What follows belongs to an exercise in optimizing a design on an open flow for small area; a production flow would make more cautious choices.
Where RTL was checked, it was by simulation tests only, not by an equivalence proof against the original.
Not every run is shown, and edits may drop behaviour that the tests do not exercise.
For runs 10 and 11, only the layout was checked, not whether the RTL still works.
Power is estimated from default activity; no workload was simulated.

==> design.v <==
`timescale 1ns / 1ps
module pipelined_complex_mult (
    input clk,                    
    input rst,                    
    input signed [7:0] a,         
    input signed [7:0] b,         
    input signed [7:0] c,         
    input signed [7:0] d,         
    output reg signed [16:0] real_out,  
    output reg signed [16:0] imag_out   
);
reg [7:0] a1, b1, c1, d1, a2, b2, c2, d2;
reg [3:0] c3_one, c3_two, c3_neg, d3_one, d3_two, d3_neg;
reg [7:0] a3, b3;
reg v1, v2;
always @(posedge clk, posedge rst)
begin
    if (rst) begin
        v1 <= 1'b0;
        v2 <= 1'b0;
        a3 <= 8'd0;
        b3 <= 8'd0;
    end else begin
        v1 <= 1'b1;
        v2 <= v1;
        a3 <= a2 & {8{v2}};
        b3 <= b2 & {8{v2}};
    end
end
always @(posedge clk)
begin
    a1 <= a; b1 <= b; c1 <= c; d1 <= d;
    a2 <= a1; b2 <= b1; c2 <= c1; d2 <= d1;
    c3_one[0] <= c2[0] ^ 1'b0;
    c3_two[0] <= (c2[1] ^ c2[0]) & ~(c2[0] ^ 1'b0);
    c3_neg[0] <= c2[1];
    c3_one[1] <= c2[2] ^ c2[1];
    c3_two[1] <= (c2[3] ^ c2[2]) & ~(c2[2] ^ c2[1]);
    c3_neg[1] <= c2[3];
    c3_one[2] <= c2[4] ^ c2[3];
    c3_two[2] <= (c2[5] ^ c2[4]) & ~(c2[4] ^ c2[3]);
    c3_neg[2] <= c2[5];
    c3_one[3] <= c2[6] ^ c2[5];
    c3_two[3] <= (c2[7] ^ c2[6]) & ~(c2[6] ^ c2[5]);
    c3_neg[3] <= c2[7];
    d3_one[0] <= d2[0] ^ 1'b0;
    d3_two[0] <= (d2[1] ^ d2[0]) & ~(d2[0] ^ 1'b0);
    d3_neg[0] <= d2[1];
    d3_one[1] <= d2[2] ^ d2[1];
    d3_two[1] <= (d2[3] ^ d2[2]) & ~(d2[2] ^ d2[1]);
    d3_neg[1] <= d2[3];
    d3_one[2] <= d2[4] ^ d2[3];
    d3_two[2] <= (d2[5] ^ d2[4]) & ~(d2[4] ^ d2[3]);
    d3_neg[2] <= d2[5];
    d3_one[3] <= d2[6] ^ d2[5];
    d3_two[3] <= (d2[7] ^ d2[6]) & ~(d2[6] ^ d2[5]);
    d3_neg[3] <= d2[7];
end
wire re_p1 = ~(a3[0] & c3_one[0]);
wire re_p2 = ~(c3_neg[0] & ~(a3[0] & c3_one[0]));
wire re_p3;
wire re_p3_t;
cm_ao22 u_re_p3_t (.a(a3[1]), .b(c3_one[0]), .c(a3[0]), .d(c3_two[0]), .y(re_p3_t));
cm_xnor u_re_p3 (.x(re_p3_t), .y(c3_neg[0]), .s(re_p3));
wire re_p4;
wire re_p4_t;
cm_ao22 u_re_p4_t (.a(a3[2]), .b(c3_one[0]), .c(a3[1]), .d(c3_two[0]), .y(re_p4_t));
cm_xnor u_re_p4 (.x(re_p4_t), .y(c3_neg[0]), .s(re_p4));
wire re_p5;
wire re_p5_t;
cm_ao22 u_re_p5_t (.a(a3[3]), .b(c3_one[0]), .c(a3[2]), .d(c3_two[0]), .y(re_p5_t));
cm_xnor u_re_p5 (.x(re_p5_t), .y(c3_neg[0]), .s(re_p5));
wire re_p6;
wire re_p6_t;
cm_ao22 u_re_p6_t (.a(a3[4]), .b(c3_one[0]), .c(a3[3]), .d(c3_two[0]), .y(re_p6_t));
cm_xnor u_re_p6 (.x(re_p6_t), .y(c3_neg[0]), .s(re_p6));
wire re_p7;
wire re_p7_t;
cm_ao22 u_re_p7_t (.a(a3[5]), .b(c3_one[0]), .c(a3[4]), .d(c3_two[0]), .y(re_p7_t));
cm_xnor u_re_p7 (.x(re_p7_t), .y(c3_neg[0]), .s(re_p7));
wire re_p8;
wire re_p8_t;
cm_ao22 u_re_p8_t (.a(a3[6]), .b(c3_one[0]), .c(a3[5]), .d(c3_two[0]), .y(re_p8_t));
cm_xnor u_re_p8 (.x(re_p8_t), .y(c3_neg[0]), .s(re_p8));
wire re_p9;
wire re_p9_t;
cm_ao22 u_re_p9_t (.a(a3[7]), .b(c3_one[0]), .c(a3[6]), .d(c3_two[0]), .y(re_p9_t));
cm_xnor u_re_p9 (.x(re_p9_t), .y(c3_neg[0]), .s(re_p9));
wire re_p10;
wire re_p10_t;
cm_ao22 u_re_p10_t (.a(a3[7]), .b(c3_one[0]), .c(a3[7]), .d(c3_two[0]), .y(re_p10_t));
cm_xor u_re_p10 (.x(re_p10_t), .y(c3_neg[0]), .s(re_p10));
wire re_p11 = ~(a3[0] & c3_one[1]);
wire re_p12 = ~(c3_neg[1] & ~(a3[0] & c3_one[1]));
wire re_p13;
wire re_p13_t;
cm_ao22 u_re_p13_t (.a(a3[1]), .b(c3_one[1]), .c(a3[0]), .d(c3_two[1]), .y(re_p13_t));
cm_xnor u_re_p13 (.x(re_p13_t), .y(c3_neg[1]), .s(re_p13));
wire re_p14;
wire re_p14_t;
cm_ao22 u_re_p14_t (.a(a3[2]), .b(c3_one[1]), .c(a3[1]), .d(c3_two[1]), .y(re_p14_t));
cm_xnor u_re_p14 (.x(re_p14_t), .y(c3_neg[1]), .s(re_p14));
wire re_p15;
wire re_p15_t;
cm_ao22 u_re_p15_t (.a(a3[3]), .b(c3_one[1]), .c(a3[2]), .d(c3_two[1]), .y(re_p15_t));
cm_xnor u_re_p15 (.x(re_p15_t), .y(c3_neg[1]), .s(re_p15));
wire re_p16;
wire re_p16_t;
cm_ao22 u_re_p16_t (.a(a3[4]), .b(c3_one[1]), .c(a3[3]), .d(c3_two[1]), .y(re_p16_t));
cm_xnor u_re_p16 (.x(re_p16_t), .y(c3_neg[1]), .s(re_p16));
wire re_p17;
wire re_p17_t;
cm_ao22 u_re_p17_t (.a(a3[5]), .b(c3_one[1]), .c(a3[4]), .d(c3_two[1]), .y(re_p17_t));
cm_xnor u_re_p17 (.x(re_p17_t), .y(c3_neg[1]), .s(re_p17));
wire re_p18;
wire re_p18_t;
cm_ao22 u_re_p18_t (.a(a3[6]), .b(c3_one[1]), .c(a3[5]), .d(c3_two[1]), .y(re_p18_t));
cm_xnor u_re_p18 (.x(re_p18_t), .y(c3_neg[1]), .s(re_p18));
wire re_p19;
wire re_p19_t;
cm_ao22 u_re_p19_t (.a(a3[7]), .b(c3_one[1]), .c(a3[6]), .d(c3_two[1]), .y(re_p19_t));
cm_xnor u_re_p19 (.x(re_p19_t), .y(c3_neg[1]), .s(re_p19));
wire re_p20;
wire re_p20_t;
cm_ao22 u_re_p20_t (.a(a3[7]), .b(c3_one[1]), .c(a3[7]), .d(c3_two[1]), .y(re_p20_t));
cm_xor u_re_p20 (.x(re_p20_t), .y(c3_neg[1]), .s(re_p20));
wire re_p21 = ~(a3[0] & c3_one[2]);
wire re_p22 = ~(c3_neg[2] & ~(a3[0] & c3_one[2]));
wire re_p23;
wire re_p23_t;
cm_ao22 u_re_p23_t (.a(a3[1]), .b(c3_one[2]), .c(a3[0]), .d(c3_two[2]), .y(re_p23_t));
cm_xnor u_re_p23 (.x(re_p23_t), .y(c3_neg[2]), .s(re_p23));
wire re_p24;
wire re_p24_t;
cm_ao22 u_re_p24_t (.a(a3[2]), .b(c3_one[2]), .c(a3[1]), .d(c3_two[2]), .y(re_p24_t));
cm_xnor u_re_p24 (.x(re_p24_t), .y(c3_neg[2]), .s(re_p24));
wire re_p25;
wire re_p25_t;
cm_ao22 u_re_p25_t (.a(a3[3]), .b(c3_one[2]), .c(a3[2]), .d(c3_two[2]), .y(re_p25_t));
cm_xnor u_re_p25 (.x(re_p25_t), .y(c3_neg[2]), .s(re_p25));
wire re_p26;
wire re_p26_t;
cm_ao22 u_re_p26_t (.a(a3[4]), .b(c3_one[2]), .c(a3[3]), .d(c3_two[2]), .y(re_p26_t));
cm_xnor u_re_p26 (.x(re_p26_t), .y(c3_neg[2]), .s(re_p26));
wire re_p27;
wire re_p27_t;
cm_ao22 u_re_p27_t (.a(a3[5]), .b(c3_one[2]), .c(a3[4]), .d(c3_two[2]), .y(re_p27_t));
cm_xnor u_re_p27 (.x(re_p27_t), .y(c3_neg[2]), .s(re_p27));
wire re_p28;
wire re_p28_t;
cm_ao22 u_re_p28_t (.a(a3[6]), .b(c3_one[2]), .c(a3[5]), .d(c3_two[2]), .y(re_p28_t));
cm_xnor u_re_p28 (.x(re_p28_t), .y(c3_neg[2]), .s(re_p28));
wire re_p29;
wire re_p29_t;
cm_ao22 u_re_p29_t (.a(a3[7]), .b(c3_one[2]), .c(a3[6]), .d(c3_two[2]), .y(re_p29_t));
cm_xnor u_re_p29 (.x(re_p29_t), .y(c3_neg[2]), .s(re_p29));
wire re_p30;
wire re_p30_t;
cm_ao22 u_re_p30_t (.a(a3[7]), .b(c3_one[2]), .c(a3[7]), .d(c3_two[2]), .y(re_p30_t));
cm_xor u_re_p30 (.x(re_p30_t), .y(c3_neg[2]), .s(re_p30));
wire re_p31 = ~(a3[0] & c3_one[3]);
wire re_p32 = ~(c3_neg[3] & ~(a3[0] & c3_one[3]));
wire re_p33;
wire re_p33_t;
cm_ao22 u_re_p33_t (.a(a3[1]), .b(c3_one[3]), .c(a3[0]), .d(c3_two[3]), .y(re_p33_t));
cm_xnor u_re_p33 (.x(re_p33_t), .y(c3_neg[3]), .s(re_p33));
wire re_p34;
wire re_p34_t;
cm_ao22 u_re_p34_t (.a(a3[2]), .b(c3_one[3]), .c(a3[1]), .d(c3_two[3]), .y(re_p34_t));
cm_xnor u_re_p34 (.x(re_p34_t), .y(c3_neg[3]), .s(re_p34));
wire re_p35;
wire re_p35_t;
cm_ao22 u_re_p35_t (.a(a3[3]), .b(c3_one[3]), .c(a3[2]), .d(c3_two[3]), .y(re_p35_t));
cm_xnor u_re_p35 (.x(re_p35_t), .y(c3_neg[3]), .s(re_p35));
wire re_p36;
wire re_p36_t;
cm_ao22 u_re_p36_t (.a(a3[4]), .b(c3_one[3]), .c(a3[3]), .d(c3_two[3]), .y(re_p36_t));
cm_xnor u_re_p36 (.x(re_p36_t), .y(c3_neg[3]), .s(re_p36));
wire re_p37;
wire re_p37_t;
cm_ao22 u_re_p37_t (.a(a3[5]), .b(c3_one[3]), .c(a3[4]), .d(c3_two[3]), .y(re_p37_t));
cm_xnor u_re_p37 (.x(re_p37_t), .y(c3_neg[3]), .s(re_p37));
wire re_p38;
wire re_p38_t;
cm_ao22 u_re_p38_t (.a(a3[6]), .b(c3_one[3]), .c(a3[5]), .d(c3_two[3]), .y(re_p38_t));
cm_xnor u_re_p38 (.x(re_p38_t), .y(c3_neg[3]), .s(re_p38));
wire re_p39;
wire re_p39_t;
cm_ao22 u_re_p39_t (.a(a3[7]), .b(c3_one[3]), .c(a3[6]), .d(c3_two[3]), .y(re_p39_t));
cm_xnor u_re_p39 (.x(re_p39_t), .y(c3_neg[3]), .s(re_p39));
wire re_p40;
wire re_p40_t;
cm_ao22 u_re_p40_t (.a(a3[7]), .b(c3_one[3]), .c(a3[7]), .d(c3_two[3]), .y(re_p40_t));
cm_xor u_re_p40 (.x(re_p40_t), .y(c3_neg[3]), .s(re_p40));
wire re_p41 = ~(b3[0] & d3_one[0]);
wire re_p42 = (d3_neg[0] | (b3[0] & d3_one[0]));
wire re_p43;
wire re_p43_t;
cm_ao22 u_re_p43_t (.a(b3[1]), .b(d3_one[0]), .c(b3[0]), .d(d3_two[0]), .y(re_p43_t));
cm_xor u_re_p43 (.x(re_p43_t), .y(d3_neg[0]), .s(re_p43));
wire re_p44;
wire re_p44_t;
cm_ao22 u_re_p44_t (.a(b3[2]), .b(d3_one[0]), .c(b3[1]), .d(d3_two[0]), .y(re_p44_t));
cm_xor u_re_p44 (.x(re_p44_t), .y(d3_neg[0]), .s(re_p44));
wire re_p45;
wire re_p45_t;
cm_ao22 u_re_p45_t (.a(b3[3]), .b(d3_one[0]), .c(b3[2]), .d(d3_two[0]), .y(re_p45_t));
cm_xor u_re_p45 (.x(re_p45_t), .y(d3_neg[0]), .s(re_p45));
wire re_p46;
wire re_p46_t;
cm_ao22 u_re_p46_t (.a(b3[4]), .b(d3_one[0]), .c(b3[3]), .d(d3_two[0]), .y(re_p46_t));
cm_xor u_re_p46 (.x(re_p46_t), .y(d3_neg[0]), .s(re_p46));
wire re_p47;
wire re_p47_t;
cm_ao22 u_re_p47_t (.a(b3[5]), .b(d3_one[0]), .c(b3[4]), .d(d3_two[0]), .y(re_p47_t));
cm_xor u_re_p47 (.x(re_p47_t), .y(d3_neg[0]), .s(re_p47));
wire re_p48;
wire re_p48_t;
cm_ao22 u_re_p48_t (.a(b3[6]), .b(d3_one[0]), .c(b3[5]), .d(d3_two[0]), .y(re_p48_t));
cm_xor u_re_p48 (.x(re_p48_t), .y(d3_neg[0]), .s(re_p48));
wire re_p49;
wire re_p49_t;
cm_ao22 u_re_p49_t (.a(b3[7]), .b(d3_one[0]), .c(b3[6]), .d(d3_two[0]), .y(re_p49_t));
cm_xor u_re_p49 (.x(re_p49_t), .y(d3_neg[0]), .s(re_p49));
wire re_p50;
wire re_p50_t;
cm_ao22 u_re_p50_t (.a(b3[7]), .b(d3_one[0]), .c(b3[7]), .d(d3_two[0]), .y(re_p50_t));
cm_xnor u_re_p50 (.x(re_p50_t), .y(d3_neg[0]), .s(re_p50));
wire re_p51 = ~(b3[0] & d3_one[1]);
wire re_p52 = (d3_neg[1] | (b3[0] & d3_one[1]));
wire re_p53;
wire re_p53_t;
cm_ao22 u_re_p53_t (.a(b3[1]), .b(d3_one[1]), .c(b3[0]), .d(d3_two[1]), .y(re_p53_t));
cm_xor u_re_p53 (.x(re_p53_t), .y(d3_neg[1]), .s(re_p53));
wire re_p54;
wire re_p54_t;
cm_ao22 u_re_p54_t (.a(b3[2]), .b(d3_one[1]), .c(b3[1]), .d(d3_two[1]), .y(re_p54_t));
cm_xor u_re_p54 (.x(re_p54_t), .y(d3_neg[1]), .s(re_p54));
wire re_p55;
wire re_p55_t;
cm_ao22 u_re_p55_t (.a(b3[3]), .b(d3_one[1]), .c(b3[2]), .d(d3_two[1]), .y(re_p55_t));
cm_xor u_re_p55 (.x(re_p55_t), .y(d3_neg[1]), .s(re_p55));
wire re_p56;
wire re_p56_t;
cm_ao22 u_re_p56_t (.a(b3[4]), .b(d3_one[1]), .c(b3[3]), .d(d3_two[1]), .y(re_p56_t));
cm_xor u_re_p56 (.x(re_p56_t), .y(d3_neg[1]), .s(re_p56));
wire re_p57;
wire re_p57_t;
cm_ao22 u_re_p57_t (.a(b3[5]), .b(d3_one[1]), .c(b3[4]), .d(d3_two[1]), .y(re_p57_t));
cm_xor u_re_p57 (.x(re_p57_t), .y(d3_neg[1]), .s(re_p57));
wire re_p58;
wire re_p58_t;
cm_ao22 u_re_p58_t (.a(b3[6]), .b(d3_one[1]), .c(b3[5]), .d(d3_two[1]), .y(re_p58_t));
cm_xor u_re_p58 (.x(re_p58_t), .y(d3_neg[1]), .s(re_p58));
wire re_p59;
wire re_p59_t;
cm_ao22 u_re_p59_t (.a(b3[7]), .b(d3_one[1]), .c(b3[6]), .d(d3_two[1]), .y(re_p59_t));
cm_xor u_re_p59 (.x(re_p59_t), .y(d3_neg[1]), .s(re_p59));
wire re_p60;
wire re_p60_t;
cm_ao22 u_re_p60_t (.a(b3[7]), .b(d3_one[1]), .c(b3[7]), .d(d3_two[1]), .y(re_p60_t));
cm_xnor u_re_p60 (.x(re_p60_t), .y(d3_neg[1]), .s(re_p60));
wire re_p61 = ~(b3[0] & d3_one[2]);
wire re_p62 = (d3_neg[2] | (b3[0] & d3_one[2]));
wire re_p63;
wire re_p63_t;
cm_ao22 u_re_p63_t (.a(b3[1]), .b(d3_one[2]), .c(b3[0]), .d(d3_two[2]), .y(re_p63_t));
cm_xor u_re_p63 (.x(re_p63_t), .y(d3_neg[2]), .s(re_p63));
wire re_p64;
wire re_p64_t;
cm_ao22 u_re_p64_t (.a(b3[2]), .b(d3_one[2]), .c(b3[1]), .d(d3_two[2]), .y(re_p64_t));
cm_xor u_re_p64 (.x(re_p64_t), .y(d3_neg[2]), .s(re_p64));
wire re_p65;
wire re_p65_t;
cm_ao22 u_re_p65_t (.a(b3[3]), .b(d3_one[2]), .c(b3[2]), .d(d3_two[2]), .y(re_p65_t));
cm_xor u_re_p65 (.x(re_p65_t), .y(d3_neg[2]), .s(re_p65));
wire re_p66;
wire re_p66_t;
cm_ao22 u_re_p66_t (.a(b3[4]), .b(d3_one[2]), .c(b3[3]), .d(d3_two[2]), .y(re_p66_t));
cm_xor u_re_p66 (.x(re_p66_t), .y(d3_neg[2]), .s(re_p66));
wire re_p67;
wire re_p67_t;
cm_ao22 u_re_p67_t (.a(b3[5]), .b(d3_one[2]), .c(b3[4]), .d(d3_two[2]), .y(re_p67_t));
cm_xor u_re_p67 (.x(re_p67_t), .y(d3_neg[2]), .s(re_p67));
wire re_p68;
wire re_p68_t;
cm_ao22 u_re_p68_t (.a(b3[6]), .b(d3_one[2]), .c(b3[5]), .d(d3_two[2]), .y(re_p68_t));
cm_xor u_re_p68 (.x(re_p68_t), .y(d3_neg[2]), .s(re_p68));
wire re_p69;
wire re_p69_t;
cm_ao22 u_re_p69_t (.a(b3[7]), .b(d3_one[2]), .c(b3[6]), .d(d3_two[2]), .y(re_p69_t));
cm_xor u_re_p69 (.x(re_p69_t), .y(d3_neg[2]), .s(re_p69));
wire re_p70;
wire re_p70_t;
cm_ao22 u_re_p70_t (.a(b3[7]), .b(d3_one[2]), .c(b3[7]), .d(d3_two[2]), .y(re_p70_t));
cm_xnor u_re_p70 (.x(re_p70_t), .y(d3_neg[2]), .s(re_p70));
wire re_p71 = ~(b3[0] & d3_one[3]);
wire re_p72 = (d3_neg[3] | (b3[0] & d3_one[3]));
wire re_p73;
wire re_p73_t;
cm_ao22 u_re_p73_t (.a(b3[1]), .b(d3_one[3]), .c(b3[0]), .d(d3_two[3]), .y(re_p73_t));
cm_xor u_re_p73 (.x(re_p73_t), .y(d3_neg[3]), .s(re_p73));
wire re_p74;
wire re_p74_t;
cm_ao22 u_re_p74_t (.a(b3[2]), .b(d3_one[3]), .c(b3[1]), .d(d3_two[3]), .y(re_p74_t));
cm_xor u_re_p74 (.x(re_p74_t), .y(d3_neg[3]), .s(re_p74));
wire re_p75;
wire re_p75_t;
cm_ao22 u_re_p75_t (.a(b3[3]), .b(d3_one[3]), .c(b3[2]), .d(d3_two[3]), .y(re_p75_t));
cm_xor u_re_p75 (.x(re_p75_t), .y(d3_neg[3]), .s(re_p75));
wire re_p76;
wire re_p76_t;
cm_ao22 u_re_p76_t (.a(b3[4]), .b(d3_one[3]), .c(b3[3]), .d(d3_two[3]), .y(re_p76_t));
cm_xor u_re_p76 (.x(re_p76_t), .y(d3_neg[3]), .s(re_p76));
wire re_p77;
wire re_p77_t;
cm_ao22 u_re_p77_t (.a(b3[5]), .b(d3_one[3]), .c(b3[4]), .d(d3_two[3]), .y(re_p77_t));
cm_xor u_re_p77 (.x(re_p77_t), .y(d3_neg[3]), .s(re_p77));
wire re_p78;
wire re_p78_t;
cm_ao22 u_re_p78_t (.a(b3[6]), .b(d3_one[3]), .c(b3[5]), .d(d3_two[3]), .y(re_p78_t));
cm_xor u_re_p78 (.x(re_p78_t), .y(d3_neg[3]), .s(re_p78));
wire re_p79;
wire re_p79_t;
cm_ao22 u_re_p79_t (.a(b3[7]), .b(d3_one[3]), .c(b3[6]), .d(d3_two[3]), .y(re_p79_t));
cm_xor u_re_p79 (.x(re_p79_t), .y(d3_neg[3]), .s(re_p79));
wire re_p80;
wire re_p80_t;
cm_ao22 u_re_p80_t (.a(b3[7]), .b(d3_one[3]), .c(b3[7]), .d(d3_two[3]), .y(re_p80_t));
cm_xnor u_re_p80 (.x(re_p80_t), .y(d3_neg[3]), .s(re_p80));
wire re_s81, re_c82;
cm_xnor u_re_s81 (.x(re_p32), .y(re_p72), .s(re_s81));
cm_or u_re_c82 (.x(re_p32), .y(re_p72), .c(re_c82));
wire re_s83, re_c84;
cm_fa u_re_s83 (.x(re_p7), .y(re_p22), .z(re_p62), .s(re_s83), .c(re_c84));
wire re_s85, re_c86;
cm_fa u_re_s85 (.x(re_p8), .y(re_p31), .z(re_p71), .s(re_s85), .c(re_c86));
wire re_s87, re_c88;
cm_xnor u_re_s87 (.x(re_p16), .y(re_p24), .s(re_s87));
cm_or u_re_c88 (.x(re_p16), .y(re_p24), .c(re_c88));
wire re_s89, re_c90;
cm_fa u_re_s89 (.x(re_p9), .y(re_p17), .z(re_p25), .s(re_s89), .c(re_c90));
wire re_s91, re_c92;
cm_fa u_re_s91 (.x(re_p33), .y(re_p49), .z(re_p57), .s(re_s91), .c(re_c92));
wire re_s93, re_c94;
cm_xnor u_re_s93 (.x(re_p65), .y(re_p73), .s(re_s93));
cm_or u_re_c94 (.x(re_p65), .y(re_p73), .c(re_c94));
wire re_s95, re_c96;
cm_fa u_re_s95 (.x(re_p10), .y(re_p18), .z(re_p26), .s(re_s95), .c(re_c96));
wire re_s97, re_c98;
cm_fa u_re_s97 (.x(re_p34), .y(re_p50), .z(re_p58), .s(re_s97), .c(re_c98));
wire re_s99, re_c100;
cm_fa u_re_s99 (.x(re_c82), .y(re_p66), .z(re_p74), .s(re_s99), .c(re_c100));
wire re_s101, re_c102;
cm_ha u_re_s101 (.x(re_p19), .y(re_p27), .s(re_s101), .c(re_c102));
wire re_s103, re_c104;
cm_fa u_re_s103 (.x(re_p35), .y(re_p59), .z(re_p67), .s(re_s103), .c(re_c104));
wire re_s105, re_c106;
cm_ha u_re_s105 (.x(re_p20), .y(re_p28), .s(re_s105), .c(re_c106));
wire re_s107, re_c108;
cm_xnor u_re_s107 (.x(re_p36), .y(re_p60), .s(re_s107));
cm_or u_re_c108 (.x(re_p36), .y(re_p60), .c(re_c108));
wire re_s109, re_c110;
cm_fa u_re_s109 (.x(re_p5), .y(re_p12), .z(re_p52), .s(re_s109), .c(re_c110));
wire re_s111, re_c112;
cm_fa u_re_s111 (.x(re_p6), .y(re_p21), .z(re_p61), .s(re_s111), .c(re_c112));
wire re_s113, re_c114;
cm_xnor u_re_s113 (.x(re_p14), .y(re_p46), .s(re_s113));
cm_or u_re_c114 (.x(re_p14), .y(re_p46), .c(re_c114));
wire re_s115, re_c116;
cm_fa u_re_s115 (.x(re_p15), .y(re_p23), .z(re_p47), .s(re_s115), .c(re_c116));
wire re_s117, re_c118;
cm_fa u_re_s117 (.x(re_s83), .y(re_p55), .z(re_p63), .s(re_s117), .c(re_c118));
wire re_s119, re_c120;
cm_fa u_re_s119 (.x(re_p48), .y(re_p56), .z(re_p64), .s(re_s119), .c(re_c120));
wire re_s121, re_c122;
cm_fa u_re_s121 (.x(re_s85), .y(re_c84), .z(re_s87), .s(re_s121), .c(re_c122));
wire re_s123, re_c124;
cm_fa u_re_s123 (.x(re_c88), .y(re_s93), .z(re_s81), .s(re_s123), .c(re_c124));
wire re_s125, re_c126;
cm_fa u_re_s125 (.x(re_s89), .y(re_s91), .z(re_c86), .s(re_s125), .c(re_c126));
wire re_s127, re_c128;
cm_fa u_re_s127 (.x(re_c90), .y(re_c92), .z(re_c94), .s(re_s127), .c(re_c128));
wire re_s129, re_c130;
cm_fa u_re_s129 (.x(re_s99), .y(re_s95), .z(re_s97), .s(re_s129), .c(re_c130));
wire re_s131, re_c132;
cm_fa u_re_s131 (.x(re_c96), .y(re_s101), .z(re_p75), .s(re_s131), .c(re_c132));
wire re_s133, re_c134;
cm_fa u_re_s133 (.x(re_c100), .y(re_s103), .z(re_c98), .s(re_s133), .c(re_c134));
wire re_s135, re_c136;
cm_fa u_re_s135 (.x(re_s107), .y(re_p68), .z(re_p76), .s(re_s135), .c(re_c136));
wire re_s137, re_c138;
cm_fa u_re_s137 (.x(re_c104), .y(re_s105), .z(re_c102), .s(re_s137), .c(re_c138));
wire re_s139, re_c140;
cm_fa u_re_s139 (.x(re_p29), .y(re_p37), .z(re_p69), .s(re_s139), .c(re_c140));
wire re_s141, re_c142;
cm_fa u_re_s141 (.x(re_c106), .y(re_c108), .z(re_p77), .s(re_s141), .c(re_c142));
wire re_s143, re_c144;
cm_ha u_re_s143 (.x(re_p30), .y(re_p38), .s(re_s143), .c(re_c144));
wire re_s145, re_c146;
cm_xnor u_re_s145 (.x(re_p70), .y(re_p78), .s(re_s145));
cm_or u_re_c146 (.x(re_p70), .y(re_p78), .c(re_c146));
wire re_s147, re_c148;
cm_xnor u_re_s147 (.x(re_p2), .y(re_p42), .s(re_s147));
cm_or u_re_c148 (.x(re_p2), .y(re_p42), .c(re_c148));
wire re_s149, re_c150;
cm_fa u_re_s149 (.x(re_p4), .y(re_p11), .z(re_p51), .s(re_s149), .c(re_c150));
wire re_s151, re_c152;
cm_fa u_re_s151 (.x(re_p13), .y(re_p45), .z(re_p53), .s(re_s151), .c(re_c152));
wire re_s153, re_c154;
cm_fa u_re_s153 (.x(re_c110), .y(re_s113), .z(re_p54), .s(re_s153), .c(re_c154));
wire re_s155, re_c156;
cm_fa u_re_s155 (.x(re_s115), .y(re_c112), .z(re_c114), .s(re_s155), .c(re_c156));
wire re_s157, re_c158;
cm_fa u_re_s157 (.x(re_c118), .y(re_s119), .z(re_c116), .s(re_s157), .c(re_c158));
wire re_s159, re_c160;
cm_fa u_re_s159 (.x(re_c122), .y(re_s123), .z(re_c120), .s(re_s159), .c(re_c160));
wire re_s161, re_c162;
cm_fa u_re_s161 (.x(re_c126), .y(re_s127), .z(re_c124), .s(re_s161), .c(re_c162));
wire re_s163, re_c164;
cm_fa u_re_s163 (.x(re_c130), .y(re_s131), .z(re_c128), .s(re_s163), .c(re_c164));
wire re_s165, re_c166;
cm_fa u_re_s165 (.x(re_c134), .y(re_c132), .z(re_s135), .s(re_s165), .c(re_c166));
wire re_s167, re_c168;
cm_fa u_re_s167 (.x(re_s141), .y(re_c136), .z(re_s139), .s(re_s167), .c(re_c168));
wire re_s169, re_c170;
cm_fa u_re_s169 (.x(re_c140), .y(re_s143), .z(re_s145), .s(re_s169), .c(re_c170));
wire re_s171, re_c172;
cm_fa u_re_s171 (.x(re_c144), .y(re_p39), .z(re_p79), .s(re_s171), .c(re_c172));
wire n173 = ~re_p40;
wire re_s174, re_c175;
cm_xnor u_re_s174 (.x(re_p3), .y(re_p43), .s(re_s174));
cm_or u_re_c175 (.x(re_p3), .y(re_p43), .c(re_c175));
wire re_s176, re_c177;
cm_fa u_re_s176 (.x(re_s149), .y(re_c148), .z(re_p44), .s(re_s176), .c(re_c177));
wire re_s178, re_c179;
cm_fa u_re_s178 (.x(re_s151), .y(re_s109), .z(re_c150), .s(re_s178), .c(re_c179));
wire re_s180, re_c181;
cm_fa u_re_s180 (.x(re_s153), .y(re_s111), .z(re_c152), .s(re_s180), .c(re_c181));
wire re_s182, re_c183;
cm_fa u_re_s182 (.x(re_s155), .y(re_s117), .z(re_c154), .s(re_s182), .c(re_c183));
wire re_s184, re_c185;
cm_fa u_re_s184 (.x(re_s157), .y(re_s121), .z(re_c156), .s(re_s184), .c(re_c185));
wire re_s186, re_c187;
cm_fa u_re_s186 (.x(re_s159), .y(re_c158), .z(re_s125), .s(re_s186), .c(re_c187));
wire re_s188, re_c189;
cm_fa u_re_s188 (.x(re_s161), .y(re_c160), .z(re_s129), .s(re_s188), .c(re_c189));
wire re_s190, re_c191;
cm_fa u_re_s190 (.x(re_s163), .y(re_c162), .z(re_s133), .s(re_s190), .c(re_c191));
wire re_s192, re_c193;
cm_fa u_re_s192 (.x(re_c164), .y(re_s165), .z(re_s137), .s(re_s192), .c(re_c193));
wire re_s194, re_c195;
cm_fa u_re_s194 (.x(re_c166), .y(re_s167), .z(re_c138), .s(re_s194), .c(re_c195));
wire re_s196, re_c197;
cm_fa u_re_s196 (.x(re_c168), .y(re_s169), .z(re_c142), .s(re_s196), .c(re_c197));
wire re_s198, re_c199;
cm_fa u_re_s198 (.x(re_c170), .y(re_s171), .z(re_c146), .s(re_s198), .c(re_c199));
wire re_s200, re_c201;
cm_fa u_re_s200 (.x(re_c172), .y(n173), .z(re_p80), .s(re_s200), .c(re_c201));
wire re_s202, re_c203;
cm_xnor u_re_s202 (.x(re_p1), .y(re_p41), .s(re_s202));
cm_or u_re_c203 (.x(re_p1), .y(re_p41), .c(re_c203));
wire n204 = ~re_s202;
wire re_s205, re_c206;
cm_fa u_re_s205 (.x(re_s174), .y(re_s147), .z(re_c203), .s(re_s205), .c(re_c206));
wire n207 = ~re_s205;
wire re_s208, re_c209;
cm_fa u_re_s208 (.x(re_s176), .y(re_c206), .z(re_c175), .s(re_s208), .c(re_c209));
wire n210 = ~re_s208;
wire re_s211, re_c212;
cm_fa u_re_s211 (.x(re_c209), .y(re_s178), .z(re_c177), .s(re_s211), .c(re_c212));
wire n213 = ~re_s211;
wire re_s214, re_c215;
cm_fa u_re_s214 (.x(re_c212), .y(re_s180), .z(re_c179), .s(re_s214), .c(re_c215));
wire n216 = ~re_s214;
wire re_s217, re_c218;
cm_fa u_re_s217 (.x(re_c215), .y(re_s182), .z(re_c181), .s(re_s217), .c(re_c218));
wire n219 = ~re_s217;
wire re_hp220, re_hg221;
cm_ha u_re_hp220 (.x(re_c183), .y(re_s184), .s(re_hp220), .c(re_hg221));
wire re_hp222, re_hg223;
cm_ha u_re_hp222 (.x(re_c185), .y(re_s186), .s(re_hp222), .c(re_hg223));
wire re_hp224, re_hg225;
cm_ha u_re_hp224 (.x(re_c187), .y(re_s188), .s(re_hp224), .c(re_hg225));
wire re_hp226, re_hg227;
cm_ha u_re_hp226 (.x(re_c189), .y(re_s190), .s(re_hp226), .c(re_hg227));
wire re_hp228, re_hg229;
cm_ha u_re_hp228 (.x(re_c191), .y(re_s192), .s(re_hp228), .c(re_hg229));
wire re_hp230, re_hg231;
cm_ha u_re_hp230 (.x(re_c193), .y(re_s194), .s(re_hp230), .c(re_hg231));
wire re_hp232, re_hg233;
cm_ha u_re_hp232 (.x(re_c195), .y(re_s196), .s(re_hp232), .c(re_hg233));
wire re_hp234, re_hg235;
cm_ha u_re_hp234 (.x(re_c197), .y(re_s198), .s(re_hp234), .c(re_hg235));
wire re_hp236, re_hg237;
cm_ha u_re_hp236 (.x(re_c199), .y(re_s200), .s(re_hp236), .c(re_hg237));
wire re_x238;
cm_xor u_re_x238 (.x(re_p40), .y(re_c201), .s(re_x238));
wire re_g239;
cm_ao u_re_g239 (.a(re_hp220), .b(re_c218), .c(re_hg221), .y(re_g239));
wire re_g240;
cm_ao u_re_g240 (.a(re_hp224), .b(re_hg223), .c(re_hg225), .y(re_g240));
wire re_pp241;
cm_and u_re_pp241 (.a(re_hp224), .b(re_hp222), .y(re_pp241));
wire re_g242;
cm_ao u_re_g242 (.a(re_hp228), .b(re_hg227), .c(re_hg229), .y(re_g242));
wire re_pp243;
cm_and u_re_pp243 (.a(re_hp228), .b(re_hp226), .y(re_pp243));
wire re_g244;
cm_ao u_re_g244 (.a(re_hp232), .b(re_hg231), .c(re_hg233), .y(re_g244));
wire re_pp245;
cm_and u_re_pp245 (.a(re_hp232), .b(re_hp230), .y(re_pp245));
wire re_g246;
cm_ao u_re_g246 (.a(re_hp236), .b(re_hg235), .c(re_hg237), .y(re_g246));
wire re_pp247;
cm_and u_re_pp247 (.a(re_hp236), .b(re_hp234), .y(re_pp247));
wire re_g248;
cm_ao u_re_g248 (.a(re_hp222), .b(re_g239), .c(re_hg223), .y(re_g248));
wire re_g249;
cm_ao u_re_g249 (.a(re_pp241), .b(re_g239), .c(re_g240), .y(re_g249));
wire re_g250;
cm_ao u_re_g250 (.a(re_hp230), .b(re_g242), .c(re_hg231), .y(re_g250));
wire re_pp251;
cm_and u_re_pp251 (.a(re_hp230), .b(re_pp243), .y(re_pp251));
wire re_g252;
cm_ao u_re_g252 (.a(re_pp245), .b(re_g242), .c(re_g244), .y(re_g252));
wire re_pp253;
cm_and u_re_pp253 (.a(re_pp245), .b(re_pp243), .y(re_pp253));
wire re_g254;
cm_ao u_re_g254 (.a(re_hp226), .b(re_g249), .c(re_hg227), .y(re_g254));
wire re_g255;
cm_ao u_re_g255 (.a(re_pp243), .b(re_g249), .c(re_g242), .y(re_g255));
wire re_g256;
cm_ao u_re_g256 (.a(re_pp251), .b(re_g249), .c(re_g250), .y(re_g256));
wire re_g257;
cm_ao u_re_g257 (.a(re_pp253), .b(re_g249), .c(re_g252), .y(re_g257));
wire re_g258;
cm_ao u_re_g258 (.a(re_hp234), .b(re_g257), .c(re_hg235), .y(re_g258));
wire re_g259;
cm_ao u_re_g259 (.a(re_pp247), .b(re_g257), .c(re_g246), .y(re_g259));
wire re_x260;
cm_xnor u_re_x260 (.x(re_hp220), .y(re_c218), .s(re_x260));
wire re_x261;
cm_xnor u_re_x261 (.x(re_hp222), .y(re_g239), .s(re_x261));
wire re_x262;
cm_xnor u_re_x262 (.x(re_hp224), .y(re_g248), .s(re_x262));
wire re_x263;
cm_xnor u_re_x263 (.x(re_hp226), .y(re_g249), .s(re_x263));
wire re_x264;
cm_xnor u_re_x264 (.x(re_hp228), .y(re_g254), .s(re_x264));
wire re_x265;
cm_xnor u_re_x265 (.x(re_hp230), .y(re_g255), .s(re_x265));
wire re_x266;
cm_xnor u_re_x266 (.x(re_hp232), .y(re_g256), .s(re_x266));
wire re_x267;
cm_xnor u_re_x267 (.x(re_hp234), .y(re_g257), .s(re_x267));
wire re_x268;
cm_xnor u_re_x268 (.x(re_hp236), .y(re_g258), .s(re_x268));
wire re_x269;
cm_xnor u_re_x269 (.x(re_x238), .y(re_g259), .s(re_x269));
wire [15:0] re_sum = {re_x269, re_x268, re_x267, re_x266, re_x265, re_x264, re_x263, re_x262, re_x261, re_x260, n219, n216, n213, n210, n207, n204};
wire im_p270 = ~(a3[0] & d3_one[0]);
wire im_p271 = ~(d3_neg[0] & ~(a3[0] & d3_one[0]));
wire im_p272;
wire im_p272_t;
cm_ao22 u_im_p272_t (.a(a3[1]), .b(d3_one[0]), .c(a3[0]), .d(d3_two[0]), .y(im_p272_t));
cm_xnor u_im_p272 (.x(im_p272_t), .y(d3_neg[0]), .s(im_p272));
wire im_p273;
wire im_p273_t;
cm_ao22 u_im_p273_t (.a(a3[2]), .b(d3_one[0]), .c(a3[1]), .d(d3_two[0]), .y(im_p273_t));
cm_xnor u_im_p273 (.x(im_p273_t), .y(d3_neg[0]), .s(im_p273));
wire im_p274;
wire im_p274_t;
cm_ao22 u_im_p274_t (.a(a3[3]), .b(d3_one[0]), .c(a3[2]), .d(d3_two[0]), .y(im_p274_t));
cm_xnor u_im_p274 (.x(im_p274_t), .y(d3_neg[0]), .s(im_p274));
wire im_p275;
wire im_p275_t;
cm_ao22 u_im_p275_t (.a(a3[4]), .b(d3_one[0]), .c(a3[3]), .d(d3_two[0]), .y(im_p275_t));
cm_xnor u_im_p275 (.x(im_p275_t), .y(d3_neg[0]), .s(im_p275));
wire im_p276;
wire im_p276_t;
cm_ao22 u_im_p276_t (.a(a3[5]), .b(d3_one[0]), .c(a3[4]), .d(d3_two[0]), .y(im_p276_t));
cm_xnor u_im_p276 (.x(im_p276_t), .y(d3_neg[0]), .s(im_p276));
wire im_p277;
wire im_p277_t;
cm_ao22 u_im_p277_t (.a(a3[6]), .b(d3_one[0]), .c(a3[5]), .d(d3_two[0]), .y(im_p277_t));
cm_xnor u_im_p277 (.x(im_p277_t), .y(d3_neg[0]), .s(im_p277));
wire im_p278;
wire im_p278_t;
cm_ao22 u_im_p278_t (.a(a3[7]), .b(d3_one[0]), .c(a3[6]), .d(d3_two[0]), .y(im_p278_t));
cm_xnor u_im_p278 (.x(im_p278_t), .y(d3_neg[0]), .s(im_p278));
wire im_p279;
wire im_p279_t;
cm_ao22 u_im_p279_t (.a(a3[7]), .b(d3_one[0]), .c(a3[7]), .d(d3_two[0]), .y(im_p279_t));
cm_xor u_im_p279 (.x(im_p279_t), .y(d3_neg[0]), .s(im_p279));
wire im_p280 = ~(a3[0] & d3_one[1]);
wire im_p281 = ~(d3_neg[1] & ~(a3[0] & d3_one[1]));
wire im_p282;
wire im_p282_t;
cm_ao22 u_im_p282_t (.a(a3[1]), .b(d3_one[1]), .c(a3[0]), .d(d3_two[1]), .y(im_p282_t));
cm_xnor u_im_p282 (.x(im_p282_t), .y(d3_neg[1]), .s(im_p282));
wire im_p283;
wire im_p283_t;
cm_ao22 u_im_p283_t (.a(a3[2]), .b(d3_one[1]), .c(a3[1]), .d(d3_two[1]), .y(im_p283_t));
cm_xnor u_im_p283 (.x(im_p283_t), .y(d3_neg[1]), .s(im_p283));
wire im_p284;
wire im_p284_t;
cm_ao22 u_im_p284_t (.a(a3[3]), .b(d3_one[1]), .c(a3[2]), .d(d3_two[1]), .y(im_p284_t));
cm_xnor u_im_p284 (.x(im_p284_t), .y(d3_neg[1]), .s(im_p284));
wire im_p285;
wire im_p285_t;
cm_ao22 u_im_p285_t (.a(a3[4]), .b(d3_one[1]), .c(a3[3]), .d(d3_two[1]), .y(im_p285_t));
cm_xnor u_im_p285 (.x(im_p285_t), .y(d3_neg[1]), .s(im_p285));
wire im_p286;
wire im_p286_t;
cm_ao22 u_im_p286_t (.a(a3[5]), .b(d3_one[1]), .c(a3[4]), .d(d3_two[1]), .y(im_p286_t));
cm_xnor u_im_p286 (.x(im_p286_t), .y(d3_neg[1]), .s(im_p286));
wire im_p287;
wire im_p287_t;
cm_ao22 u_im_p287_t (.a(a3[6]), .b(d3_one[1]), .c(a3[5]), .d(d3_two[1]), .y(im_p287_t));
cm_xnor u_im_p287 (.x(im_p287_t), .y(d3_neg[1]), .s(im_p287));
wire im_p288;
wire im_p288_t;
cm_ao22 u_im_p288_t (.a(a3[7]), .b(d3_one[1]), .c(a3[6]), .d(d3_two[1]), .y(im_p288_t));
cm_xnor u_im_p288 (.x(im_p288_t), .y(d3_neg[1]), .s(im_p288));
wire im_p289;
wire im_p289_t;
cm_ao22 u_im_p289_t (.a(a3[7]), .b(d3_one[1]), .c(a3[7]), .d(d3_two[1]), .y(im_p289_t));
cm_xor u_im_p289 (.x(im_p289_t), .y(d3_neg[1]), .s(im_p289));
wire im_p290 = ~(a3[0] & d3_one[2]);
wire im_p291 = ~(d3_neg[2] & ~(a3[0] & d3_one[2]));
wire im_p292;
wire im_p292_t;
cm_ao22 u_im_p292_t (.a(a3[1]), .b(d3_one[2]), .c(a3[0]), .d(d3_two[2]), .y(im_p292_t));
cm_xnor u_im_p292 (.x(im_p292_t), .y(d3_neg[2]), .s(im_p292));
wire im_p293;
wire im_p293_t;
cm_ao22 u_im_p293_t (.a(a3[2]), .b(d3_one[2]), .c(a3[1]), .d(d3_two[2]), .y(im_p293_t));
cm_xnor u_im_p293 (.x(im_p293_t), .y(d3_neg[2]), .s(im_p293));
wire im_p294;
wire im_p294_t;
cm_ao22 u_im_p294_t (.a(a3[3]), .b(d3_one[2]), .c(a3[2]), .d(d3_two[2]), .y(im_p294_t));
cm_xnor u_im_p294 (.x(im_p294_t), .y(d3_neg[2]), .s(im_p294));
wire im_p295;
wire im_p295_t;
cm_ao22 u_im_p295_t (.a(a3[4]), .b(d3_one[2]), .c(a3[3]), .d(d3_two[2]), .y(im_p295_t));
cm_xnor u_im_p295 (.x(im_p295_t), .y(d3_neg[2]), .s(im_p295));
wire im_p296;
wire im_p296_t;
cm_ao22 u_im_p296_t (.a(a3[5]), .b(d3_one[2]), .c(a3[4]), .d(d3_two[2]), .y(im_p296_t));
cm_xnor u_im_p296 (.x(im_p296_t), .y(d3_neg[2]), .s(im_p296));
wire im_p297;
wire im_p297_t;
cm_ao22 u_im_p297_t (.a(a3[6]), .b(d3_one[2]), .c(a3[5]), .d(d3_two[2]), .y(im_p297_t));
cm_xnor u_im_p297 (.x(im_p297_t), .y(d3_neg[2]), .s(im_p297));
wire im_p298;
wire im_p298_t;
cm_ao22 u_im_p298_t (.a(a3[7]), .b(d3_one[2]), .c(a3[6]), .d(d3_two[2]), .y(im_p298_t));
cm_xnor u_im_p298 (.x(im_p298_t), .y(d3_neg[2]), .s(im_p298));
wire im_p299;
wire im_p299_t;
cm_ao22 u_im_p299_t (.a(a3[7]), .b(d3_one[2]), .c(a3[7]), .d(d3_two[2]), .y(im_p299_t));
cm_xor u_im_p299 (.x(im_p299_t), .y(d3_neg[2]), .s(im_p299));
wire im_p300 = ~(a3[0] & d3_one[3]);
wire im_p301 = ~(d3_neg[3] & ~(a3[0] & d3_one[3]));
wire im_p302;
wire im_p302_t;
cm_ao22 u_im_p302_t (.a(a3[1]), .b(d3_one[3]), .c(a3[0]), .d(d3_two[3]), .y(im_p302_t));
cm_xnor u_im_p302 (.x(im_p302_t), .y(d3_neg[3]), .s(im_p302));
wire im_p303;
wire im_p303_t;
cm_ao22 u_im_p303_t (.a(a3[2]), .b(d3_one[3]), .c(a3[1]), .d(d3_two[3]), .y(im_p303_t));
cm_xnor u_im_p303 (.x(im_p303_t), .y(d3_neg[3]), .s(im_p303));
wire im_p304;
wire im_p304_t;
cm_ao22 u_im_p304_t (.a(a3[3]), .b(d3_one[3]), .c(a3[2]), .d(d3_two[3]), .y(im_p304_t));
cm_xnor u_im_p304 (.x(im_p304_t), .y(d3_neg[3]), .s(im_p304));
wire im_p305;
wire im_p305_t;
cm_ao22 u_im_p305_t (.a(a3[4]), .b(d3_one[3]), .c(a3[3]), .d(d3_two[3]), .y(im_p305_t));
cm_xnor u_im_p305 (.x(im_p305_t), .y(d3_neg[3]), .s(im_p305));
wire im_p306;
wire im_p306_t;
cm_ao22 u_im_p306_t (.a(a3[5]), .b(d3_one[3]), .c(a3[4]), .d(d3_two[3]), .y(im_p306_t));
cm_xnor u_im_p306 (.x(im_p306_t), .y(d3_neg[3]), .s(im_p306));
wire im_p307;
wire im_p307_t;
cm_ao22 u_im_p307_t (.a(a3[6]), .b(d3_one[3]), .c(a3[5]), .d(d3_two[3]), .y(im_p307_t));
cm_xnor u_im_p307 (.x(im_p307_t), .y(d3_neg[3]), .s(im_p307));
wire im_p308;
wire im_p308_t;
cm_ao22 u_im_p308_t (.a(a3[7]), .b(d3_one[3]), .c(a3[6]), .d(d3_two[3]), .y(im_p308_t));
cm_xnor u_im_p308 (.x(im_p308_t), .y(d3_neg[3]), .s(im_p308));
wire im_p309;
wire im_p309_t;
cm_ao22 u_im_p309_t (.a(a3[7]), .b(d3_one[3]), .c(a3[7]), .d(d3_two[3]), .y(im_p309_t));
cm_xor u_im_p309 (.x(im_p309_t), .y(d3_neg[3]), .s(im_p309));
wire im_p310 = ~(b3[0] & c3_one[0]);
wire im_p311 = ~(c3_neg[0] & ~(b3[0] & c3_one[0]));
wire im_p312;
wire im_p312_t;
cm_ao22 u_im_p312_t (.a(b3[1]), .b(c3_one[0]), .c(b3[0]), .d(c3_two[0]), .y(im_p312_t));
cm_xnor u_im_p312 (.x(im_p312_t), .y(c3_neg[0]), .s(im_p312));
wire im_p313;
wire im_p313_t;
cm_ao22 u_im_p313_t (.a(b3[2]), .b(c3_one[0]), .c(b3[1]), .d(c3_two[0]), .y(im_p313_t));
cm_xnor u_im_p313 (.x(im_p313_t), .y(c3_neg[0]), .s(im_p313));
wire im_p314;
wire im_p314_t;
cm_ao22 u_im_p314_t (.a(b3[3]), .b(c3_one[0]), .c(b3[2]), .d(c3_two[0]), .y(im_p314_t));
cm_xnor u_im_p314 (.x(im_p314_t), .y(c3_neg[0]), .s(im_p314));
wire im_p315;
wire im_p315_t;
cm_ao22 u_im_p315_t (.a(b3[4]), .b(c3_one[0]), .c(b3[3]), .d(c3_two[0]), .y(im_p315_t));
cm_xnor u_im_p315 (.x(im_p315_t), .y(c3_neg[0]), .s(im_p315));
wire im_p316;
wire im_p316_t;
cm_ao22 u_im_p316_t (.a(b3[5]), .b(c3_one[0]), .c(b3[4]), .d(c3_two[0]), .y(im_p316_t));
cm_xnor u_im_p316 (.x(im_p316_t), .y(c3_neg[0]), .s(im_p316));
wire im_p317;
wire im_p317_t;
cm_ao22 u_im_p317_t (.a(b3[6]), .b(c3_one[0]), .c(b3[5]), .d(c3_two[0]), .y(im_p317_t));
cm_xnor u_im_p317 (.x(im_p317_t), .y(c3_neg[0]), .s(im_p317));
wire im_p318;
wire im_p318_t;
cm_ao22 u_im_p318_t (.a(b3[7]), .b(c3_one[0]), .c(b3[6]), .d(c3_two[0]), .y(im_p318_t));
cm_xnor u_im_p318 (.x(im_p318_t), .y(c3_neg[0]), .s(im_p318));
wire im_p319;
wire im_p319_t;
cm_ao22 u_im_p319_t (.a(b3[7]), .b(c3_one[0]), .c(b3[7]), .d(c3_two[0]), .y(im_p319_t));
cm_xor u_im_p319 (.x(im_p319_t), .y(c3_neg[0]), .s(im_p319));
wire im_p320 = ~(b3[0] & c3_one[1]);
wire im_p321 = ~(c3_neg[1] & ~(b3[0] & c3_one[1]));
wire im_p322;
wire im_p322_t;
cm_ao22 u_im_p322_t (.a(b3[1]), .b(c3_one[1]), .c(b3[0]), .d(c3_two[1]), .y(im_p322_t));
cm_xnor u_im_p322 (.x(im_p322_t), .y(c3_neg[1]), .s(im_p322));
wire im_p323;
wire im_p323_t;
cm_ao22 u_im_p323_t (.a(b3[2]), .b(c3_one[1]), .c(b3[1]), .d(c3_two[1]), .y(im_p323_t));
cm_xnor u_im_p323 (.x(im_p323_t), .y(c3_neg[1]), .s(im_p323));
wire im_p324;
wire im_p324_t;
cm_ao22 u_im_p324_t (.a(b3[3]), .b(c3_one[1]), .c(b3[2]), .d(c3_two[1]), .y(im_p324_t));
cm_xnor u_im_p324 (.x(im_p324_t), .y(c3_neg[1]), .s(im_p324));
wire im_p325;
wire im_p325_t;
cm_ao22 u_im_p325_t (.a(b3[4]), .b(c3_one[1]), .c(b3[3]), .d(c3_two[1]), .y(im_p325_t));
cm_xnor u_im_p325 (.x(im_p325_t), .y(c3_neg[1]), .s(im_p325));
wire im_p326;
wire im_p326_t;
cm_ao22 u_im_p326_t (.a(b3[5]), .b(c3_one[1]), .c(b3[4]), .d(c3_two[1]), .y(im_p326_t));
cm_xnor u_im_p326 (.x(im_p326_t), .y(c3_neg[1]), .s(im_p326));
wire im_p327;
wire im_p327_t;
cm_ao22 u_im_p327_t (.a(b3[6]), .b(c3_one[1]), .c(b3[5]), .d(c3_two[1]), .y(im_p327_t));
cm_xnor u_im_p327 (.x(im_p327_t), .y(c3_neg[1]), .s(im_p327));
wire im_p328;
wire im_p328_t;
cm_ao22 u_im_p328_t (.a(b3[7]), .b(c3_one[1]), .c(b3[6]), .d(c3_two[1]), .y(im_p328_t));
cm_xnor u_im_p328 (.x(im_p328_t), .y(c3_neg[1]), .s(im_p328));
wire im_p329;
wire im_p329_t;
cm_ao22 u_im_p329_t (.a(b3[7]), .b(c3_one[1]), .c(b3[7]), .d(c3_two[1]), .y(im_p329_t));
cm_xor u_im_p329 (.x(im_p329_t), .y(c3_neg[1]), .s(im_p329));
wire im_p330 = ~(b3[0] & c3_one[2]);
wire im_p331 = ~(c3_neg[2] & ~(b3[0] & c3_one[2]));
wire im_p332;
wire im_p332_t;
cm_ao22 u_im_p332_t (.a(b3[1]), .b(c3_one[2]), .c(b3[0]), .d(c3_two[2]), .y(im_p332_t));
cm_xnor u_im_p332 (.x(im_p332_t), .y(c3_neg[2]), .s(im_p332));
wire im_p333;
wire im_p333_t;
cm_ao22 u_im_p333_t (.a(b3[2]), .b(c3_one[2]), .c(b3[1]), .d(c3_two[2]), .y(im_p333_t));
cm_xnor u_im_p333 (.x(im_p333_t), .y(c3_neg[2]), .s(im_p333));
wire im_p334;
wire im_p334_t;
cm_ao22 u_im_p334_t (.a(b3[3]), .b(c3_one[2]), .c(b3[2]), .d(c3_two[2]), .y(im_p334_t));
cm_xnor u_im_p334 (.x(im_p334_t), .y(c3_neg[2]), .s(im_p334));
wire im_p335;
wire im_p335_t;
cm_ao22 u_im_p335_t (.a(b3[4]), .b(c3_one[2]), .c(b3[3]), .d(c3_two[2]), .y(im_p335_t));
cm_xnor u_im_p335 (.x(im_p335_t), .y(c3_neg[2]), .s(im_p335));
wire im_p336;
wire im_p336_t;
cm_ao22 u_im_p336_t (.a(b3[5]), .b(c3_one[2]), .c(b3[4]), .d(c3_two[2]), .y(im_p336_t));
cm_xnor u_im_p336 (.x(im_p336_t), .y(c3_neg[2]), .s(im_p336));
wire im_p337;
wire im_p337_t;
cm_ao22 u_im_p337_t (.a(b3[6]), .b(c3_one[2]), .c(b3[5]), .d(c3_two[2]), .y(im_p337_t));
cm_xnor u_im_p337 (.x(im_p337_t), .y(c3_neg[2]), .s(im_p337));
wire im_p338;
wire im_p338_t;
cm_ao22 u_im_p338_t (.a(b3[7]), .b(c3_one[2]), .c(b3[6]), .d(c3_two[2]), .y(im_p338_t));
cm_xnor u_im_p338 (.x(im_p338_t), .y(c3_neg[2]), .s(im_p338));
wire im_p339;
wire im_p339_t;
cm_ao22 u_im_p339_t (.a(b3[7]), .b(c3_one[2]), .c(b3[7]), .d(c3_two[2]), .y(im_p339_t));
cm_xor u_im_p339 (.x(im_p339_t), .y(c3_neg[2]), .s(im_p339));
wire im_p340 = ~(b3[0] & c3_one[3]);
wire im_p341 = ~(c3_neg[3] & ~(b3[0] & c3_one[3]));
wire im_p342;
wire im_p342_t;
cm_ao22 u_im_p342_t (.a(b3[1]), .b(c3_one[3]), .c(b3[0]), .d(c3_two[3]), .y(im_p342_t));
cm_xnor u_im_p342 (.x(im_p342_t), .y(c3_neg[3]), .s(im_p342));
wire im_p343;
wire im_p343_t;
cm_ao22 u_im_p343_t (.a(b3[2]), .b(c3_one[3]), .c(b3[1]), .d(c3_two[3]), .y(im_p343_t));
cm_xnor u_im_p343 (.x(im_p343_t), .y(c3_neg[3]), .s(im_p343));
wire im_p344;
wire im_p344_t;
cm_ao22 u_im_p344_t (.a(b3[3]), .b(c3_one[3]), .c(b3[2]), .d(c3_two[3]), .y(im_p344_t));
cm_xnor u_im_p344 (.x(im_p344_t), .y(c3_neg[3]), .s(im_p344));
wire im_p345;
wire im_p345_t;
cm_ao22 u_im_p345_t (.a(b3[4]), .b(c3_one[3]), .c(b3[3]), .d(c3_two[3]), .y(im_p345_t));
cm_xnor u_im_p345 (.x(im_p345_t), .y(c3_neg[3]), .s(im_p345));
wire im_p346;
wire im_p346_t;
cm_ao22 u_im_p346_t (.a(b3[5]), .b(c3_one[3]), .c(b3[4]), .d(c3_two[3]), .y(im_p346_t));
cm_xnor u_im_p346 (.x(im_p346_t), .y(c3_neg[3]), .s(im_p346));
wire im_p347;
wire im_p347_t;
cm_ao22 u_im_p347_t (.a(b3[6]), .b(c3_one[3]), .c(b3[5]), .d(c3_two[3]), .y(im_p347_t));
cm_xnor u_im_p347 (.x(im_p347_t), .y(c3_neg[3]), .s(im_p347));
wire im_p348;
wire im_p348_t;
cm_ao22 u_im_p348_t (.a(b3[7]), .b(c3_one[3]), .c(b3[6]), .d(c3_two[3]), .y(im_p348_t));
cm_xnor u_im_p348 (.x(im_p348_t), .y(c3_neg[3]), .s(im_p348));
wire im_p349;
wire im_p349_t;
cm_ao22 u_im_p349_t (.a(b3[7]), .b(c3_one[3]), .c(b3[7]), .d(c3_two[3]), .y(im_p349_t));
cm_xor u_im_p349 (.x(im_p349_t), .y(c3_neg[3]), .s(im_p349));
wire im_s350, im_c351;
cm_xnor u_im_s350 (.x(im_p301), .y(im_p341), .s(im_s350));
cm_or u_im_c351 (.x(im_p301), .y(im_p341), .c(im_c351));
wire im_s352, im_c353;
cm_fa u_im_s352 (.x(im_p276), .y(im_p291), .z(im_p331), .s(im_s352), .c(im_c353));
wire im_s354, im_c355;
cm_fa u_im_s354 (.x(im_p277), .y(im_p300), .z(im_p340), .s(im_s354), .c(im_c355));
wire im_s356, im_c357;
cm_xnor u_im_s356 (.x(im_p285), .y(im_p293), .s(im_s356));
cm_or u_im_c357 (.x(im_p285), .y(im_p293), .c(im_c357));
wire im_s358, im_c359;
cm_fa u_im_s358 (.x(im_p278), .y(im_p286), .z(im_p294), .s(im_s358), .c(im_c359));
wire im_s360, im_c361;
cm_fa u_im_s360 (.x(im_p302), .y(im_p318), .z(im_p326), .s(im_s360), .c(im_c361));
wire im_s362, im_c363;
cm_xnor u_im_s362 (.x(im_p334), .y(im_p342), .s(im_s362));
cm_or u_im_c363 (.x(im_p334), .y(im_p342), .c(im_c363));
wire im_s364, im_c365;
cm_fa u_im_s364 (.x(im_p279), .y(im_p287), .z(im_p295), .s(im_s364), .c(im_c365));
wire im_s366, im_c367;
cm_fa u_im_s366 (.x(im_p303), .y(im_p319), .z(im_p327), .s(im_s366), .c(im_c367));
wire im_s368, im_c369;
cm_fa u_im_s368 (.x(im_c351), .y(im_p335), .z(im_p343), .s(im_s368), .c(im_c369));
wire im_s370, im_c371;
cm_ha u_im_s370 (.x(im_p288), .y(im_p296), .s(im_s370), .c(im_c371));
wire im_s372, im_c373;
cm_fa u_im_s372 (.x(im_p304), .y(im_p328), .z(im_p336), .s(im_s372), .c(im_c373));
wire im_s374, im_c375;
cm_ha u_im_s374 (.x(im_p289), .y(im_p297), .s(im_s374), .c(im_c375));
wire im_s376, im_c377;
cm_xnor u_im_s376 (.x(im_p305), .y(im_p329), .s(im_s376));
cm_or u_im_c377 (.x(im_p305), .y(im_p329), .c(im_c377));
wire im_s378, im_c379;
cm_fa u_im_s378 (.x(im_p274), .y(im_p281), .z(im_p321), .s(im_s378), .c(im_c379));
wire im_s380, im_c381;
cm_fa u_im_s380 (.x(im_p275), .y(im_p290), .z(im_p330), .s(im_s380), .c(im_c381));
wire im_s382, im_c383;
cm_xnor u_im_s382 (.x(im_p283), .y(im_p315), .s(im_s382));
cm_or u_im_c383 (.x(im_p283), .y(im_p315), .c(im_c383));
wire im_s384, im_c385;
cm_fa u_im_s384 (.x(im_p284), .y(im_p292), .z(im_p316), .s(im_s384), .c(im_c385));
wire im_s386, im_c387;
cm_fa u_im_s386 (.x(im_s352), .y(im_p324), .z(im_p332), .s(im_s386), .c(im_c387));
wire im_s388, im_c389;
cm_fa u_im_s388 (.x(im_p317), .y(im_p325), .z(im_p333), .s(im_s388), .c(im_c389));
wire im_s390, im_c391;
cm_fa u_im_s390 (.x(im_s354), .y(im_c353), .z(im_s356), .s(im_s390), .c(im_c391));
wire im_s392, im_c393;
cm_fa u_im_s392 (.x(im_c357), .y(im_s362), .z(im_s350), .s(im_s392), .c(im_c393));
wire im_s394, im_c395;
cm_fa u_im_s394 (.x(im_s358), .y(im_s360), .z(im_c355), .s(im_s394), .c(im_c395));
wire im_s396, im_c397;
cm_fa u_im_s396 (.x(im_c359), .y(im_c361), .z(im_c363), .s(im_s396), .c(im_c397));
wire im_s398, im_c399;
cm_fa u_im_s398 (.x(im_s368), .y(im_s364), .z(im_s366), .s(im_s398), .c(im_c399));
wire im_s400, im_c401;
cm_fa u_im_s400 (.x(im_c365), .y(im_s370), .z(im_p344), .s(im_s400), .c(im_c401));
wire im_s402, im_c403;
cm_fa u_im_s402 (.x(im_c369), .y(im_s372), .z(im_c367), .s(im_s402), .c(im_c403));
wire im_s404, im_c405;
cm_fa u_im_s404 (.x(im_s376), .y(im_p337), .z(im_p345), .s(im_s404), .c(im_c405));
wire im_s406, im_c407;
cm_fa u_im_s406 (.x(im_c373), .y(im_s374), .z(im_c371), .s(im_s406), .c(im_c407));
wire im_s408, im_c409;
cm_fa u_im_s408 (.x(im_p298), .y(im_p306), .z(im_p338), .s(im_s408), .c(im_c409));
wire im_s410, im_c411;
cm_fa u_im_s410 (.x(im_c375), .y(im_c377), .z(im_p346), .s(im_s410), .c(im_c411));
wire im_s412, im_c413;
cm_ha u_im_s412 (.x(im_p299), .y(im_p307), .s(im_s412), .c(im_c413));
wire im_s414, im_c415;
cm_xnor u_im_s414 (.x(im_p339), .y(im_p347), .s(im_s414));
cm_or u_im_c415 (.x(im_p339), .y(im_p347), .c(im_c415));
wire im_s416, im_c417;
cm_xnor u_im_s416 (.x(im_p271), .y(im_p311), .s(im_s416));
cm_or u_im_c417 (.x(im_p271), .y(im_p311), .c(im_c417));
wire im_s418, im_c419;
cm_fa u_im_s418 (.x(im_p273), .y(im_p280), .z(im_p320), .s(im_s418), .c(im_c419));
wire im_s420, im_c421;
cm_fa u_im_s420 (.x(im_p282), .y(im_p314), .z(im_p322), .s(im_s420), .c(im_c421));
wire im_s422, im_c423;
cm_fa u_im_s422 (.x(im_c379), .y(im_s382), .z(im_p323), .s(im_s422), .c(im_c423));
wire im_s424, im_c425;
cm_fa u_im_s424 (.x(im_s384), .y(im_c381), .z(im_c383), .s(im_s424), .c(im_c425));
wire im_s426, im_c427;
cm_fa u_im_s426 (.x(im_c387), .y(im_s388), .z(im_c385), .s(im_s426), .c(im_c427));
wire im_s428, im_c429;
cm_fa u_im_s428 (.x(im_c391), .y(im_s392), .z(im_c389), .s(im_s428), .c(im_c429));
wire im_s430, im_c431;
cm_fa u_im_s430 (.x(im_c395), .y(im_s396), .z(im_c393), .s(im_s430), .c(im_c431));
wire im_s432, im_c433;
cm_fa u_im_s432 (.x(im_c399), .y(im_s400), .z(im_c397), .s(im_s432), .c(im_c433));
wire im_s434, im_c435;
cm_fa u_im_s434 (.x(im_c403), .y(im_c401), .z(im_s404), .s(im_s434), .c(im_c435));
wire im_s436, im_c437;
cm_fa u_im_s436 (.x(im_s410), .y(im_c405), .z(im_s408), .s(im_s436), .c(im_c437));
wire im_s438, im_c439;
cm_fa u_im_s438 (.x(im_c409), .y(im_s412), .z(im_s414), .s(im_s438), .c(im_c439));
wire im_s440, im_c441;
cm_fa u_im_s440 (.x(im_c413), .y(im_p308), .z(im_p348), .s(im_s440), .c(im_c441));
wire n442 = ~im_p309;
wire im_s443, im_c444;
cm_xnor u_im_s443 (.x(im_p272), .y(im_p312), .s(im_s443));
cm_or u_im_c444 (.x(im_p272), .y(im_p312), .c(im_c444));
wire im_s445, im_c446;
cm_fa u_im_s445 (.x(im_s418), .y(im_c417), .z(im_p313), .s(im_s445), .c(im_c446));
wire im_s447, im_c448;
cm_fa u_im_s447 (.x(im_s420), .y(im_s378), .z(im_c419), .s(im_s447), .c(im_c448));
wire im_s449, im_c450;
cm_fa u_im_s449 (.x(im_s422), .y(im_s380), .z(im_c421), .s(im_s449), .c(im_c450));
wire im_s451, im_c452;
cm_fa u_im_s451 (.x(im_s424), .y(im_s386), .z(im_c423), .s(im_s451), .c(im_c452));
wire im_s453, im_c454;
cm_fa u_im_s453 (.x(im_s426), .y(im_s390), .z(im_c425), .s(im_s453), .c(im_c454));
wire im_s455, im_c456;
cm_fa u_im_s455 (.x(im_s428), .y(im_c427), .z(im_s394), .s(im_s455), .c(im_c456));
wire im_s457, im_c458;
cm_fa u_im_s457 (.x(im_s430), .y(im_c429), .z(im_s398), .s(im_s457), .c(im_c458));
wire im_s459, im_c460;
cm_fa u_im_s459 (.x(im_s432), .y(im_c431), .z(im_s402), .s(im_s459), .c(im_c460));
wire im_s461, im_c462;
cm_fa u_im_s461 (.x(im_c433), .y(im_s434), .z(im_s406), .s(im_s461), .c(im_c462));
wire im_s463, im_c464;
cm_fa u_im_s463 (.x(im_c435), .y(im_s436), .z(im_c407), .s(im_s463), .c(im_c464));
wire im_s465, im_c466;
cm_fa u_im_s465 (.x(im_c437), .y(im_s438), .z(im_c411), .s(im_s465), .c(im_c466));
wire im_s467, im_c468;
cm_fa u_im_s467 (.x(im_c439), .y(im_s440), .z(im_c415), .s(im_s467), .c(im_c468));
wire im_s469, im_c470;
cm_fa u_im_s469 (.x(im_c441), .y(n442), .z(im_p349), .s(im_s469), .c(im_c470));
wire im_s471, im_c472;
cm_xnor u_im_s471 (.x(im_p270), .y(im_p310), .s(im_s471));
cm_or u_im_c472 (.x(im_p270), .y(im_p310), .c(im_c472));
wire n473 = ~im_s471;
wire im_s474, im_c475;
cm_fa u_im_s474 (.x(im_s443), .y(im_s416), .z(im_c472), .s(im_s474), .c(im_c475));
wire n476 = ~im_s474;
wire im_s477, im_c478;
cm_fa u_im_s477 (.x(im_s445), .y(im_c475), .z(im_c444), .s(im_s477), .c(im_c478));
wire n479 = ~im_s477;
wire im_s480, im_c481;
cm_fa u_im_s480 (.x(im_c478), .y(im_s447), .z(im_c446), .s(im_s480), .c(im_c481));
wire n482 = ~im_s480;
wire im_s483, im_c484;
cm_fa u_im_s483 (.x(im_c481), .y(im_s449), .z(im_c448), .s(im_s483), .c(im_c484));
wire n485 = ~im_s483;
wire im_s486, im_c487;
cm_fa u_im_s486 (.x(im_c484), .y(im_s451), .z(im_c450), .s(im_s486), .c(im_c487));
wire n488 = ~im_s486;
wire im_hp489, im_hg490;
cm_ha u_im_hp489 (.x(im_c452), .y(im_s453), .s(im_hp489), .c(im_hg490));
wire im_hp491, im_hg492;
cm_ha u_im_hp491 (.x(im_c454), .y(im_s455), .s(im_hp491), .c(im_hg492));
wire im_hp493, im_hg494;
cm_ha u_im_hp493 (.x(im_c456), .y(im_s457), .s(im_hp493), .c(im_hg494));
wire im_hp495, im_hg496;
cm_ha u_im_hp495 (.x(im_c458), .y(im_s459), .s(im_hp495), .c(im_hg496));
wire im_hp497, im_hg498;
cm_ha u_im_hp497 (.x(im_c460), .y(im_s461), .s(im_hp497), .c(im_hg498));
wire im_hp499, im_hg500;
cm_ha u_im_hp499 (.x(im_c462), .y(im_s463), .s(im_hp499), .c(im_hg500));
wire im_hp501, im_hg502;
cm_ha u_im_hp501 (.x(im_c464), .y(im_s465), .s(im_hp501), .c(im_hg502));
wire im_hp503, im_hg504;
cm_ha u_im_hp503 (.x(im_c466), .y(im_s467), .s(im_hp503), .c(im_hg504));
wire im_hp505, im_hg506;
cm_ha u_im_hp505 (.x(im_c468), .y(im_s469), .s(im_hp505), .c(im_hg506));
wire im_hp507, im_hg508;
cm_ha u_im_hp507 (.x(im_c470), .y(im_p309), .s(im_hp507), .c(im_hg508));
wire im_g509;
cm_ao u_im_g509 (.a(im_hp489), .b(im_c487), .c(im_hg490), .y(im_g509));
wire im_g510;
cm_ao u_im_g510 (.a(im_hp493), .b(im_hg492), .c(im_hg494), .y(im_g510));
wire im_pp511;
cm_and u_im_pp511 (.a(im_hp493), .b(im_hp491), .y(im_pp511));
wire im_g512;
cm_ao u_im_g512 (.a(im_hp497), .b(im_hg496), .c(im_hg498), .y(im_g512));
wire im_pp513;
cm_and u_im_pp513 (.a(im_hp497), .b(im_hp495), .y(im_pp513));
wire im_g514;
cm_ao u_im_g514 (.a(im_hp501), .b(im_hg500), .c(im_hg502), .y(im_g514));
wire im_pp515;
cm_and u_im_pp515 (.a(im_hp501), .b(im_hp499), .y(im_pp515));
wire im_g516;
cm_ao u_im_g516 (.a(im_hp505), .b(im_hg504), .c(im_hg506), .y(im_g516));
wire im_pp517;
cm_and u_im_pp517 (.a(im_hp505), .b(im_hp503), .y(im_pp517));
wire im_g518;
cm_ao u_im_g518 (.a(im_hp491), .b(im_g509), .c(im_hg492), .y(im_g518));
wire im_g519;
cm_ao u_im_g519 (.a(im_pp511), .b(im_g509), .c(im_g510), .y(im_g519));
wire im_g520;
cm_ao u_im_g520 (.a(im_hp499), .b(im_g512), .c(im_hg500), .y(im_g520));
wire im_pp521;
cm_and u_im_pp521 (.a(im_hp499), .b(im_pp513), .y(im_pp521));
wire im_g522;
cm_ao u_im_g522 (.a(im_pp515), .b(im_g512), .c(im_g514), .y(im_g522));
wire im_pp523;
cm_and u_im_pp523 (.a(im_pp515), .b(im_pp513), .y(im_pp523));
wire im_g524;
cm_ao u_im_g524 (.a(im_hp507), .b(im_g516), .c(im_hg508), .y(im_g524));
wire im_pp525;
cm_and u_im_pp525 (.a(im_hp507), .b(im_pp517), .y(im_pp525));
wire im_g526;
cm_ao u_im_g526 (.a(im_hp495), .b(im_g519), .c(im_hg496), .y(im_g526));
wire im_g527;
cm_ao u_im_g527 (.a(im_pp513), .b(im_g519), .c(im_g512), .y(im_g527));
wire im_g528;
cm_ao u_im_g528 (.a(im_pp521), .b(im_g519), .c(im_g520), .y(im_g528));
wire im_g529;
cm_ao u_im_g529 (.a(im_pp523), .b(im_g519), .c(im_g522), .y(im_g529));
wire im_g530;
cm_ao u_im_g530 (.a(im_hp503), .b(im_g529), .c(im_hg504), .y(im_g530));
wire im_g531;
cm_ao u_im_g531 (.a(im_pp517), .b(im_g529), .c(im_g516), .y(im_g531));
wire im_g532;
cm_ao u_im_g532 (.a(im_pp525), .b(im_g529), .c(im_g524), .y(im_g532));
wire im_x533;
cm_xnor u_im_x533 (.x(im_hp489), .y(im_c487), .s(im_x533));
wire im_x534;
cm_xnor u_im_x534 (.x(im_hp491), .y(im_g509), .s(im_x534));
wire im_x535;
cm_xnor u_im_x535 (.x(im_hp493), .y(im_g518), .s(im_x535));
wire im_x536;
cm_xnor u_im_x536 (.x(im_hp495), .y(im_g519), .s(im_x536));
wire im_x537;
cm_xnor u_im_x537 (.x(im_hp497), .y(im_g526), .s(im_x537));
wire im_x538;
cm_xnor u_im_x538 (.x(im_hp499), .y(im_g527), .s(im_x538));
wire im_x539;
cm_xnor u_im_x539 (.x(im_hp501), .y(im_g528), .s(im_x539));
wire im_x540;
cm_xnor u_im_x540 (.x(im_hp503), .y(im_g529), .s(im_x540));
wire im_x541;
cm_xnor u_im_x541 (.x(im_hp505), .y(im_g530), .s(im_x541));
wire im_x542;
cm_xnor u_im_x542 (.x(im_hp507), .y(im_g531), .s(im_x542));
wire [16:0] im_sum = {im_g532, im_x542, im_x541, im_x540, im_x539, im_x538, im_x537, im_x536, im_x535, im_x534, im_x533, n488, n485, n482, n479, n476, n473};
always @(posedge clk, posedge rst)
begin
    if (rst) begin
        real_out <= 17'd0;
        imag_out <= 17'd0;
    end else begin
        real_out <= {re_sum[15], re_sum};
        imag_out <= im_sum;
    end
end
endmodule
module cm_fa (input x, input y, input z, output s, output c);
assign s = x ^ y ^ z;
assign c = (x & y) | (x & z) | (y & z);
endmodule
module cm_ha (input x, input y, output s, output c);
assign s = x ^ y;
assign c = x & y;
endmodule
module cm_xor (input x, input y, output s);
assign s = x ^ y;
endmodule
module cm_xnor (input x, input y, output s);
assign s = ~(x ^ y);
endmodule
module cm_or (input x, input y, output c);
assign c = x | y;
endmodule
module cm_ao (input a, input b, input c, output y);
assign y = c | (a & b);
endmodule
module cm_ao22 (input a, input b, input c, input d, output y);
assign y = (a & b) | (c & d);
endmodule
module cm_bpp0 (input x, input one, input n, output y);
assign y = (x & one) ^ n;
endmodule
module cm_bpp0n (input x, input one, input n, output y);
assign y = ~((x & one) ^ n);
endmodule
module cm_and (input a, input b, output y);
assign y = a & b;
endmodule
==> flow/run.sh <==
#!/bin/bash
# The standard layout (standard.sh), with these ORFS settings changed:
#  - BUFFER_PORTS_ARGS: buffer_ports puts the smallest buffer,
#    sky130_fd_sc_hd__buf_1, on every input and output port instead of the
#    cell it picks by default (every port still gets its buffer);
#  - CTS_ARGS: the standard clock tree synthesis arguments plus
#    -dont_use_dummy_load (no dummy clock loads for balancing);
#  - REMOVE_ABC_BUFFERS: the floorplan step removes the buffers that ABC put
#    into the synthesized netlist and leaves buffering to the resizer.
# Each tool's full output is in the logs standard.sh writes under orfs/logs;
# this script's own output goes to run.log.
set -e
cd "$(dirname "$0")/.."
export BUFFER_PORTS_ARGS="-buffer_cell sky130_fd_sc_hd__buf_1"
export CTS_ARGS="-sink_clustering_enable -repair_clock_nets -dont_use_dummy_load -buf_list sky130_fd_sc_hd__clkbuf_8 -sink_clustering_levels 1"
export REMOVE_ABC_BUFFERS=1
bash standard.sh > run.log 2>&1
==> standard.sh <==
#!/bin/bash
# synth_recipe.tcl (not shown) runs the flow's synth.tcl, then flattens the netlist and writes it again
# the make line also repeats each setting of config.mk as NAME=value (left out here)
make -C /OpenROAD-flow-scripts/flow DESIGN_CONFIG=/design/flow/config.mk WORK_HOME=/design/flow/orfs CLKGATE_MAP_FILE= SYNTH_SCRIPT=/design/flow/synth_recipe.tcl "${@:-finish}"
==> config.mk <==
export PLATFORM = sky130hd
export DESIGN_NAME = pipelined_complex_mult
export DESIGN_NICKNAME = pipelined_complex_mult
export VERILOG_FILES = /design/flow/design.v
export SDC_FILE = /design/flow/constraint.sdc
export NUM_CORES = 4
export LEC_CHECK = 0
export CAP_MARGIN = 20
export CORE_MARGIN = 2
export CORE_UTILIZATION = 40
export CTS_BUF_LIST = sky130_fd_sc_hd__clkbuf_8
export GPL_TIMING_DRIVEN = 0
export SLEW_MARGIN = 20
export SYNTH_HIERARCHICAL = 1
==> constraint.sdc <==
create_clock -name core_clock -period 5.0 [get_ports {clk}]
set_input_delay 1.0000 -clock core_clock [delete_from_list [all_inputs] [get_ports {clk}]]
set_output_delay 1.0000 -clock core_clock [all_outputs]
set_load 0.01 [all_outputs]
Figure 1. Wires at chosen ports, followed through buffers (run 1).
The bar under the picture is 50 µm long.
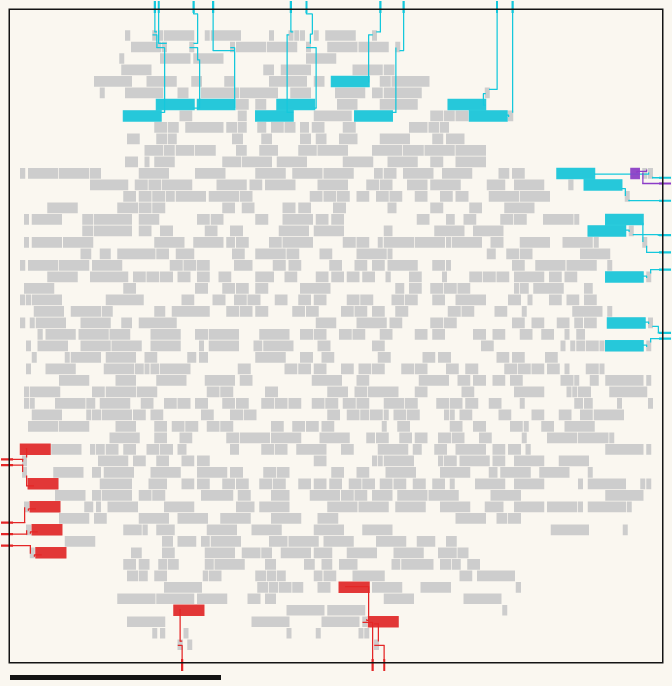
real_out -> cyan  # bits 17, direction output, end cells 16, buffers 17, wire 297 µm
d -> red  # bits 8, direction input, end cells 8, buffers 8, wire 85.3 µm
rst -> purple  # bits 1, direction input, end cells 1, buffers 1, wire 9.90 µm

Figure 2. Pin map (run 1).
The bar under the picture is 50 µm long. Pins as bars across the die edge, other pins in gray.
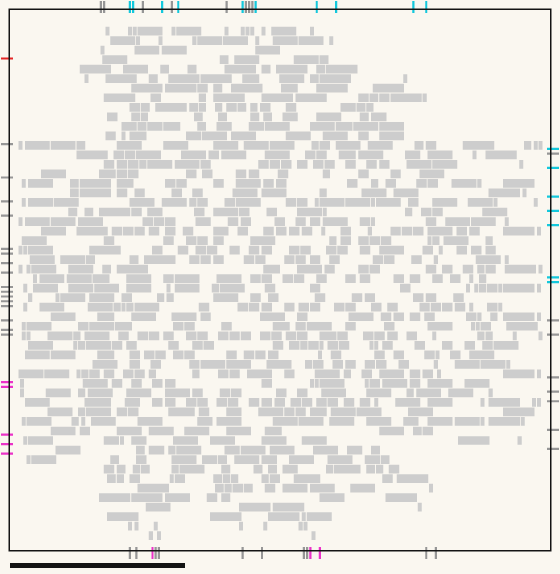
clk -> red  # pins 1, direction input, edge left
real_out -> cyan  # pins 17, direction output, edge 10 top, 7 right
d -> magenta  # pins 8, direction input, edge 5 left, 3 bottom

==> results.json, run 1 <==
{
  "status": "finished clean",
  "finalPower_mw": 6.34,
  "rsz0062_at_grt": "no",
  "syn_avg_cell_area_um2": 12.5,
  "gp_congestion": 0.761,
  "grt_antenna_before_repair": 0,
  "seq_area_share_pct": 30.9,
  "critPathKind": "register to register",
  "path_cells": "a22o_1, xnor2_1, fa_1, fa_1, fa_1, fa_1, fa_1, fa_1, a21o_1, a21o_1, a21o_1, a21o_1, xnor2_1",
  "grt_pass1_vias": 5766,
  "place_ws_ns": 0.110,
  "final-hold-violation-count": 0,
  "ctsHtreeMaxLevel": 4,
  "n_all_inverters": 15,
  "cp-start-kind": "register",
  "cellPowerDensity_nw_per_um2": 643,
  "ant_nets": 0,
  "wl_met1_um": 8310,
  "vias": 5705,
  "post_cts_buffers": 0,
  "cp.depth": 13,
  "netlist_area_um2": 9030,
  "vias_per_cell": 5.26,
  "critPathMaxFanout": 16,
  "clk_pin_slew_worst_paths_ns": 0.09,
  "fin_util_pct": 44.7,
  "taps": 280,
  "nNetsFinal": 973,
  "whs_path_depth": 0,
  "worst_slack_ns": 0.201,
  "p_int_mw": 3.84,
  "synth_mux_area_share_pct": 0,
  "largest_register_ffs": 17,
  "powerClk_uw": 664,
  "num_antenna_cells": 0,
  "synth-simple-area-share_pct": 5.72,
  "grt_usage_pct": 16.4,
  "drc": 0,
  "synth_compound_area_share_pct": 15.5,
  "worstSkewPairLatency_ns": 0.45,
  "clkCellAreaFrac_pct": 2.38,
  "tightest_slew_ns": 1.09,
  "wl_met3_um": 791
}
Figure 3. Placement by cell class (run 1).
The bar under the picture is 50 µm long. Fill, decap, tap and diode cells in gray.
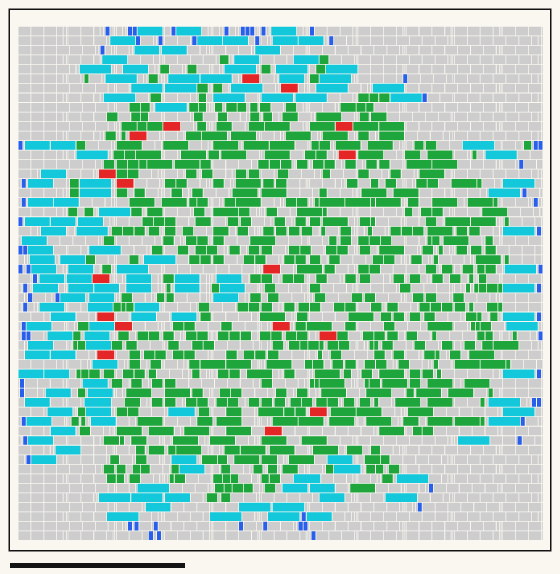
sequential cells -> cyan  # cells 139, share of their area 32%
clock drivers -> red  # cells 17, share of their area 2.5%
combinational and other logic -> green  # cells 581, share of their area 63%
remaining buffers and delay cells -> blue  # cells 67, share of their area 2.6%

Figure 4. Signal wires on met4 (run 1).
The bar under the picture is 50 µm long.
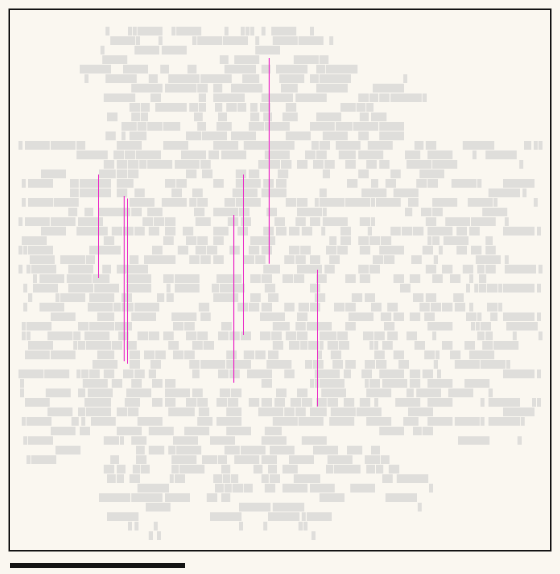
share of all routed wire = 1.7%
longest straight run = 58.5 µm
nets with wire on the layer = 6

==> run 2, diff against run 1 <==
--- a/flow/run.sh
+++ b/flow/run.sh
@@ -12,6 +12,6 @@
 set -e
 cd "$(dirname "$0")/.."
 export BUFFER_PORTS_ARGS="-buffer_cell sky130_fd_sc_hd__buf_1"
-export CTS_ARGS="-sink_clustering_enable -repair_clock_nets -dont_use_dummy_load -buf_list sky130_fd_sc_hd__clkbuf_8 -sink_clustering_levels 1"
+export CTS_ARGS="-sink_clustering_enable -repair_clock_nets -dont_use_dummy_load -buf_list sky130_fd_sc_hd__clkbuf_8"
 export REMOVE_ABC_BUFFERS=1
 bash standard.sh > run.log 2>&1
Figure 5. The clock network (run 2).
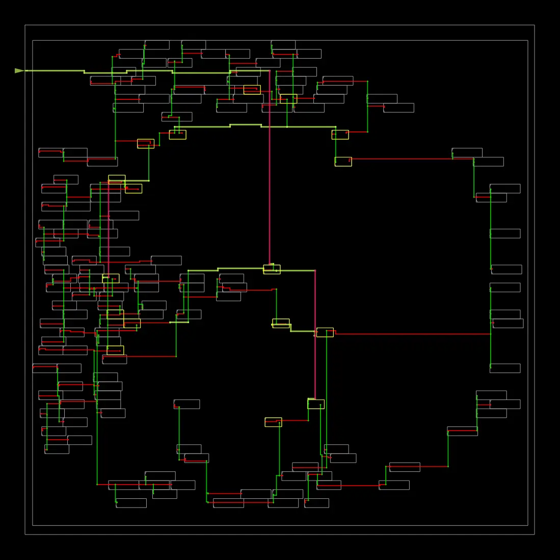
seq_cells: 139
Clock Latency Late Sink: 0.45 ns

==> results.json, run 2 <==
{
  "post_cts_buffers": 0,
  "worstPathArrival_ns": 5.17,
  "largest-register": "imag_out",
  "syn_avg_cell_area_um2": 12.5,
  "grt_use_met3_pct": 2.89,
  "port_buffers": 67,
  "synth_common_cells": "128 x a22o_1, 126 x xnor2_1, 108 x fa_1",
  "dominant_cells": "multi-input combinational cells",
  "worst_slack_ns": 0.201,
  "tightest_slew_ns": 1.09,
  "drt_iter0_drc": 322,
  "grt_pass1_vias": 5766,
  "status": "finished clean",
  "nNetsFinal": 973,
  "regArea_um2": 3040,
  "gp_congestion": 0.761,
  "synth_compound_area_share_pct": 15.5,
  "startpoint": "a3[2]$_DFF_PP0_",
  "post_route_cells_drive_above_1_share_pct": 4.73,
  "clk_pin_slew_worst_paths_ns": 0.09,
  "place_ws_ns": 0.110,
  "num_antenna_cells": 0,
  "final-hold-violation-count": 0,
  "p_leak_nw": 3.97,
  "clockBufferDepth": 2,
  "fin_setup_tns_ns": 0,
  "regToRegStartpoint": "a3[2]$_DFF_PP0_",
  "p_sw_mw": 2.50,
  "post-route-min-period_ns": 4.80,
  "wl_met1_um": 8310,
  "vias": 5705,
  "top_regs": "imag_out x17, real_out x16",
  "cts_root_buffer": "clkbuf_8",
  "p_seq_mw": 1.58,
  "path_cells": "a22o_1, xnor2_1, fa_1, fa_1, fa_1, fa_1, fa_1, fa_1, a21o_1, a21o_1, a21o_1, a21o_1, xnor2_1",
  "finClkSkew_ns": 0.0336,
  "critPathMaxFanout": 16,
  "fin_crit_sh_pct": 96.0,
  "fin_area_um2": 9850,
  "powerClk_uw": 664,
  "cts_resized": 0,
  "buffers_excl_clock": 67,
  "ant_nets": 0,
  "grt_pass1_wl_um": 30400,
  "grt_max_degree": 52,
  "timing.hold.ws_ns": 0.312,
  "met2_usage_pct": 27.6,
  "pwr-share-seq_pct": 24.9,
  "met2WireLength_um": 9120,
  "routed_wl_um": 18500,
  "synthAdderAreaFrac_pct": 27.4,
  "grt_usage_pct": 16.4,
  "critPathKind": "register to register",
  "drc": 0,
  "fin_util_pct": 44.7,
  "fillCellCount": 2114,
  "largest_register_ffs": 17,
  "cts.sinks": 139,
  "multi_input_gates": 566,
  "final-nonclk-buf-share_pct": 2.55,
  "cp.required_ns": 5.37,
  "pwr-share-comb_pct": 64.7,
  "die_x_um": 154,
  "final_cell_count_no_fill": 1084,
  "wl_met3_um": 791,
  "max_stage_delay_ns": 0.82,
  "p_int_mw": 3.84,
  "cp.depth": 13,
  "synth-edff-count": 0,
  "yosysUniqueCellTypes": 20,
  "vias_per_cell": 5.26,
  "n_all_inverters": 15,
  "cts_buffers": 17,
  "end_kind": "register",
  "clkCellAreaFrac_pct": 2.38,
  "irDropWorstVdd_mv": 0.531,
  "ys_dominant_reg_cell": "dfxtp_1",
  "whs_path_depth": 0,
  "cellPowerDensity_nw_per_um2": 643,
  "ios": 68,
  "grt.busiest_layer": "met2",
  "top_power_group": "combinational logic",
  "max_freq_mhz": 208,
  "swShare_pct": 39.5,
  "grt_use_met1_pct": 21.9,
  "cp-start-kind": "register",
  "netlist_area_um2": 9030,
  "synth-simple-area-share_pct": 5.72,
  "place_inst": 1067,
  "rsz0062_at_grt": "no",
  "first_pass_iters": 5,
  "taps": 280,
  "grt_antenna_before_repair": 0,
  "finalPower_mw": 6.34,
  "maxSlewHeadroom_pct": 27.5,
  "cts_tree": "built",
  "wl_per_cell_um": 17.1,
  "ctsHtreeMaxLevel": 4,
  "yosysSeqAreaShare_pct": 33.6,
  "seq_area_share_pct": 30.9,
  "synth_mux_area_share_pct": 0
}
--- run 3 (changed files replaced; the others as in run 2) ---
==> design.v <==
`timescale 1ns / 1ps
module pipelined_complex_mult (
    input clk,                    
    input rst,                    
    input signed [7:0] a,         
    input signed [7:0] b,         
    input signed [7:0] c,         
    input signed [7:0] d,         
    output reg signed [16:0] real_out,  
    output reg signed [16:0] imag_out   
);
reg [7:0] a1, b1, c1, d1, a2, b2, c2, d2;
reg [3:0] c3_onen, c3_twon, c3_neg, d3_onen, d3_twon, d3_neg;
reg [7:0] a3n, b3n;    
reg v1, v2;
always @(posedge clk, posedge rst)
begin
    if (rst) begin
        v1 <= 1'b0;
        v2 <= 1'b0;
        a3n <= 8'hff;
        b3n <= 8'hff;
    end else begin
        v1 <= 1'b1;
        v2 <= v1;
        a3n <= ~(a2 & {8{v2}});
        b3n <= ~(b2 & {8{v2}});
    end
end
always @(posedge clk)
begin
    a1 <= a; b1 <= b; c1 <= c; d1 <= d;
    a2 <= a1; b2 <= b1; c2 <= c1; d2 <= d1;
    c3_onen[0] <= ~(c2[0] ^ 1'b0);
    c3_twon[0] <= ~((c2[1] ^ c2[0]) & ~(c2[0] ^ 1'b0));
    c3_neg[0] <= c2[1];
    c3_onen[1] <= ~(c2[2] ^ c2[1]);
    c3_twon[1] <= ~((c2[3] ^ c2[2]) & ~(c2[2] ^ c2[1]));
    c3_neg[1] <= c2[3];
    c3_onen[2] <= ~(c2[4] ^ c2[3]);
    c3_twon[2] <= ~((c2[5] ^ c2[4]) & ~(c2[4] ^ c2[3]));
    c3_neg[2] <= c2[5];
    c3_onen[3] <= ~(c2[6] ^ c2[5]);
    c3_twon[3] <= ~((c2[7] ^ c2[6]) & ~(c2[6] ^ c2[5]));
    c3_neg[3] <= c2[7];
    d3_onen[0] <= ~(d2[0] ^ 1'b0);
    d3_twon[0] <= ~((d2[1] ^ d2[0]) & ~(d2[0] ^ 1'b0));
    d3_neg[0] <= d2[1];
    d3_onen[1] <= ~(d2[2] ^ d2[1]);
    d3_twon[1] <= ~((d2[3] ^ d2[2]) & ~(d2[2] ^ d2[1]));
    d3_neg[1] <= d2[3];
    d3_onen[2] <= ~(d2[4] ^ d2[3]);
    d3_twon[2] <= ~((d2[5] ^ d2[4]) & ~(d2[4] ^ d2[3]));
    d3_neg[2] <= d2[5];
    d3_onen[3] <= ~(d2[6] ^ d2[5]);
    d3_twon[3] <= ~((d2[7] ^ d2[6]) & ~(d2[6] ^ d2[5]));
    d3_neg[3] <= d2[7];
end
wire re_p1 = (a3n[0] | c3_onen[0]);
wire re_p2 = ~(c3_neg[0] & (a3n[0] | c3_onen[0]));
wire re_p3;
wire re_p3_t;
cm_oai22 u_re_p3_t (.a(a3n[1]), .b(c3_onen[0]), .c(a3n[0]), .d(c3_twon[0]), .y(re_p3_t));
cm_xnor u_re_p3 (.x(re_p3_t), .y(c3_neg[0]), .s(re_p3));
wire re_p4;
wire re_p4_t;
cm_oai22 u_re_p4_t (.a(a3n[2]), .b(c3_onen[0]), .c(a3n[1]), .d(c3_twon[0]), .y(re_p4_t));
cm_xnor u_re_p4 (.x(re_p4_t), .y(c3_neg[0]), .s(re_p4));
wire re_p5;
wire re_p5_t;
cm_oai22 u_re_p5_t (.a(a3n[3]), .b(c3_onen[0]), .c(a3n[2]), .d(c3_twon[0]), .y(re_p5_t));
cm_xnor u_re_p5 (.x(re_p5_t), .y(c3_neg[0]), .s(re_p5));
wire re_p6;
wire re_p6_t;
cm_oai22 u_re_p6_t (.a(a3n[4]), .b(c3_onen[0]), .c(a3n[3]), .d(c3_twon[0]), .y(re_p6_t));
cm_xnor u_re_p6 (.x(re_p6_t), .y(c3_neg[0]), .s(re_p6));
wire re_p7;
wire re_p7_t;
cm_oai22 u_re_p7_t (.a(a3n[5]), .b(c3_onen[0]), .c(a3n[4]), .d(c3_twon[0]), .y(re_p7_t));
cm_xnor u_re_p7 (.x(re_p7_t), .y(c3_neg[0]), .s(re_p7));
wire re_p8;
wire re_p8_t;
cm_oai22 u_re_p8_t (.a(a3n[6]), .b(c3_onen[0]), .c(a3n[5]), .d(c3_twon[0]), .y(re_p8_t));
cm_xnor u_re_p8 (.x(re_p8_t), .y(c3_neg[0]), .s(re_p8));
wire re_p9;
wire re_p9_t;
cm_oai22 u_re_p9_t (.a(a3n[7]), .b(c3_onen[0]), .c(a3n[6]), .d(c3_twon[0]), .y(re_p9_t));
cm_xnor u_re_p9 (.x(re_p9_t), .y(c3_neg[0]), .s(re_p9));
wire re_p10;
wire re_p10_t;
cm_oai22 u_re_p10_t (.a(a3n[7]), .b(c3_onen[0]), .c(a3n[7]), .d(c3_twon[0]), .y(re_p10_t));
cm_xor u_re_p10 (.x(re_p10_t), .y(c3_neg[0]), .s(re_p10));
wire re_p11 = (a3n[0] | c3_onen[1]);
wire re_p12 = ~(c3_neg[1] & (a3n[0] | c3_onen[1]));
wire re_p13;
wire re_p13_t;
cm_oai22 u_re_p13_t (.a(a3n[1]), .b(c3_onen[1]), .c(a3n[0]), .d(c3_twon[1]), .y(re_p13_t));
cm_xnor u_re_p13 (.x(re_p13_t), .y(c3_neg[1]), .s(re_p13));
wire re_p14;
wire re_p14_t;
cm_oai22 u_re_p14_t (.a(a3n[2]), .b(c3_onen[1]), .c(a3n[1]), .d(c3_twon[1]), .y(re_p14_t));
cm_xnor u_re_p14 (.x(re_p14_t), .y(c3_neg[1]), .s(re_p14));
wire re_p15;
wire re_p15_t;
cm_oai22 u_re_p15_t (.a(a3n[3]), .b(c3_onen[1]), .c(a3n[2]), .d(c3_twon[1]), .y(re_p15_t));
cm_xnor u_re_p15 (.x(re_p15_t), .y(c3_neg[1]), .s(re_p15));
wire re_p16;
wire re_p16_t;
cm_oai22 u_re_p16_t (.a(a3n[4]), .b(c3_onen[1]), .c(a3n[3]), .d(c3_twon[1]), .y(re_p16_t));
cm_xnor u_re_p16 (.x(re_p16_t), .y(c3_neg[1]), .s(re_p16));
wire re_p17;
wire re_p17_t;
cm_oai22 u_re_p17_t (.a(a3n[5]), .b(c3_onen[1]), .c(a3n[4]), .d(c3_twon[1]), .y(re_p17_t));
cm_xnor u_re_p17 (.x(re_p17_t), .y(c3_neg[1]), .s(re_p17));
wire re_p18;
wire re_p18_t;
cm_oai22 u_re_p18_t (.a(a3n[6]), .b(c3_onen[1]), .c(a3n[5]), .d(c3_twon[1]), .y(re_p18_t));
cm_xnor u_re_p18 (.x(re_p18_t), .y(c3_neg[1]), .s(re_p18));
wire re_p19;
wire re_p19_t;
cm_oai22 u_re_p19_t (.a(a3n[7]), .b(c3_onen[1]), .c(a3n[6]), .d(c3_twon[1]), .y(re_p19_t));
cm_xnor u_re_p19 (.x(re_p19_t), .y(c3_neg[1]), .s(re_p19));
wire re_p20;
wire re_p20_t;
cm_oai22 u_re_p20_t (.a(a3n[7]), .b(c3_onen[1]), .c(a3n[7]), .d(c3_twon[1]), .y(re_p20_t));
cm_xor u_re_p20 (.x(re_p20_t), .y(c3_neg[1]), .s(re_p20));
wire re_p21 = (a3n[0] | c3_onen[2]);
wire re_p22 = ~(c3_neg[2] & (a3n[0] | c3_onen[2]));
wire re_p23;
wire re_p23_t;
cm_oai22 u_re_p23_t (.a(a3n[1]), .b(c3_onen[2]), .c(a3n[0]), .d(c3_twon[2]), .y(re_p23_t));
cm_xnor u_re_p23 (.x(re_p23_t), .y(c3_neg[2]), .s(re_p23));
wire re_p24;
wire re_p24_t;
cm_oai22 u_re_p24_t (.a(a3n[2]), .b(c3_onen[2]), .c(a3n[1]), .d(c3_twon[2]), .y(re_p24_t));
cm_xnor u_re_p24 (.x(re_p24_t), .y(c3_neg[2]), .s(re_p24));
wire re_p25;
wire re_p25_t;
cm_oai22 u_re_p25_t (.a(a3n[3]), .b(c3_onen[2]), .c(a3n[2]), .d(c3_twon[2]), .y(re_p25_t));
cm_xnor u_re_p25 (.x(re_p25_t), .y(c3_neg[2]), .s(re_p25));
wire re_p26;
wire re_p26_t;
cm_oai22 u_re_p26_t (.a(a3n[4]), .b(c3_onen[2]), .c(a3n[3]), .d(c3_twon[2]), .y(re_p26_t));
cm_xnor u_re_p26 (.x(re_p26_t), .y(c3_neg[2]), .s(re_p26));
wire re_p27;
wire re_p27_t;
cm_oai22 u_re_p27_t (.a(a3n[5]), .b(c3_onen[2]), .c(a3n[4]), .d(c3_twon[2]), .y(re_p27_t));
cm_xnor u_re_p27 (.x(re_p27_t), .y(c3_neg[2]), .s(re_p27));
wire re_p28;
wire re_p28_t;
cm_oai22 u_re_p28_t (.a(a3n[6]), .b(c3_onen[2]), .c(a3n[5]), .d(c3_twon[2]), .y(re_p28_t));
cm_xnor u_re_p28 (.x(re_p28_t), .y(c3_neg[2]), .s(re_p28));
wire re_p29;
wire re_p29_t;
cm_oai22 u_re_p29_t (.a(a3n[7]), .b(c3_onen[2]), .c(a3n[6]), .d(c3_twon[2]), .y(re_p29_t));
cm_xnor u_re_p29 (.x(re_p29_t), .y(c3_neg[2]), .s(re_p29));
wire re_p30;
wire re_p30_t;
cm_oai22 u_re_p30_t (.a(a3n[7]), .b(c3_onen[2]), .c(a3n[7]), .d(c3_twon[2]), .y(re_p30_t));
cm_xor u_re_p30 (.x(re_p30_t), .y(c3_neg[2]), .s(re_p30));
wire re_p31 = (a3n[0] | c3_onen[3]);
wire re_p32 = ~(c3_neg[3] & (a3n[0] | c3_onen[3]));
wire re_p33;
wire re_p33_t;
cm_oai22 u_re_p33_t (.a(a3n[1]), .b(c3_onen[3]), .c(a3n[0]), .d(c3_twon[3]), .y(re_p33_t));
cm_xnor u_re_p33 (.x(re_p33_t), .y(c3_neg[3]), .s(re_p33));
wire re_p34;
wire re_p34_t;
cm_oai22 u_re_p34_t (.a(a3n[2]), .b(c3_onen[3]), .c(a3n[1]), .d(c3_twon[3]), .y(re_p34_t));
cm_xnor u_re_p34 (.x(re_p34_t), .y(c3_neg[3]), .s(re_p34));
wire re_p35;
wire re_p35_t;
cm_oai22 u_re_p35_t (.a(a3n[3]), .b(c3_onen[3]), .c(a3n[2]), .d(c3_twon[3]), .y(re_p35_t));
cm_xnor u_re_p35 (.x(re_p35_t), .y(c3_neg[3]), .s(re_p35));
wire re_p36;
wire re_p36_t;
cm_oai22 u_re_p36_t (.a(a3n[4]), .b(c3_onen[3]), .c(a3n[3]), .d(c3_twon[3]), .y(re_p36_t));
cm_xnor u_re_p36 (.x(re_p36_t), .y(c3_neg[3]), .s(re_p36));
wire re_p37;
wire re_p37_t;
cm_oai22 u_re_p37_t (.a(a3n[5]), .b(c3_onen[3]), .c(a3n[4]), .d(c3_twon[3]), .y(re_p37_t));
cm_xnor u_re_p37 (.x(re_p37_t), .y(c3_neg[3]), .s(re_p37));
wire re_p38;
wire re_p38_t;
cm_oai22 u_re_p38_t (.a(a3n[6]), .b(c3_onen[3]), .c(a3n[5]), .d(c3_twon[3]), .y(re_p38_t));
cm_xnor u_re_p38 (.x(re_p38_t), .y(c3_neg[3]), .s(re_p38));
wire re_p39;
wire re_p39_t;
cm_oai22 u_re_p39_t (.a(a3n[7]), .b(c3_onen[3]), .c(a3n[6]), .d(c3_twon[3]), .y(re_p39_t));
cm_xnor u_re_p39 (.x(re_p39_t), .y(c3_neg[3]), .s(re_p39));
wire re_p40;
wire re_p40_t;
cm_oai22 u_re_p40_t (.a(a3n[7]), .b(c3_onen[3]), .c(a3n[7]), .d(c3_twon[3]), .y(re_p40_t));
cm_xor u_re_p40 (.x(re_p40_t), .y(c3_neg[3]), .s(re_p40));
wire re_p41 = (b3n[0] | d3_onen[0]);
wire re_p42 = (d3_neg[0] | ~(b3n[0] | d3_onen[0]));
wire re_p43;
wire re_p43_t;
cm_oai22 u_re_p43_t (.a(b3n[1]), .b(d3_onen[0]), .c(b3n[0]), .d(d3_twon[0]), .y(re_p43_t));
cm_xor u_re_p43 (.x(re_p43_t), .y(d3_neg[0]), .s(re_p43));
wire re_p44;
wire re_p44_t;
cm_oai22 u_re_p44_t (.a(b3n[2]), .b(d3_onen[0]), .c(b3n[1]), .d(d3_twon[0]), .y(re_p44_t));
cm_xor u_re_p44 (.x(re_p44_t), .y(d3_neg[0]), .s(re_p44));
wire re_p45;
wire re_p45_t;
cm_oai22 u_re_p45_t (.a(b3n[3]), .b(d3_onen[0]), .c(b3n[2]), .d(d3_twon[0]), .y(re_p45_t));
cm_xor u_re_p45 (.x(re_p45_t), .y(d3_neg[0]), .s(re_p45));
wire re_p46;
wire re_p46_t;
cm_oai22 u_re_p46_t (.a(b3n[4]), .b(d3_onen[0]), .c(b3n[3]), .d(d3_twon[0]), .y(re_p46_t));
cm_xor u_re_p46 (.x(re_p46_t), .y(d3_neg[0]), .s(re_p46));
wire re_p47;
wire re_p47_t;
cm_oai22 u_re_p47_t (.a(b3n[5]), .b(d3_onen[0]), .c(b3n[4]), .d(d3_twon[0]), .y(re_p47_t));
cm_xor u_re_p47 (.x(re_p47_t), .y(d3_neg[0]), .s(re_p47));
wire re_p48;
wire re_p48_t;
cm_oai22 u_re_p48_t (.a(b3n[6]), .b(d3_onen[0]), .c(b3n[5]), .d(d3_twon[0]), .y(re_p48_t));
cm_xor u_re_p48 (.x(re_p48_t), .y(d3_neg[0]), .s(re_p48));
wire re_p49;
wire re_p49_t;
cm_oai22 u_re_p49_t (.a(b3n[7]), .b(d3_onen[0]), .c(b3n[6]), .d(d3_twon[0]), .y(re_p49_t));
cm_xor u_re_p49 (.x(re_p49_t), .y(d3_neg[0]), .s(re_p49));
wire re_p50;
wire re_p50_t;
cm_oai22 u_re_p50_t (.a(b3n[7]), .b(d3_onen[0]), .c(b3n[7]), .d(d3_twon[0]), .y(re_p50_t));
cm_xnor u_re_p50 (.x(re_p50_t), .y(d3_neg[0]), .s(re_p50));
wire re_p51 = (b3n[0] | d3_onen[1]);
wire re_p52 = (d3_neg[1] | ~(b3n[0] | d3_onen[1]));
wire re_p53;
wire re_p53_t;
cm_oai22 u_re_p53_t (.a(b3n[1]), .b(d3_onen[1]), .c(b3n[0]), .d(d3_twon[1]), .y(re_p53_t));
cm_xor u_re_p53 (.x(re_p53_t), .y(d3_neg[1]), .s(re_p53));
wire re_p54;
wire re_p54_t;
cm_oai22 u_re_p54_t (.a(b3n[2]), .b(d3_onen[1]), .c(b3n[1]), .d(d3_twon[1]), .y(re_p54_t));
cm_xor u_re_p54 (.x(re_p54_t), .y(d3_neg[1]), .s(re_p54));
wire re_p55;
wire re_p55_t;
cm_oai22 u_re_p55_t (.a(b3n[3]), .b(d3_onen[1]), .c(b3n[2]), .d(d3_twon[1]), .y(re_p55_t));
cm_xor u_re_p55 (.x(re_p55_t), .y(d3_neg[1]), .s(re_p55));
wire re_p56;
wire re_p56_t;
cm_oai22 u_re_p56_t (.a(b3n[4]), .b(d3_onen[1]), .c(b3n[3]), .d(d3_twon[1]), .y(re_p56_t));
cm_xor u_re_p56 (.x(re_p56_t), .y(d3_neg[1]), .s(re_p56));
wire re_p57;
wire re_p57_t;
cm_oai22 u_re_p57_t (.a(b3n[5]), .b(d3_onen[1]), .c(b3n[4]), .d(d3_twon[1]), .y(re_p57_t));
cm_xor u_re_p57 (.x(re_p57_t), .y(d3_neg[1]), .s(re_p57));
wire re_p58;
wire re_p58_t;
cm_oai22 u_re_p58_t (.a(b3n[6]), .b(d3_onen[1]), .c(b3n[5]), .d(d3_twon[1]), .y(re_p58_t));
cm_xor u_re_p58 (.x(re_p58_t), .y(d3_neg[1]), .s(re_p58));
wire re_p59;
wire re_p59_t;
cm_oai22 u_re_p59_t (.a(b3n[7]), .b(d3_onen[1]), .c(b3n[6]), .d(d3_twon[1]), .y(re_p59_t));
cm_xor u_re_p59 (.x(re_p59_t), .y(d3_neg[1]), .s(re_p59));
wire re_p60;
wire re_p60_t;
cm_oai22 u_re_p60_t (.a(b3n[7]), .b(d3_onen[1]), .c(b3n[7]), .d(d3_twon[1]), .y(re_p60_t));
cm_xnor u_re_p60 (.x(re_p60_t), .y(d3_neg[1]), .s(re_p60));
wire re_p61 = (b3n[0] | d3_onen[2]);
wire re_p62 = (d3_neg[2] | ~(b3n[0] | d3_onen[2]));
wire re_p63;
wire re_p63_t;
cm_oai22 u_re_p63_t (.a(b3n[1]), .b(d3_onen[2]), .c(b3n[0]), .d(d3_twon[2]), .y(re_p63_t));
cm_xor u_re_p63 (.x(re_p63_t), .y(d3_neg[2]), .s(re_p63));
wire re_p64;
wire re_p64_t;
cm_oai22 u_re_p64_t (.a(b3n[2]), .b(d3_onen[2]), .c(b3n[1]), .d(d3_twon[2]), .y(re_p64_t));
cm_xor u_re_p64 (.x(re_p64_t), .y(d3_neg[2]), .s(re_p64));
wire re_p65;
wire re_p65_t;
cm_oai22 u_re_p65_t (.a(b3n[3]), .b(d3_onen[2]), .c(b3n[2]), .d(d3_twon[2]), .y(re_p65_t));
cm_xor u_re_p65 (.x(re_p65_t), .y(d3_neg[2]), .s(re_p65));
wire re_p66;
wire re_p66_t;
cm_oai22 u_re_p66_t (.a(b3n[4]), .b(d3_onen[2]), .c(b3n[3]), .d(d3_twon[2]), .y(re_p66_t));
cm_xor u_re_p66 (.x(re_p66_t), .y(d3_neg[2]), .s(re_p66));
wire re_p67;
wire re_p67_t;
cm_oai22 u_re_p67_t (.a(b3n[5]), .b(d3_onen[2]), .c(b3n[4]), .d(d3_twon[2]), .y(re_p67_t));
cm_xor u_re_p67 (.x(re_p67_t), .y(d3_neg[2]), .s(re_p67));
wire re_p68;
wire re_p68_t;
cm_oai22 u_re_p68_t (.a(b3n[6]), .b(d3_onen[2]), .c(b3n[5]), .d(d3_twon[2]), .y(re_p68_t));
cm_xor u_re_p68 (.x(re_p68_t), .y(d3_neg[2]), .s(re_p68));
wire re_p69;
wire re_p69_t;
cm_oai22 u_re_p69_t (.a(b3n[7]), .b(d3_onen[2]), .c(b3n[6]), .d(d3_twon[2]), .y(re_p69_t));
cm_xor u_re_p69 (.x(re_p69_t), .y(d3_neg[2]), .s(re_p69));
wire re_p70;
wire re_p70_t;
cm_oai22 u_re_p70_t (.a(b3n[7]), .b(d3_onen[2]), .c(b3n[7]), .d(d3_twon[2]), .y(re_p70_t));
cm_xnor u_re_p70 (.x(re_p70_t), .y(d3_neg[2]), .s(re_p70));
wire re_p71 = (b3n[0] | d3_onen[3]);
wire re_p72 = (d3_neg[3] | ~(b3n[0] | d3_onen[3]));
wire re_p73;
wire re_p73_t;
cm_oai22 u_re_p73_t (.a(b3n[1]), .b(d3_onen[3]), .c(b3n[0]), .d(d3_twon[3]), .y(re_p73_t));
cm_xor u_re_p73 (.x(re_p73_t), .y(d3_neg[3]), .s(re_p73));
wire re_p74;
wire re_p74_t;
cm_oai22 u_re_p74_t (.a(b3n[2]), .b(d3_onen[3]), .c(b3n[1]), .d(d3_twon[3]), .y(re_p74_t));
cm_xor u_re_p74 (.x(re_p74_t), .y(d3_neg[3]), .s(re_p74));
wire re_p75;
wire re_p75_t;
cm_oai22 u_re_p75_t (.a(b3n[3]), .b(d3_onen[3]), .c(b3n[2]), .d(d3_twon[3]), .y(re_p75_t));
cm_xor u_re_p75 (.x(re_p75_t), .y(d3_neg[3]), .s(re_p75));
wire re_p76;
wire re_p76_t;
cm_oai22 u_re_p76_t (.a(b3n[4]), .b(d3_onen[3]), .c(b3n[3]), .d(d3_twon[3]), .y(re_p76_t));
cm_xor u_re_p76 (.x(re_p76_t), .y(d3_neg[3]), .s(re_p76));
wire re_p77;
wire re_p77_t;
cm_oai22 u_re_p77_t (.a(b3n[5]), .b(d3_onen[3]), .c(b3n[4]), .d(d3_twon[3]), .y(re_p77_t));
cm_xor u_re_p77 (.x(re_p77_t), .y(d3_neg[3]), .s(re_p77));
wire re_p78;
wire re_p78_t;
cm_oai22 u_re_p78_t (.a(b3n[6]), .b(d3_onen[3]), .c(b3n[5]), .d(d3_twon[3]), .y(re_p78_t));
cm_xor u_re_p78 (.x(re_p78_t), .y(d3_neg[3]), .s(re_p78));
wire re_p79;
wire re_p79_t;
cm_oai22 u_re_p79_t (.a(b3n[7]), .b(d3_onen[3]), .c(b3n[6]), .d(d3_twon[3]), .y(re_p79_t));
cm_xor u_re_p79 (.x(re_p79_t), .y(d3_neg[3]), .s(re_p79));
wire re_p80;
wire re_p80_t;
cm_oai22 u_re_p80_t (.a(b3n[7]), .b(d3_onen[3]), .c(b3n[7]), .d(d3_twon[3]), .y(re_p80_t));
cm_xnor u_re_p80 (.x(re_p80_t), .y(d3_neg[3]), .s(re_p80));
wire re_s81, re_c82;
cm_xnor u_re_s81 (.x(re_p32), .y(re_p72), .s(re_s81));
cm_or u_re_c82 (.x(re_p32), .y(re_p72), .c(re_c82));
wire re_s83, re_c84;
cm_fa u_re_s83 (.x(re_p7), .y(re_p22), .z(re_p62), .s(re_s83), .c(re_c84));
wire re_s85, re_c86;
cm_fa u_re_s85 (.x(re_p8), .y(re_p31), .z(re_p71), .s(re_s85), .c(re_c86));
wire re_s87, re_c88;
cm_xnor u_re_s87 (.x(re_p16), .y(re_p24), .s(re_s87));
cm_or u_re_c88 (.x(re_p16), .y(re_p24), .c(re_c88));
wire re_s89, re_c90;
cm_fa u_re_s89 (.x(re_p9), .y(re_p17), .z(re_p25), .s(re_s89), .c(re_c90));
wire re_s91, re_c92;
cm_fa u_re_s91 (.x(re_p33), .y(re_p49), .z(re_p57), .s(re_s91), .c(re_c92));
wire re_s93, re_c94;
cm_xnor u_re_s93 (.x(re_p65), .y(re_p73), .s(re_s93));
cm_or u_re_c94 (.x(re_p65), .y(re_p73), .c(re_c94));
wire re_s95, re_c96;
cm_fa u_re_s95 (.x(re_p10), .y(re_p18), .z(re_p26), .s(re_s95), .c(re_c96));
wire re_s97, re_c98;
cm_fa u_re_s97 (.x(re_p34), .y(re_p50), .z(re_p58), .s(re_s97), .c(re_c98));
wire re_s99, re_c100;
cm_fa u_re_s99 (.x(re_c82), .y(re_p66), .z(re_p74), .s(re_s99), .c(re_c100));
wire re_s101, re_c102;
cm_ha u_re_s101 (.x(re_p19), .y(re_p27), .s(re_s101), .c(re_c102));
wire re_s103, re_c104;
cm_fa u_re_s103 (.x(re_p35), .y(re_p59), .z(re_p67), .s(re_s103), .c(re_c104));
wire re_s105, re_c106;
cm_ha u_re_s105 (.x(re_p20), .y(re_p28), .s(re_s105), .c(re_c106));
wire re_s107, re_c108;
cm_xnor u_re_s107 (.x(re_p36), .y(re_p60), .s(re_s107));
cm_or u_re_c108 (.x(re_p36), .y(re_p60), .c(re_c108));
wire re_s109, re_c110;
cm_fa u_re_s109 (.x(re_p5), .y(re_p12), .z(re_p52), .s(re_s109), .c(re_c110));
wire re_s111, re_c112;
cm_fa u_re_s111 (.x(re_p6), .y(re_p21), .z(re_p61), .s(re_s111), .c(re_c112));
wire re_s113, re_c114;
cm_xnor u_re_s113 (.x(re_p14), .y(re_p46), .s(re_s113));
cm_or u_re_c114 (.x(re_p14), .y(re_p46), .c(re_c114));
wire re_s115, re_c116;
cm_fa u_re_s115 (.x(re_p15), .y(re_p23), .z(re_p47), .s(re_s115), .c(re_c116));
wire re_s117, re_c118;
cm_fa u_re_s117 (.x(re_s83), .y(re_p55), .z(re_p63), .s(re_s117), .c(re_c118));
wire re_s119, re_c120;
cm_fa u_re_s119 (.x(re_p48), .y(re_p56), .z(re_p64), .s(re_s119), .c(re_c120));
wire re_s121, re_c122;
cm_fa u_re_s121 (.x(re_s85), .y(re_c84), .z(re_s87), .s(re_s121), .c(re_c122));
wire re_s123, re_c124;
cm_fa u_re_s123 (.x(re_c88), .y(re_s93), .z(re_s81), .s(re_s123), .c(re_c124));
wire re_s125, re_c126;
cm_fa u_re_s125 (.x(re_s89), .y(re_s91), .z(re_c86), .s(re_s125), .c(re_c126));
wire re_s127, re_c128;
cm_fa u_re_s127 (.x(re_c90), .y(re_c92), .z(re_c94), .s(re_s127), .c(re_c128));
wire re_s129, re_c130;
cm_fa u_re_s129 (.x(re_s99), .y(re_s95), .z(re_s97), .s(re_s129), .c(re_c130));
wire re_s131, re_c132;
cm_fa u_re_s131 (.x(re_c96), .y(re_s101), .z(re_p75), .s(re_s131), .c(re_c132));
wire re_s133, re_c134;
cm_fa u_re_s133 (.x(re_c100), .y(re_s103), .z(re_c98), .s(re_s133), .c(re_c134));
wire re_s135, re_c136;
cm_fa u_re_s135 (.x(re_s107), .y(re_p68), .z(re_p76), .s(re_s135), .c(re_c136));
wire re_s137, re_c138;
cm_fa u_re_s137 (.x(re_c104), .y(re_s105), .z(re_c102), .s(re_s137), .c(re_c138));
wire re_s139, re_c140;
cm_fa u_re_s139 (.x(re_p29), .y(re_p37), .z(re_p69), .s(re_s139), .c(re_c140));
wire re_s141, re_c142;
cm_fa u_re_s141 (.x(re_c106), .y(re_c108), .z(re_p77), .s(re_s141), .c(re_c142));
wire re_s143, re_c144;
cm_ha u_re_s143 (.x(re_p30), .y(re_p38), .s(re_s143), .c(re_c144));
wire re_s145, re_c146;
cm_xnor u_re_s145 (.x(re_p70), .y(re_p78), .s(re_s145));
cm_or u_re_c146 (.x(re_p70), .y(re_p78), .c(re_c146));
wire re_s147, re_c148;
cm_xnor u_re_s147 (.x(re_p2), .y(re_p42), .s(re_s147));
cm_or u_re_c148 (.x(re_p2), .y(re_p42), .c(re_c148));
wire re_s149, re_c150;
cm_fa u_re_s149 (.x(re_p4), .y(re_p11), .z(re_p51), .s(re_s149), .c(re_c150));
wire re_s151, re_c152;
cm_fa u_re_s151 (.x(re_p13), .y(re_p45), .z(re_p53), .s(re_s151), .c(re_c152));
wire re_s153, re_c154;
cm_fa u_re_s153 (.x(re_c110), .y(re_s113), .z(re_p54), .s(re_s153), .c(re_c154));
wire re_s155, re_c156;
cm_fa u_re_s155 (.x(re_s115), .y(re_c112), .z(re_c114), .s(re_s155), .c(re_c156));
wire re_s157, re_c158;
cm_fa u_re_s157 (.x(re_c118), .y(re_s119), .z(re_c116), .s(re_s157), .c(re_c158));
wire re_s159, re_c160;
cm_fa u_re_s159 (.x(re_c122), .y(re_s123), .z(re_c120), .s(re_s159), .c(re_c160));
wire re_s161, re_c162;
cm_fa u_re_s161 (.x(re_c126), .y(re_s127), .z(re_c124), .s(re_s161), .c(re_c162));
wire re_s163, re_c164;
cm_fa u_re_s163 (.x(re_c130), .y(re_s131), .z(re_c128), .s(re_s163), .c(re_c164));
wire re_s165, re_c166;
cm_fa u_re_s165 (.x(re_c134), .y(re_c132), .z(re_s135), .s(re_s165), .c(re_c166));
wire re_s167, re_c168;
cm_fa u_re_s167 (.x(re_s141), .y(re_c136), .z(re_s139), .s(re_s167), .c(re_c168));
wire re_s169, re_c170;
cm_fa u_re_s169 (.x(re_c140), .y(re_s143), .z(re_s145), .s(re_s169), .c(re_c170));
wire re_s171, re_c172;
cm_fa u_re_s171 (.x(re_c144), .y(re_p39), .z(re_p79), .s(re_s171), .c(re_c172));
wire n173 = ~re_p40;
wire re_s174, re_c175;
cm_xnor u_re_s174 (.x(re_p3), .y(re_p43), .s(re_s174));
cm_or u_re_c175 (.x(re_p3), .y(re_p43), .c(re_c175));
wire re_s176, re_c177;
cm_fa u_re_s176 (.x(re_s149), .y(re_c148), .z(re_p44), .s(re_s176), .c(re_c177));
wire re_s178, re_c179;
cm_fa u_re_s178 (.x(re_s151), .y(re_s109), .z(re_c150), .s(re_s178), .c(re_c179));
wire re_s180, re_c181;
cm_fa u_re_s180 (.x(re_s153), .y(re_s111), .z(re_c152), .s(re_s180), .c(re_c181));
wire re_s182, re_c183;
cm_fa u_re_s182 (.x(re_s155), .y(re_s117), .z(re_c154), .s(re_s182), .c(re_c183));
wire re_s184, re_c185;
cm_fa u_re_s184 (.x(re_s157), .y(re_s121), .z(re_c156), .s(re_s184), .c(re_c185));
wire re_s186, re_c187;
cm_fa u_re_s186 (.x(re_s159), .y(re_c158), .z(re_s125), .s(re_s186), .c(re_c187));
wire re_s188, re_c189;
cm_fa u_re_s188 (.x(re_s161), .y(re_c160), .z(re_s129), .s(re_s188), .c(re_c189));
wire re_s190, re_c191;
cm_fa u_re_s190 (.x(re_s163), .y(re_c162), .z(re_s133), .s(re_s190), .c(re_c191));
wire re_s192, re_c193;
cm_fa u_re_s192 (.x(re_c164), .y(re_s165), .z(re_s137), .s(re_s192), .c(re_c193));
wire re_s194, re_c195;
cm_fa u_re_s194 (.x(re_c166), .y(re_s167), .z(re_c138), .s(re_s194), .c(re_c195));
wire re_s196, re_c197;
cm_fa u_re_s196 (.x(re_c168), .y(re_s169), .z(re_c142), .s(re_s196), .c(re_c197));
wire re_s198, re_c199;
cm_fa u_re_s198 (.x(re_c170), .y(re_s171), .z(re_c146), .s(re_s198), .c(re_c199));
wire re_s200, re_c201;
cm_fa u_re_s200 (.x(re_c172), .y(n173), .z(re_p80), .s(re_s200), .c(re_c201));
wire re_s202, re_c203;
cm_xnor u_re_s202 (.x(re_p1), .y(re_p41), .s(re_s202));
cm_or u_re_c203 (.x(re_p1), .y(re_p41), .c(re_c203));
wire n204 = ~re_s202;
wire re_s205, re_c206;
cm_fa u_re_s205 (.x(re_s174), .y(re_s147), .z(re_c203), .s(re_s205), .c(re_c206));
wire n207 = ~re_s205;
wire re_s208, re_c209;
cm_fa u_re_s208 (.x(re_s176), .y(re_c206), .z(re_c175), .s(re_s208), .c(re_c209));
wire n210 = ~re_s208;
wire re_s211, re_c212;
cm_fa u_re_s211 (.x(re_c209), .y(re_s178), .z(re_c177), .s(re_s211), .c(re_c212));
wire n213 = ~re_s211;
wire re_s214, re_c215;
cm_fa u_re_s214 (.x(re_c212), .y(re_s180), .z(re_c179), .s(re_s214), .c(re_c215));
wire n216 = ~re_s214;
wire re_s217, re_c218;
cm_fa u_re_s217 (.x(re_c215), .y(re_s182), .z(re_c181), .s(re_s217), .c(re_c218));
wire n219 = ~re_s217;
wire re_hp220, re_hg221;
cm_ha u_re_hp220 (.x(re_c183), .y(re_s184), .s(re_hp220), .c(re_hg221));
wire re_hp222, re_hg223;
cm_ha u_re_hp222 (.x(re_c185), .y(re_s186), .s(re_hp222), .c(re_hg223));
wire re_hp224, re_hg225;
cm_ha u_re_hp224 (.x(re_c187), .y(re_s188), .s(re_hp224), .c(re_hg225));
wire re_hp226, re_hg227;
cm_ha u_re_hp226 (.x(re_c189), .y(re_s190), .s(re_hp226), .c(re_hg227));
wire re_hp228, re_hg229;
cm_ha u_re_hp228 (.x(re_c191), .y(re_s192), .s(re_hp228), .c(re_hg229));
wire re_hp230, re_hg231;
cm_ha u_re_hp230 (.x(re_c193), .y(re_s194), .s(re_hp230), .c(re_hg231));
wire re_hp232, re_hg233;
cm_ha u_re_hp232 (.x(re_c195), .y(re_s196), .s(re_hp232), .c(re_hg233));
wire re_hp234, re_hg235;
cm_ha u_re_hp234 (.x(re_c197), .y(re_s198), .s(re_hp234), .c(re_hg235));
wire re_hp236, re_hg237;
cm_ha u_re_hp236 (.x(re_c199), .y(re_s200), .s(re_hp236), .c(re_hg237));
wire re_x238;
cm_xor u_re_x238 (.x(re_p40), .y(re_c201), .s(re_x238));
wire re_g239;
cm_ao u_re_g239 (.a(re_hp220), .b(re_c218), .c(re_hg221), .y(re_g239));
wire re_g240;
cm_ao u_re_g240 (.a(re_hp224), .b(re_hg223), .c(re_hg225), .y(re_g240));
wire re_pp241;
cm_and u_re_pp241 (.a(re_hp224), .b(re_hp222), .y(re_pp241));
wire re_g242;
cm_ao u_re_g242 (.a(re_hp228), .b(re_hg227), .c(re_hg229), .y(re_g242));
wire re_pp243;
cm_and u_re_pp243 (.a(re_hp228), .b(re_hp226), .y(re_pp243));
wire re_g244;
cm_ao u_re_g244 (.a(re_hp232), .b(re_hg231), .c(re_hg233), .y(re_g244));
wire re_pp245;
cm_and u_re_pp245 (.a(re_hp232), .b(re_hp230), .y(re_pp245));
wire re_g246;
cm_ao u_re_g246 (.a(re_hp236), .b(re_hg235), .c(re_hg237), .y(re_g246));
wire re_pp247;
cm_and u_re_pp247 (.a(re_hp236), .b(re_hp234), .y(re_pp247));
wire re_g248;
cm_ao u_re_g248 (.a(re_hp222), .b(re_g239), .c(re_hg223), .y(re_g248));
wire re_g249;
cm_ao u_re_g249 (.a(re_pp241), .b(re_g239), .c(re_g240), .y(re_g249));
wire re_g250;
cm_ao u_re_g250 (.a(re_hp230), .b(re_g242), .c(re_hg231), .y(re_g250));
wire re_pp251;
cm_and u_re_pp251 (.a(re_hp230), .b(re_pp243), .y(re_pp251));
wire re_g252;
cm_ao u_re_g252 (.a(re_pp245), .b(re_g242), .c(re_g244), .y(re_g252));
wire re_pp253;
cm_and u_re_pp253 (.a(re_pp245), .b(re_pp243), .y(re_pp253));
wire re_g254;
cm_ao u_re_g254 (.a(re_hp226), .b(re_g249), .c(re_hg227), .y(re_g254));
wire re_g255;
cm_ao u_re_g255 (.a(re_pp243), .b(re_g249), .c(re_g242), .y(re_g255));
wire re_g256;
cm_ao u_re_g256 (.a(re_pp251), .b(re_g249), .c(re_g250), .y(re_g256));
wire re_g257;
cm_ao u_re_g257 (.a(re_pp253), .b(re_g249), .c(re_g252), .y(re_g257));
wire re_g258;
cm_ao u_re_g258 (.a(re_hp234), .b(re_g257), .c(re_hg235), .y(re_g258));
wire re_g259;
cm_ao u_re_g259 (.a(re_pp247), .b(re_g257), .c(re_g246), .y(re_g259));
wire re_x260;
cm_xnor u_re_x260 (.x(re_hp220), .y(re_c218), .s(re_x260));
wire re_x261;
cm_xnor u_re_x261 (.x(re_hp222), .y(re_g239), .s(re_x261));
wire re_x262;
cm_xnor u_re_x262 (.x(re_hp224), .y(re_g248), .s(re_x262));
wire re_x263;
cm_xnor u_re_x263 (.x(re_hp226), .y(re_g249), .s(re_x263));
wire re_x264;
cm_xnor u_re_x264 (.x(re_hp228), .y(re_g254), .s(re_x264));
wire re_x265;
cm_xnor u_re_x265 (.x(re_hp230), .y(re_g255), .s(re_x265));
wire re_x266;
cm_xnor u_re_x266 (.x(re_hp232), .y(re_g256), .s(re_x266));
wire re_x267;
cm_xnor u_re_x267 (.x(re_hp234), .y(re_g257), .s(re_x267));
wire re_x268;
cm_xnor u_re_x268 (.x(re_hp236), .y(re_g258), .s(re_x268));
wire re_x269;
cm_xnor u_re_x269 (.x(re_x238), .y(re_g259), .s(re_x269));
wire [15:0] re_sum = {re_x269, re_x268, re_x267, re_x266, re_x265, re_x264, re_x263, re_x262, re_x261, re_x260, n219, n216, n213, n210, n207, n204};
wire im_p270 = (a3n[0] | d3_onen[0]);
wire im_p271 = ~(d3_neg[0] & (a3n[0] | d3_onen[0]));
wire im_p272;
wire im_p272_t;
cm_oai22 u_im_p272_t (.a(a3n[1]), .b(d3_onen[0]), .c(a3n[0]), .d(d3_twon[0]), .y(im_p272_t));
cm_xnor u_im_p272 (.x(im_p272_t), .y(d3_neg[0]), .s(im_p272));
wire im_p273;
wire im_p273_t;
cm_oai22 u_im_p273_t (.a(a3n[2]), .b(d3_onen[0]), .c(a3n[1]), .d(d3_twon[0]), .y(im_p273_t));
cm_xnor u_im_p273 (.x(im_p273_t), .y(d3_neg[0]), .s(im_p273));
wire im_p274;
wire im_p274_t;
cm_oai22 u_im_p274_t (.a(a3n[3]), .b(d3_onen[0]), .c(a3n[2]), .d(d3_twon[0]), .y(im_p274_t));
cm_xnor u_im_p274 (.x(im_p274_t), .y(d3_neg[0]), .s(im_p274));
wire im_p275;
wire im_p275_t;
cm_oai22 u_im_p275_t (.a(a3n[4]), .b(d3_onen[0]), .c(a3n[3]), .d(d3_twon[0]), .y(im_p275_t));
cm_xnor u_im_p275 (.x(im_p275_t), .y(d3_neg[0]), .s(im_p275));
wire im_p276;
wire im_p276_t;
cm_oai22 u_im_p276_t (.a(a3n[5]), .b(d3_onen[0]), .c(a3n[4]), .d(d3_twon[0]), .y(im_p276_t));
cm_xnor u_im_p276 (.x(im_p276_t), .y(d3_neg[0]), .s(im_p276));
wire im_p277;
wire im_p277_t;
cm_oai22 u_im_p277_t (.a(a3n[6]), .b(d3_onen[0]), .c(a3n[5]), .d(d3_twon[0]), .y(im_p277_t));
cm_xnor u_im_p277 (.x(im_p277_t), .y(d3_neg[0]), .s(im_p277));
wire im_p278;
wire im_p278_t;
cm_oai22 u_im_p278_t (.a(a3n[7]), .b(d3_onen[0]), .c(a3n[6]), .d(d3_twon[0]), .y(im_p278_t));
cm_xnor u_im_p278 (.x(im_p278_t), .y(d3_neg[0]), .s(im_p278));
wire im_p279;
wire im_p279_t;
cm_oai22 u_im_p279_t (.a(a3n[7]), .b(d3_onen[0]), .c(a3n[7]), .d(d3_twon[0]), .y(im_p279_t));
cm_xor u_im_p279 (.x(im_p279_t), .y(d3_neg[0]), .s(im_p279));
wire im_p280 = (a3n[0] | d3_onen[1]);
wire im_p281 = ~(d3_neg[1] & (a3n[0] | d3_onen[1]));
wire im_p282;
wire im_p282_t;
cm_oai22 u_im_p282_t (.a(a3n[1]), .b(d3_onen[1]), .c(a3n[0]), .d(d3_twon[1]), .y(im_p282_t));
cm_xnor u_im_p282 (.x(im_p282_t), .y(d3_neg[1]), .s(im_p282));
wire im_p283;
wire im_p283_t;
cm_oai22 u_im_p283_t (.a(a3n[2]), .b(d3_onen[1]), .c(a3n[1]), .d(d3_twon[1]), .y(im_p283_t));
cm_xnor u_im_p283 (.x(im_p283_t), .y(d3_neg[1]), .s(im_p283));
wire im_p284;
wire im_p284_t;
cm_oai22 u_im_p284_t (.a(a3n[3]), .b(d3_onen[1]), .c(a3n[2]), .d(d3_twon[1]), .y(im_p284_t));
cm_xnor u_im_p284 (.x(im_p284_t), .y(d3_neg[1]), .s(im_p284));
wire im_p285;
wire im_p285_t;
cm_oai22 u_im_p285_t (.a(a3n[4]), .b(d3_onen[1]), .c(a3n[3]), .d(d3_twon[1]), .y(im_p285_t));
cm_xnor u_im_p285 (.x(im_p285_t), .y(d3_neg[1]), .s(im_p285));
wire im_p286;
wire im_p286_t;
cm_oai22 u_im_p286_t (.a(a3n[5]), .b(d3_onen[1]), .c(a3n[4]), .d(d3_twon[1]), .y(im_p286_t));
cm_xnor u_im_p286 (.x(im_p286_t), .y(d3_neg[1]), .s(im_p286));
wire im_p287;
wire im_p287_t;
cm_oai22 u_im_p287_t (.a(a3n[6]), .b(d3_onen[1]), .c(a3n[5]), .d(d3_twon[1]), .y(im_p287_t));
cm_xnor u_im_p287 (.x(im_p287_t), .y(d3_neg[1]), .s(im_p287));
wire im_p288;
wire im_p288_t;
cm_oai22 u_im_p288_t (.a(a3n[7]), .b(d3_onen[1]), .c(a3n[6]), .d(d3_twon[1]), .y(im_p288_t));
cm_xnor u_im_p288 (.x(im_p288_t), .y(d3_neg[1]), .s(im_p288));
wire im_p289;
wire im_p289_t;
cm_oai22 u_im_p289_t (.a(a3n[7]), .b(d3_onen[1]), .c(a3n[7]), .d(d3_twon[1]), .y(im_p289_t));
cm_xor u_im_p289 (.x(im_p289_t), .y(d3_neg[1]), .s(im_p289));
wire im_p290 = (a3n[0] | d3_onen[2]);
wire im_p291 = ~(d3_neg[2] & (a3n[0] | d3_onen[2]));
wire im_p292;
wire im_p292_t;
cm_oai22 u_im_p292_t (.a(a3n[1]), .b(d3_onen[2]), .c(a3n[0]), .d(d3_twon[2]), .y(im_p292_t));
cm_xnor u_im_p292 (.x(im_p292_t), .y(d3_neg[2]), .s(im_p292));
wire im_p293;
wire im_p293_t;
cm_oai22 u_im_p293_t (.a(a3n[2]), .b(d3_onen[2]), .c(a3n[1]), .d(d3_twon[2]), .y(im_p293_t));
cm_xnor u_im_p293 (.x(im_p293_t), .y(d3_neg[2]), .s(im_p293));
wire im_p294;
wire im_p294_t;
cm_oai22 u_im_p294_t (.a(a3n[3]), .b(d3_onen[2]), .c(a3n[2]), .d(d3_twon[2]), .y(im_p294_t));
cm_xnor u_im_p294 (.x(im_p294_t), .y(d3_neg[2]), .s(im_p294));
wire im_p295;
wire im_p295_t;
cm_oai22 u_im_p295_t (.a(a3n[4]), .b(d3_onen[2]), .c(a3n[3]), .d(d3_twon[2]), .y(im_p295_t));
cm_xnor u_im_p295 (.x(im_p295_t), .y(d3_neg[2]), .s(im_p295));
wire im_p296;
wire im_p296_t;
cm_oai22 u_im_p296_t (.a(a3n[5]), .b(d3_onen[2]), .c(a3n[4]), .d(d3_twon[2]), .y(im_p296_t));
cm_xnor u_im_p296 (.x(im_p296_t), .y(d3_neg[2]), .s(im_p296));
wire im_p297;
wire im_p297_t;
cm_oai22 u_im_p297_t (.a(a3n[6]), .b(d3_onen[2]), .c(a3n[5]), .d(d3_twon[2]), .y(im_p297_t));
cm_xnor u_im_p297 (.x(im_p297_t), .y(d3_neg[2]), .s(im_p297));
wire im_p298;
wire im_p298_t;
cm_oai22 u_im_p298_t (.a(a3n[7]), .b(d3_onen[2]), .c(a3n[6]), .d(d3_twon[2]), .y(im_p298_t));
cm_xnor u_im_p298 (.x(im_p298_t), .y(d3_neg[2]), .s(im_p298));
wire im_p299;
wire im_p299_t;
cm_oai22 u_im_p299_t (.a(a3n[7]), .b(d3_onen[2]), .c(a3n[7]), .d(d3_twon[2]), .y(im_p299_t));
cm_xor u_im_p299 (.x(im_p299_t), .y(d3_neg[2]), .s(im_p299));
wire im_p300 = (a3n[0] | d3_onen[3]);
wire im_p301 = ~(d3_neg[3] & (a3n[0] | d3_onen[3]));
wire im_p302;
wire im_p302_t;
cm_oai22 u_im_p302_t (.a(a3n[1]), .b(d3_onen[3]), .c(a3n[0]), .d(d3_twon[3]), .y(im_p302_t));
cm_xnor u_im_p302 (.x(im_p302_t), .y(d3_neg[3]), .s(im_p302));
wire im_p303;
wire im_p303_t;
cm_oai22 u_im_p303_t (.a(a3n[2]), .b(d3_onen[3]), .c(a3n[1]), .d(d3_twon[3]), .y(im_p303_t));
cm_xnor u_im_p303 (.x(im_p303_t), .y(d3_neg[3]), .s(im_p303));
wire im_p304;
wire im_p304_t;
cm_oai22 u_im_p304_t (.a(a3n[3]), .b(d3_onen[3]), .c(a3n[2]), .d(d3_twon[3]), .y(im_p304_t));
cm_xnor u_im_p304 (.x(im_p304_t), .y(d3_neg[3]), .s(im_p304));
wire im_p305;
wire im_p305_t;
cm_oai22 u_im_p305_t (.a(a3n[4]), .b(d3_onen[3]), .c(a3n[3]), .d(d3_twon[3]), .y(im_p305_t));
cm_xnor u_im_p305 (.x(im_p305_t), .y(d3_neg[3]), .s(im_p305));
wire im_p306;
wire im_p306_t;
cm_oai22 u_im_p306_t (.a(a3n[5]), .b(d3_onen[3]), .c(a3n[4]), .d(d3_twon[3]), .y(im_p306_t));
cm_xnor u_im_p306 (.x(im_p306_t), .y(d3_neg[3]), .s(im_p306));
wire im_p307;
wire im_p307_t;
cm_oai22 u_im_p307_t (.a(a3n[6]), .b(d3_onen[3]), .c(a3n[5]), .d(d3_twon[3]), .y(im_p307_t));
cm_xnor u_im_p307 (.x(im_p307_t), .y(d3_neg[3]), .s(im_p307));
wire im_p308;
wire im_p308_t;
cm_oai22 u_im_p308_t (.a(a3n[7]), .b(d3_onen[3]), .c(a3n[6]), .d(d3_twon[3]), .y(im_p308_t));
cm_xnor u_im_p308 (.x(im_p308_t), .y(d3_neg[3]), .s(im_p308));
wire im_p309;
wire im_p309_t;
cm_oai22 u_im_p309_t (.a(a3n[7]), .b(d3_onen[3]), .c(a3n[7]), .d(d3_twon[3]), .y(im_p309_t));
cm_xor u_im_p309 (.x(im_p309_t), .y(d3_neg[3]), .s(im_p309));
wire im_p310 = (b3n[0] | c3_onen[0]);
wire im_p311 = ~(c3_neg[0] & (b3n[0] | c3_onen[0]));
wire im_p312;
wire im_p312_t;
cm_oai22 u_im_p312_t (.a(b3n[1]), .b(c3_onen[0]), .c(b3n[0]), .d(c3_twon[0]), .y(im_p312_t));
cm_xnor u_im_p312 (.x(im_p312_t), .y(c3_neg[0]), .s(im_p312));
wire im_p313;
wire im_p313_t;
cm_oai22 u_im_p313_t (.a(b3n[2]), .b(c3_onen[0]), .c(b3n[1]), .d(c3_twon[0]), .y(im_p313_t));
cm_xnor u_im_p313 (.x(im_p313_t), .y(c3_neg[0]), .s(im_p313));
wire im_p314;
wire im_p314_t;
cm_oai22 u_im_p314_t (.a(b3n[3]), .b(c3_onen[0]), .c(b3n[2]), .d(c3_twon[0]), .y(im_p314_t));
cm_xnor u_im_p314 (.x(im_p314_t), .y(c3_neg[0]), .s(im_p314));
wire im_p315;
wire im_p315_t;
cm_oai22 u_im_p315_t (.a(b3n[4]), .b(c3_onen[0]), .c(b3n[3]), .d(c3_twon[0]), .y(im_p315_t));
cm_xnor u_im_p315 (.x(im_p315_t), .y(c3_neg[0]), .s(im_p315));
wire im_p316;
wire im_p316_t;
cm_oai22 u_im_p316_t (.a(b3n[5]), .b(c3_onen[0]), .c(b3n[4]), .d(c3_twon[0]), .y(im_p316_t));
cm_xnor u_im_p316 (.x(im_p316_t), .y(c3_neg[0]), .s(im_p316));
wire im_p317;
wire im_p317_t;
cm_oai22 u_im_p317_t (.a(b3n[6]), .b(c3_onen[0]), .c(b3n[5]), .d(c3_twon[0]), .y(im_p317_t));
cm_xnor u_im_p317 (.x(im_p317_t), .y(c3_neg[0]), .s(im_p317));
wire im_p318;
wire im_p318_t;
cm_oai22 u_im_p318_t (.a(b3n[7]), .b(c3_onen[0]), .c(b3n[6]), .d(c3_twon[0]), .y(im_p318_t));
cm_xnor u_im_p318 (.x(im_p318_t), .y(c3_neg[0]), .s(im_p318));
wire im_p319;
wire im_p319_t;
cm_oai22 u_im_p319_t (.a(b3n[7]), .b(c3_onen[0]), .c(b3n[7]), .d(c3_twon[0]), .y(im_p319_t));
cm_xor u_im_p319 (.x(im_p319_t), .y(c3_neg[0]), .s(im_p319));
wire im_p320 = (b3n[0] | c3_onen[1]);
wire im_p321 = ~(c3_neg[1] & (b3n[0] | c3_onen[1]));
wire im_p322;
wire im_p322_t;
cm_oai22 u_im_p322_t (.a(b3n[1]), .b(c3_onen[1]), .c(b3n[0]), .d(c3_twon[1]), .y(im_p322_t));
cm_xnor u_im_p322 (.x(im_p322_t), .y(c3_neg[1]), .s(im_p322));
wire im_p323;
wire im_p323_t;
cm_oai22 u_im_p323_t (.a(b3n[2]), .b(c3_onen[1]), .c(b3n[1]), .d(c3_twon[1]), .y(im_p323_t));
cm_xnor u_im_p323 (.x(im_p323_t), .y(c3_neg[1]), .s(im_p323));
wire im_p324;
wire im_p324_t;
cm_oai22 u_im_p324_t (.a(b3n[3]), .b(c3_onen[1]), .c(b3n[2]), .d(c3_twon[1]), .y(im_p324_t));
cm_xnor u_im_p324 (.x(im_p324_t), .y(c3_neg[1]), .s(im_p324));
wire im_p325;
wire im_p325_t;
cm_oai22 u_im_p325_t (.a(b3n[4]), .b(c3_onen[1]), .c(b3n[3]), .d(c3_twon[1]), .y(im_p325_t));
cm_xnor u_im_p325 (.x(im_p325_t), .y(c3_neg[1]), .s(im_p325));
wire im_p326;
wire im_p326_t;
cm_oai22 u_im_p326_t (.a(b3n[5]), .b(c3_onen[1]), .c(b3n[4]), .d(c3_twon[1]), .y(im_p326_t));
cm_xnor u_im_p326 (.x(im_p326_t), .y(c3_neg[1]), .s(im_p326));
wire im_p327;
wire im_p327_t;
cm_oai22 u_im_p327_t (.a(b3n[6]), .b(c3_onen[1]), .c(b3n[5]), .d(c3_twon[1]), .y(im_p327_t));
cm_xnor u_im_p327 (.x(im_p327_t), .y(c3_neg[1]), .s(im_p327));
wire im_p328;
wire im_p328_t;
cm_oai22 u_im_p328_t (.a(b3n[7]), .b(c3_onen[1]), .c(b3n[6]), .d(c3_twon[1]), .y(im_p328_t));
cm_xnor u_im_p328 (.x(im_p328_t), .y(c3_neg[1]), .s(im_p328));
wire im_p329;
wire im_p329_t;
cm_oai22 u_im_p329_t (.a(b3n[7]), .b(c3_onen[1]), .c(b3n[7]), .d(c3_twon[1]), .y(im_p329_t));
cm_xor u_im_p329 (.x(im_p329_t), .y(c3_neg[1]), .s(im_p329));
wire im_p330 = (b3n[0] | c3_onen[2]);
wire im_p331 = ~(c3_neg[2] & (b3n[0] | c3_onen[2]));
wire im_p332;
wire im_p332_t;
cm_oai22 u_im_p332_t (.a(b3n[1]), .b(c3_onen[2]), .c(b3n[0]), .d(c3_twon[2]), .y(im_p332_t));
cm_xnor u_im_p332 (.x(im_p332_t), .y(c3_neg[2]), .s(im_p332));
wire im_p333;
wire im_p333_t;
cm_oai22 u_im_p333_t (.a(b3n[2]), .b(c3_onen[2]), .c(b3n[1]), .d(c3_twon[2]), .y(im_p333_t));
cm_xnor u_im_p333 (.x(im_p333_t), .y(c3_neg[2]), .s(im_p333));
wire im_p334;
wire im_p334_t;
cm_oai22 u_im_p334_t (.a(b3n[3]), .b(c3_onen[2]), .c(b3n[2]), .d(c3_twon[2]), .y(im_p334_t));
cm_xnor u_im_p334 (.x(im_p334_t), .y(c3_neg[2]), .s(im_p334));
wire im_p335;
wire im_p335_t;
cm_oai22 u_im_p335_t (.a(b3n[4]), .b(c3_onen[2]), .c(b3n[3]), .d(c3_twon[2]), .y(im_p335_t));
cm_xnor u_im_p335 (.x(im_p335_t), .y(c3_neg[2]), .s(im_p335));
wire im_p336;
wire im_p336_t;
cm_oai22 u_im_p336_t (.a(b3n[5]), .b(c3_onen[2]), .c(b3n[4]), .d(c3_twon[2]), .y(im_p336_t));
cm_xnor u_im_p336 (.x(im_p336_t), .y(c3_neg[2]), .s(im_p336));
wire im_p337;
wire im_p337_t;
cm_oai22 u_im_p337_t (.a(b3n[6]), .b(c3_onen[2]), .c(b3n[5]), .d(c3_twon[2]), .y(im_p337_t));
cm_xnor u_im_p337 (.x(im_p337_t), .y(c3_neg[2]), .s(im_p337));
wire im_p338;
wire im_p338_t;
cm_oai22 u_im_p338_t (.a(b3n[7]), .b(c3_onen[2]), .c(b3n[6]), .d(c3_twon[2]), .y(im_p338_t));
cm_xnor u_im_p338 (.x(im_p338_t), .y(c3_neg[2]), .s(im_p338));
wire im_p339;
wire im_p339_t;
cm_oai22 u_im_p339_t (.a(b3n[7]), .b(c3_onen[2]), .c(b3n[7]), .d(c3_twon[2]), .y(im_p339_t));
cm_xor u_im_p339 (.x(im_p339_t), .y(c3_neg[2]), .s(im_p339));
wire im_p340 = (b3n[0] | c3_onen[3]);
wire im_p341 = ~(c3_neg[3] & (b3n[0] | c3_onen[3]));
wire im_p342;
wire im_p342_t;
cm_oai22 u_im_p342_t (.a(b3n[1]), .b(c3_onen[3]), .c(b3n[0]), .d(c3_twon[3]), .y(im_p342_t));
cm_xnor u_im_p342 (.x(im_p342_t), .y(c3_neg[3]), .s(im_p342));
wire im_p343;
wire im_p343_t;
cm_oai22 u_im_p343_t (.a(b3n[2]), .b(c3_onen[3]), .c(b3n[1]), .d(c3_twon[3]), .y(im_p343_t));
cm_xnor u_im_p343 (.x(im_p343_t), .y(c3_neg[3]), .s(im_p343));
wire im_p344;
wire im_p344_t;
cm_oai22 u_im_p344_t (.a(b3n[3]), .b(c3_onen[3]), .c(b3n[2]), .d(c3_twon[3]), .y(im_p344_t));
cm_xnor u_im_p344 (.x(im_p344_t), .y(c3_neg[3]), .s(im_p344));
wire im_p345;
wire im_p345_t;
cm_oai22 u_im_p345_t (.a(b3n[4]), .b(c3_onen[3]), .c(b3n[3]), .d(c3_twon[3]), .y(im_p345_t));
cm_xnor u_im_p345 (.x(im_p345_t), .y(c3_neg[3]), .s(im_p345));
wire im_p346;
wire im_p346_t;
cm_oai22 u_im_p346_t (.a(b3n[5]), .b(c3_onen[3]), .c(b3n[4]), .d(c3_twon[3]), .y(im_p346_t));
cm_xnor u_im_p346 (.x(im_p346_t), .y(c3_neg[3]), .s(im_p346));
wire im_p347;
wire im_p347_t;
cm_oai22 u_im_p347_t (.a(b3n[6]), .b(c3_onen[3]), .c(b3n[5]), .d(c3_twon[3]), .y(im_p347_t));
cm_xnor u_im_p347 (.x(im_p347_t), .y(c3_neg[3]), .s(im_p347));
wire im_p348;
wire im_p348_t;
cm_oai22 u_im_p348_t (.a(b3n[7]), .b(c3_onen[3]), .c(b3n[6]), .d(c3_twon[3]), .y(im_p348_t));
cm_xnor u_im_p348 (.x(im_p348_t), .y(c3_neg[3]), .s(im_p348));
wire im_p349;
wire im_p349_t;
cm_oai22 u_im_p349_t (.a(b3n[7]), .b(c3_onen[3]), .c(b3n[7]), .d(c3_twon[3]), .y(im_p349_t));
cm_xor u_im_p349 (.x(im_p349_t), .y(c3_neg[3]), .s(im_p349));
wire im_s350, im_c351;
cm_xnor u_im_s350 (.x(im_p301), .y(im_p341), .s(im_s350));
cm_or u_im_c351 (.x(im_p301), .y(im_p341), .c(im_c351));
wire im_s352, im_c353;
cm_fa u_im_s352 (.x(im_p276), .y(im_p291), .z(im_p331), .s(im_s352), .c(im_c353));
wire im_s354, im_c355;
cm_fa u_im_s354 (.x(im_p277), .y(im_p300), .z(im_p340), .s(im_s354), .c(im_c355));
wire im_s356, im_c357;
cm_xnor u_im_s356 (.x(im_p285), .y(im_p293), .s(im_s356));
cm_or u_im_c357 (.x(im_p285), .y(im_p293), .c(im_c357));
wire im_s358, im_c359;
cm_fa u_im_s358 (.x(im_p278), .y(im_p286), .z(im_p294), .s(im_s358), .c(im_c359));
wire im_s360, im_c361;
cm_fa u_im_s360 (.x(im_p302), .y(im_p318), .z(im_p326), .s(im_s360), .c(im_c361));
wire im_s362, im_c363;
cm_xnor u_im_s362 (.x(im_p334), .y(im_p342), .s(im_s362));
cm_or u_im_c363 (.x(im_p334), .y(im_p342), .c(im_c363));
wire im_s364, im_c365;
cm_fa u_im_s364 (.x(im_p279), .y(im_p287), .z(im_p295), .s(im_s364), .c(im_c365));
wire im_s366, im_c367;
cm_fa u_im_s366 (.x(im_p303), .y(im_p319), .z(im_p327), .s(im_s366), .c(im_c367));
wire im_s368, im_c369;
cm_fa u_im_s368 (.x(im_c351), .y(im_p335), .z(im_p343), .s(im_s368), .c(im_c369));
wire im_s370, im_c371;
cm_ha u_im_s370 (.x(im_p288), .y(im_p296), .s(im_s370), .c(im_c371));
wire im_s372, im_c373;
cm_fa u_im_s372 (.x(im_p304), .y(im_p328), .z(im_p336), .s(im_s372), .c(im_c373));
wire im_s374, im_c375;
cm_ha u_im_s374 (.x(im_p289), .y(im_p297), .s(im_s374), .c(im_c375));
wire im_s376, im_c377;
cm_xnor u_im_s376 (.x(im_p305), .y(im_p329), .s(im_s376));
cm_or u_im_c377 (.x(im_p305), .y(im_p329), .c(im_c377));
wire im_s378, im_c379;
cm_fa u_im_s378 (.x(im_p274), .y(im_p281), .z(im_p321), .s(im_s378), .c(im_c379));
wire im_s380, im_c381;
cm_fa u_im_s380 (.x(im_p275), .y(im_p290), .z(im_p330), .s(im_s380), .c(im_c381));
wire im_s382, im_c383;
cm_xnor u_im_s382 (.x(im_p283), .y(im_p315), .s(im_s382));
cm_or u_im_c383 (.x(im_p283), .y(im_p315), .c(im_c383));
wire im_s384, im_c385;
cm_fa u_im_s384 (.x(im_p284), .y(im_p292), .z(im_p316), .s(im_s384), .c(im_c385));
wire im_s386, im_c387;
cm_fa u_im_s386 (.x(im_s352), .y(im_p324), .z(im_p332), .s(im_s386), .c(im_c387));
wire im_s388, im_c389;
cm_fa u_im_s388 (.x(im_p317), .y(im_p325), .z(im_p333), .s(im_s388), .c(im_c389));
wire im_s390, im_c391;
cm_fa u_im_s390 (.x(im_s354), .y(im_c353), .z(im_s356), .s(im_s390), .c(im_c391));
wire im_s392, im_c393;
cm_fa u_im_s392 (.x(im_c357), .y(im_s362), .z(im_s350), .s(im_s392), .c(im_c393));
wire im_s394, im_c395;
cm_fa u_im_s394 (.x(im_s358), .y(im_s360), .z(im_c355), .s(im_s394), .c(im_c395));
wire im_s396, im_c397;
cm_fa u_im_s396 (.x(im_c359), .y(im_c361), .z(im_c363), .s(im_s396), .c(im_c397));
wire im_s398, im_c399;
cm_fa u_im_s398 (.x(im_s368), .y(im_s364), .z(im_s366), .s(im_s398), .c(im_c399));
wire im_s400, im_c401;
cm_fa u_im_s400 (.x(im_c365), .y(im_s370), .z(im_p344), .s(im_s400), .c(im_c401));
wire im_s402, im_c403;
cm_fa u_im_s402 (.x(im_c369), .y(im_s372), .z(im_c367), .s(im_s402), .c(im_c403));
wire im_s404, im_c405;
cm_fa u_im_s404 (.x(im_s376), .y(im_p337), .z(im_p345), .s(im_s404), .c(im_c405));
wire im_s406, im_c407;
cm_fa u_im_s406 (.x(im_c373), .y(im_s374), .z(im_c371), .s(im_s406), .c(im_c407));
wire im_s408, im_c409;
cm_fa u_im_s408 (.x(im_p298), .y(im_p306), .z(im_p338), .s(im_s408), .c(im_c409));
wire im_s410, im_c411;
cm_fa u_im_s410 (.x(im_c375), .y(im_c377), .z(im_p346), .s(im_s410), .c(im_c411));
wire im_s412, im_c413;
cm_ha u_im_s412 (.x(im_p299), .y(im_p307), .s(im_s412), .c(im_c413));
wire im_s414, im_c415;
cm_xnor u_im_s414 (.x(im_p339), .y(im_p347), .s(im_s414));
cm_or u_im_c415 (.x(im_p339), .y(im_p347), .c(im_c415));
wire im_s416, im_c417;
cm_xnor u_im_s416 (.x(im_p271), .y(im_p311), .s(im_s416));
cm_or u_im_c417 (.x(im_p271), .y(im_p311), .c(im_c417));
wire im_s418, im_c419;
cm_fa u_im_s418 (.x(im_p273), .y(im_p280), .z(im_p320), .s(im_s418), .c(im_c419));
wire im_s420, im_c421;
cm_fa u_im_s420 (.x(im_p282), .y(im_p314), .z(im_p322), .s(im_s420), .c(im_c421));
wire im_s422, im_c423;
cm_fa u_im_s422 (.x(im_c379), .y(im_s382), .z(im_p323), .s(im_s422), .c(im_c423));
wire im_s424, im_c425;
cm_fa u_im_s424 (.x(im_s384), .y(im_c381), .z(im_c383), .s(im_s424), .c(im_c425));
wire im_s426, im_c427;
cm_fa u_im_s426 (.x(im_c387), .y(im_s388), .z(im_c385), .s(im_s426), .c(im_c427));
wire im_s428, im_c429;
cm_fa u_im_s428 (.x(im_c391), .y(im_s392), .z(im_c389), .s(im_s428), .c(im_c429));
wire im_s430, im_c431;
cm_fa u_im_s430 (.x(im_c395), .y(im_s396), .z(im_c393), .s(im_s430), .c(im_c431));
wire im_s432, im_c433;
cm_fa u_im_s432 (.x(im_c399), .y(im_s400), .z(im_c397), .s(im_s432), .c(im_c433));
wire im_s434, im_c435;
cm_fa u_im_s434 (.x(im_c403), .y(im_c401), .z(im_s404), .s(im_s434), .c(im_c435));
wire im_s436, im_c437;
cm_fa u_im_s436 (.x(im_s410), .y(im_c405), .z(im_s408), .s(im_s436), .c(im_c437));
wire im_s438, im_c439;
cm_fa u_im_s438 (.x(im_c409), .y(im_s412), .z(im_s414), .s(im_s438), .c(im_c439));
wire im_s440, im_c441;
cm_fa u_im_s440 (.x(im_c413), .y(im_p308), .z(im_p348), .s(im_s440), .c(im_c441));
wire n442 = ~im_p309;
wire im_s443, im_c444;
cm_xnor u_im_s443 (.x(im_p272), .y(im_p312), .s(im_s443));
cm_or u_im_c444 (.x(im_p272), .y(im_p312), .c(im_c444));
wire im_s445, im_c446;
cm_fa u_im_s445 (.x(im_s418), .y(im_c417), .z(im_p313), .s(im_s445), .c(im_c446));
wire im_s447, im_c448;
cm_fa u_im_s447 (.x(im_s420), .y(im_s378), .z(im_c419), .s(im_s447), .c(im_c448));
wire im_s449, im_c450;
cm_fa u_im_s449 (.x(im_s422), .y(im_s380), .z(im_c421), .s(im_s449), .c(im_c450));
wire im_s451, im_c452;
cm_fa u_im_s451 (.x(im_s424), .y(im_s386), .z(im_c423), .s(im_s451), .c(im_c452));
wire im_s453, im_c454;
cm_fa u_im_s453 (.x(im_s426), .y(im_s390), .z(im_c425), .s(im_s453), .c(im_c454));
wire im_s455, im_c456;
cm_fa u_im_s455 (.x(im_s428), .y(im_c427), .z(im_s394), .s(im_s455), .c(im_c456));
wire im_s457, im_c458;
cm_fa u_im_s457 (.x(im_s430), .y(im_c429), .z(im_s398), .s(im_s457), .c(im_c458));
wire im_s459, im_c460;
cm_fa u_im_s459 (.x(im_s432), .y(im_c431), .z(im_s402), .s(im_s459), .c(im_c460));
wire im_s461, im_c462;
cm_fa u_im_s461 (.x(im_c433), .y(im_s434), .z(im_s406), .s(im_s461), .c(im_c462));
wire im_s463, im_c464;
cm_fa u_im_s463 (.x(im_c435), .y(im_s436), .z(im_c407), .s(im_s463), .c(im_c464));
wire im_s465, im_c466;
cm_fa u_im_s465 (.x(im_c437), .y(im_s438), .z(im_c411), .s(im_s465), .c(im_c466));
wire im_s467, im_c468;
cm_fa u_im_s467 (.x(im_c439), .y(im_s440), .z(im_c415), .s(im_s467), .c(im_c468));
wire im_s469, im_c470;
cm_fa u_im_s469 (.x(im_c441), .y(n442), .z(im_p349), .s(im_s469), .c(im_c470));
wire im_s471, im_c472;
cm_xnor u_im_s471 (.x(im_p270), .y(im_p310), .s(im_s471));
cm_or u_im_c472 (.x(im_p270), .y(im_p310), .c(im_c472));
wire n473 = ~im_s471;
wire im_s474, im_c475;
cm_fa u_im_s474 (.x(im_s443), .y(im_s416), .z(im_c472), .s(im_s474), .c(im_c475));
wire n476 = ~im_s474;
wire im_s477, im_c478;
cm_fa u_im_s477 (.x(im_s445), .y(im_c475), .z(im_c444), .s(im_s477), .c(im_c478));
wire n479 = ~im_s477;
wire im_s480, im_c481;
cm_fa u_im_s480 (.x(im_c478), .y(im_s447), .z(im_c446), .s(im_s480), .c(im_c481));
wire n482 = ~im_s480;
wire im_s483, im_c484;
cm_fa u_im_s483 (.x(im_c481), .y(im_s449), .z(im_c448), .s(im_s483), .c(im_c484));
wire n485 = ~im_s483;
wire im_s486, im_c487;
cm_fa u_im_s486 (.x(im_c484), .y(im_s451), .z(im_c450), .s(im_s486), .c(im_c487));
wire n488 = ~im_s486;
wire im_hp489, im_hg490;
cm_ha u_im_hp489 (.x(im_c452), .y(im_s453), .s(im_hp489), .c(im_hg490));
wire im_hp491, im_hg492;
cm_ha u_im_hp491 (.x(im_c454), .y(im_s455), .s(im_hp491), .c(im_hg492));
wire im_hp493, im_hg494;
cm_ha u_im_hp493 (.x(im_c456), .y(im_s457), .s(im_hp493), .c(im_hg494));
wire im_hp495, im_hg496;
cm_ha u_im_hp495 (.x(im_c458), .y(im_s459), .s(im_hp495), .c(im_hg496));
wire im_hp497, im_hg498;
cm_ha u_im_hp497 (.x(im_c460), .y(im_s461), .s(im_hp497), .c(im_hg498));
wire im_hp499, im_hg500;
cm_ha u_im_hp499 (.x(im_c462), .y(im_s463), .s(im_hp499), .c(im_hg500));
wire im_hp501, im_hg502;
cm_ha u_im_hp501 (.x(im_c464), .y(im_s465), .s(im_hp501), .c(im_hg502));
wire im_hp503, im_hg504;
cm_ha u_im_hp503 (.x(im_c466), .y(im_s467), .s(im_hp503), .c(im_hg504));
wire im_hp505, im_hg506;
cm_ha u_im_hp505 (.x(im_c468), .y(im_s469), .s(im_hp505), .c(im_hg506));
wire im_hp507, im_hg508;
cm_ha u_im_hp507 (.x(im_c470), .y(im_p309), .s(im_hp507), .c(im_hg508));
wire im_g509;
cm_ao u_im_g509 (.a(im_hp489), .b(im_c487), .c(im_hg490), .y(im_g509));
wire im_g510;
cm_ao u_im_g510 (.a(im_hp493), .b(im_hg492), .c(im_hg494), .y(im_g510));
wire im_pp511;
cm_and u_im_pp511 (.a(im_hp493), .b(im_hp491), .y(im_pp511));
wire im_g512;
cm_ao u_im_g512 (.a(im_hp497), .b(im_hg496), .c(im_hg498), .y(im_g512));
wire im_pp513;
cm_and u_im_pp513 (.a(im_hp497), .b(im_hp495), .y(im_pp513));
wire im_g514;
cm_ao u_im_g514 (.a(im_hp501), .b(im_hg500), .c(im_hg502), .y(im_g514));
wire im_pp515;
cm_and u_im_pp515 (.a(im_hp501), .b(im_hp499), .y(im_pp515));
wire im_g516;
cm_ao u_im_g516 (.a(im_hp505), .b(im_hg504), .c(im_hg506), .y(im_g516));
wire im_pp517;
cm_and u_im_pp517 (.a(im_hp505), .b(im_hp503), .y(im_pp517));
wire im_g518;
cm_ao u_im_g518 (.a(im_hp491), .b(im_g509), .c(im_hg492), .y(im_g518));
wire im_g519;
cm_ao u_im_g519 (.a(im_pp511), .b(im_g509), .c(im_g510), .y(im_g519));
wire im_g520;
cm_ao u_im_g520 (.a(im_hp499), .b(im_g512), .c(im_hg500), .y(im_g520));
wire im_pp521;
cm_and u_im_pp521 (.a(im_hp499), .b(im_pp513), .y(im_pp521));
wire im_g522;
cm_ao u_im_g522 (.a(im_pp515), .b(im_g512), .c(im_g514), .y(im_g522));
wire im_pp523;
cm_and u_im_pp523 (.a(im_pp515), .b(im_pp513), .y(im_pp523));
wire im_g524;
cm_ao u_im_g524 (.a(im_hp507), .b(im_g516), .c(im_hg508), .y(im_g524));
wire im_pp525;
cm_and u_im_pp525 (.a(im_hp507), .b(im_pp517), .y(im_pp525));
wire im_g526;
cm_ao u_im_g526 (.a(im_hp495), .b(im_g519), .c(im_hg496), .y(im_g526));
wire im_g527;
cm_ao u_im_g527 (.a(im_pp513), .b(im_g519), .c(im_g512), .y(im_g527));
wire im_g528;
cm_ao u_im_g528 (.a(im_pp521), .b(im_g519), .c(im_g520), .y(im_g528));
wire im_g529;
cm_ao u_im_g529 (.a(im_pp523), .b(im_g519), .c(im_g522), .y(im_g529));
wire im_g530;
cm_ao u_im_g530 (.a(im_hp503), .b(im_g529), .c(im_hg504), .y(im_g530));
wire im_g531;
cm_ao u_im_g531 (.a(im_pp517), .b(im_g529), .c(im_g516), .y(im_g531));
wire im_g532;
cm_ao u_im_g532 (.a(im_pp525), .b(im_g529), .c(im_g524), .y(im_g532));
wire im_x533;
cm_xnor u_im_x533 (.x(im_hp489), .y(im_c487), .s(im_x533));
wire im_x534;
cm_xnor u_im_x534 (.x(im_hp491), .y(im_g509), .s(im_x534));
wire im_x535;
cm_xnor u_im_x535 (.x(im_hp493), .y(im_g518), .s(im_x535));
wire im_x536;
cm_xnor u_im_x536 (.x(im_hp495), .y(im_g519), .s(im_x536));
wire im_x537;
cm_xnor u_im_x537 (.x(im_hp497), .y(im_g526), .s(im_x537));
wire im_x538;
cm_xnor u_im_x538 (.x(im_hp499), .y(im_g527), .s(im_x538));
wire im_x539;
cm_xnor u_im_x539 (.x(im_hp501), .y(im_g528), .s(im_x539));
wire im_x540;
cm_xnor u_im_x540 (.x(im_hp503), .y(im_g529), .s(im_x540));
wire im_x541;
cm_xnor u_im_x541 (.x(im_hp505), .y(im_g530), .s(im_x541));
wire im_x542;
cm_xnor u_im_x542 (.x(im_hp507), .y(im_g531), .s(im_x542));
wire [16:0] im_sum = {im_g532, im_x542, im_x541, im_x540, im_x539, im_x538, im_x537, im_x536, im_x535, im_x534, im_x533, n488, n485, n482, n479, n476, n473};
always @(posedge clk, posedge rst)
begin
    if (rst) begin
        real_out <= 17'd0;
        imag_out <= 17'd0;
    end else begin
        real_out <= {re_sum[15], re_sum};
        imag_out <= im_sum;
    end
end
endmodule
module cm_fa (input x, input y, input z, output s, output c);
assign s = x ^ y ^ z;
assign c = (x & y) | (x & z) | (y & z);
endmodule
module cm_ha (input x, input y, output s, output c);
assign s = x ^ y;
assign c = x & y;
endmodule
module cm_xor (input x, input y, output s);
assign s = x ^ y;
endmodule
module cm_xnor (input x, input y, output s);
assign s = ~(x ^ y);
endmodule
module cm_or (input x, input y, output c);
assign c = x | y;
endmodule
module cm_ao (input a, input b, input c, output y);
assign y = c | (a & b);
endmodule
module cm_ao22 (input a, input b, input c, input d, output y);
assign y = (a & b) | (c & d);
endmodule
module cm_oai22 (input a, input b, input c, input d, output y);
assign y = ~((a | b) & (c | d));
endmodule
module cm_bpp0 (input x, input one, input n, output y);
assign y = (x & one) ^ n;
endmodule
module cm_bpp0n (input x, input one, input n, output y);
assign y = ~((x & one) ^ n);
endmodule
module cm_and (input a, input b, output y);
assign y = a & b;
endmodule
==> flow/run.sh <==
#!/bin/bash
# The standard layout (standard.sh), with these ORFS settings changed:
#  - BUFFER_PORTS_ARGS: buffer_ports puts the smallest buffer,
#    sky130_fd_sc_hd__buf_1, on every input and output port instead of the
#    cell it picks by default (every port still gets its buffer);
#  - CTS_ARGS: the standard clock tree synthesis arguments plus
#    -dont_use_dummy_load (no dummy clock loads for balancing);
#  - REMOVE_ABC_BUFFERS: the floorplan step removes the buffers that ABC put
#    into the synthesized netlist and leaves buffering to the resizer.
# Each tool's full output is in the logs standard.sh writes under orfs/logs;
# this script's own output goes to run.log.
set -e
cd "$(dirname "$0")/.."
export BUFFER_PORTS_ARGS="-buffer_cell sky130_fd_sc_hd__buf_1"
export CTS_ARGS="-repair_clock_nets -dont_use_dummy_load -buf_list sky130_fd_sc_hd__clkbuf_8"
export REMOVE_ABC_BUFFERS=1
bash standard.sh > run.log 2>&1
==> results.json, run 3 <==
{
  "status": "finished clean",
  "dominant_cells": "multi-input combinational cells",
  "place_inst": 1070,
  "final-hold-violation-count": 0,
  "timing.hold.ws_ns": 0.296,
  "wl_met1_um": 7900,
  "fillCellCount": 2045,
  "grt_usage_pct": 17.0,
  "synth_compound_area_share_pct": 12.3,
  "ys_ff_latch": 139,
  "vias": 5767,
  "finalPower_mw": 6.28,
  "largest_register_ffs": 17,
  "port_buffers": 67,
  "top_regs": "imag_out x17, real_out x16",
  "synth_common_cells": "132 x xnor2_1, 128 x o22ai_1, 108 x fa_1",
  "grt_pass1_vias": 5917,
  "cts_buffers": 17,
  "cts.sinks": 139,
  "cts_resized": 0,
  "grt.busiest_layer": "met2",
  "p_leak_nw": 3.66,
  "maxSlewHeadroom_pct": 25.1,
  "post_route_cells_drive_above_1_share_pct": 5.33,
  "fin_util_pct": 44.2,
  "yosysUniqueCellTypes": 21,
  "worst_slack_ns": 0.288,
  "routed_wl_um": 18200,
  "drc": 0,
  "seq_cell_count": 139,
  "met2_usage_pct": 28.4,
  "clk_pin_slew_worst_paths_ns": 0.09,
  "post_cts_buffers": 0,
  "gp_congestion": 0.759,
  "hold_path_class": "register to register",
  "taps": 280,
  "swShare_pct": 39.2,
  "synth_mux_area_share_pct": 0,
  "ios": 68,
  "place_ws_ns": 0.116,
  "top_power_group": "combinational logic",
  "fin_area_um2": 9560,
  "largest-register": "imag_out",
  "synthAdderAreaFrac_pct": 28.4,
  "cellPowerDensity_nw_per_um2": 657,
  "clockBufferDepth": 2,
  "end_kind": "register",
  "ant_nets": 0,
  "met2WireLength_um": 9000,
  "pwr-share-seq_pct": 25.1,
  "min_to": "d2[7]$_DFF_P_",
  "cp.required_ns": 5.36,
  "whs_path_depth": 0,
  "drt_iter0_drc": 351,
  "ys_dominant_reg_cell": "dfxtp_1",
  "cts_tree": "built",
  "grt_pass1_wl_um": 30000,
  "p_int_mw": 3.82,
  "cp-start-kind": "register",
  "regToRegStartpoint": "a3n[2]$_DFF_PP1_",
  "cts_root_buffer": "clkbuf_8",
  "wl_per_cell_um": 16.7,
  "n_all_inverters": 17,
  "synth-edff-count": 0,
  "buffers_excl_clock": 68,
  "grt_max_degree": 30,
  "fin_crit_sh_pct": 94.2,
  "tightest_slew_ns": 1.12,
  "max_freq_mhz": 212,
  "vias_per_cell": 5.31,
  "final_cell_count_no_fill": 1087,
  "cp.depth": 13,
  "wl_met3_um": 920,
  "p_sw_mw": 2.47,
  "synth-simple-area-share_pct": 5.84,
  "clkCellAreaFrac_pct": 2.45,
  "ctsHtreeMaxLevel": 4,
  "pwr-share-comb_pct": 64.5,
  "startpoint": "a3n[2]$_DFF_PP1_",
  "grt_use_met1_pct": 22.1,
  "rsz0062_at_grt": "no",
  "first_pass_iters": 6
}
Figure 6. Signal wires on met4 (run 3).
The bar under the picture is 50 µm long.
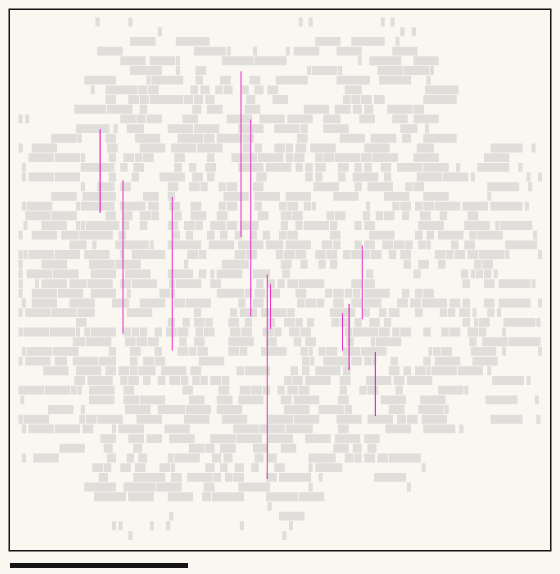
share of all routed wire = 1.9%
main direction = vertical

Figure 7. The clock network (run 3).
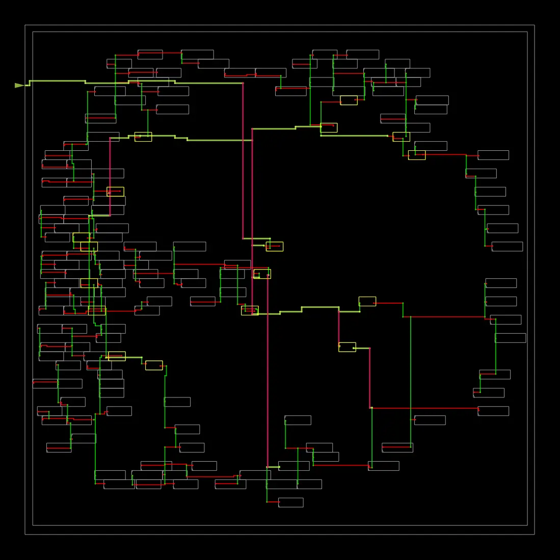
clock group total power: 656 µW
Layout Skew: 0.0439 ns

Figure 8. Wires at chosen ports, followed through buffers (run 3).
The bar under the picture is 50 µm long.
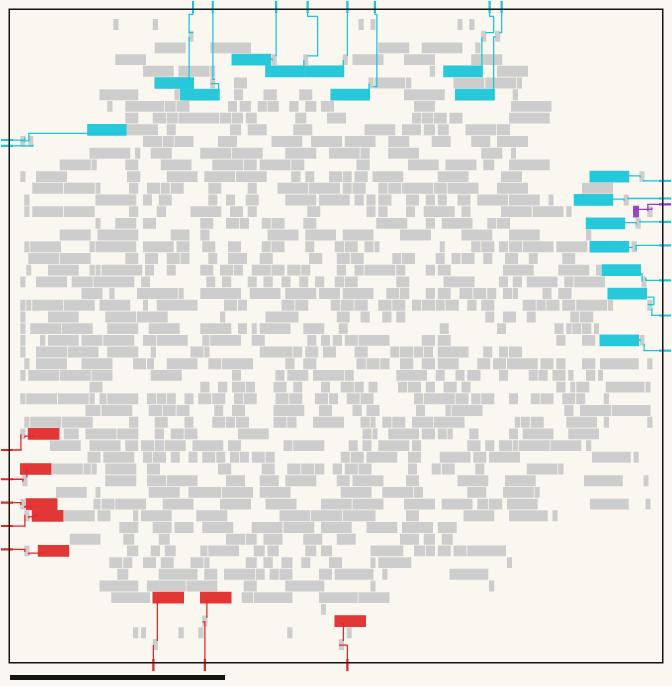
rst -> purple  # bits 1, direction input, end cells 1, buffers 1, wire 9.30 µm
real_out -> cyan  # bits 17, direction output, end cells 16, buffers 17, wire 224 µm
d -> red  # bits 8, direction input, end cells 8, buffers 8, wire 70.8 µm

Figure 9. Pin map (run 3).
The bar under the picture is 50 µm long. Pins as bars across the die edge, other pins in gray.
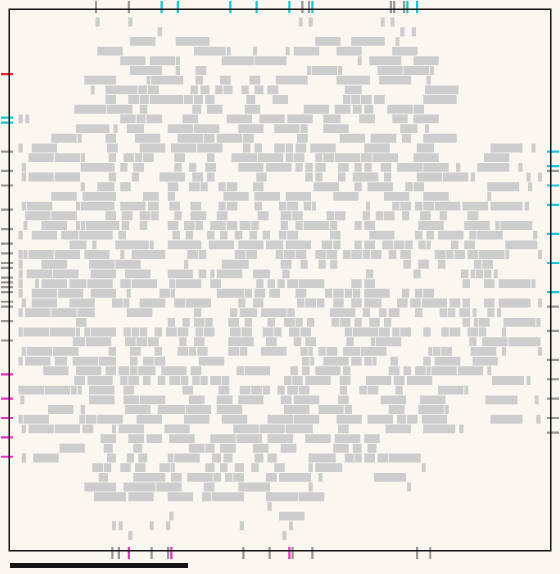

==> run 4, diff against run 3 <==
--- a/flow/run.sh
+++ b/flow/run.sh
@@ -12,6 +12,6 @@
 set -e
 cd "$(dirname "$0")/.."
 export BUFFER_PORTS_ARGS="-buffer_cell sky130_fd_sc_hd__buf_1"
-export CTS_ARGS="-repair_clock_nets -dont_use_dummy_load -buf_list sky130_fd_sc_hd__clkbuf_8"
+export CTS_ARGS="-sink_clustering_enable -repair_clock_nets -dont_use_dummy_load -buf_list sky130_fd_sc_hd__clkbuf_8 -distance_between_buffers 200 -branching_point_buffers_distance 200"
 export REMOVE_ABC_BUFFERS=1
 bash standard.sh > run.log 2>&1
Figure 10. Pin map (run 4).
The bar under the picture is 50 µm long. Pins as bars across the die edge, other pins in gray.
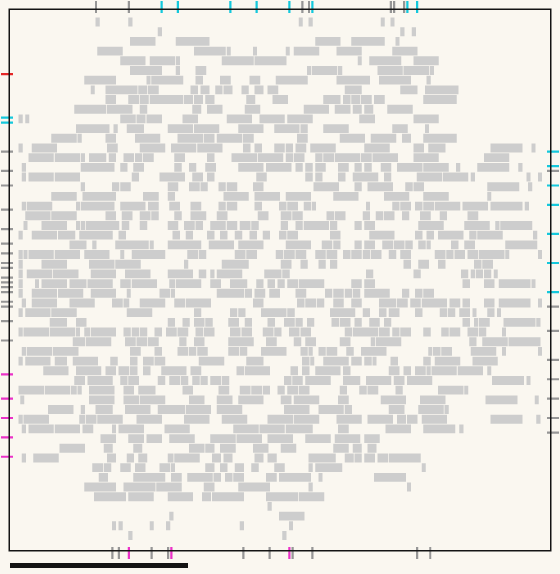
real_out -> cyan  # pins 17, direction output, edge 8 top, 7 right, 2 left
d -> magenta  # pins 8, direction input, edge 5 left, 3 bottom
clk -> red  # pins 1, direction input, edge left
all pins by edge = 25 left, 15 top, 15 right, 13 bottom

Figure 11. Placement by cell class (run 4).
The bar under the picture is 50 µm long. Fill, decap, tap and diode cells in gray.
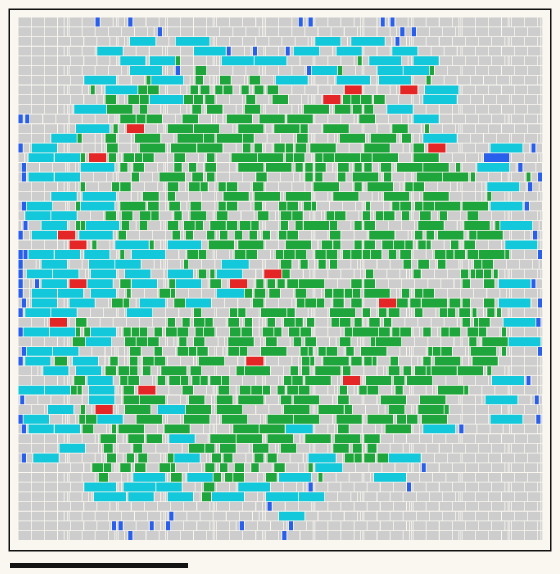
remaining buffers and delay cells -> blue  # cells 68, share of their area 2.9%
combinational and other logic -> green  # cells 583, share of their area 61%
sequential cells -> cyan  # cells 139, share of their area 33%
clock drivers -> red  # cells 17, share of their area 2.5%

Figure 12. The clock network (run 4).
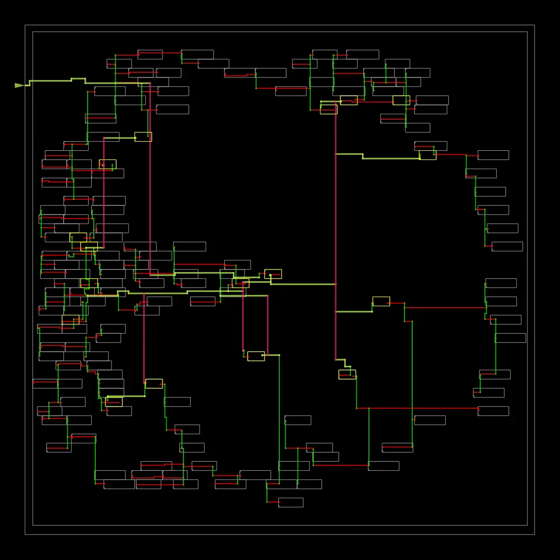
Layout Skew: 0.0419 ns
clock buf count: 17
CTS Sinks: 139
Num CTS Buffers: 17
Clock Latency Late Sink: 0.47 ns

==> results.json, run 4 <==
{
  "ys_ff_latch": 139,
  "die_x_um": 152,
  "path_cells": "o22ai_1, xnor2_1, fa_1, fa_1, fa_1, fa_1, fa_1, fa_1, a21o_1, a21o_1, a21o_1, a21o_1, xnor2_1",
  "powerClk_uw": 659,
  "hold_path_class": "register to register",
  "layout_commonest_cell": "xnor2_1",
  "dpl-instance-area_um2": 9320,
  "critPathKind": "register to register",
  "regToRegStartpoint": "a3n[2]$_DFF_PP1_",
  "synth_common_cells": "132 x xnor2_1, 128 x o22ai_1, 108 x fa_1",
  "wl_per_cell_um": 16.6,
  "end_kind": "register",
  "synthAdderAreaFrac_pct": 28.4,
  "met2_usage_pct": 28.2,
  "max_stage_delay_ns": 0.76,
  "routed_wl_um": 18100,
  "cp.required_ns": 5.38,
  "final-hold-violation-count": 0,
  "gp_congestion": 0.759,
  "cp-start-kind": "register",
  "timing.hold.ws_ns": 0.299,
  "largest_register_ffs": 17,
  "ctsHtreeMaxLevel": 4,
  "wl_met3_um": 941,
  "p_seq_mw": 1.58,
  "syn_avg_cell_area_um2": 12.0,
  "vias": 5779,
  "status": "finished clean",
  "pwr-share-comb_pct": 64.4,
  "cellPowerDensity_nw_per_um2": 657,
  "clockBufferDepth": 2,
  "fin_setup_tns_ns": 0,
  "worst_slack_ns": 0.304,
  "grt_use_met3_pct": 3.62,
  "finalPower_mw": 6.28,
  "grt_antenna_before_repair": 0,
  "p_int_mw": 3.82,
  "drc": 0,
  "synth-simple-area-share_pct": 5.84,
  "synth_compound_area_share_pct": 12.3,
  "fin_crit_sh_pct": 93.9,
  "ios": 68,
  "worstPathArrival_ns": 5.08,
  "grt_max_degree": 30,
  "tightest_slew_ns": 1.13,
  "min_to": "d2[7]$_DFF_P_",
  "top_power_group": "combinational logic",
  "dominant_cells": "multi-input combinational cells",
  "place_inst": 1070,
  "drt_iter0_drc": 418,
  "synth-edff-count": 0,
  "met2WireLength_um": 8810,
  "port_buffers": 67,
  "buffers_excl_clock": 68,
  "wl_met1_um": 7920,
  "ant_nets": 0,
  "grt_usage_pct": 17.2,
  "n_all_inverters": 17,
  "final-nonclk-buf-share_pct": 2.84,
  "synth_mux_area_share_pct": 0,
  "pwr-share-seq_pct": 25.1,
  "max_freq_mhz": 213,
  "largest-register": "imag_out",
  "fin_area_um2": 9560,
  "setup_viol": 0,
  "rsz0062_at_grt": "no",
  "post_route_cells_drive_above_1_share_pct": 5.33,
  "fin_util_pct": 44.2,
  "regArea_um2": 3070,
  "final_cell_count_no_fill": 1087,
  "yosysUniqueCellTypes": 21,
  "multi_input_gates": 566,
  "nNetsFinal": 976,
  "irDropWorstVdd_mv": 0.481,
  "maxSlewHeadroom_pct": 24.5,
  "startpoint": "a3n[2]$_DFF_PP1_",
  "swShare_pct": 39.2,
  "ys_dominant_reg_cell": "dfxtp_1",
  "whs_path_depth": 0,
  "clk_pin_slew_worst_paths_ns": 0.09,
  "seq_area_share_pct": 32.1,
  "netlist_area_um2": 8720,
  "p_leak_nw": 3.66,
  "seq_cell_count": 139,
  "cts_resized": 0,
  "grt_use_met1_pct": 21.9,
  "critPathMaxFanout": 16,
  "num_antenna_cells": 0,
  "yosysSeqAreaShare_pct": 35.1,
  "cts_root_buffer": "clkbuf_8",
  "vias_per_cell": 5.32,
  "top_regs": "imag_out x17, real_out x16",
  "fillCellCount": 2052,
  "clkCellAreaFrac_pct": 2.45,
  "post-route-min-period_ns": 4.70,
  "first_pass_iters": 5,
  "p_sw_mw": 2.46,
  "cts_tree": "built",
  "post_cts_buffers": 0,
  "grt_pass1_wl_um": 30000,
  "place_ws_ns": 0.116,
  "taps": 280
}
==> run 5, diff against run 4 <==
--- a/flow/run.sh
+++ b/flow/run.sh
@@ -12,6 +12,6 @@
 set -e
 cd "$(dirname "$0")/.."
 export BUFFER_PORTS_ARGS="-buffer_cell sky130_fd_sc_hd__buf_1"
-export CTS_ARGS="-sink_clustering_enable -repair_clock_nets -dont_use_dummy_load -buf_list sky130_fd_sc_hd__clkbuf_8 -distance_between_buffers 200 -branching_point_buffers_distance 200"
+export CTS_ARGS="-sink_clustering_enable -repair_clock_nets -dont_use_dummy_load -buf_list sky130_fd_sc_hd__clkbuf_8 -sink_buffer_max_cap_derate 1.0 -sink_clustering_size 30 -sink_clustering_max_diameter 200"
 export REMOVE_ABC_BUFFERS=1
 bash standard.sh > run.log 2>&1
Figure 13. Placement by cell class (run 5).
The bar under the picture is 50 µm long. Fill, decap, tap and diode cells in gray.
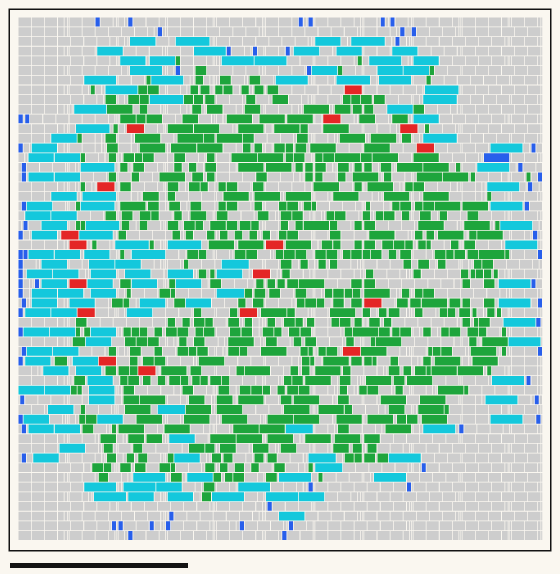
sequential cells -> cyan  # cells 139, share of their area 33%
remaining buffers and delay cells -> blue  # cells 68, share of their area 2.9%
clock drivers -> red  # cells 17, share of their area 2.5%
combinational and other logic -> green  # cells 583, share of their area 61%

==> results.json, run 5 <==
{
  "status": "finished clean",
  "setup_viol": 0,
  "grt_use_met3_pct": 3.14,
  "worst_slack_ns": 0.288,
  "grt_antenna_before_repair": 0,
  "irDropWorstVdd_mv": 0.464,
  "max_freq_mhz": 212,
  "vias_per_cell": 5.31,
  "clkCellAreaFrac_pct": 2.45,
  "critPathMaxFanout": 16,
  "synthAdderAreaFrac_pct": 28.4,
  "wl_per_cell_um": 16.7,
  "final-nonclk-buf-share_pct": 2.84,
  "p_sw_mw": 2.47,
  "cp.buffers_inverters": 0,
  "grt_usage_pct": 17.0,
  "met2_usage_pct": 28.4,
  "p_leak_nw": 3.66,
  "fin_util_pct": 44.2,
  "cts_root_buffer": "clkbuf_8",
  "fin_crit_sh_pct": 94.2,
  "powerClk_uw": 656,
  "critPathKind": "register to register",
  "grt_use_met1_pct": 22.1,
  "place_ws_ns": 0.116,
  "gp_congestion": 0.759,
  "grt_max_degree": 30,
  "worstSkewPairLatency_ns": 0.45,
  "met2WireLength_um": 9000,
  "maxSlewHeadroom_pct": 25.1,
  "cts_buffers": 17,
  "dominant_cells": "multi-input combinational cells",
  "rsz0062_at_grt": "no",
  "final_cell_count_no_fill": 1087,
  "p_seq_mw": 1.58,
  "drc": 0,
  "cts.sinks": 139,
  "nNetsFinal": 976,
  "startpoint": "a3n[2]$_DFF_PP1_",
  "pwr-share-seq_pct": 25.1,
  "die_area_um2": 23000,
  "synth_compound_area_share_pct": 12.3,
  "place_inst": 1070,
  "hold_path_class": "register to register",
  "cp-start-kind": "register",
  "whs_path_depth": 0,
  "first_pass_iters": 6,
  "fin_setup_tns_ns": 0,
  "synth_common_cells": "132 x xnor2_1, 128 x o22ai_1, 108 x fa_1",
  "cp_top_family": "adder cells",
  "ant_nets": 0,
  "die_x_um": 152,
  "p_int_mw": 3.82,
  "swShare_pct": 39.2,
  "finalPower_mw": 6.28,
  "largest_register_ffs": 17,
  "seq_area_share_pct": 32.1,
  "grt.busiest_layer": "met2",
  "top_regs": "imag_out x17, real_out x16",
  "buffers_excl_clock": 68,
  "cellPowerDensity_nw_per_um2": 657,
  "post_route_cells_drive_above_1_share_pct": 5.33,
  "regToRegStartpoint": "a3n[2]$_DFF_PP1_",
  "final-hold-violation-count": 0,
  "clk_pin_slew_worst_paths_ns": 0.09,
  "hold_path.startpoint": "d1[7]$_DFF_P_",
  "synth-edff-count": 0,
  "wl_met3_um": 920,
  "wl_met1_um": 7900,
  "post-route-min-period_ns": 4.71,
  "dpl-instance-area_um2": 9320,
  "pwr-share-comb_pct": 64.5,
  "drt_iter0_drc": 351,
  "largest-register": "imag_out",
  "regArea_um2": 3070,
  "ys_ff_latch": 139,
  "layout_commonest_cell": "xnor2_1",
  "fin_area_um2": 9560,
  "vias": 5767,
  "yosysSeqAreaShare_pct": 35.1,
  "post_cts_buffers": 0,
  "netlist_area_um2": 8720,
  "ys_dominant_reg_cell": "dfxtp_1",
  "taps": 280,
  "cts_resized": 0,
  "multi_input_gates": 566,
  "min_to": "d2[7]$_DFF_P_",
  "path_cells": "o22ai_1, xnor2_1, fa_1, fa_1, fa_1, fa_1, fa_1, fa_1, a21o_1, a21o_1, a21o_1, a21o_1, xnor2_1",
  "syn_avg_cell_area_um2": 12.0,
  "timing.hold.ws_ns": 0.296,
  "num_antenna_cells": 0,
  "grt_pass1_vias": 5917,
  "n_all_inverters": 17,
  "end_kind": "register",
  "worstPathArrival_ns": 5.07,
  "routed_wl_um": 18200,
  "ctsHtreeMaxLevel": 4,
  "top_power_group": "combinational logic",
  "synth_mux_area_share_pct": 0,
  "synth-simple-area-share_pct": 5.84,
  "clock_buffers": 17,
  "tightest_slew_ns": 1.12
}
==> run 6, diff against run 5 <==
--- a/flow/run.sh
+++ b/flow/run.sh
@@ -12,6 +12,6 @@
 set -e
 cd "$(dirname "$0")/.."
 export BUFFER_PORTS_ARGS="-buffer_cell sky130_fd_sc_hd__buf_1"
-export CTS_ARGS="-sink_clustering_enable -repair_clock_nets -dont_use_dummy_load -buf_list sky130_fd_sc_hd__clkbuf_8 -sink_buffer_max_cap_derate 1.0 -sink_clustering_size 30 -sink_clustering_max_diameter 200"
+export CTS_ARGS="-sink_clustering_enable -repair_clock_nets -dont_use_dummy_load -buf_list \"sky130_fd_sc_hd__clkbuf_4 sky130_fd_sc_hd__clkbuf_8\""
 export REMOVE_ABC_BUFFERS=1
 bash standard.sh > run.log 2>&1
==> results.json, run 6 <==
{
  "nNetsFinal": 976,
  "cts_buffers": 17,
  "cp_top_family": "adder cells",
  "n_all_inverters": 17,
  "final_cell_count_no_fill": 1087,
  "rsz0062_at_grt": "no",
  "netlist_area_um2": 8720,
  "cts.sinks": 139,
  "synth-edff-count": 0,
  "grt_max_degree": 30,
  "clock_buffers": 17,
  "yosysSeqAreaShare_pct": 35.1,
  "post_cts_buffers": 0,
  "max_stage_delay_ns": 0.76,
  "first_pass_iters": 6,
  "cts_resized": 0,
  "powerClk_uw": 656,
  "tightest_slew_ns": 1.12,
  "synthAdderAreaFrac_pct": 28.4,
  "multi_input_gates": 566,
  "place_ws_ns": 0.116,
  "final-nonclk-buf-share_pct": 2.84,
  "grt.busiest_layer": "met2",
  "place_inst": 1070,
  "final-hold-violation-count": 0,
  "wl_per_cell_um": 16.7,
  "cp.depth": 13,
  "min_to": "d2[7]$_DFF_P_",
  "setup_viol": 0,
  "die_area_um2": 23000,
  "fin_area_um2": 9560,
  "cp.required_ns": 5.36,
  "synth_common_cells": "132 x xnor2_1, 128 x o22ai_1, 108 x fa_1",
  "clkCellAreaFrac_pct": 2.45,
  "maxSlewHeadroom_pct": 25.1,
  "dominant_cells": "multi-input combinational cells",
  "cts_tree": "built",
  "dpl-instance-area_um2": 9320,
  "drt_iter0_drc": 351,
  "ctsHtreeMaxLevel": 4,
  "irDropWorstVdd_mv": 0.464,
  "path_cells": "o22ai_1, xnor2_1, fa_1, fa_1, fa_1, fa_1, fa_1, fa_1, a21o_1, a21o_1, a21o_1, a21o_1, xnor2_1",
  "p_seq_mw": 1.58,
  "synth_mux_area_share_pct": 0,
  "wl_met3_um": 920,
  "clockBufferDepth": 2,
  "finClkSkew_ns": 0.0439,
  "fin_setup_tns_ns": 0,
  "buffers_excl_clock": 68,
  "taps": 280,
  "timing.hold.ws_ns": 0.296,
  "pwr-share-seq_pct": 25.1,
  "regArea_um2": 3070,
  "num_antenna_cells": 0,
  "ios": 68,
  "swShare_pct": 39.2,
  "worstSkewPairLatency_ns": 0.45,
  "synth-simple-area-share_pct": 5.84,
  "drc": 0,
  "fin_crit_sh_pct": 94.2,
  "cts_root_buffer": "clkbuf_8",
  "grt_antenna_before_repair": 0,
  "post_route_cells_drive_above_1_share_pct": 5.33,
  "max_freq_mhz": 212,
  "vias": 5767,
  "cellPowerDensity_nw_per_um2": 657,
  "ys_dominant_reg_cell": "dfxtp_1",
  "top_regs": "imag_out x17, real_out x16",
  "layout_commonest_cell": "xnor2_1",
  "pwr-share-comb_pct": 64.5,
  "hold_path.startpoint": "d1[7]$_DFF_P_",
  "hold_path_class": "register to register",
  "p_int_mw": 3.82,
  "status": "finished clean",
  "critPathKind": "register to register",
  "largest_register_ffs": 17,
  "met2_usage_pct": 28.4,
  "p_leak_nw": 3.66,
  "end_kind": "register"
}
==> run 7, diff against run 6 <==
--- a/flow/run.sh
+++ b/flow/run.sh
@@ -12,6 +12,6 @@
 set -e
 cd "$(dirname "$0")/.."
 export BUFFER_PORTS_ARGS="-buffer_cell sky130_fd_sc_hd__buf_1"
-export CTS_ARGS="-sink_clustering_enable -repair_clock_nets -dont_use_dummy_load -buf_list \"sky130_fd_sc_hd__clkbuf_4 sky130_fd_sc_hd__clkbuf_8\""
+export CTS_ARGS="-sink_clustering_enable -repair_clock_nets -dont_use_dummy_load -buf_list sky130_fd_sc_hd__clkbuf_8"
 export REMOVE_ABC_BUFFERS=1
 bash standard.sh > run.log 2>&1
==> results.json, run 7 <==
{
  "irDropWorstVdd_mv": 0.464,
  "max_stage_delay_ns": 0.76,
  "synth_common_cells": "132 x xnor2_1, 128 x o22ai_1, 108 x fa_1",
  "critPathMaxFanout": 16,
  "cp-start-kind": "register",
  "regArea_um2": 3070,
  "dominant_cells": "multi-input combinational cells",
  "ant_nets": 0,
  "fin_crit_sh_pct": 94.2,
  "setup_viol": 0,
  "wl_met1_um": 7900,
  "maxSlewHeadroom_pct": 25.1,
  "drt_iter0_drc": 351,
  "port_buffers": 67,
  "synth-simple-area-share_pct": 5.84,
  "grt_use_met1_pct": 22.1,
  "fin_area_um2": 9560,
  "cts.sinks": 139,
  "worst_slack_ns": 0.288,
  "worstPathArrival_ns": 5.07,
  "powerClk_uw": 656,
  "regToRegStartpoint": "a3n[2]$_DFF_PP1_",
  "num_antenna_cells": 0,
  "cp.depth": 13,
  "vias": 5767,
  "fin_util_pct": 44.2,
  "synth_mux_area_share_pct": 0,
  "hold_path_class": "register to register",
  "n_all_inverters": 17,
  "gp_congestion": 0.759,
  "grt_usage_pct": 17.0,
  "timing.hold.ws_ns": 0.296,
  "routed_wl_um": 18200,
  "drc": 0,
  "swShare_pct": 39.2,
  "tightest_slew_ns": 1.12,
  "netlist_area_um2": 8720,
  "wl_met3_um": 920,
  "grt_antenna_before_repair": 0,
  "die_x_um": 152,
  "clk_pin_slew_worst_paths_ns": 0.09,
  "finalPower_mw": 6.28,
  "die_area_um2": 23000,
  "grt_max_degree": 30,
  "grt.busiest_layer": "met2",
  "status": "finished clean",
  "place_ws_ns": 0.116
}
==> run 8, diff against run 7 <==
--- a/design.v
+++ b/design.v
@@ -33,28 +33,28 @@
     a2 <= a1; b2 <= b1; c2 <= c1; d2 <= d1;
     c3_onen[0] <= ~(c2[0] ^ 1'b0);
     c3_twon[0] <= ~((c2[1] ^ c2[0]) & ~(c2[0] ^ 1'b0));
-    c3_neg[0] <= c2[1];
+    c3_neg[0] <= c2[1] & v2;
     c3_onen[1] <= ~(c2[2] ^ c2[1]);
     c3_twon[1] <= ~((c2[3] ^ c2[2]) & ~(c2[2] ^ c2[1]));
-    c3_neg[1] <= c2[3];
+    c3_neg[1] <= c2[3] & v2;
     c3_onen[2] <= ~(c2[4] ^ c2[3]);
     c3_twon[2] <= ~((c2[5] ^ c2[4]) & ~(c2[4] ^ c2[3]));
-    c3_neg[2] <= c2[5];
+    c3_neg[2] <= c2[5] & v2;
     c3_onen[3] <= ~(c2[6] ^ c2[5]);
     c3_twon[3] <= ~((c2[7] ^ c2[6]) & ~(c2[6] ^ c2[5]));
-    c3_neg[3] <= c2[7];
+    c3_neg[3] <= c2[7] & v2;
     d3_onen[0] <= ~(d2[0] ^ 1'b0);
     d3_twon[0] <= ~((d2[1] ^ d2[0]) & ~(d2[0] ^ 1'b0));
-    d3_neg[0] <= d2[1];
+    d3_neg[0] <= d2[1] & v2;
     d3_onen[1] <= ~(d2[2] ^ d2[1]);
     d3_twon[1] <= ~((d2[3] ^ d2[2]) & ~(d2[2] ^ d2[1]));
-    d3_neg[1] <= d2[3];
+    d3_neg[1] <= d2[3] & v2;
     d3_onen[2] <= ~(d2[4] ^ d2[3]);
     d3_twon[2] <= ~((d2[5] ^ d2[4]) & ~(d2[4] ^ d2[3]));
-    d3_neg[2] <= d2[5];
+    d3_neg[2] <= d2[5] & v2;
     d3_onen[3] <= ~(d2[6] ^ d2[5]);
     d3_twon[3] <= ~((d2[7] ^ d2[6]) & ~(d2[6] ^ d2[5]));
-    d3_neg[3] <= d2[7];
+    d3_neg[3] <= d2[7] & v2;
 end
 wire re_p1 = (a3n[0] | c3_onen[0]);
 wire re_p2 = ~(c3_neg[0] & (a3n[0] | c3_onen[0]));
Figure 14. Wires at chosen ports, followed through buffers (run 8).
The bar under the picture is 50 µm long.
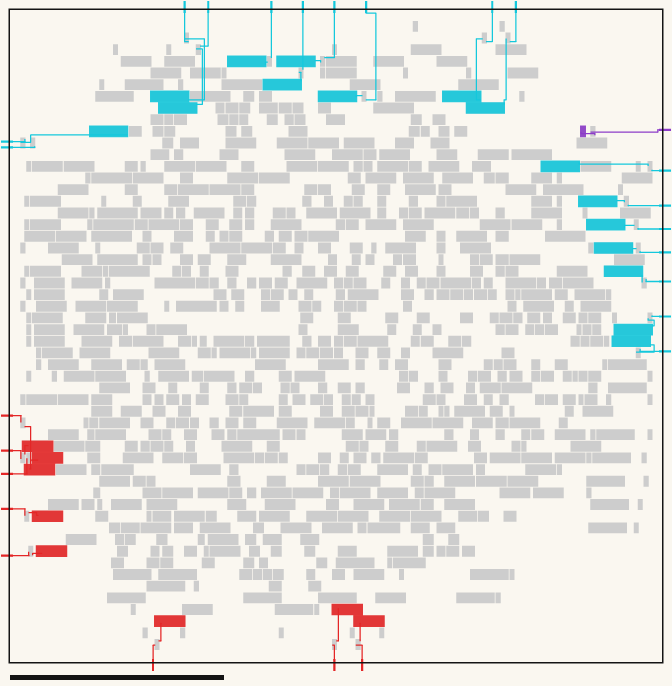
rst -> purple  # bits 1, direction input, end cells 1, buffers 1, wire 20.3 µm
real_out -> cyan  # bits 17, direction output, end cells 16, buffers 17, wire 276 µm
d -> red  # bits 8, direction input, end cells 8, buffers 8, wire 75.1 µm

Figure 15. Pin map (run 8).
The bar under the picture is 50 µm long. Pins as bars across the die edge, other pins in gray.
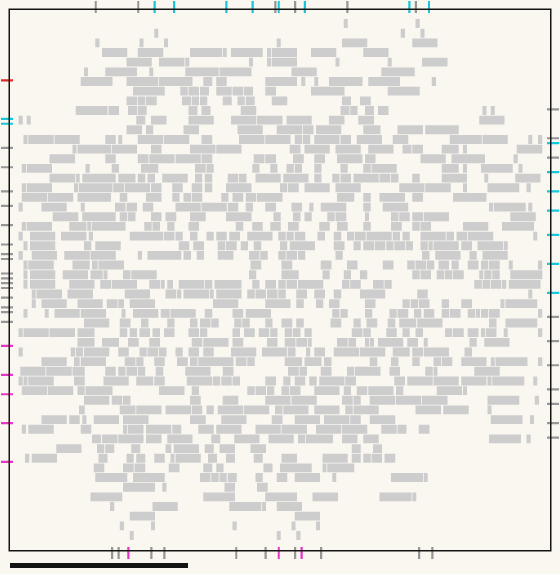
clk -> red  # pins 1, direction input, edge left
real_out -> cyan  # pins 17, direction output, edge 8 top, 7 right, 2 left
d -> magenta  # pins 8, direction input, edge 5 left, 3 bottom
all pins by edge = 24 left, 17 right, 14 top, 13 bottom

Figure 16. The clock network (run 8).
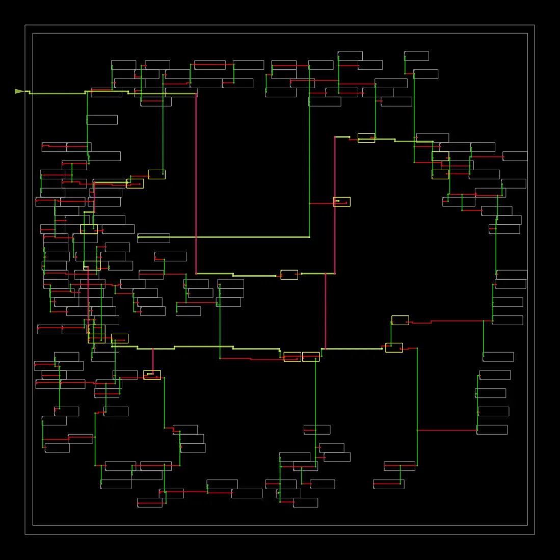
Layout Skew: 0.0343 ns
clock group total power: 657 µW

==> results.json, run 8 <==
{
  "clk_pin_slew_worst_paths_ns": 0.07,
  "worstSkewPairLatency_ns": 0.45,
  "whs_path_depth": 0,
  "layout_commonest_cell": "xnor2_1",
  "fin_area_um2": 9640,
  "post-route-min-period_ns": 4.83,
  "finalPower_mw": 6.23,
  "max_stage_delay_ns": 0.79,
  "ctsHtreeMaxLevel": 4,
  "p_sw_mw": 2.45,
  "cp.depth": 13,
  "grt_pass1_wl_um": 30100,
  "swShare_pct": 39.4,
  "first_pass_iters": 5,
  "synthAdderAreaFrac_pct": 28.2,
  "clock_buffers": 17,
  "cp_top_family": "adder cells",
  "netlist_area_um2": 8770,
  "yosysUniqueCellTypes": 23,
  "ios": 68,
  "grt_use_met1_pct": 21.0,
  "final-hold-violation-count": 0,
  "grt_usage_pct": 16.4,
  "final-nonclk-buf-share_pct": 3.10,
  "place_inst": 1078,
  "dpl-instance-area_um2": 9370,
  "wl_met1_um": 8110,
  "min_to": "c2[7]$_DFF_P_",
  "synth-edff-count": 0,
  "p_leak_nw": 3.65,
  "final_cell_count_no_fill": 1096,
  "largest-register": "imag_out",
  "die_x_um": 152,
  "place_ws_ns": 0.0823,
  "synth_compound_area_share_pct": 12.2,
  "buffers_excl_clock": 69,
  "cts_resized": 0,
  "ant_nets": 0,
  "status": "finished clean",
  "grt_use_met3_pct": 3.62,
  "cp.buffers_inverters": 0,
  "pwr-share-seq_pct": 25.3,
  "p_seq_mw": 1.57,
  "gp_congestion": 0.775,
  "regToRegStartpoint": "d3_twon[0]$_DFF_P_",
  "post_route_cells_drive_above_1_share_pct": 6.37,
  "top_power_group": "combinational logic",
  "clockBufferDepth": 2,
  "clkCellAreaFrac_pct": 2.43,
  "cellPowerDensity_nw_per_um2": 646,
  "cp-start-kind": "register",
  "taps": 280,
  "synth_common_cells": "132 x xnor2_1, 128 x o22ai_1, 108 x fa_1",
  "tightest_slew_ns": 1.12,
  "fin_setup_tns_ns": 0,
  "timing.hold.ws_ns": 0.316,
  "maxSlewHeadroom_pct": 25.3,
  "critPathKind": "register to register",
  "wl_met3_um": 1000
}
Figure 17. Signal wires on met4 (run 8).
The bar under the picture is 50 µm long.
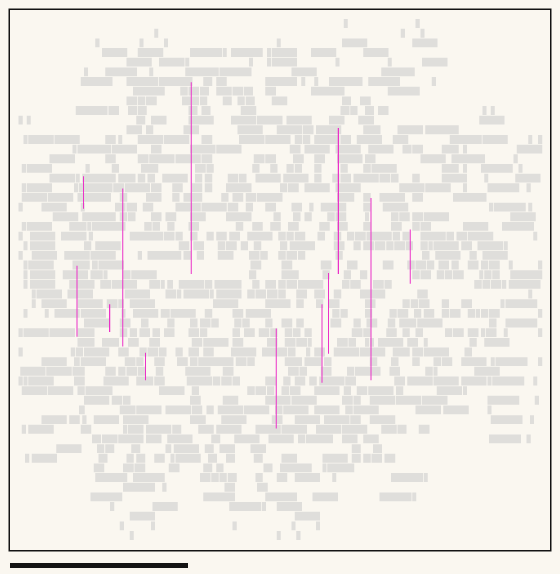

==> run 9, diff against run 8 <==
--- a/flow/run.sh
+++ b/flow/run.sh
@@ -12,6 +12,6 @@
 set -e
 cd "$(dirname "$0")/.."
 export BUFFER_PORTS_ARGS="-buffer_cell sky130_fd_sc_hd__buf_1"
-export CTS_ARGS="-sink_clustering_enable -repair_clock_nets -dont_use_dummy_load -buf_list sky130_fd_sc_hd__clkbuf_8"
+export CTS_ARGS="-sink_clustering_enable -repair_clock_nets -dont_use_dummy_load -buf_list sky130_fd_sc_hd__clkbuf_8 -sink_clustering_size 20 -sink_clustering_max_diameter 60 -sink_clustering_levels 1 -balance_levels -num_static_layers 1"
 export REMOVE_ABC_BUFFERS=1
 bash standard.sh > run.log 2>&1
Figure 18. Signal wires on met4 (run 9).
The bar under the picture is 50 µm long.
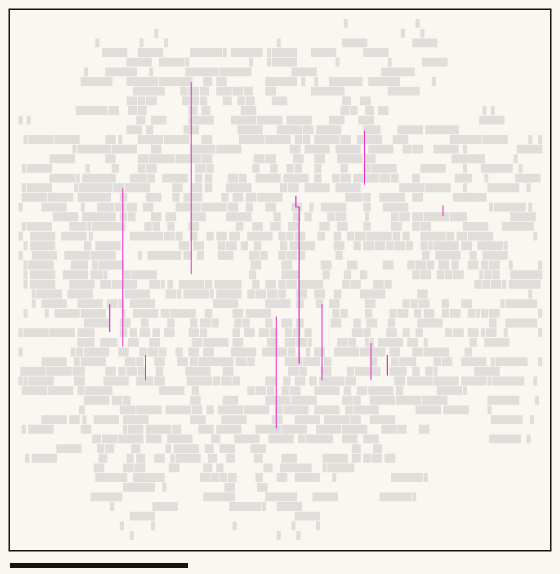
main direction = vertical
share of all routed wire = 1.3%

Figure 19. Wires at chosen ports, followed through buffers (run 9).
The bar under the picture is 50 µm long.
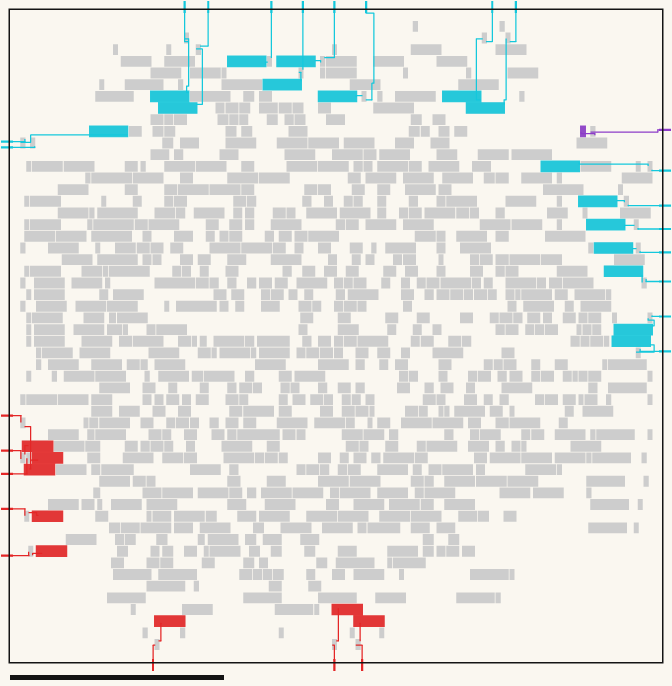
rst -> purple  # bits 1, direction input, end cells 1, buffers 1, wire 20.3 µm
real_out -> cyan  # bits 17, direction output, end cells 16, buffers 17, wire 267 µm
d -> red  # bits 8, direction input, end cells 8, buffers 8, wire 75.1 µm

Figure 20. Placement by cell class (run 9).
The bar under the picture is 50 µm long. Fill, decap, tap and diode cells in gray.
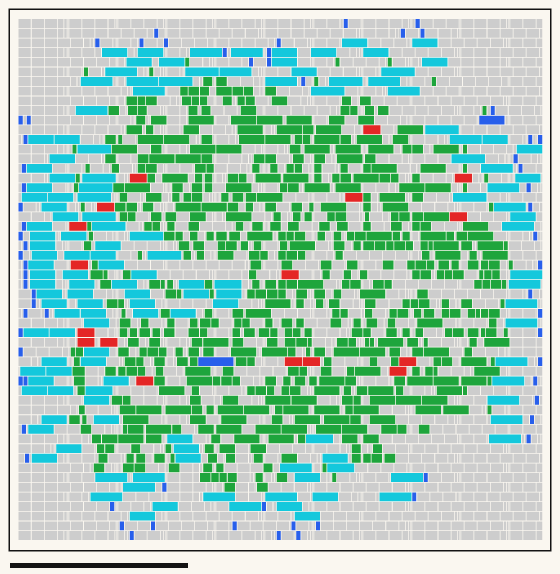
clock drivers -> red  # cells 17, share of their area 2.5%
remaining buffers and delay cells -> blue  # cells 69, share of their area 3.2%
sequential cells -> cyan  # cells 139, share of their area 33%
combinational and other logic -> green  # cells 591, share of their area 61%

==> results.json, run 9 <==
{
  "synth_compound_area_share_pct": 12.2,
  "cts_buffers": 17,
  "layout_commonest_cell": "xnor2_1",
  "n_all_inverters": 17,
  "swShare_pct": 39.5,
  "cts_tree": "built",
  "fin_crit_sh_pct": 96.3,
  "cellPowerDensity_nw_per_um2": 647,
  "met2_usage_pct": 27.8,
  "final-nonclk-buf-share_pct": 3.10,
  "ctsHtreeMaxLevel": 4,
  "ys_dominant_reg_cell": "dfxtp_1",
  "synth-simple-area-share_pct": 6.41,
  "p_int_mw": 3.77,
  "finalPower_mw": 6.24,
  "pwr-share-seq_pct": 25.2,
  "max_stage_delay_ns": 0.78,
  "seq_cell_count": 139,
  "p_seq_mw": 1.57,
  "timing.hold.ws_ns": 0.315,
  "ant_nets": 0,
  "grt_antenna_before_repair": 0,
  "post_cts_buffers": 0,
  "wl_per_cell_um": 16.8,
  "synth_mux_area_share_pct": 0,
  "port_buffers": 67,
  "taps": 280,
  "hold_path.startpoint": "c1[7]$_DFF_P_",
  "vias_per_cell": 5.25,
  "top_regs": "imag_out x17, real_out x16",
  "worstPathArrival_ns": 5.14,
  "pwr-share-comb_pct": 64.2,
  "place_ws_ns": 0.0823,
  "buffers_excl_clock": 69,
  "place_inst": 1078,
  "min_to": "c2[7]$_DFF_P_",
  "maxSlewHeadroom_pct": 27.4,
  "grt_pass1_vias": 5891,
  "finClkSkew_ns": 0.0333,
  "nNetsFinal": 985,
  "p_sw_mw": 2.46,
  "grt_use_met1_pct": 21.2,
  "synthAdderAreaFrac_pct": 28.2,
  "seq_area_share_pct": 31.8,
  "grt_use_met3_pct": 3.54,
  "synth_common_cells": "132 x xnor2_1, 128 x o22ai_1, 108 x fa_1",
  "vias": 5753,
  "powerClk_uw": 661,
  "drc": 0,
  "grt.busiest_layer": "met2",
  "fillCellCount": 2095,
  "status": "finished clean",
  "largest-register": "imag_out",
  "critPathKind": "register to register",
  "wl_met3_um": 962,
  "met2WireLength_um": 9080,
  "fin_util_pct": 44.4,
  "yosysSeqAreaShare_pct": 34.9,
  "path_cells": "o22ai_1, xnor2_1, fa_1, fa_1, fa_1, fa_1, fa_1, fa_1, a21o_1, a21o_1, a21o_1, a21o_1, xnor2_1",
  "grt_pass1_wl_um": 30200,
  "worstSkewPairLatency_ns": 0.45,
  "cp.required_ns": 5.33,
  "syn_avg_cell_area_um2": 12.0,
  "clkCellAreaFrac_pct": 2.43,
  "tightest_slew_ns": 1.09,
  "clockBufferDepth": 2,
  "ys_ff_latch": 139,
  "yosysUniqueCellTypes": 23,
  "dpl-instance-area_um2": 9370,
  "cts.sinks": 139,
  "cts_resized": 0,
  "largest_register_ffs": 17,
  "rsz0062_at_grt": "no",
  "worst_slack_ns": 0.185
}
==> run 10: too many edits to list; what changed since run 9 <==
design.v: 1116 -> 1102 lines; modules unchanged: 11
  pipelined_complex_mult: edited, 1080 -> 1066 lines
--- a/flow/run.sh
+++ b/flow/run.sh
@@ -13,5 +13,5 @@
 cd "$(dirname "$0")/.."
 export BUFFER_PORTS_ARGS="-buffer_cell sky130_fd_sc_hd__buf_1"
-export CTS_ARGS="-sink_clustering_enable -repair_clock_nets -dont_use_dummy_load -buf_list sky130_fd_sc_hd__clkbuf_8 -sink_clustering_size 20 -sink_clustering_max_diameter 60 -sink_clustering_levels 1 -balance_levels -num_static_layers 1"
+export CTS_ARGS="-sink_clustering_enable -repair_clock_nets -dont_use_dummy_load -buf_list sky130_fd_sc_hd__clkbuf_8"
 export REMOVE_ABC_BUFFERS=1
 bash standard.sh > run.log 2>&1
Figure 21. Pin map (run 10).
The bar under the picture is 50 µm long. Pins as bars across the die edge, other pins in gray.
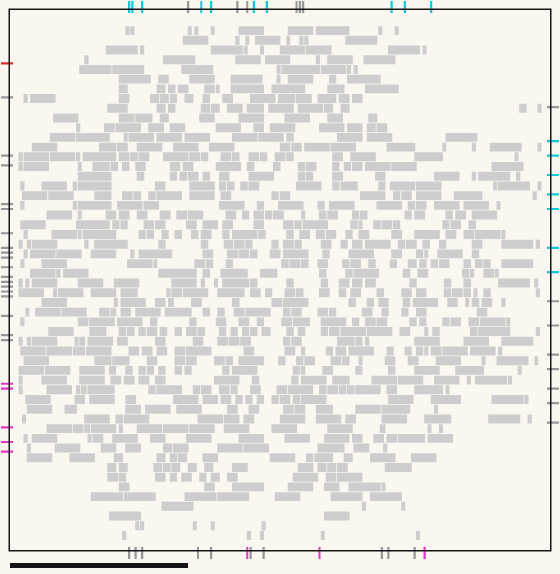
clk -> red  # pins 1, direction input, edge left
real_out -> cyan  # pins 17, direction output, edge 10 top, 7 right
d -> magenta  # pins 8, direction input, edge 5 left, 3 bottom
all pins by edge = 24 left, 16 top, 15 right, 13 bottom

Figure 22. Wires at chosen ports, followed through buffers (run 10).
The bar under the picture is 50 µm long.
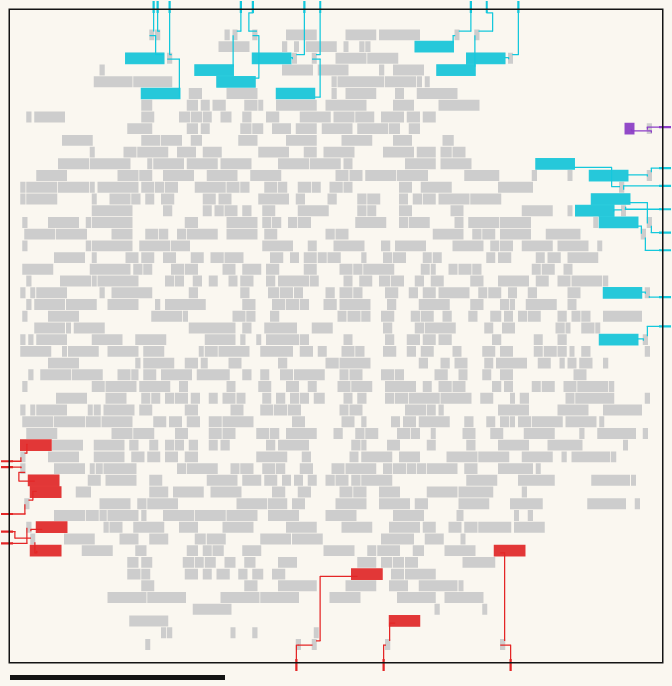
rst -> purple  # bits 1, direction input, end cells 1, buffers 1, wire 8.80 µm
real_out -> cyan  # bits 17, direction output, end cells 16, buffers 17, wire 222 µm
d -> red  # bits 8, direction input, end cells 8, buffers 8, wire 111 µm

Figure 23. Signal wires on met4 (run 10).
The bar under the picture is 50 µm long.
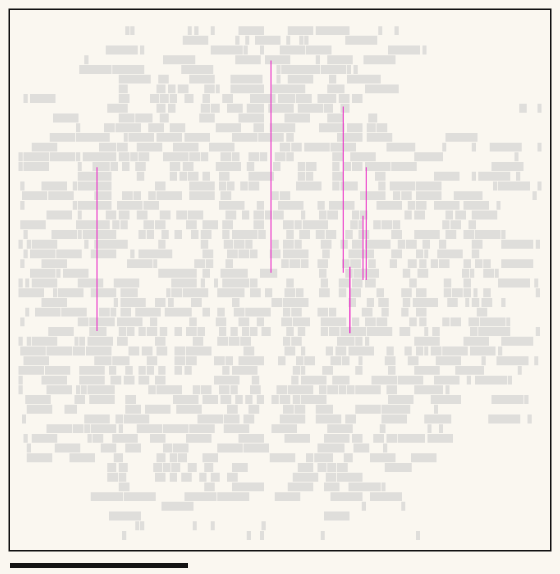
main direction = vertical
longest straight run = 59.2 µm
share of all routed wire = 1.2%

==> results.json, run 10 <==
{
  "status": "finished clean",
  "synthAdderAreaFrac_pct": 28.7,
  "grt_use_met3_pct": 2.89,
  "synth-edff-count": 0,
  "cts.sinks": 139,
  "ys_ff_latch": 139,
  "max_freq_mhz": 208,
  "hold_path.startpoint": "a1[0]$_DFF_P_",
  "multi_input_gates": 558,
  "fin_crit_sh_pct": 96.1,
  "syn_avg_cell_area_um2": 12.1,
  "top_regs": "imag_out x17, real_out x16",
  "finClkSkew_ns": 0.0276,
  "fin_setup_tns_ns": 0,
  "powerClk_uw": 663,
  "num_antenna_cells": 0,
  "die_x_um": 151,
  "grt_pass1_vias": 5749,
  "port_buffers": 67,
  "grt_max_degree": 52,
  "irDropWorstVdd_mv": 0.488,
  "synth-simple-area-share_pct": 5.72,
  "cts_root_buffer": "clkbuf_8",
  "cp.depth": 14,
  "timing.hold.ws_ns": 0.317,
  "layout_commonest_cell": "xnor2_1",
  "largest_register_ffs": 17,
  "place_ws_ns": -0.276,
  "gp_congestion": 0.776,
  "min_to": "a2[0]$_DFF_P_",
  "rsz0062_at_grt": "no",
  "worstPathArrival_ns": 5.11,
  "top_power_group": "combinational logic",
  "place_inst": 1058,
  "overflow": 0,
  "pwr-share-seq_pct": 24.7,
  "ctsHtreeMaxLevel": 4,
  "final_cell_count_no_fill": 1080,
  "synth_mux_area_share_pct": 0,
  "nNetsFinal": 974,
  "synth_compound_area_share_pct": 12.0,
  "clock_buffers": 17,
  "critPathMaxFanout": 5,
  "netlist_area_um2": 8680,
  "end_kind": "register",
  "ys_dominant_reg_cell": "dfxtp_1",
  "grt_usage_pct": 16.8,
  "fin_area_um2": 9590,
  "cp_top_family": "adder cells",
  "final-nonclk-buf-share_pct": 3.01,
  "yosysSeqAreaShare_pct": 35.2,
  "maxSlewHeadroom_pct": 29.6,
  "die_area_um2": 22900,
  "worstSkewPairLatency_ns": 0.43,
  "setup_viol": 0,
  "drt_iter0_drc": 303,
  "vias": 5690,
  "vias_per_cell": 5.27,
  "p_leak_nw": 3.64,
  "hold_path_class": "register to register",
  "largest-register": "imag_out",
  "regToRegStartpoint": "a3n[2]$_DFF_PP1_",
  "post-route-min-period_ns": 4.81,
  "taps": 275,
  "wl_met1_um": 8100,
  "whs_path_depth": 0,
  "grt_use_met1_pct": 22.0,
  "p_seq_mw": 1.57,
  "max_stage_delay_ns": 0.67,
  "critPathKind": "register to register",
  "met2WireLength_um": 9030,
  "met2_usage_pct": 28.3,
  "final-hold-violation-count": 0,
  "synth_top_family_by_area": "adder cells",
  "path_cells": "o22ai_1, xnor2_1, fa_1, fa_1, fa_1, fa_2, fa_1, fa_2, fa_2, a21o_1, a21o_4, a21o_1, a21o_1, xnor2_2",
  "p_sw_mw": 2.49,
  "p_int_mw": 3.86,
  "dpl-instance-area_um2": 9260,
  "seq_cell_count": 139,
  "cts_resized": 10,
  "routed_wl_um": 18200,
  "grt_pass1_wl_um": 29200,
  "fin_util_pct": 45.3,
  "cts_tree": "built",
  "seq_area_share_pct": 32.1,
  "first_pass_iters": 4,
  "clkCellAreaFrac_pct": 2.44,
  "dominant_cells": "multi-input combinational cells",
  "cp-start-kind": "register",
  "post_route_cells_drive_above_1_share_pct": 7.45,
  "regArea_um2": 3080,
  "cp.buffers_inverters": 0,
  "drc": 0,
  "worst_slack_ns": 0.194,
  "post_cts_buffers": 4,
  "cts_buffers": 17,
  "synth_common_cells": "130 x xnor2_1, 128 x o22ai_1, 110 x fa_1",
  "buffers_excl_clock": 72,
  "cellPowerDensity_nw_per_um2": 662,
  "startpoint": "a3n[2]$_DFF_PP1_",
  "finalPower_mw": 6.35,
  "clk_pin_slew_worst_paths_ns": 0.06,
  "pwr-share-comb_pct": 64.8,
  "fillCellCount": 2022
}
--- run 11: outline of the changes from run 10 ---
design.v: 1102 -> 1092 lines; modules unchanged: 11
  pipelined_complex_mult: edited, 1066 -> 1056 lines
Figure 24. Placement by cell class (run 11).
The bar under the picture is 50 µm long. Fill, decap, tap and diode cells in gray.
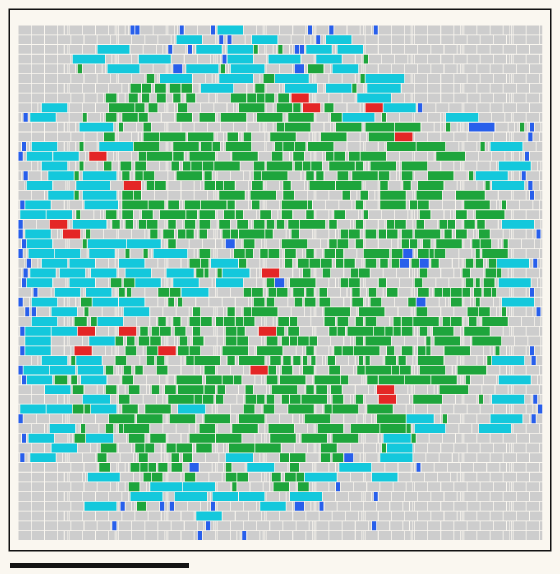
remaining buffers and delay cells -> blue  # cells 79, share of their area 3.8%
sequential cells -> cyan  # cells 139, share of their area 33%
clock drivers -> red  # cells 17, share of their area 2.5%
combinational and other logic -> green  # cells 573, share of their area 61%

Figure 25. The clock network (run 11).
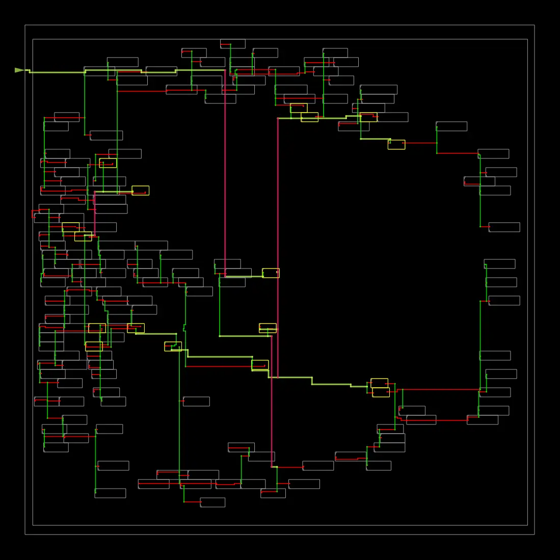
clock group total power: 654 µW
Layout Skew: 0.0422 ns
Clock Latency Late Sink: 0.45 ns

Figure 26. Wires at chosen ports, followed through buffers (run 11).
The bar under the picture is 50 µm long.
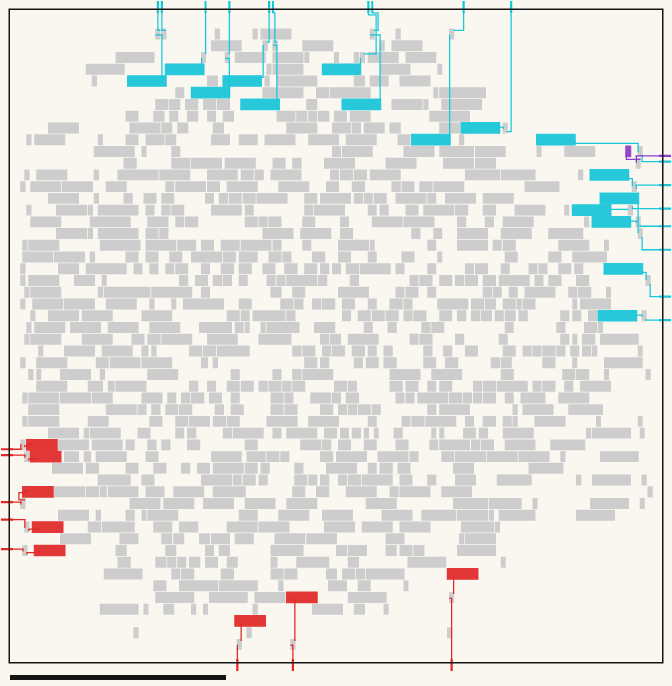
d -> red  # bits 8, direction input, end cells 8, buffers 8, wire 74.0 µm
real_out -> cyan  # bits 17, direction output, end cells 16, buffers 17, wire 266 µm
rst -> purple  # bits 1, direction input, end cells 1, buffers 1, wire 11.7 µm

==> results.json, run 11 <==
{
  "syn_avg_cell_area_um2": 12.1,
  "vias_per_cell": 5.27,
  "seq_cell_count": 139,
  "ctsHtreeMaxLevel": 4,
  "grt_usage_pct": 17.2,
  "hold_path_class": "register to register",
  "wl_per_cell_um": 17.0,
  "max_freq_mhz": 205,
  "cp-start-kind": "register",
  "multi_input_gates": 552,
  "gp_congestion": 0.759,
  "grt_antenna_before_repair": 0,
  "netlist_area_um2": 8650,
  "rsz0062_at_grt": "yes",
  "dpl-instance-area_um2": 9250,
  "synth_mux_area_share_pct": 0,
  "wl_met1_um": 7880,
  "wl_met3_um": 836,
  "synth_top_family_by_area": "adder cells",
  "drc": 0,
  "place_ws_ns": -0.511,
  "post-route-min-period_ns": 4.89,
  "fin_setup_tns_ns": 0,
  "post_cts_buffers": 8,
  "cts_resized": 21,
  "overflow": 0,
  "fin_util_pct": 45.6,
  "cts_buffers": 17,
  "max_stage_delay_ns": 0.67,
  "tightest_slew_ns": 1.12,
  "final-nonclk-buf-share_pct": 3.67,
  "p_seq_mw": 1.57,
  "swShare_pct": 38.6,
  "hold_path.startpoint": "a1[6]$_DFF_P_",
  "cp.required_ns": 5.35,
  "pwr-share-comb_pct": 64.3,
  "dominant_cells": "multi-input combinational cells",
  "finalPower_mw": 6.24,
  "whs_path_depth": 0,
  "maxSlewHeadroom_pct": 25.4,
  "clkCellAreaFrac_pct": 2.43,
  "ys_ff_latch": 139,
  "first_pass_iters": 4,
  "seq_area_share_pct": 32.0,
  "cp.depth": 14,
  "cp_top_family": "adder cells",
  "startpoint": "a3n[2]$_DFF_PP1_",
  "drt_iter0_drc": 418,
  "routed_wl_um": 18500,
  "min_to": "a2[6]$_DFF_P_",
  "pwr-share-seq_pct": 25.2,
  "p_int_mw": 3.83,
  "clockBufferDepth": 2,
  "p_leak_nw": 3.66,
  "fillCellCount": 2043,
  "critPathMaxFanout": 5,
  "buffers_excl_clock": 79,
  "grt_pass1_vias": 5850,
  "grt_use_met1_pct": 22.1,
  "critPathKind": "register to register",
  "port_buffers": 67,
  "clk_pin_slew_worst_paths_ns": 0.08,
  "synth-simple-area-share_pct": 5.67,
  "die_area_um2": 22800,
  "timing.hold.ws_ns": 0.298,
  "vias": 5702,
  "cp.buffers_inverters": 0,
  "status": "finished clean",
  "synth_compound_area_share_pct": 11.8,
  "met2_usage_pct": 29.8,
  "worst_slack_ns": 0.114,
  "post_route_cells_drive_above_1_share_pct": 9.28,
  "grt_max_degree": 28,
  "irDropWorstVdd_mv": 0.481,
  "regArea_um2": 3080,
  "final_cell_count_no_fill": 1083,
  "met2WireLength_um": 9450,
  "cts_tree": "built",
  "ant_nets": 0,
  "num_antenna_cells": 0,
  "synth-edff-count": 0,
  "die_x_um": 151,
  "path_cells": "o22ai_4, xnor2_2, fa_1, fa_1, fa_2, fa_2, fa_2, fa_2, fa_2, fa_2, a21o_1, a21o_1, a21o_1, a21o_1",
  "worstPathArrival_ns": 5.23,
  "clock_buffers": 17,
  "synth_common_cells": "128 x o22ai_1, 128 x xnor2_1, 112 x fa_1",
  "grt.busiest_layer": "met2",
  "largest-register": "imag_out",
  "ys_dominant_reg_cell": "dfxtp_1",
  "ios": 68,
  "taps": 275,
  "setup_viol": 0,
  "cts.sinks": 139,
  "top_regs": "imag_out x17, real_out x16",
  "grt_use_met3_pct": 2.98,
  "final-hold-violation-count": 0,
  "cellPowerDensity_nw_per_um2": 647,
  "nNetsFinal": 977,
  "top_power_group": "combinational logic"
}

[port drivers added, routing unchanged]
Ports are ideal in the flow. The routed layouts listed here were re-timed in OpenROAD.
Step 1 (the two cells are an assumption about what drives the block):
set clk [get_ports {clk}]
set_driving_cell -lib_cell sky130_fd_sc_hd__clkbuf_16 $clk
set_driving_cell -lib_cell sky130_fd_sc_hd__buf_2 [delete_from_list [all_inputs] $clk]
Step 2, shift: input delay + t, output delay - t, t = (earliest + latest rising clock arrival at the registers) / 2. This alone moves slack from input paths to output paths.
Slacks: ideal / step 1 / step 2; pairs: ideal / step 1.
run	t, ns	slack for setup (ns)	worst hold slack (ns)	latest minus earliest clock arrival (ns)	worst data-port slew with drivers (ns)
run 1	0.470	0.201 / 0.201 / 0.201	0.312 / 0.312 / 0.312	0.034 / 0.034	0.03
run 2	0.470	0.201 / 0.201 / 0.201	0.312 / 0.312 / 0.312	0.034 / 0.034	0.03
run 3	0.466	0.288 / 0.288 / 0.288	0.296 / 0.296 / 0.296	0.045 / 0.045	0.03
run 4	0.490	0.304 / 0.304 / 0.304	0.299 / 0.299 / 0.299	0.042 / 0.042	0.03
run 5	0.466	0.288 / 0.288 / 0.288	0.296 / 0.296 / 0.296	0.045 / 0.045	0.03
run 6	0.466	0.288 / 0.288 / 0.288	0.296 / 0.296 / 0.296	0.045 / 0.045	0.03
run 7	0.466	0.288 / 0.288 / 0.288	0.296 / 0.296 / 0.296	0.045 / 0.045	0.03
run 8	0.464	0.173 / 0.173 / 0.173	0.316 / 0.316 / 0.316	0.044 / 0.044	0.03
run 9	0.467	0.185 / 0.185 / 0.185	0.315 / 0.315 / 0.315	0.042 / 0.041	0.03
run 10	0.462	0.194 / 0.194 / 0.194	0.317 / 0.317 / 0.317	0.029 / 0.029	0.03
run 11	0.469	0.114 / 0.114 / 0.114	0.298 / 0.298 / 0.298	0.042 / 0.043	0.03
After both steps setup and hold are still met in every run listed.
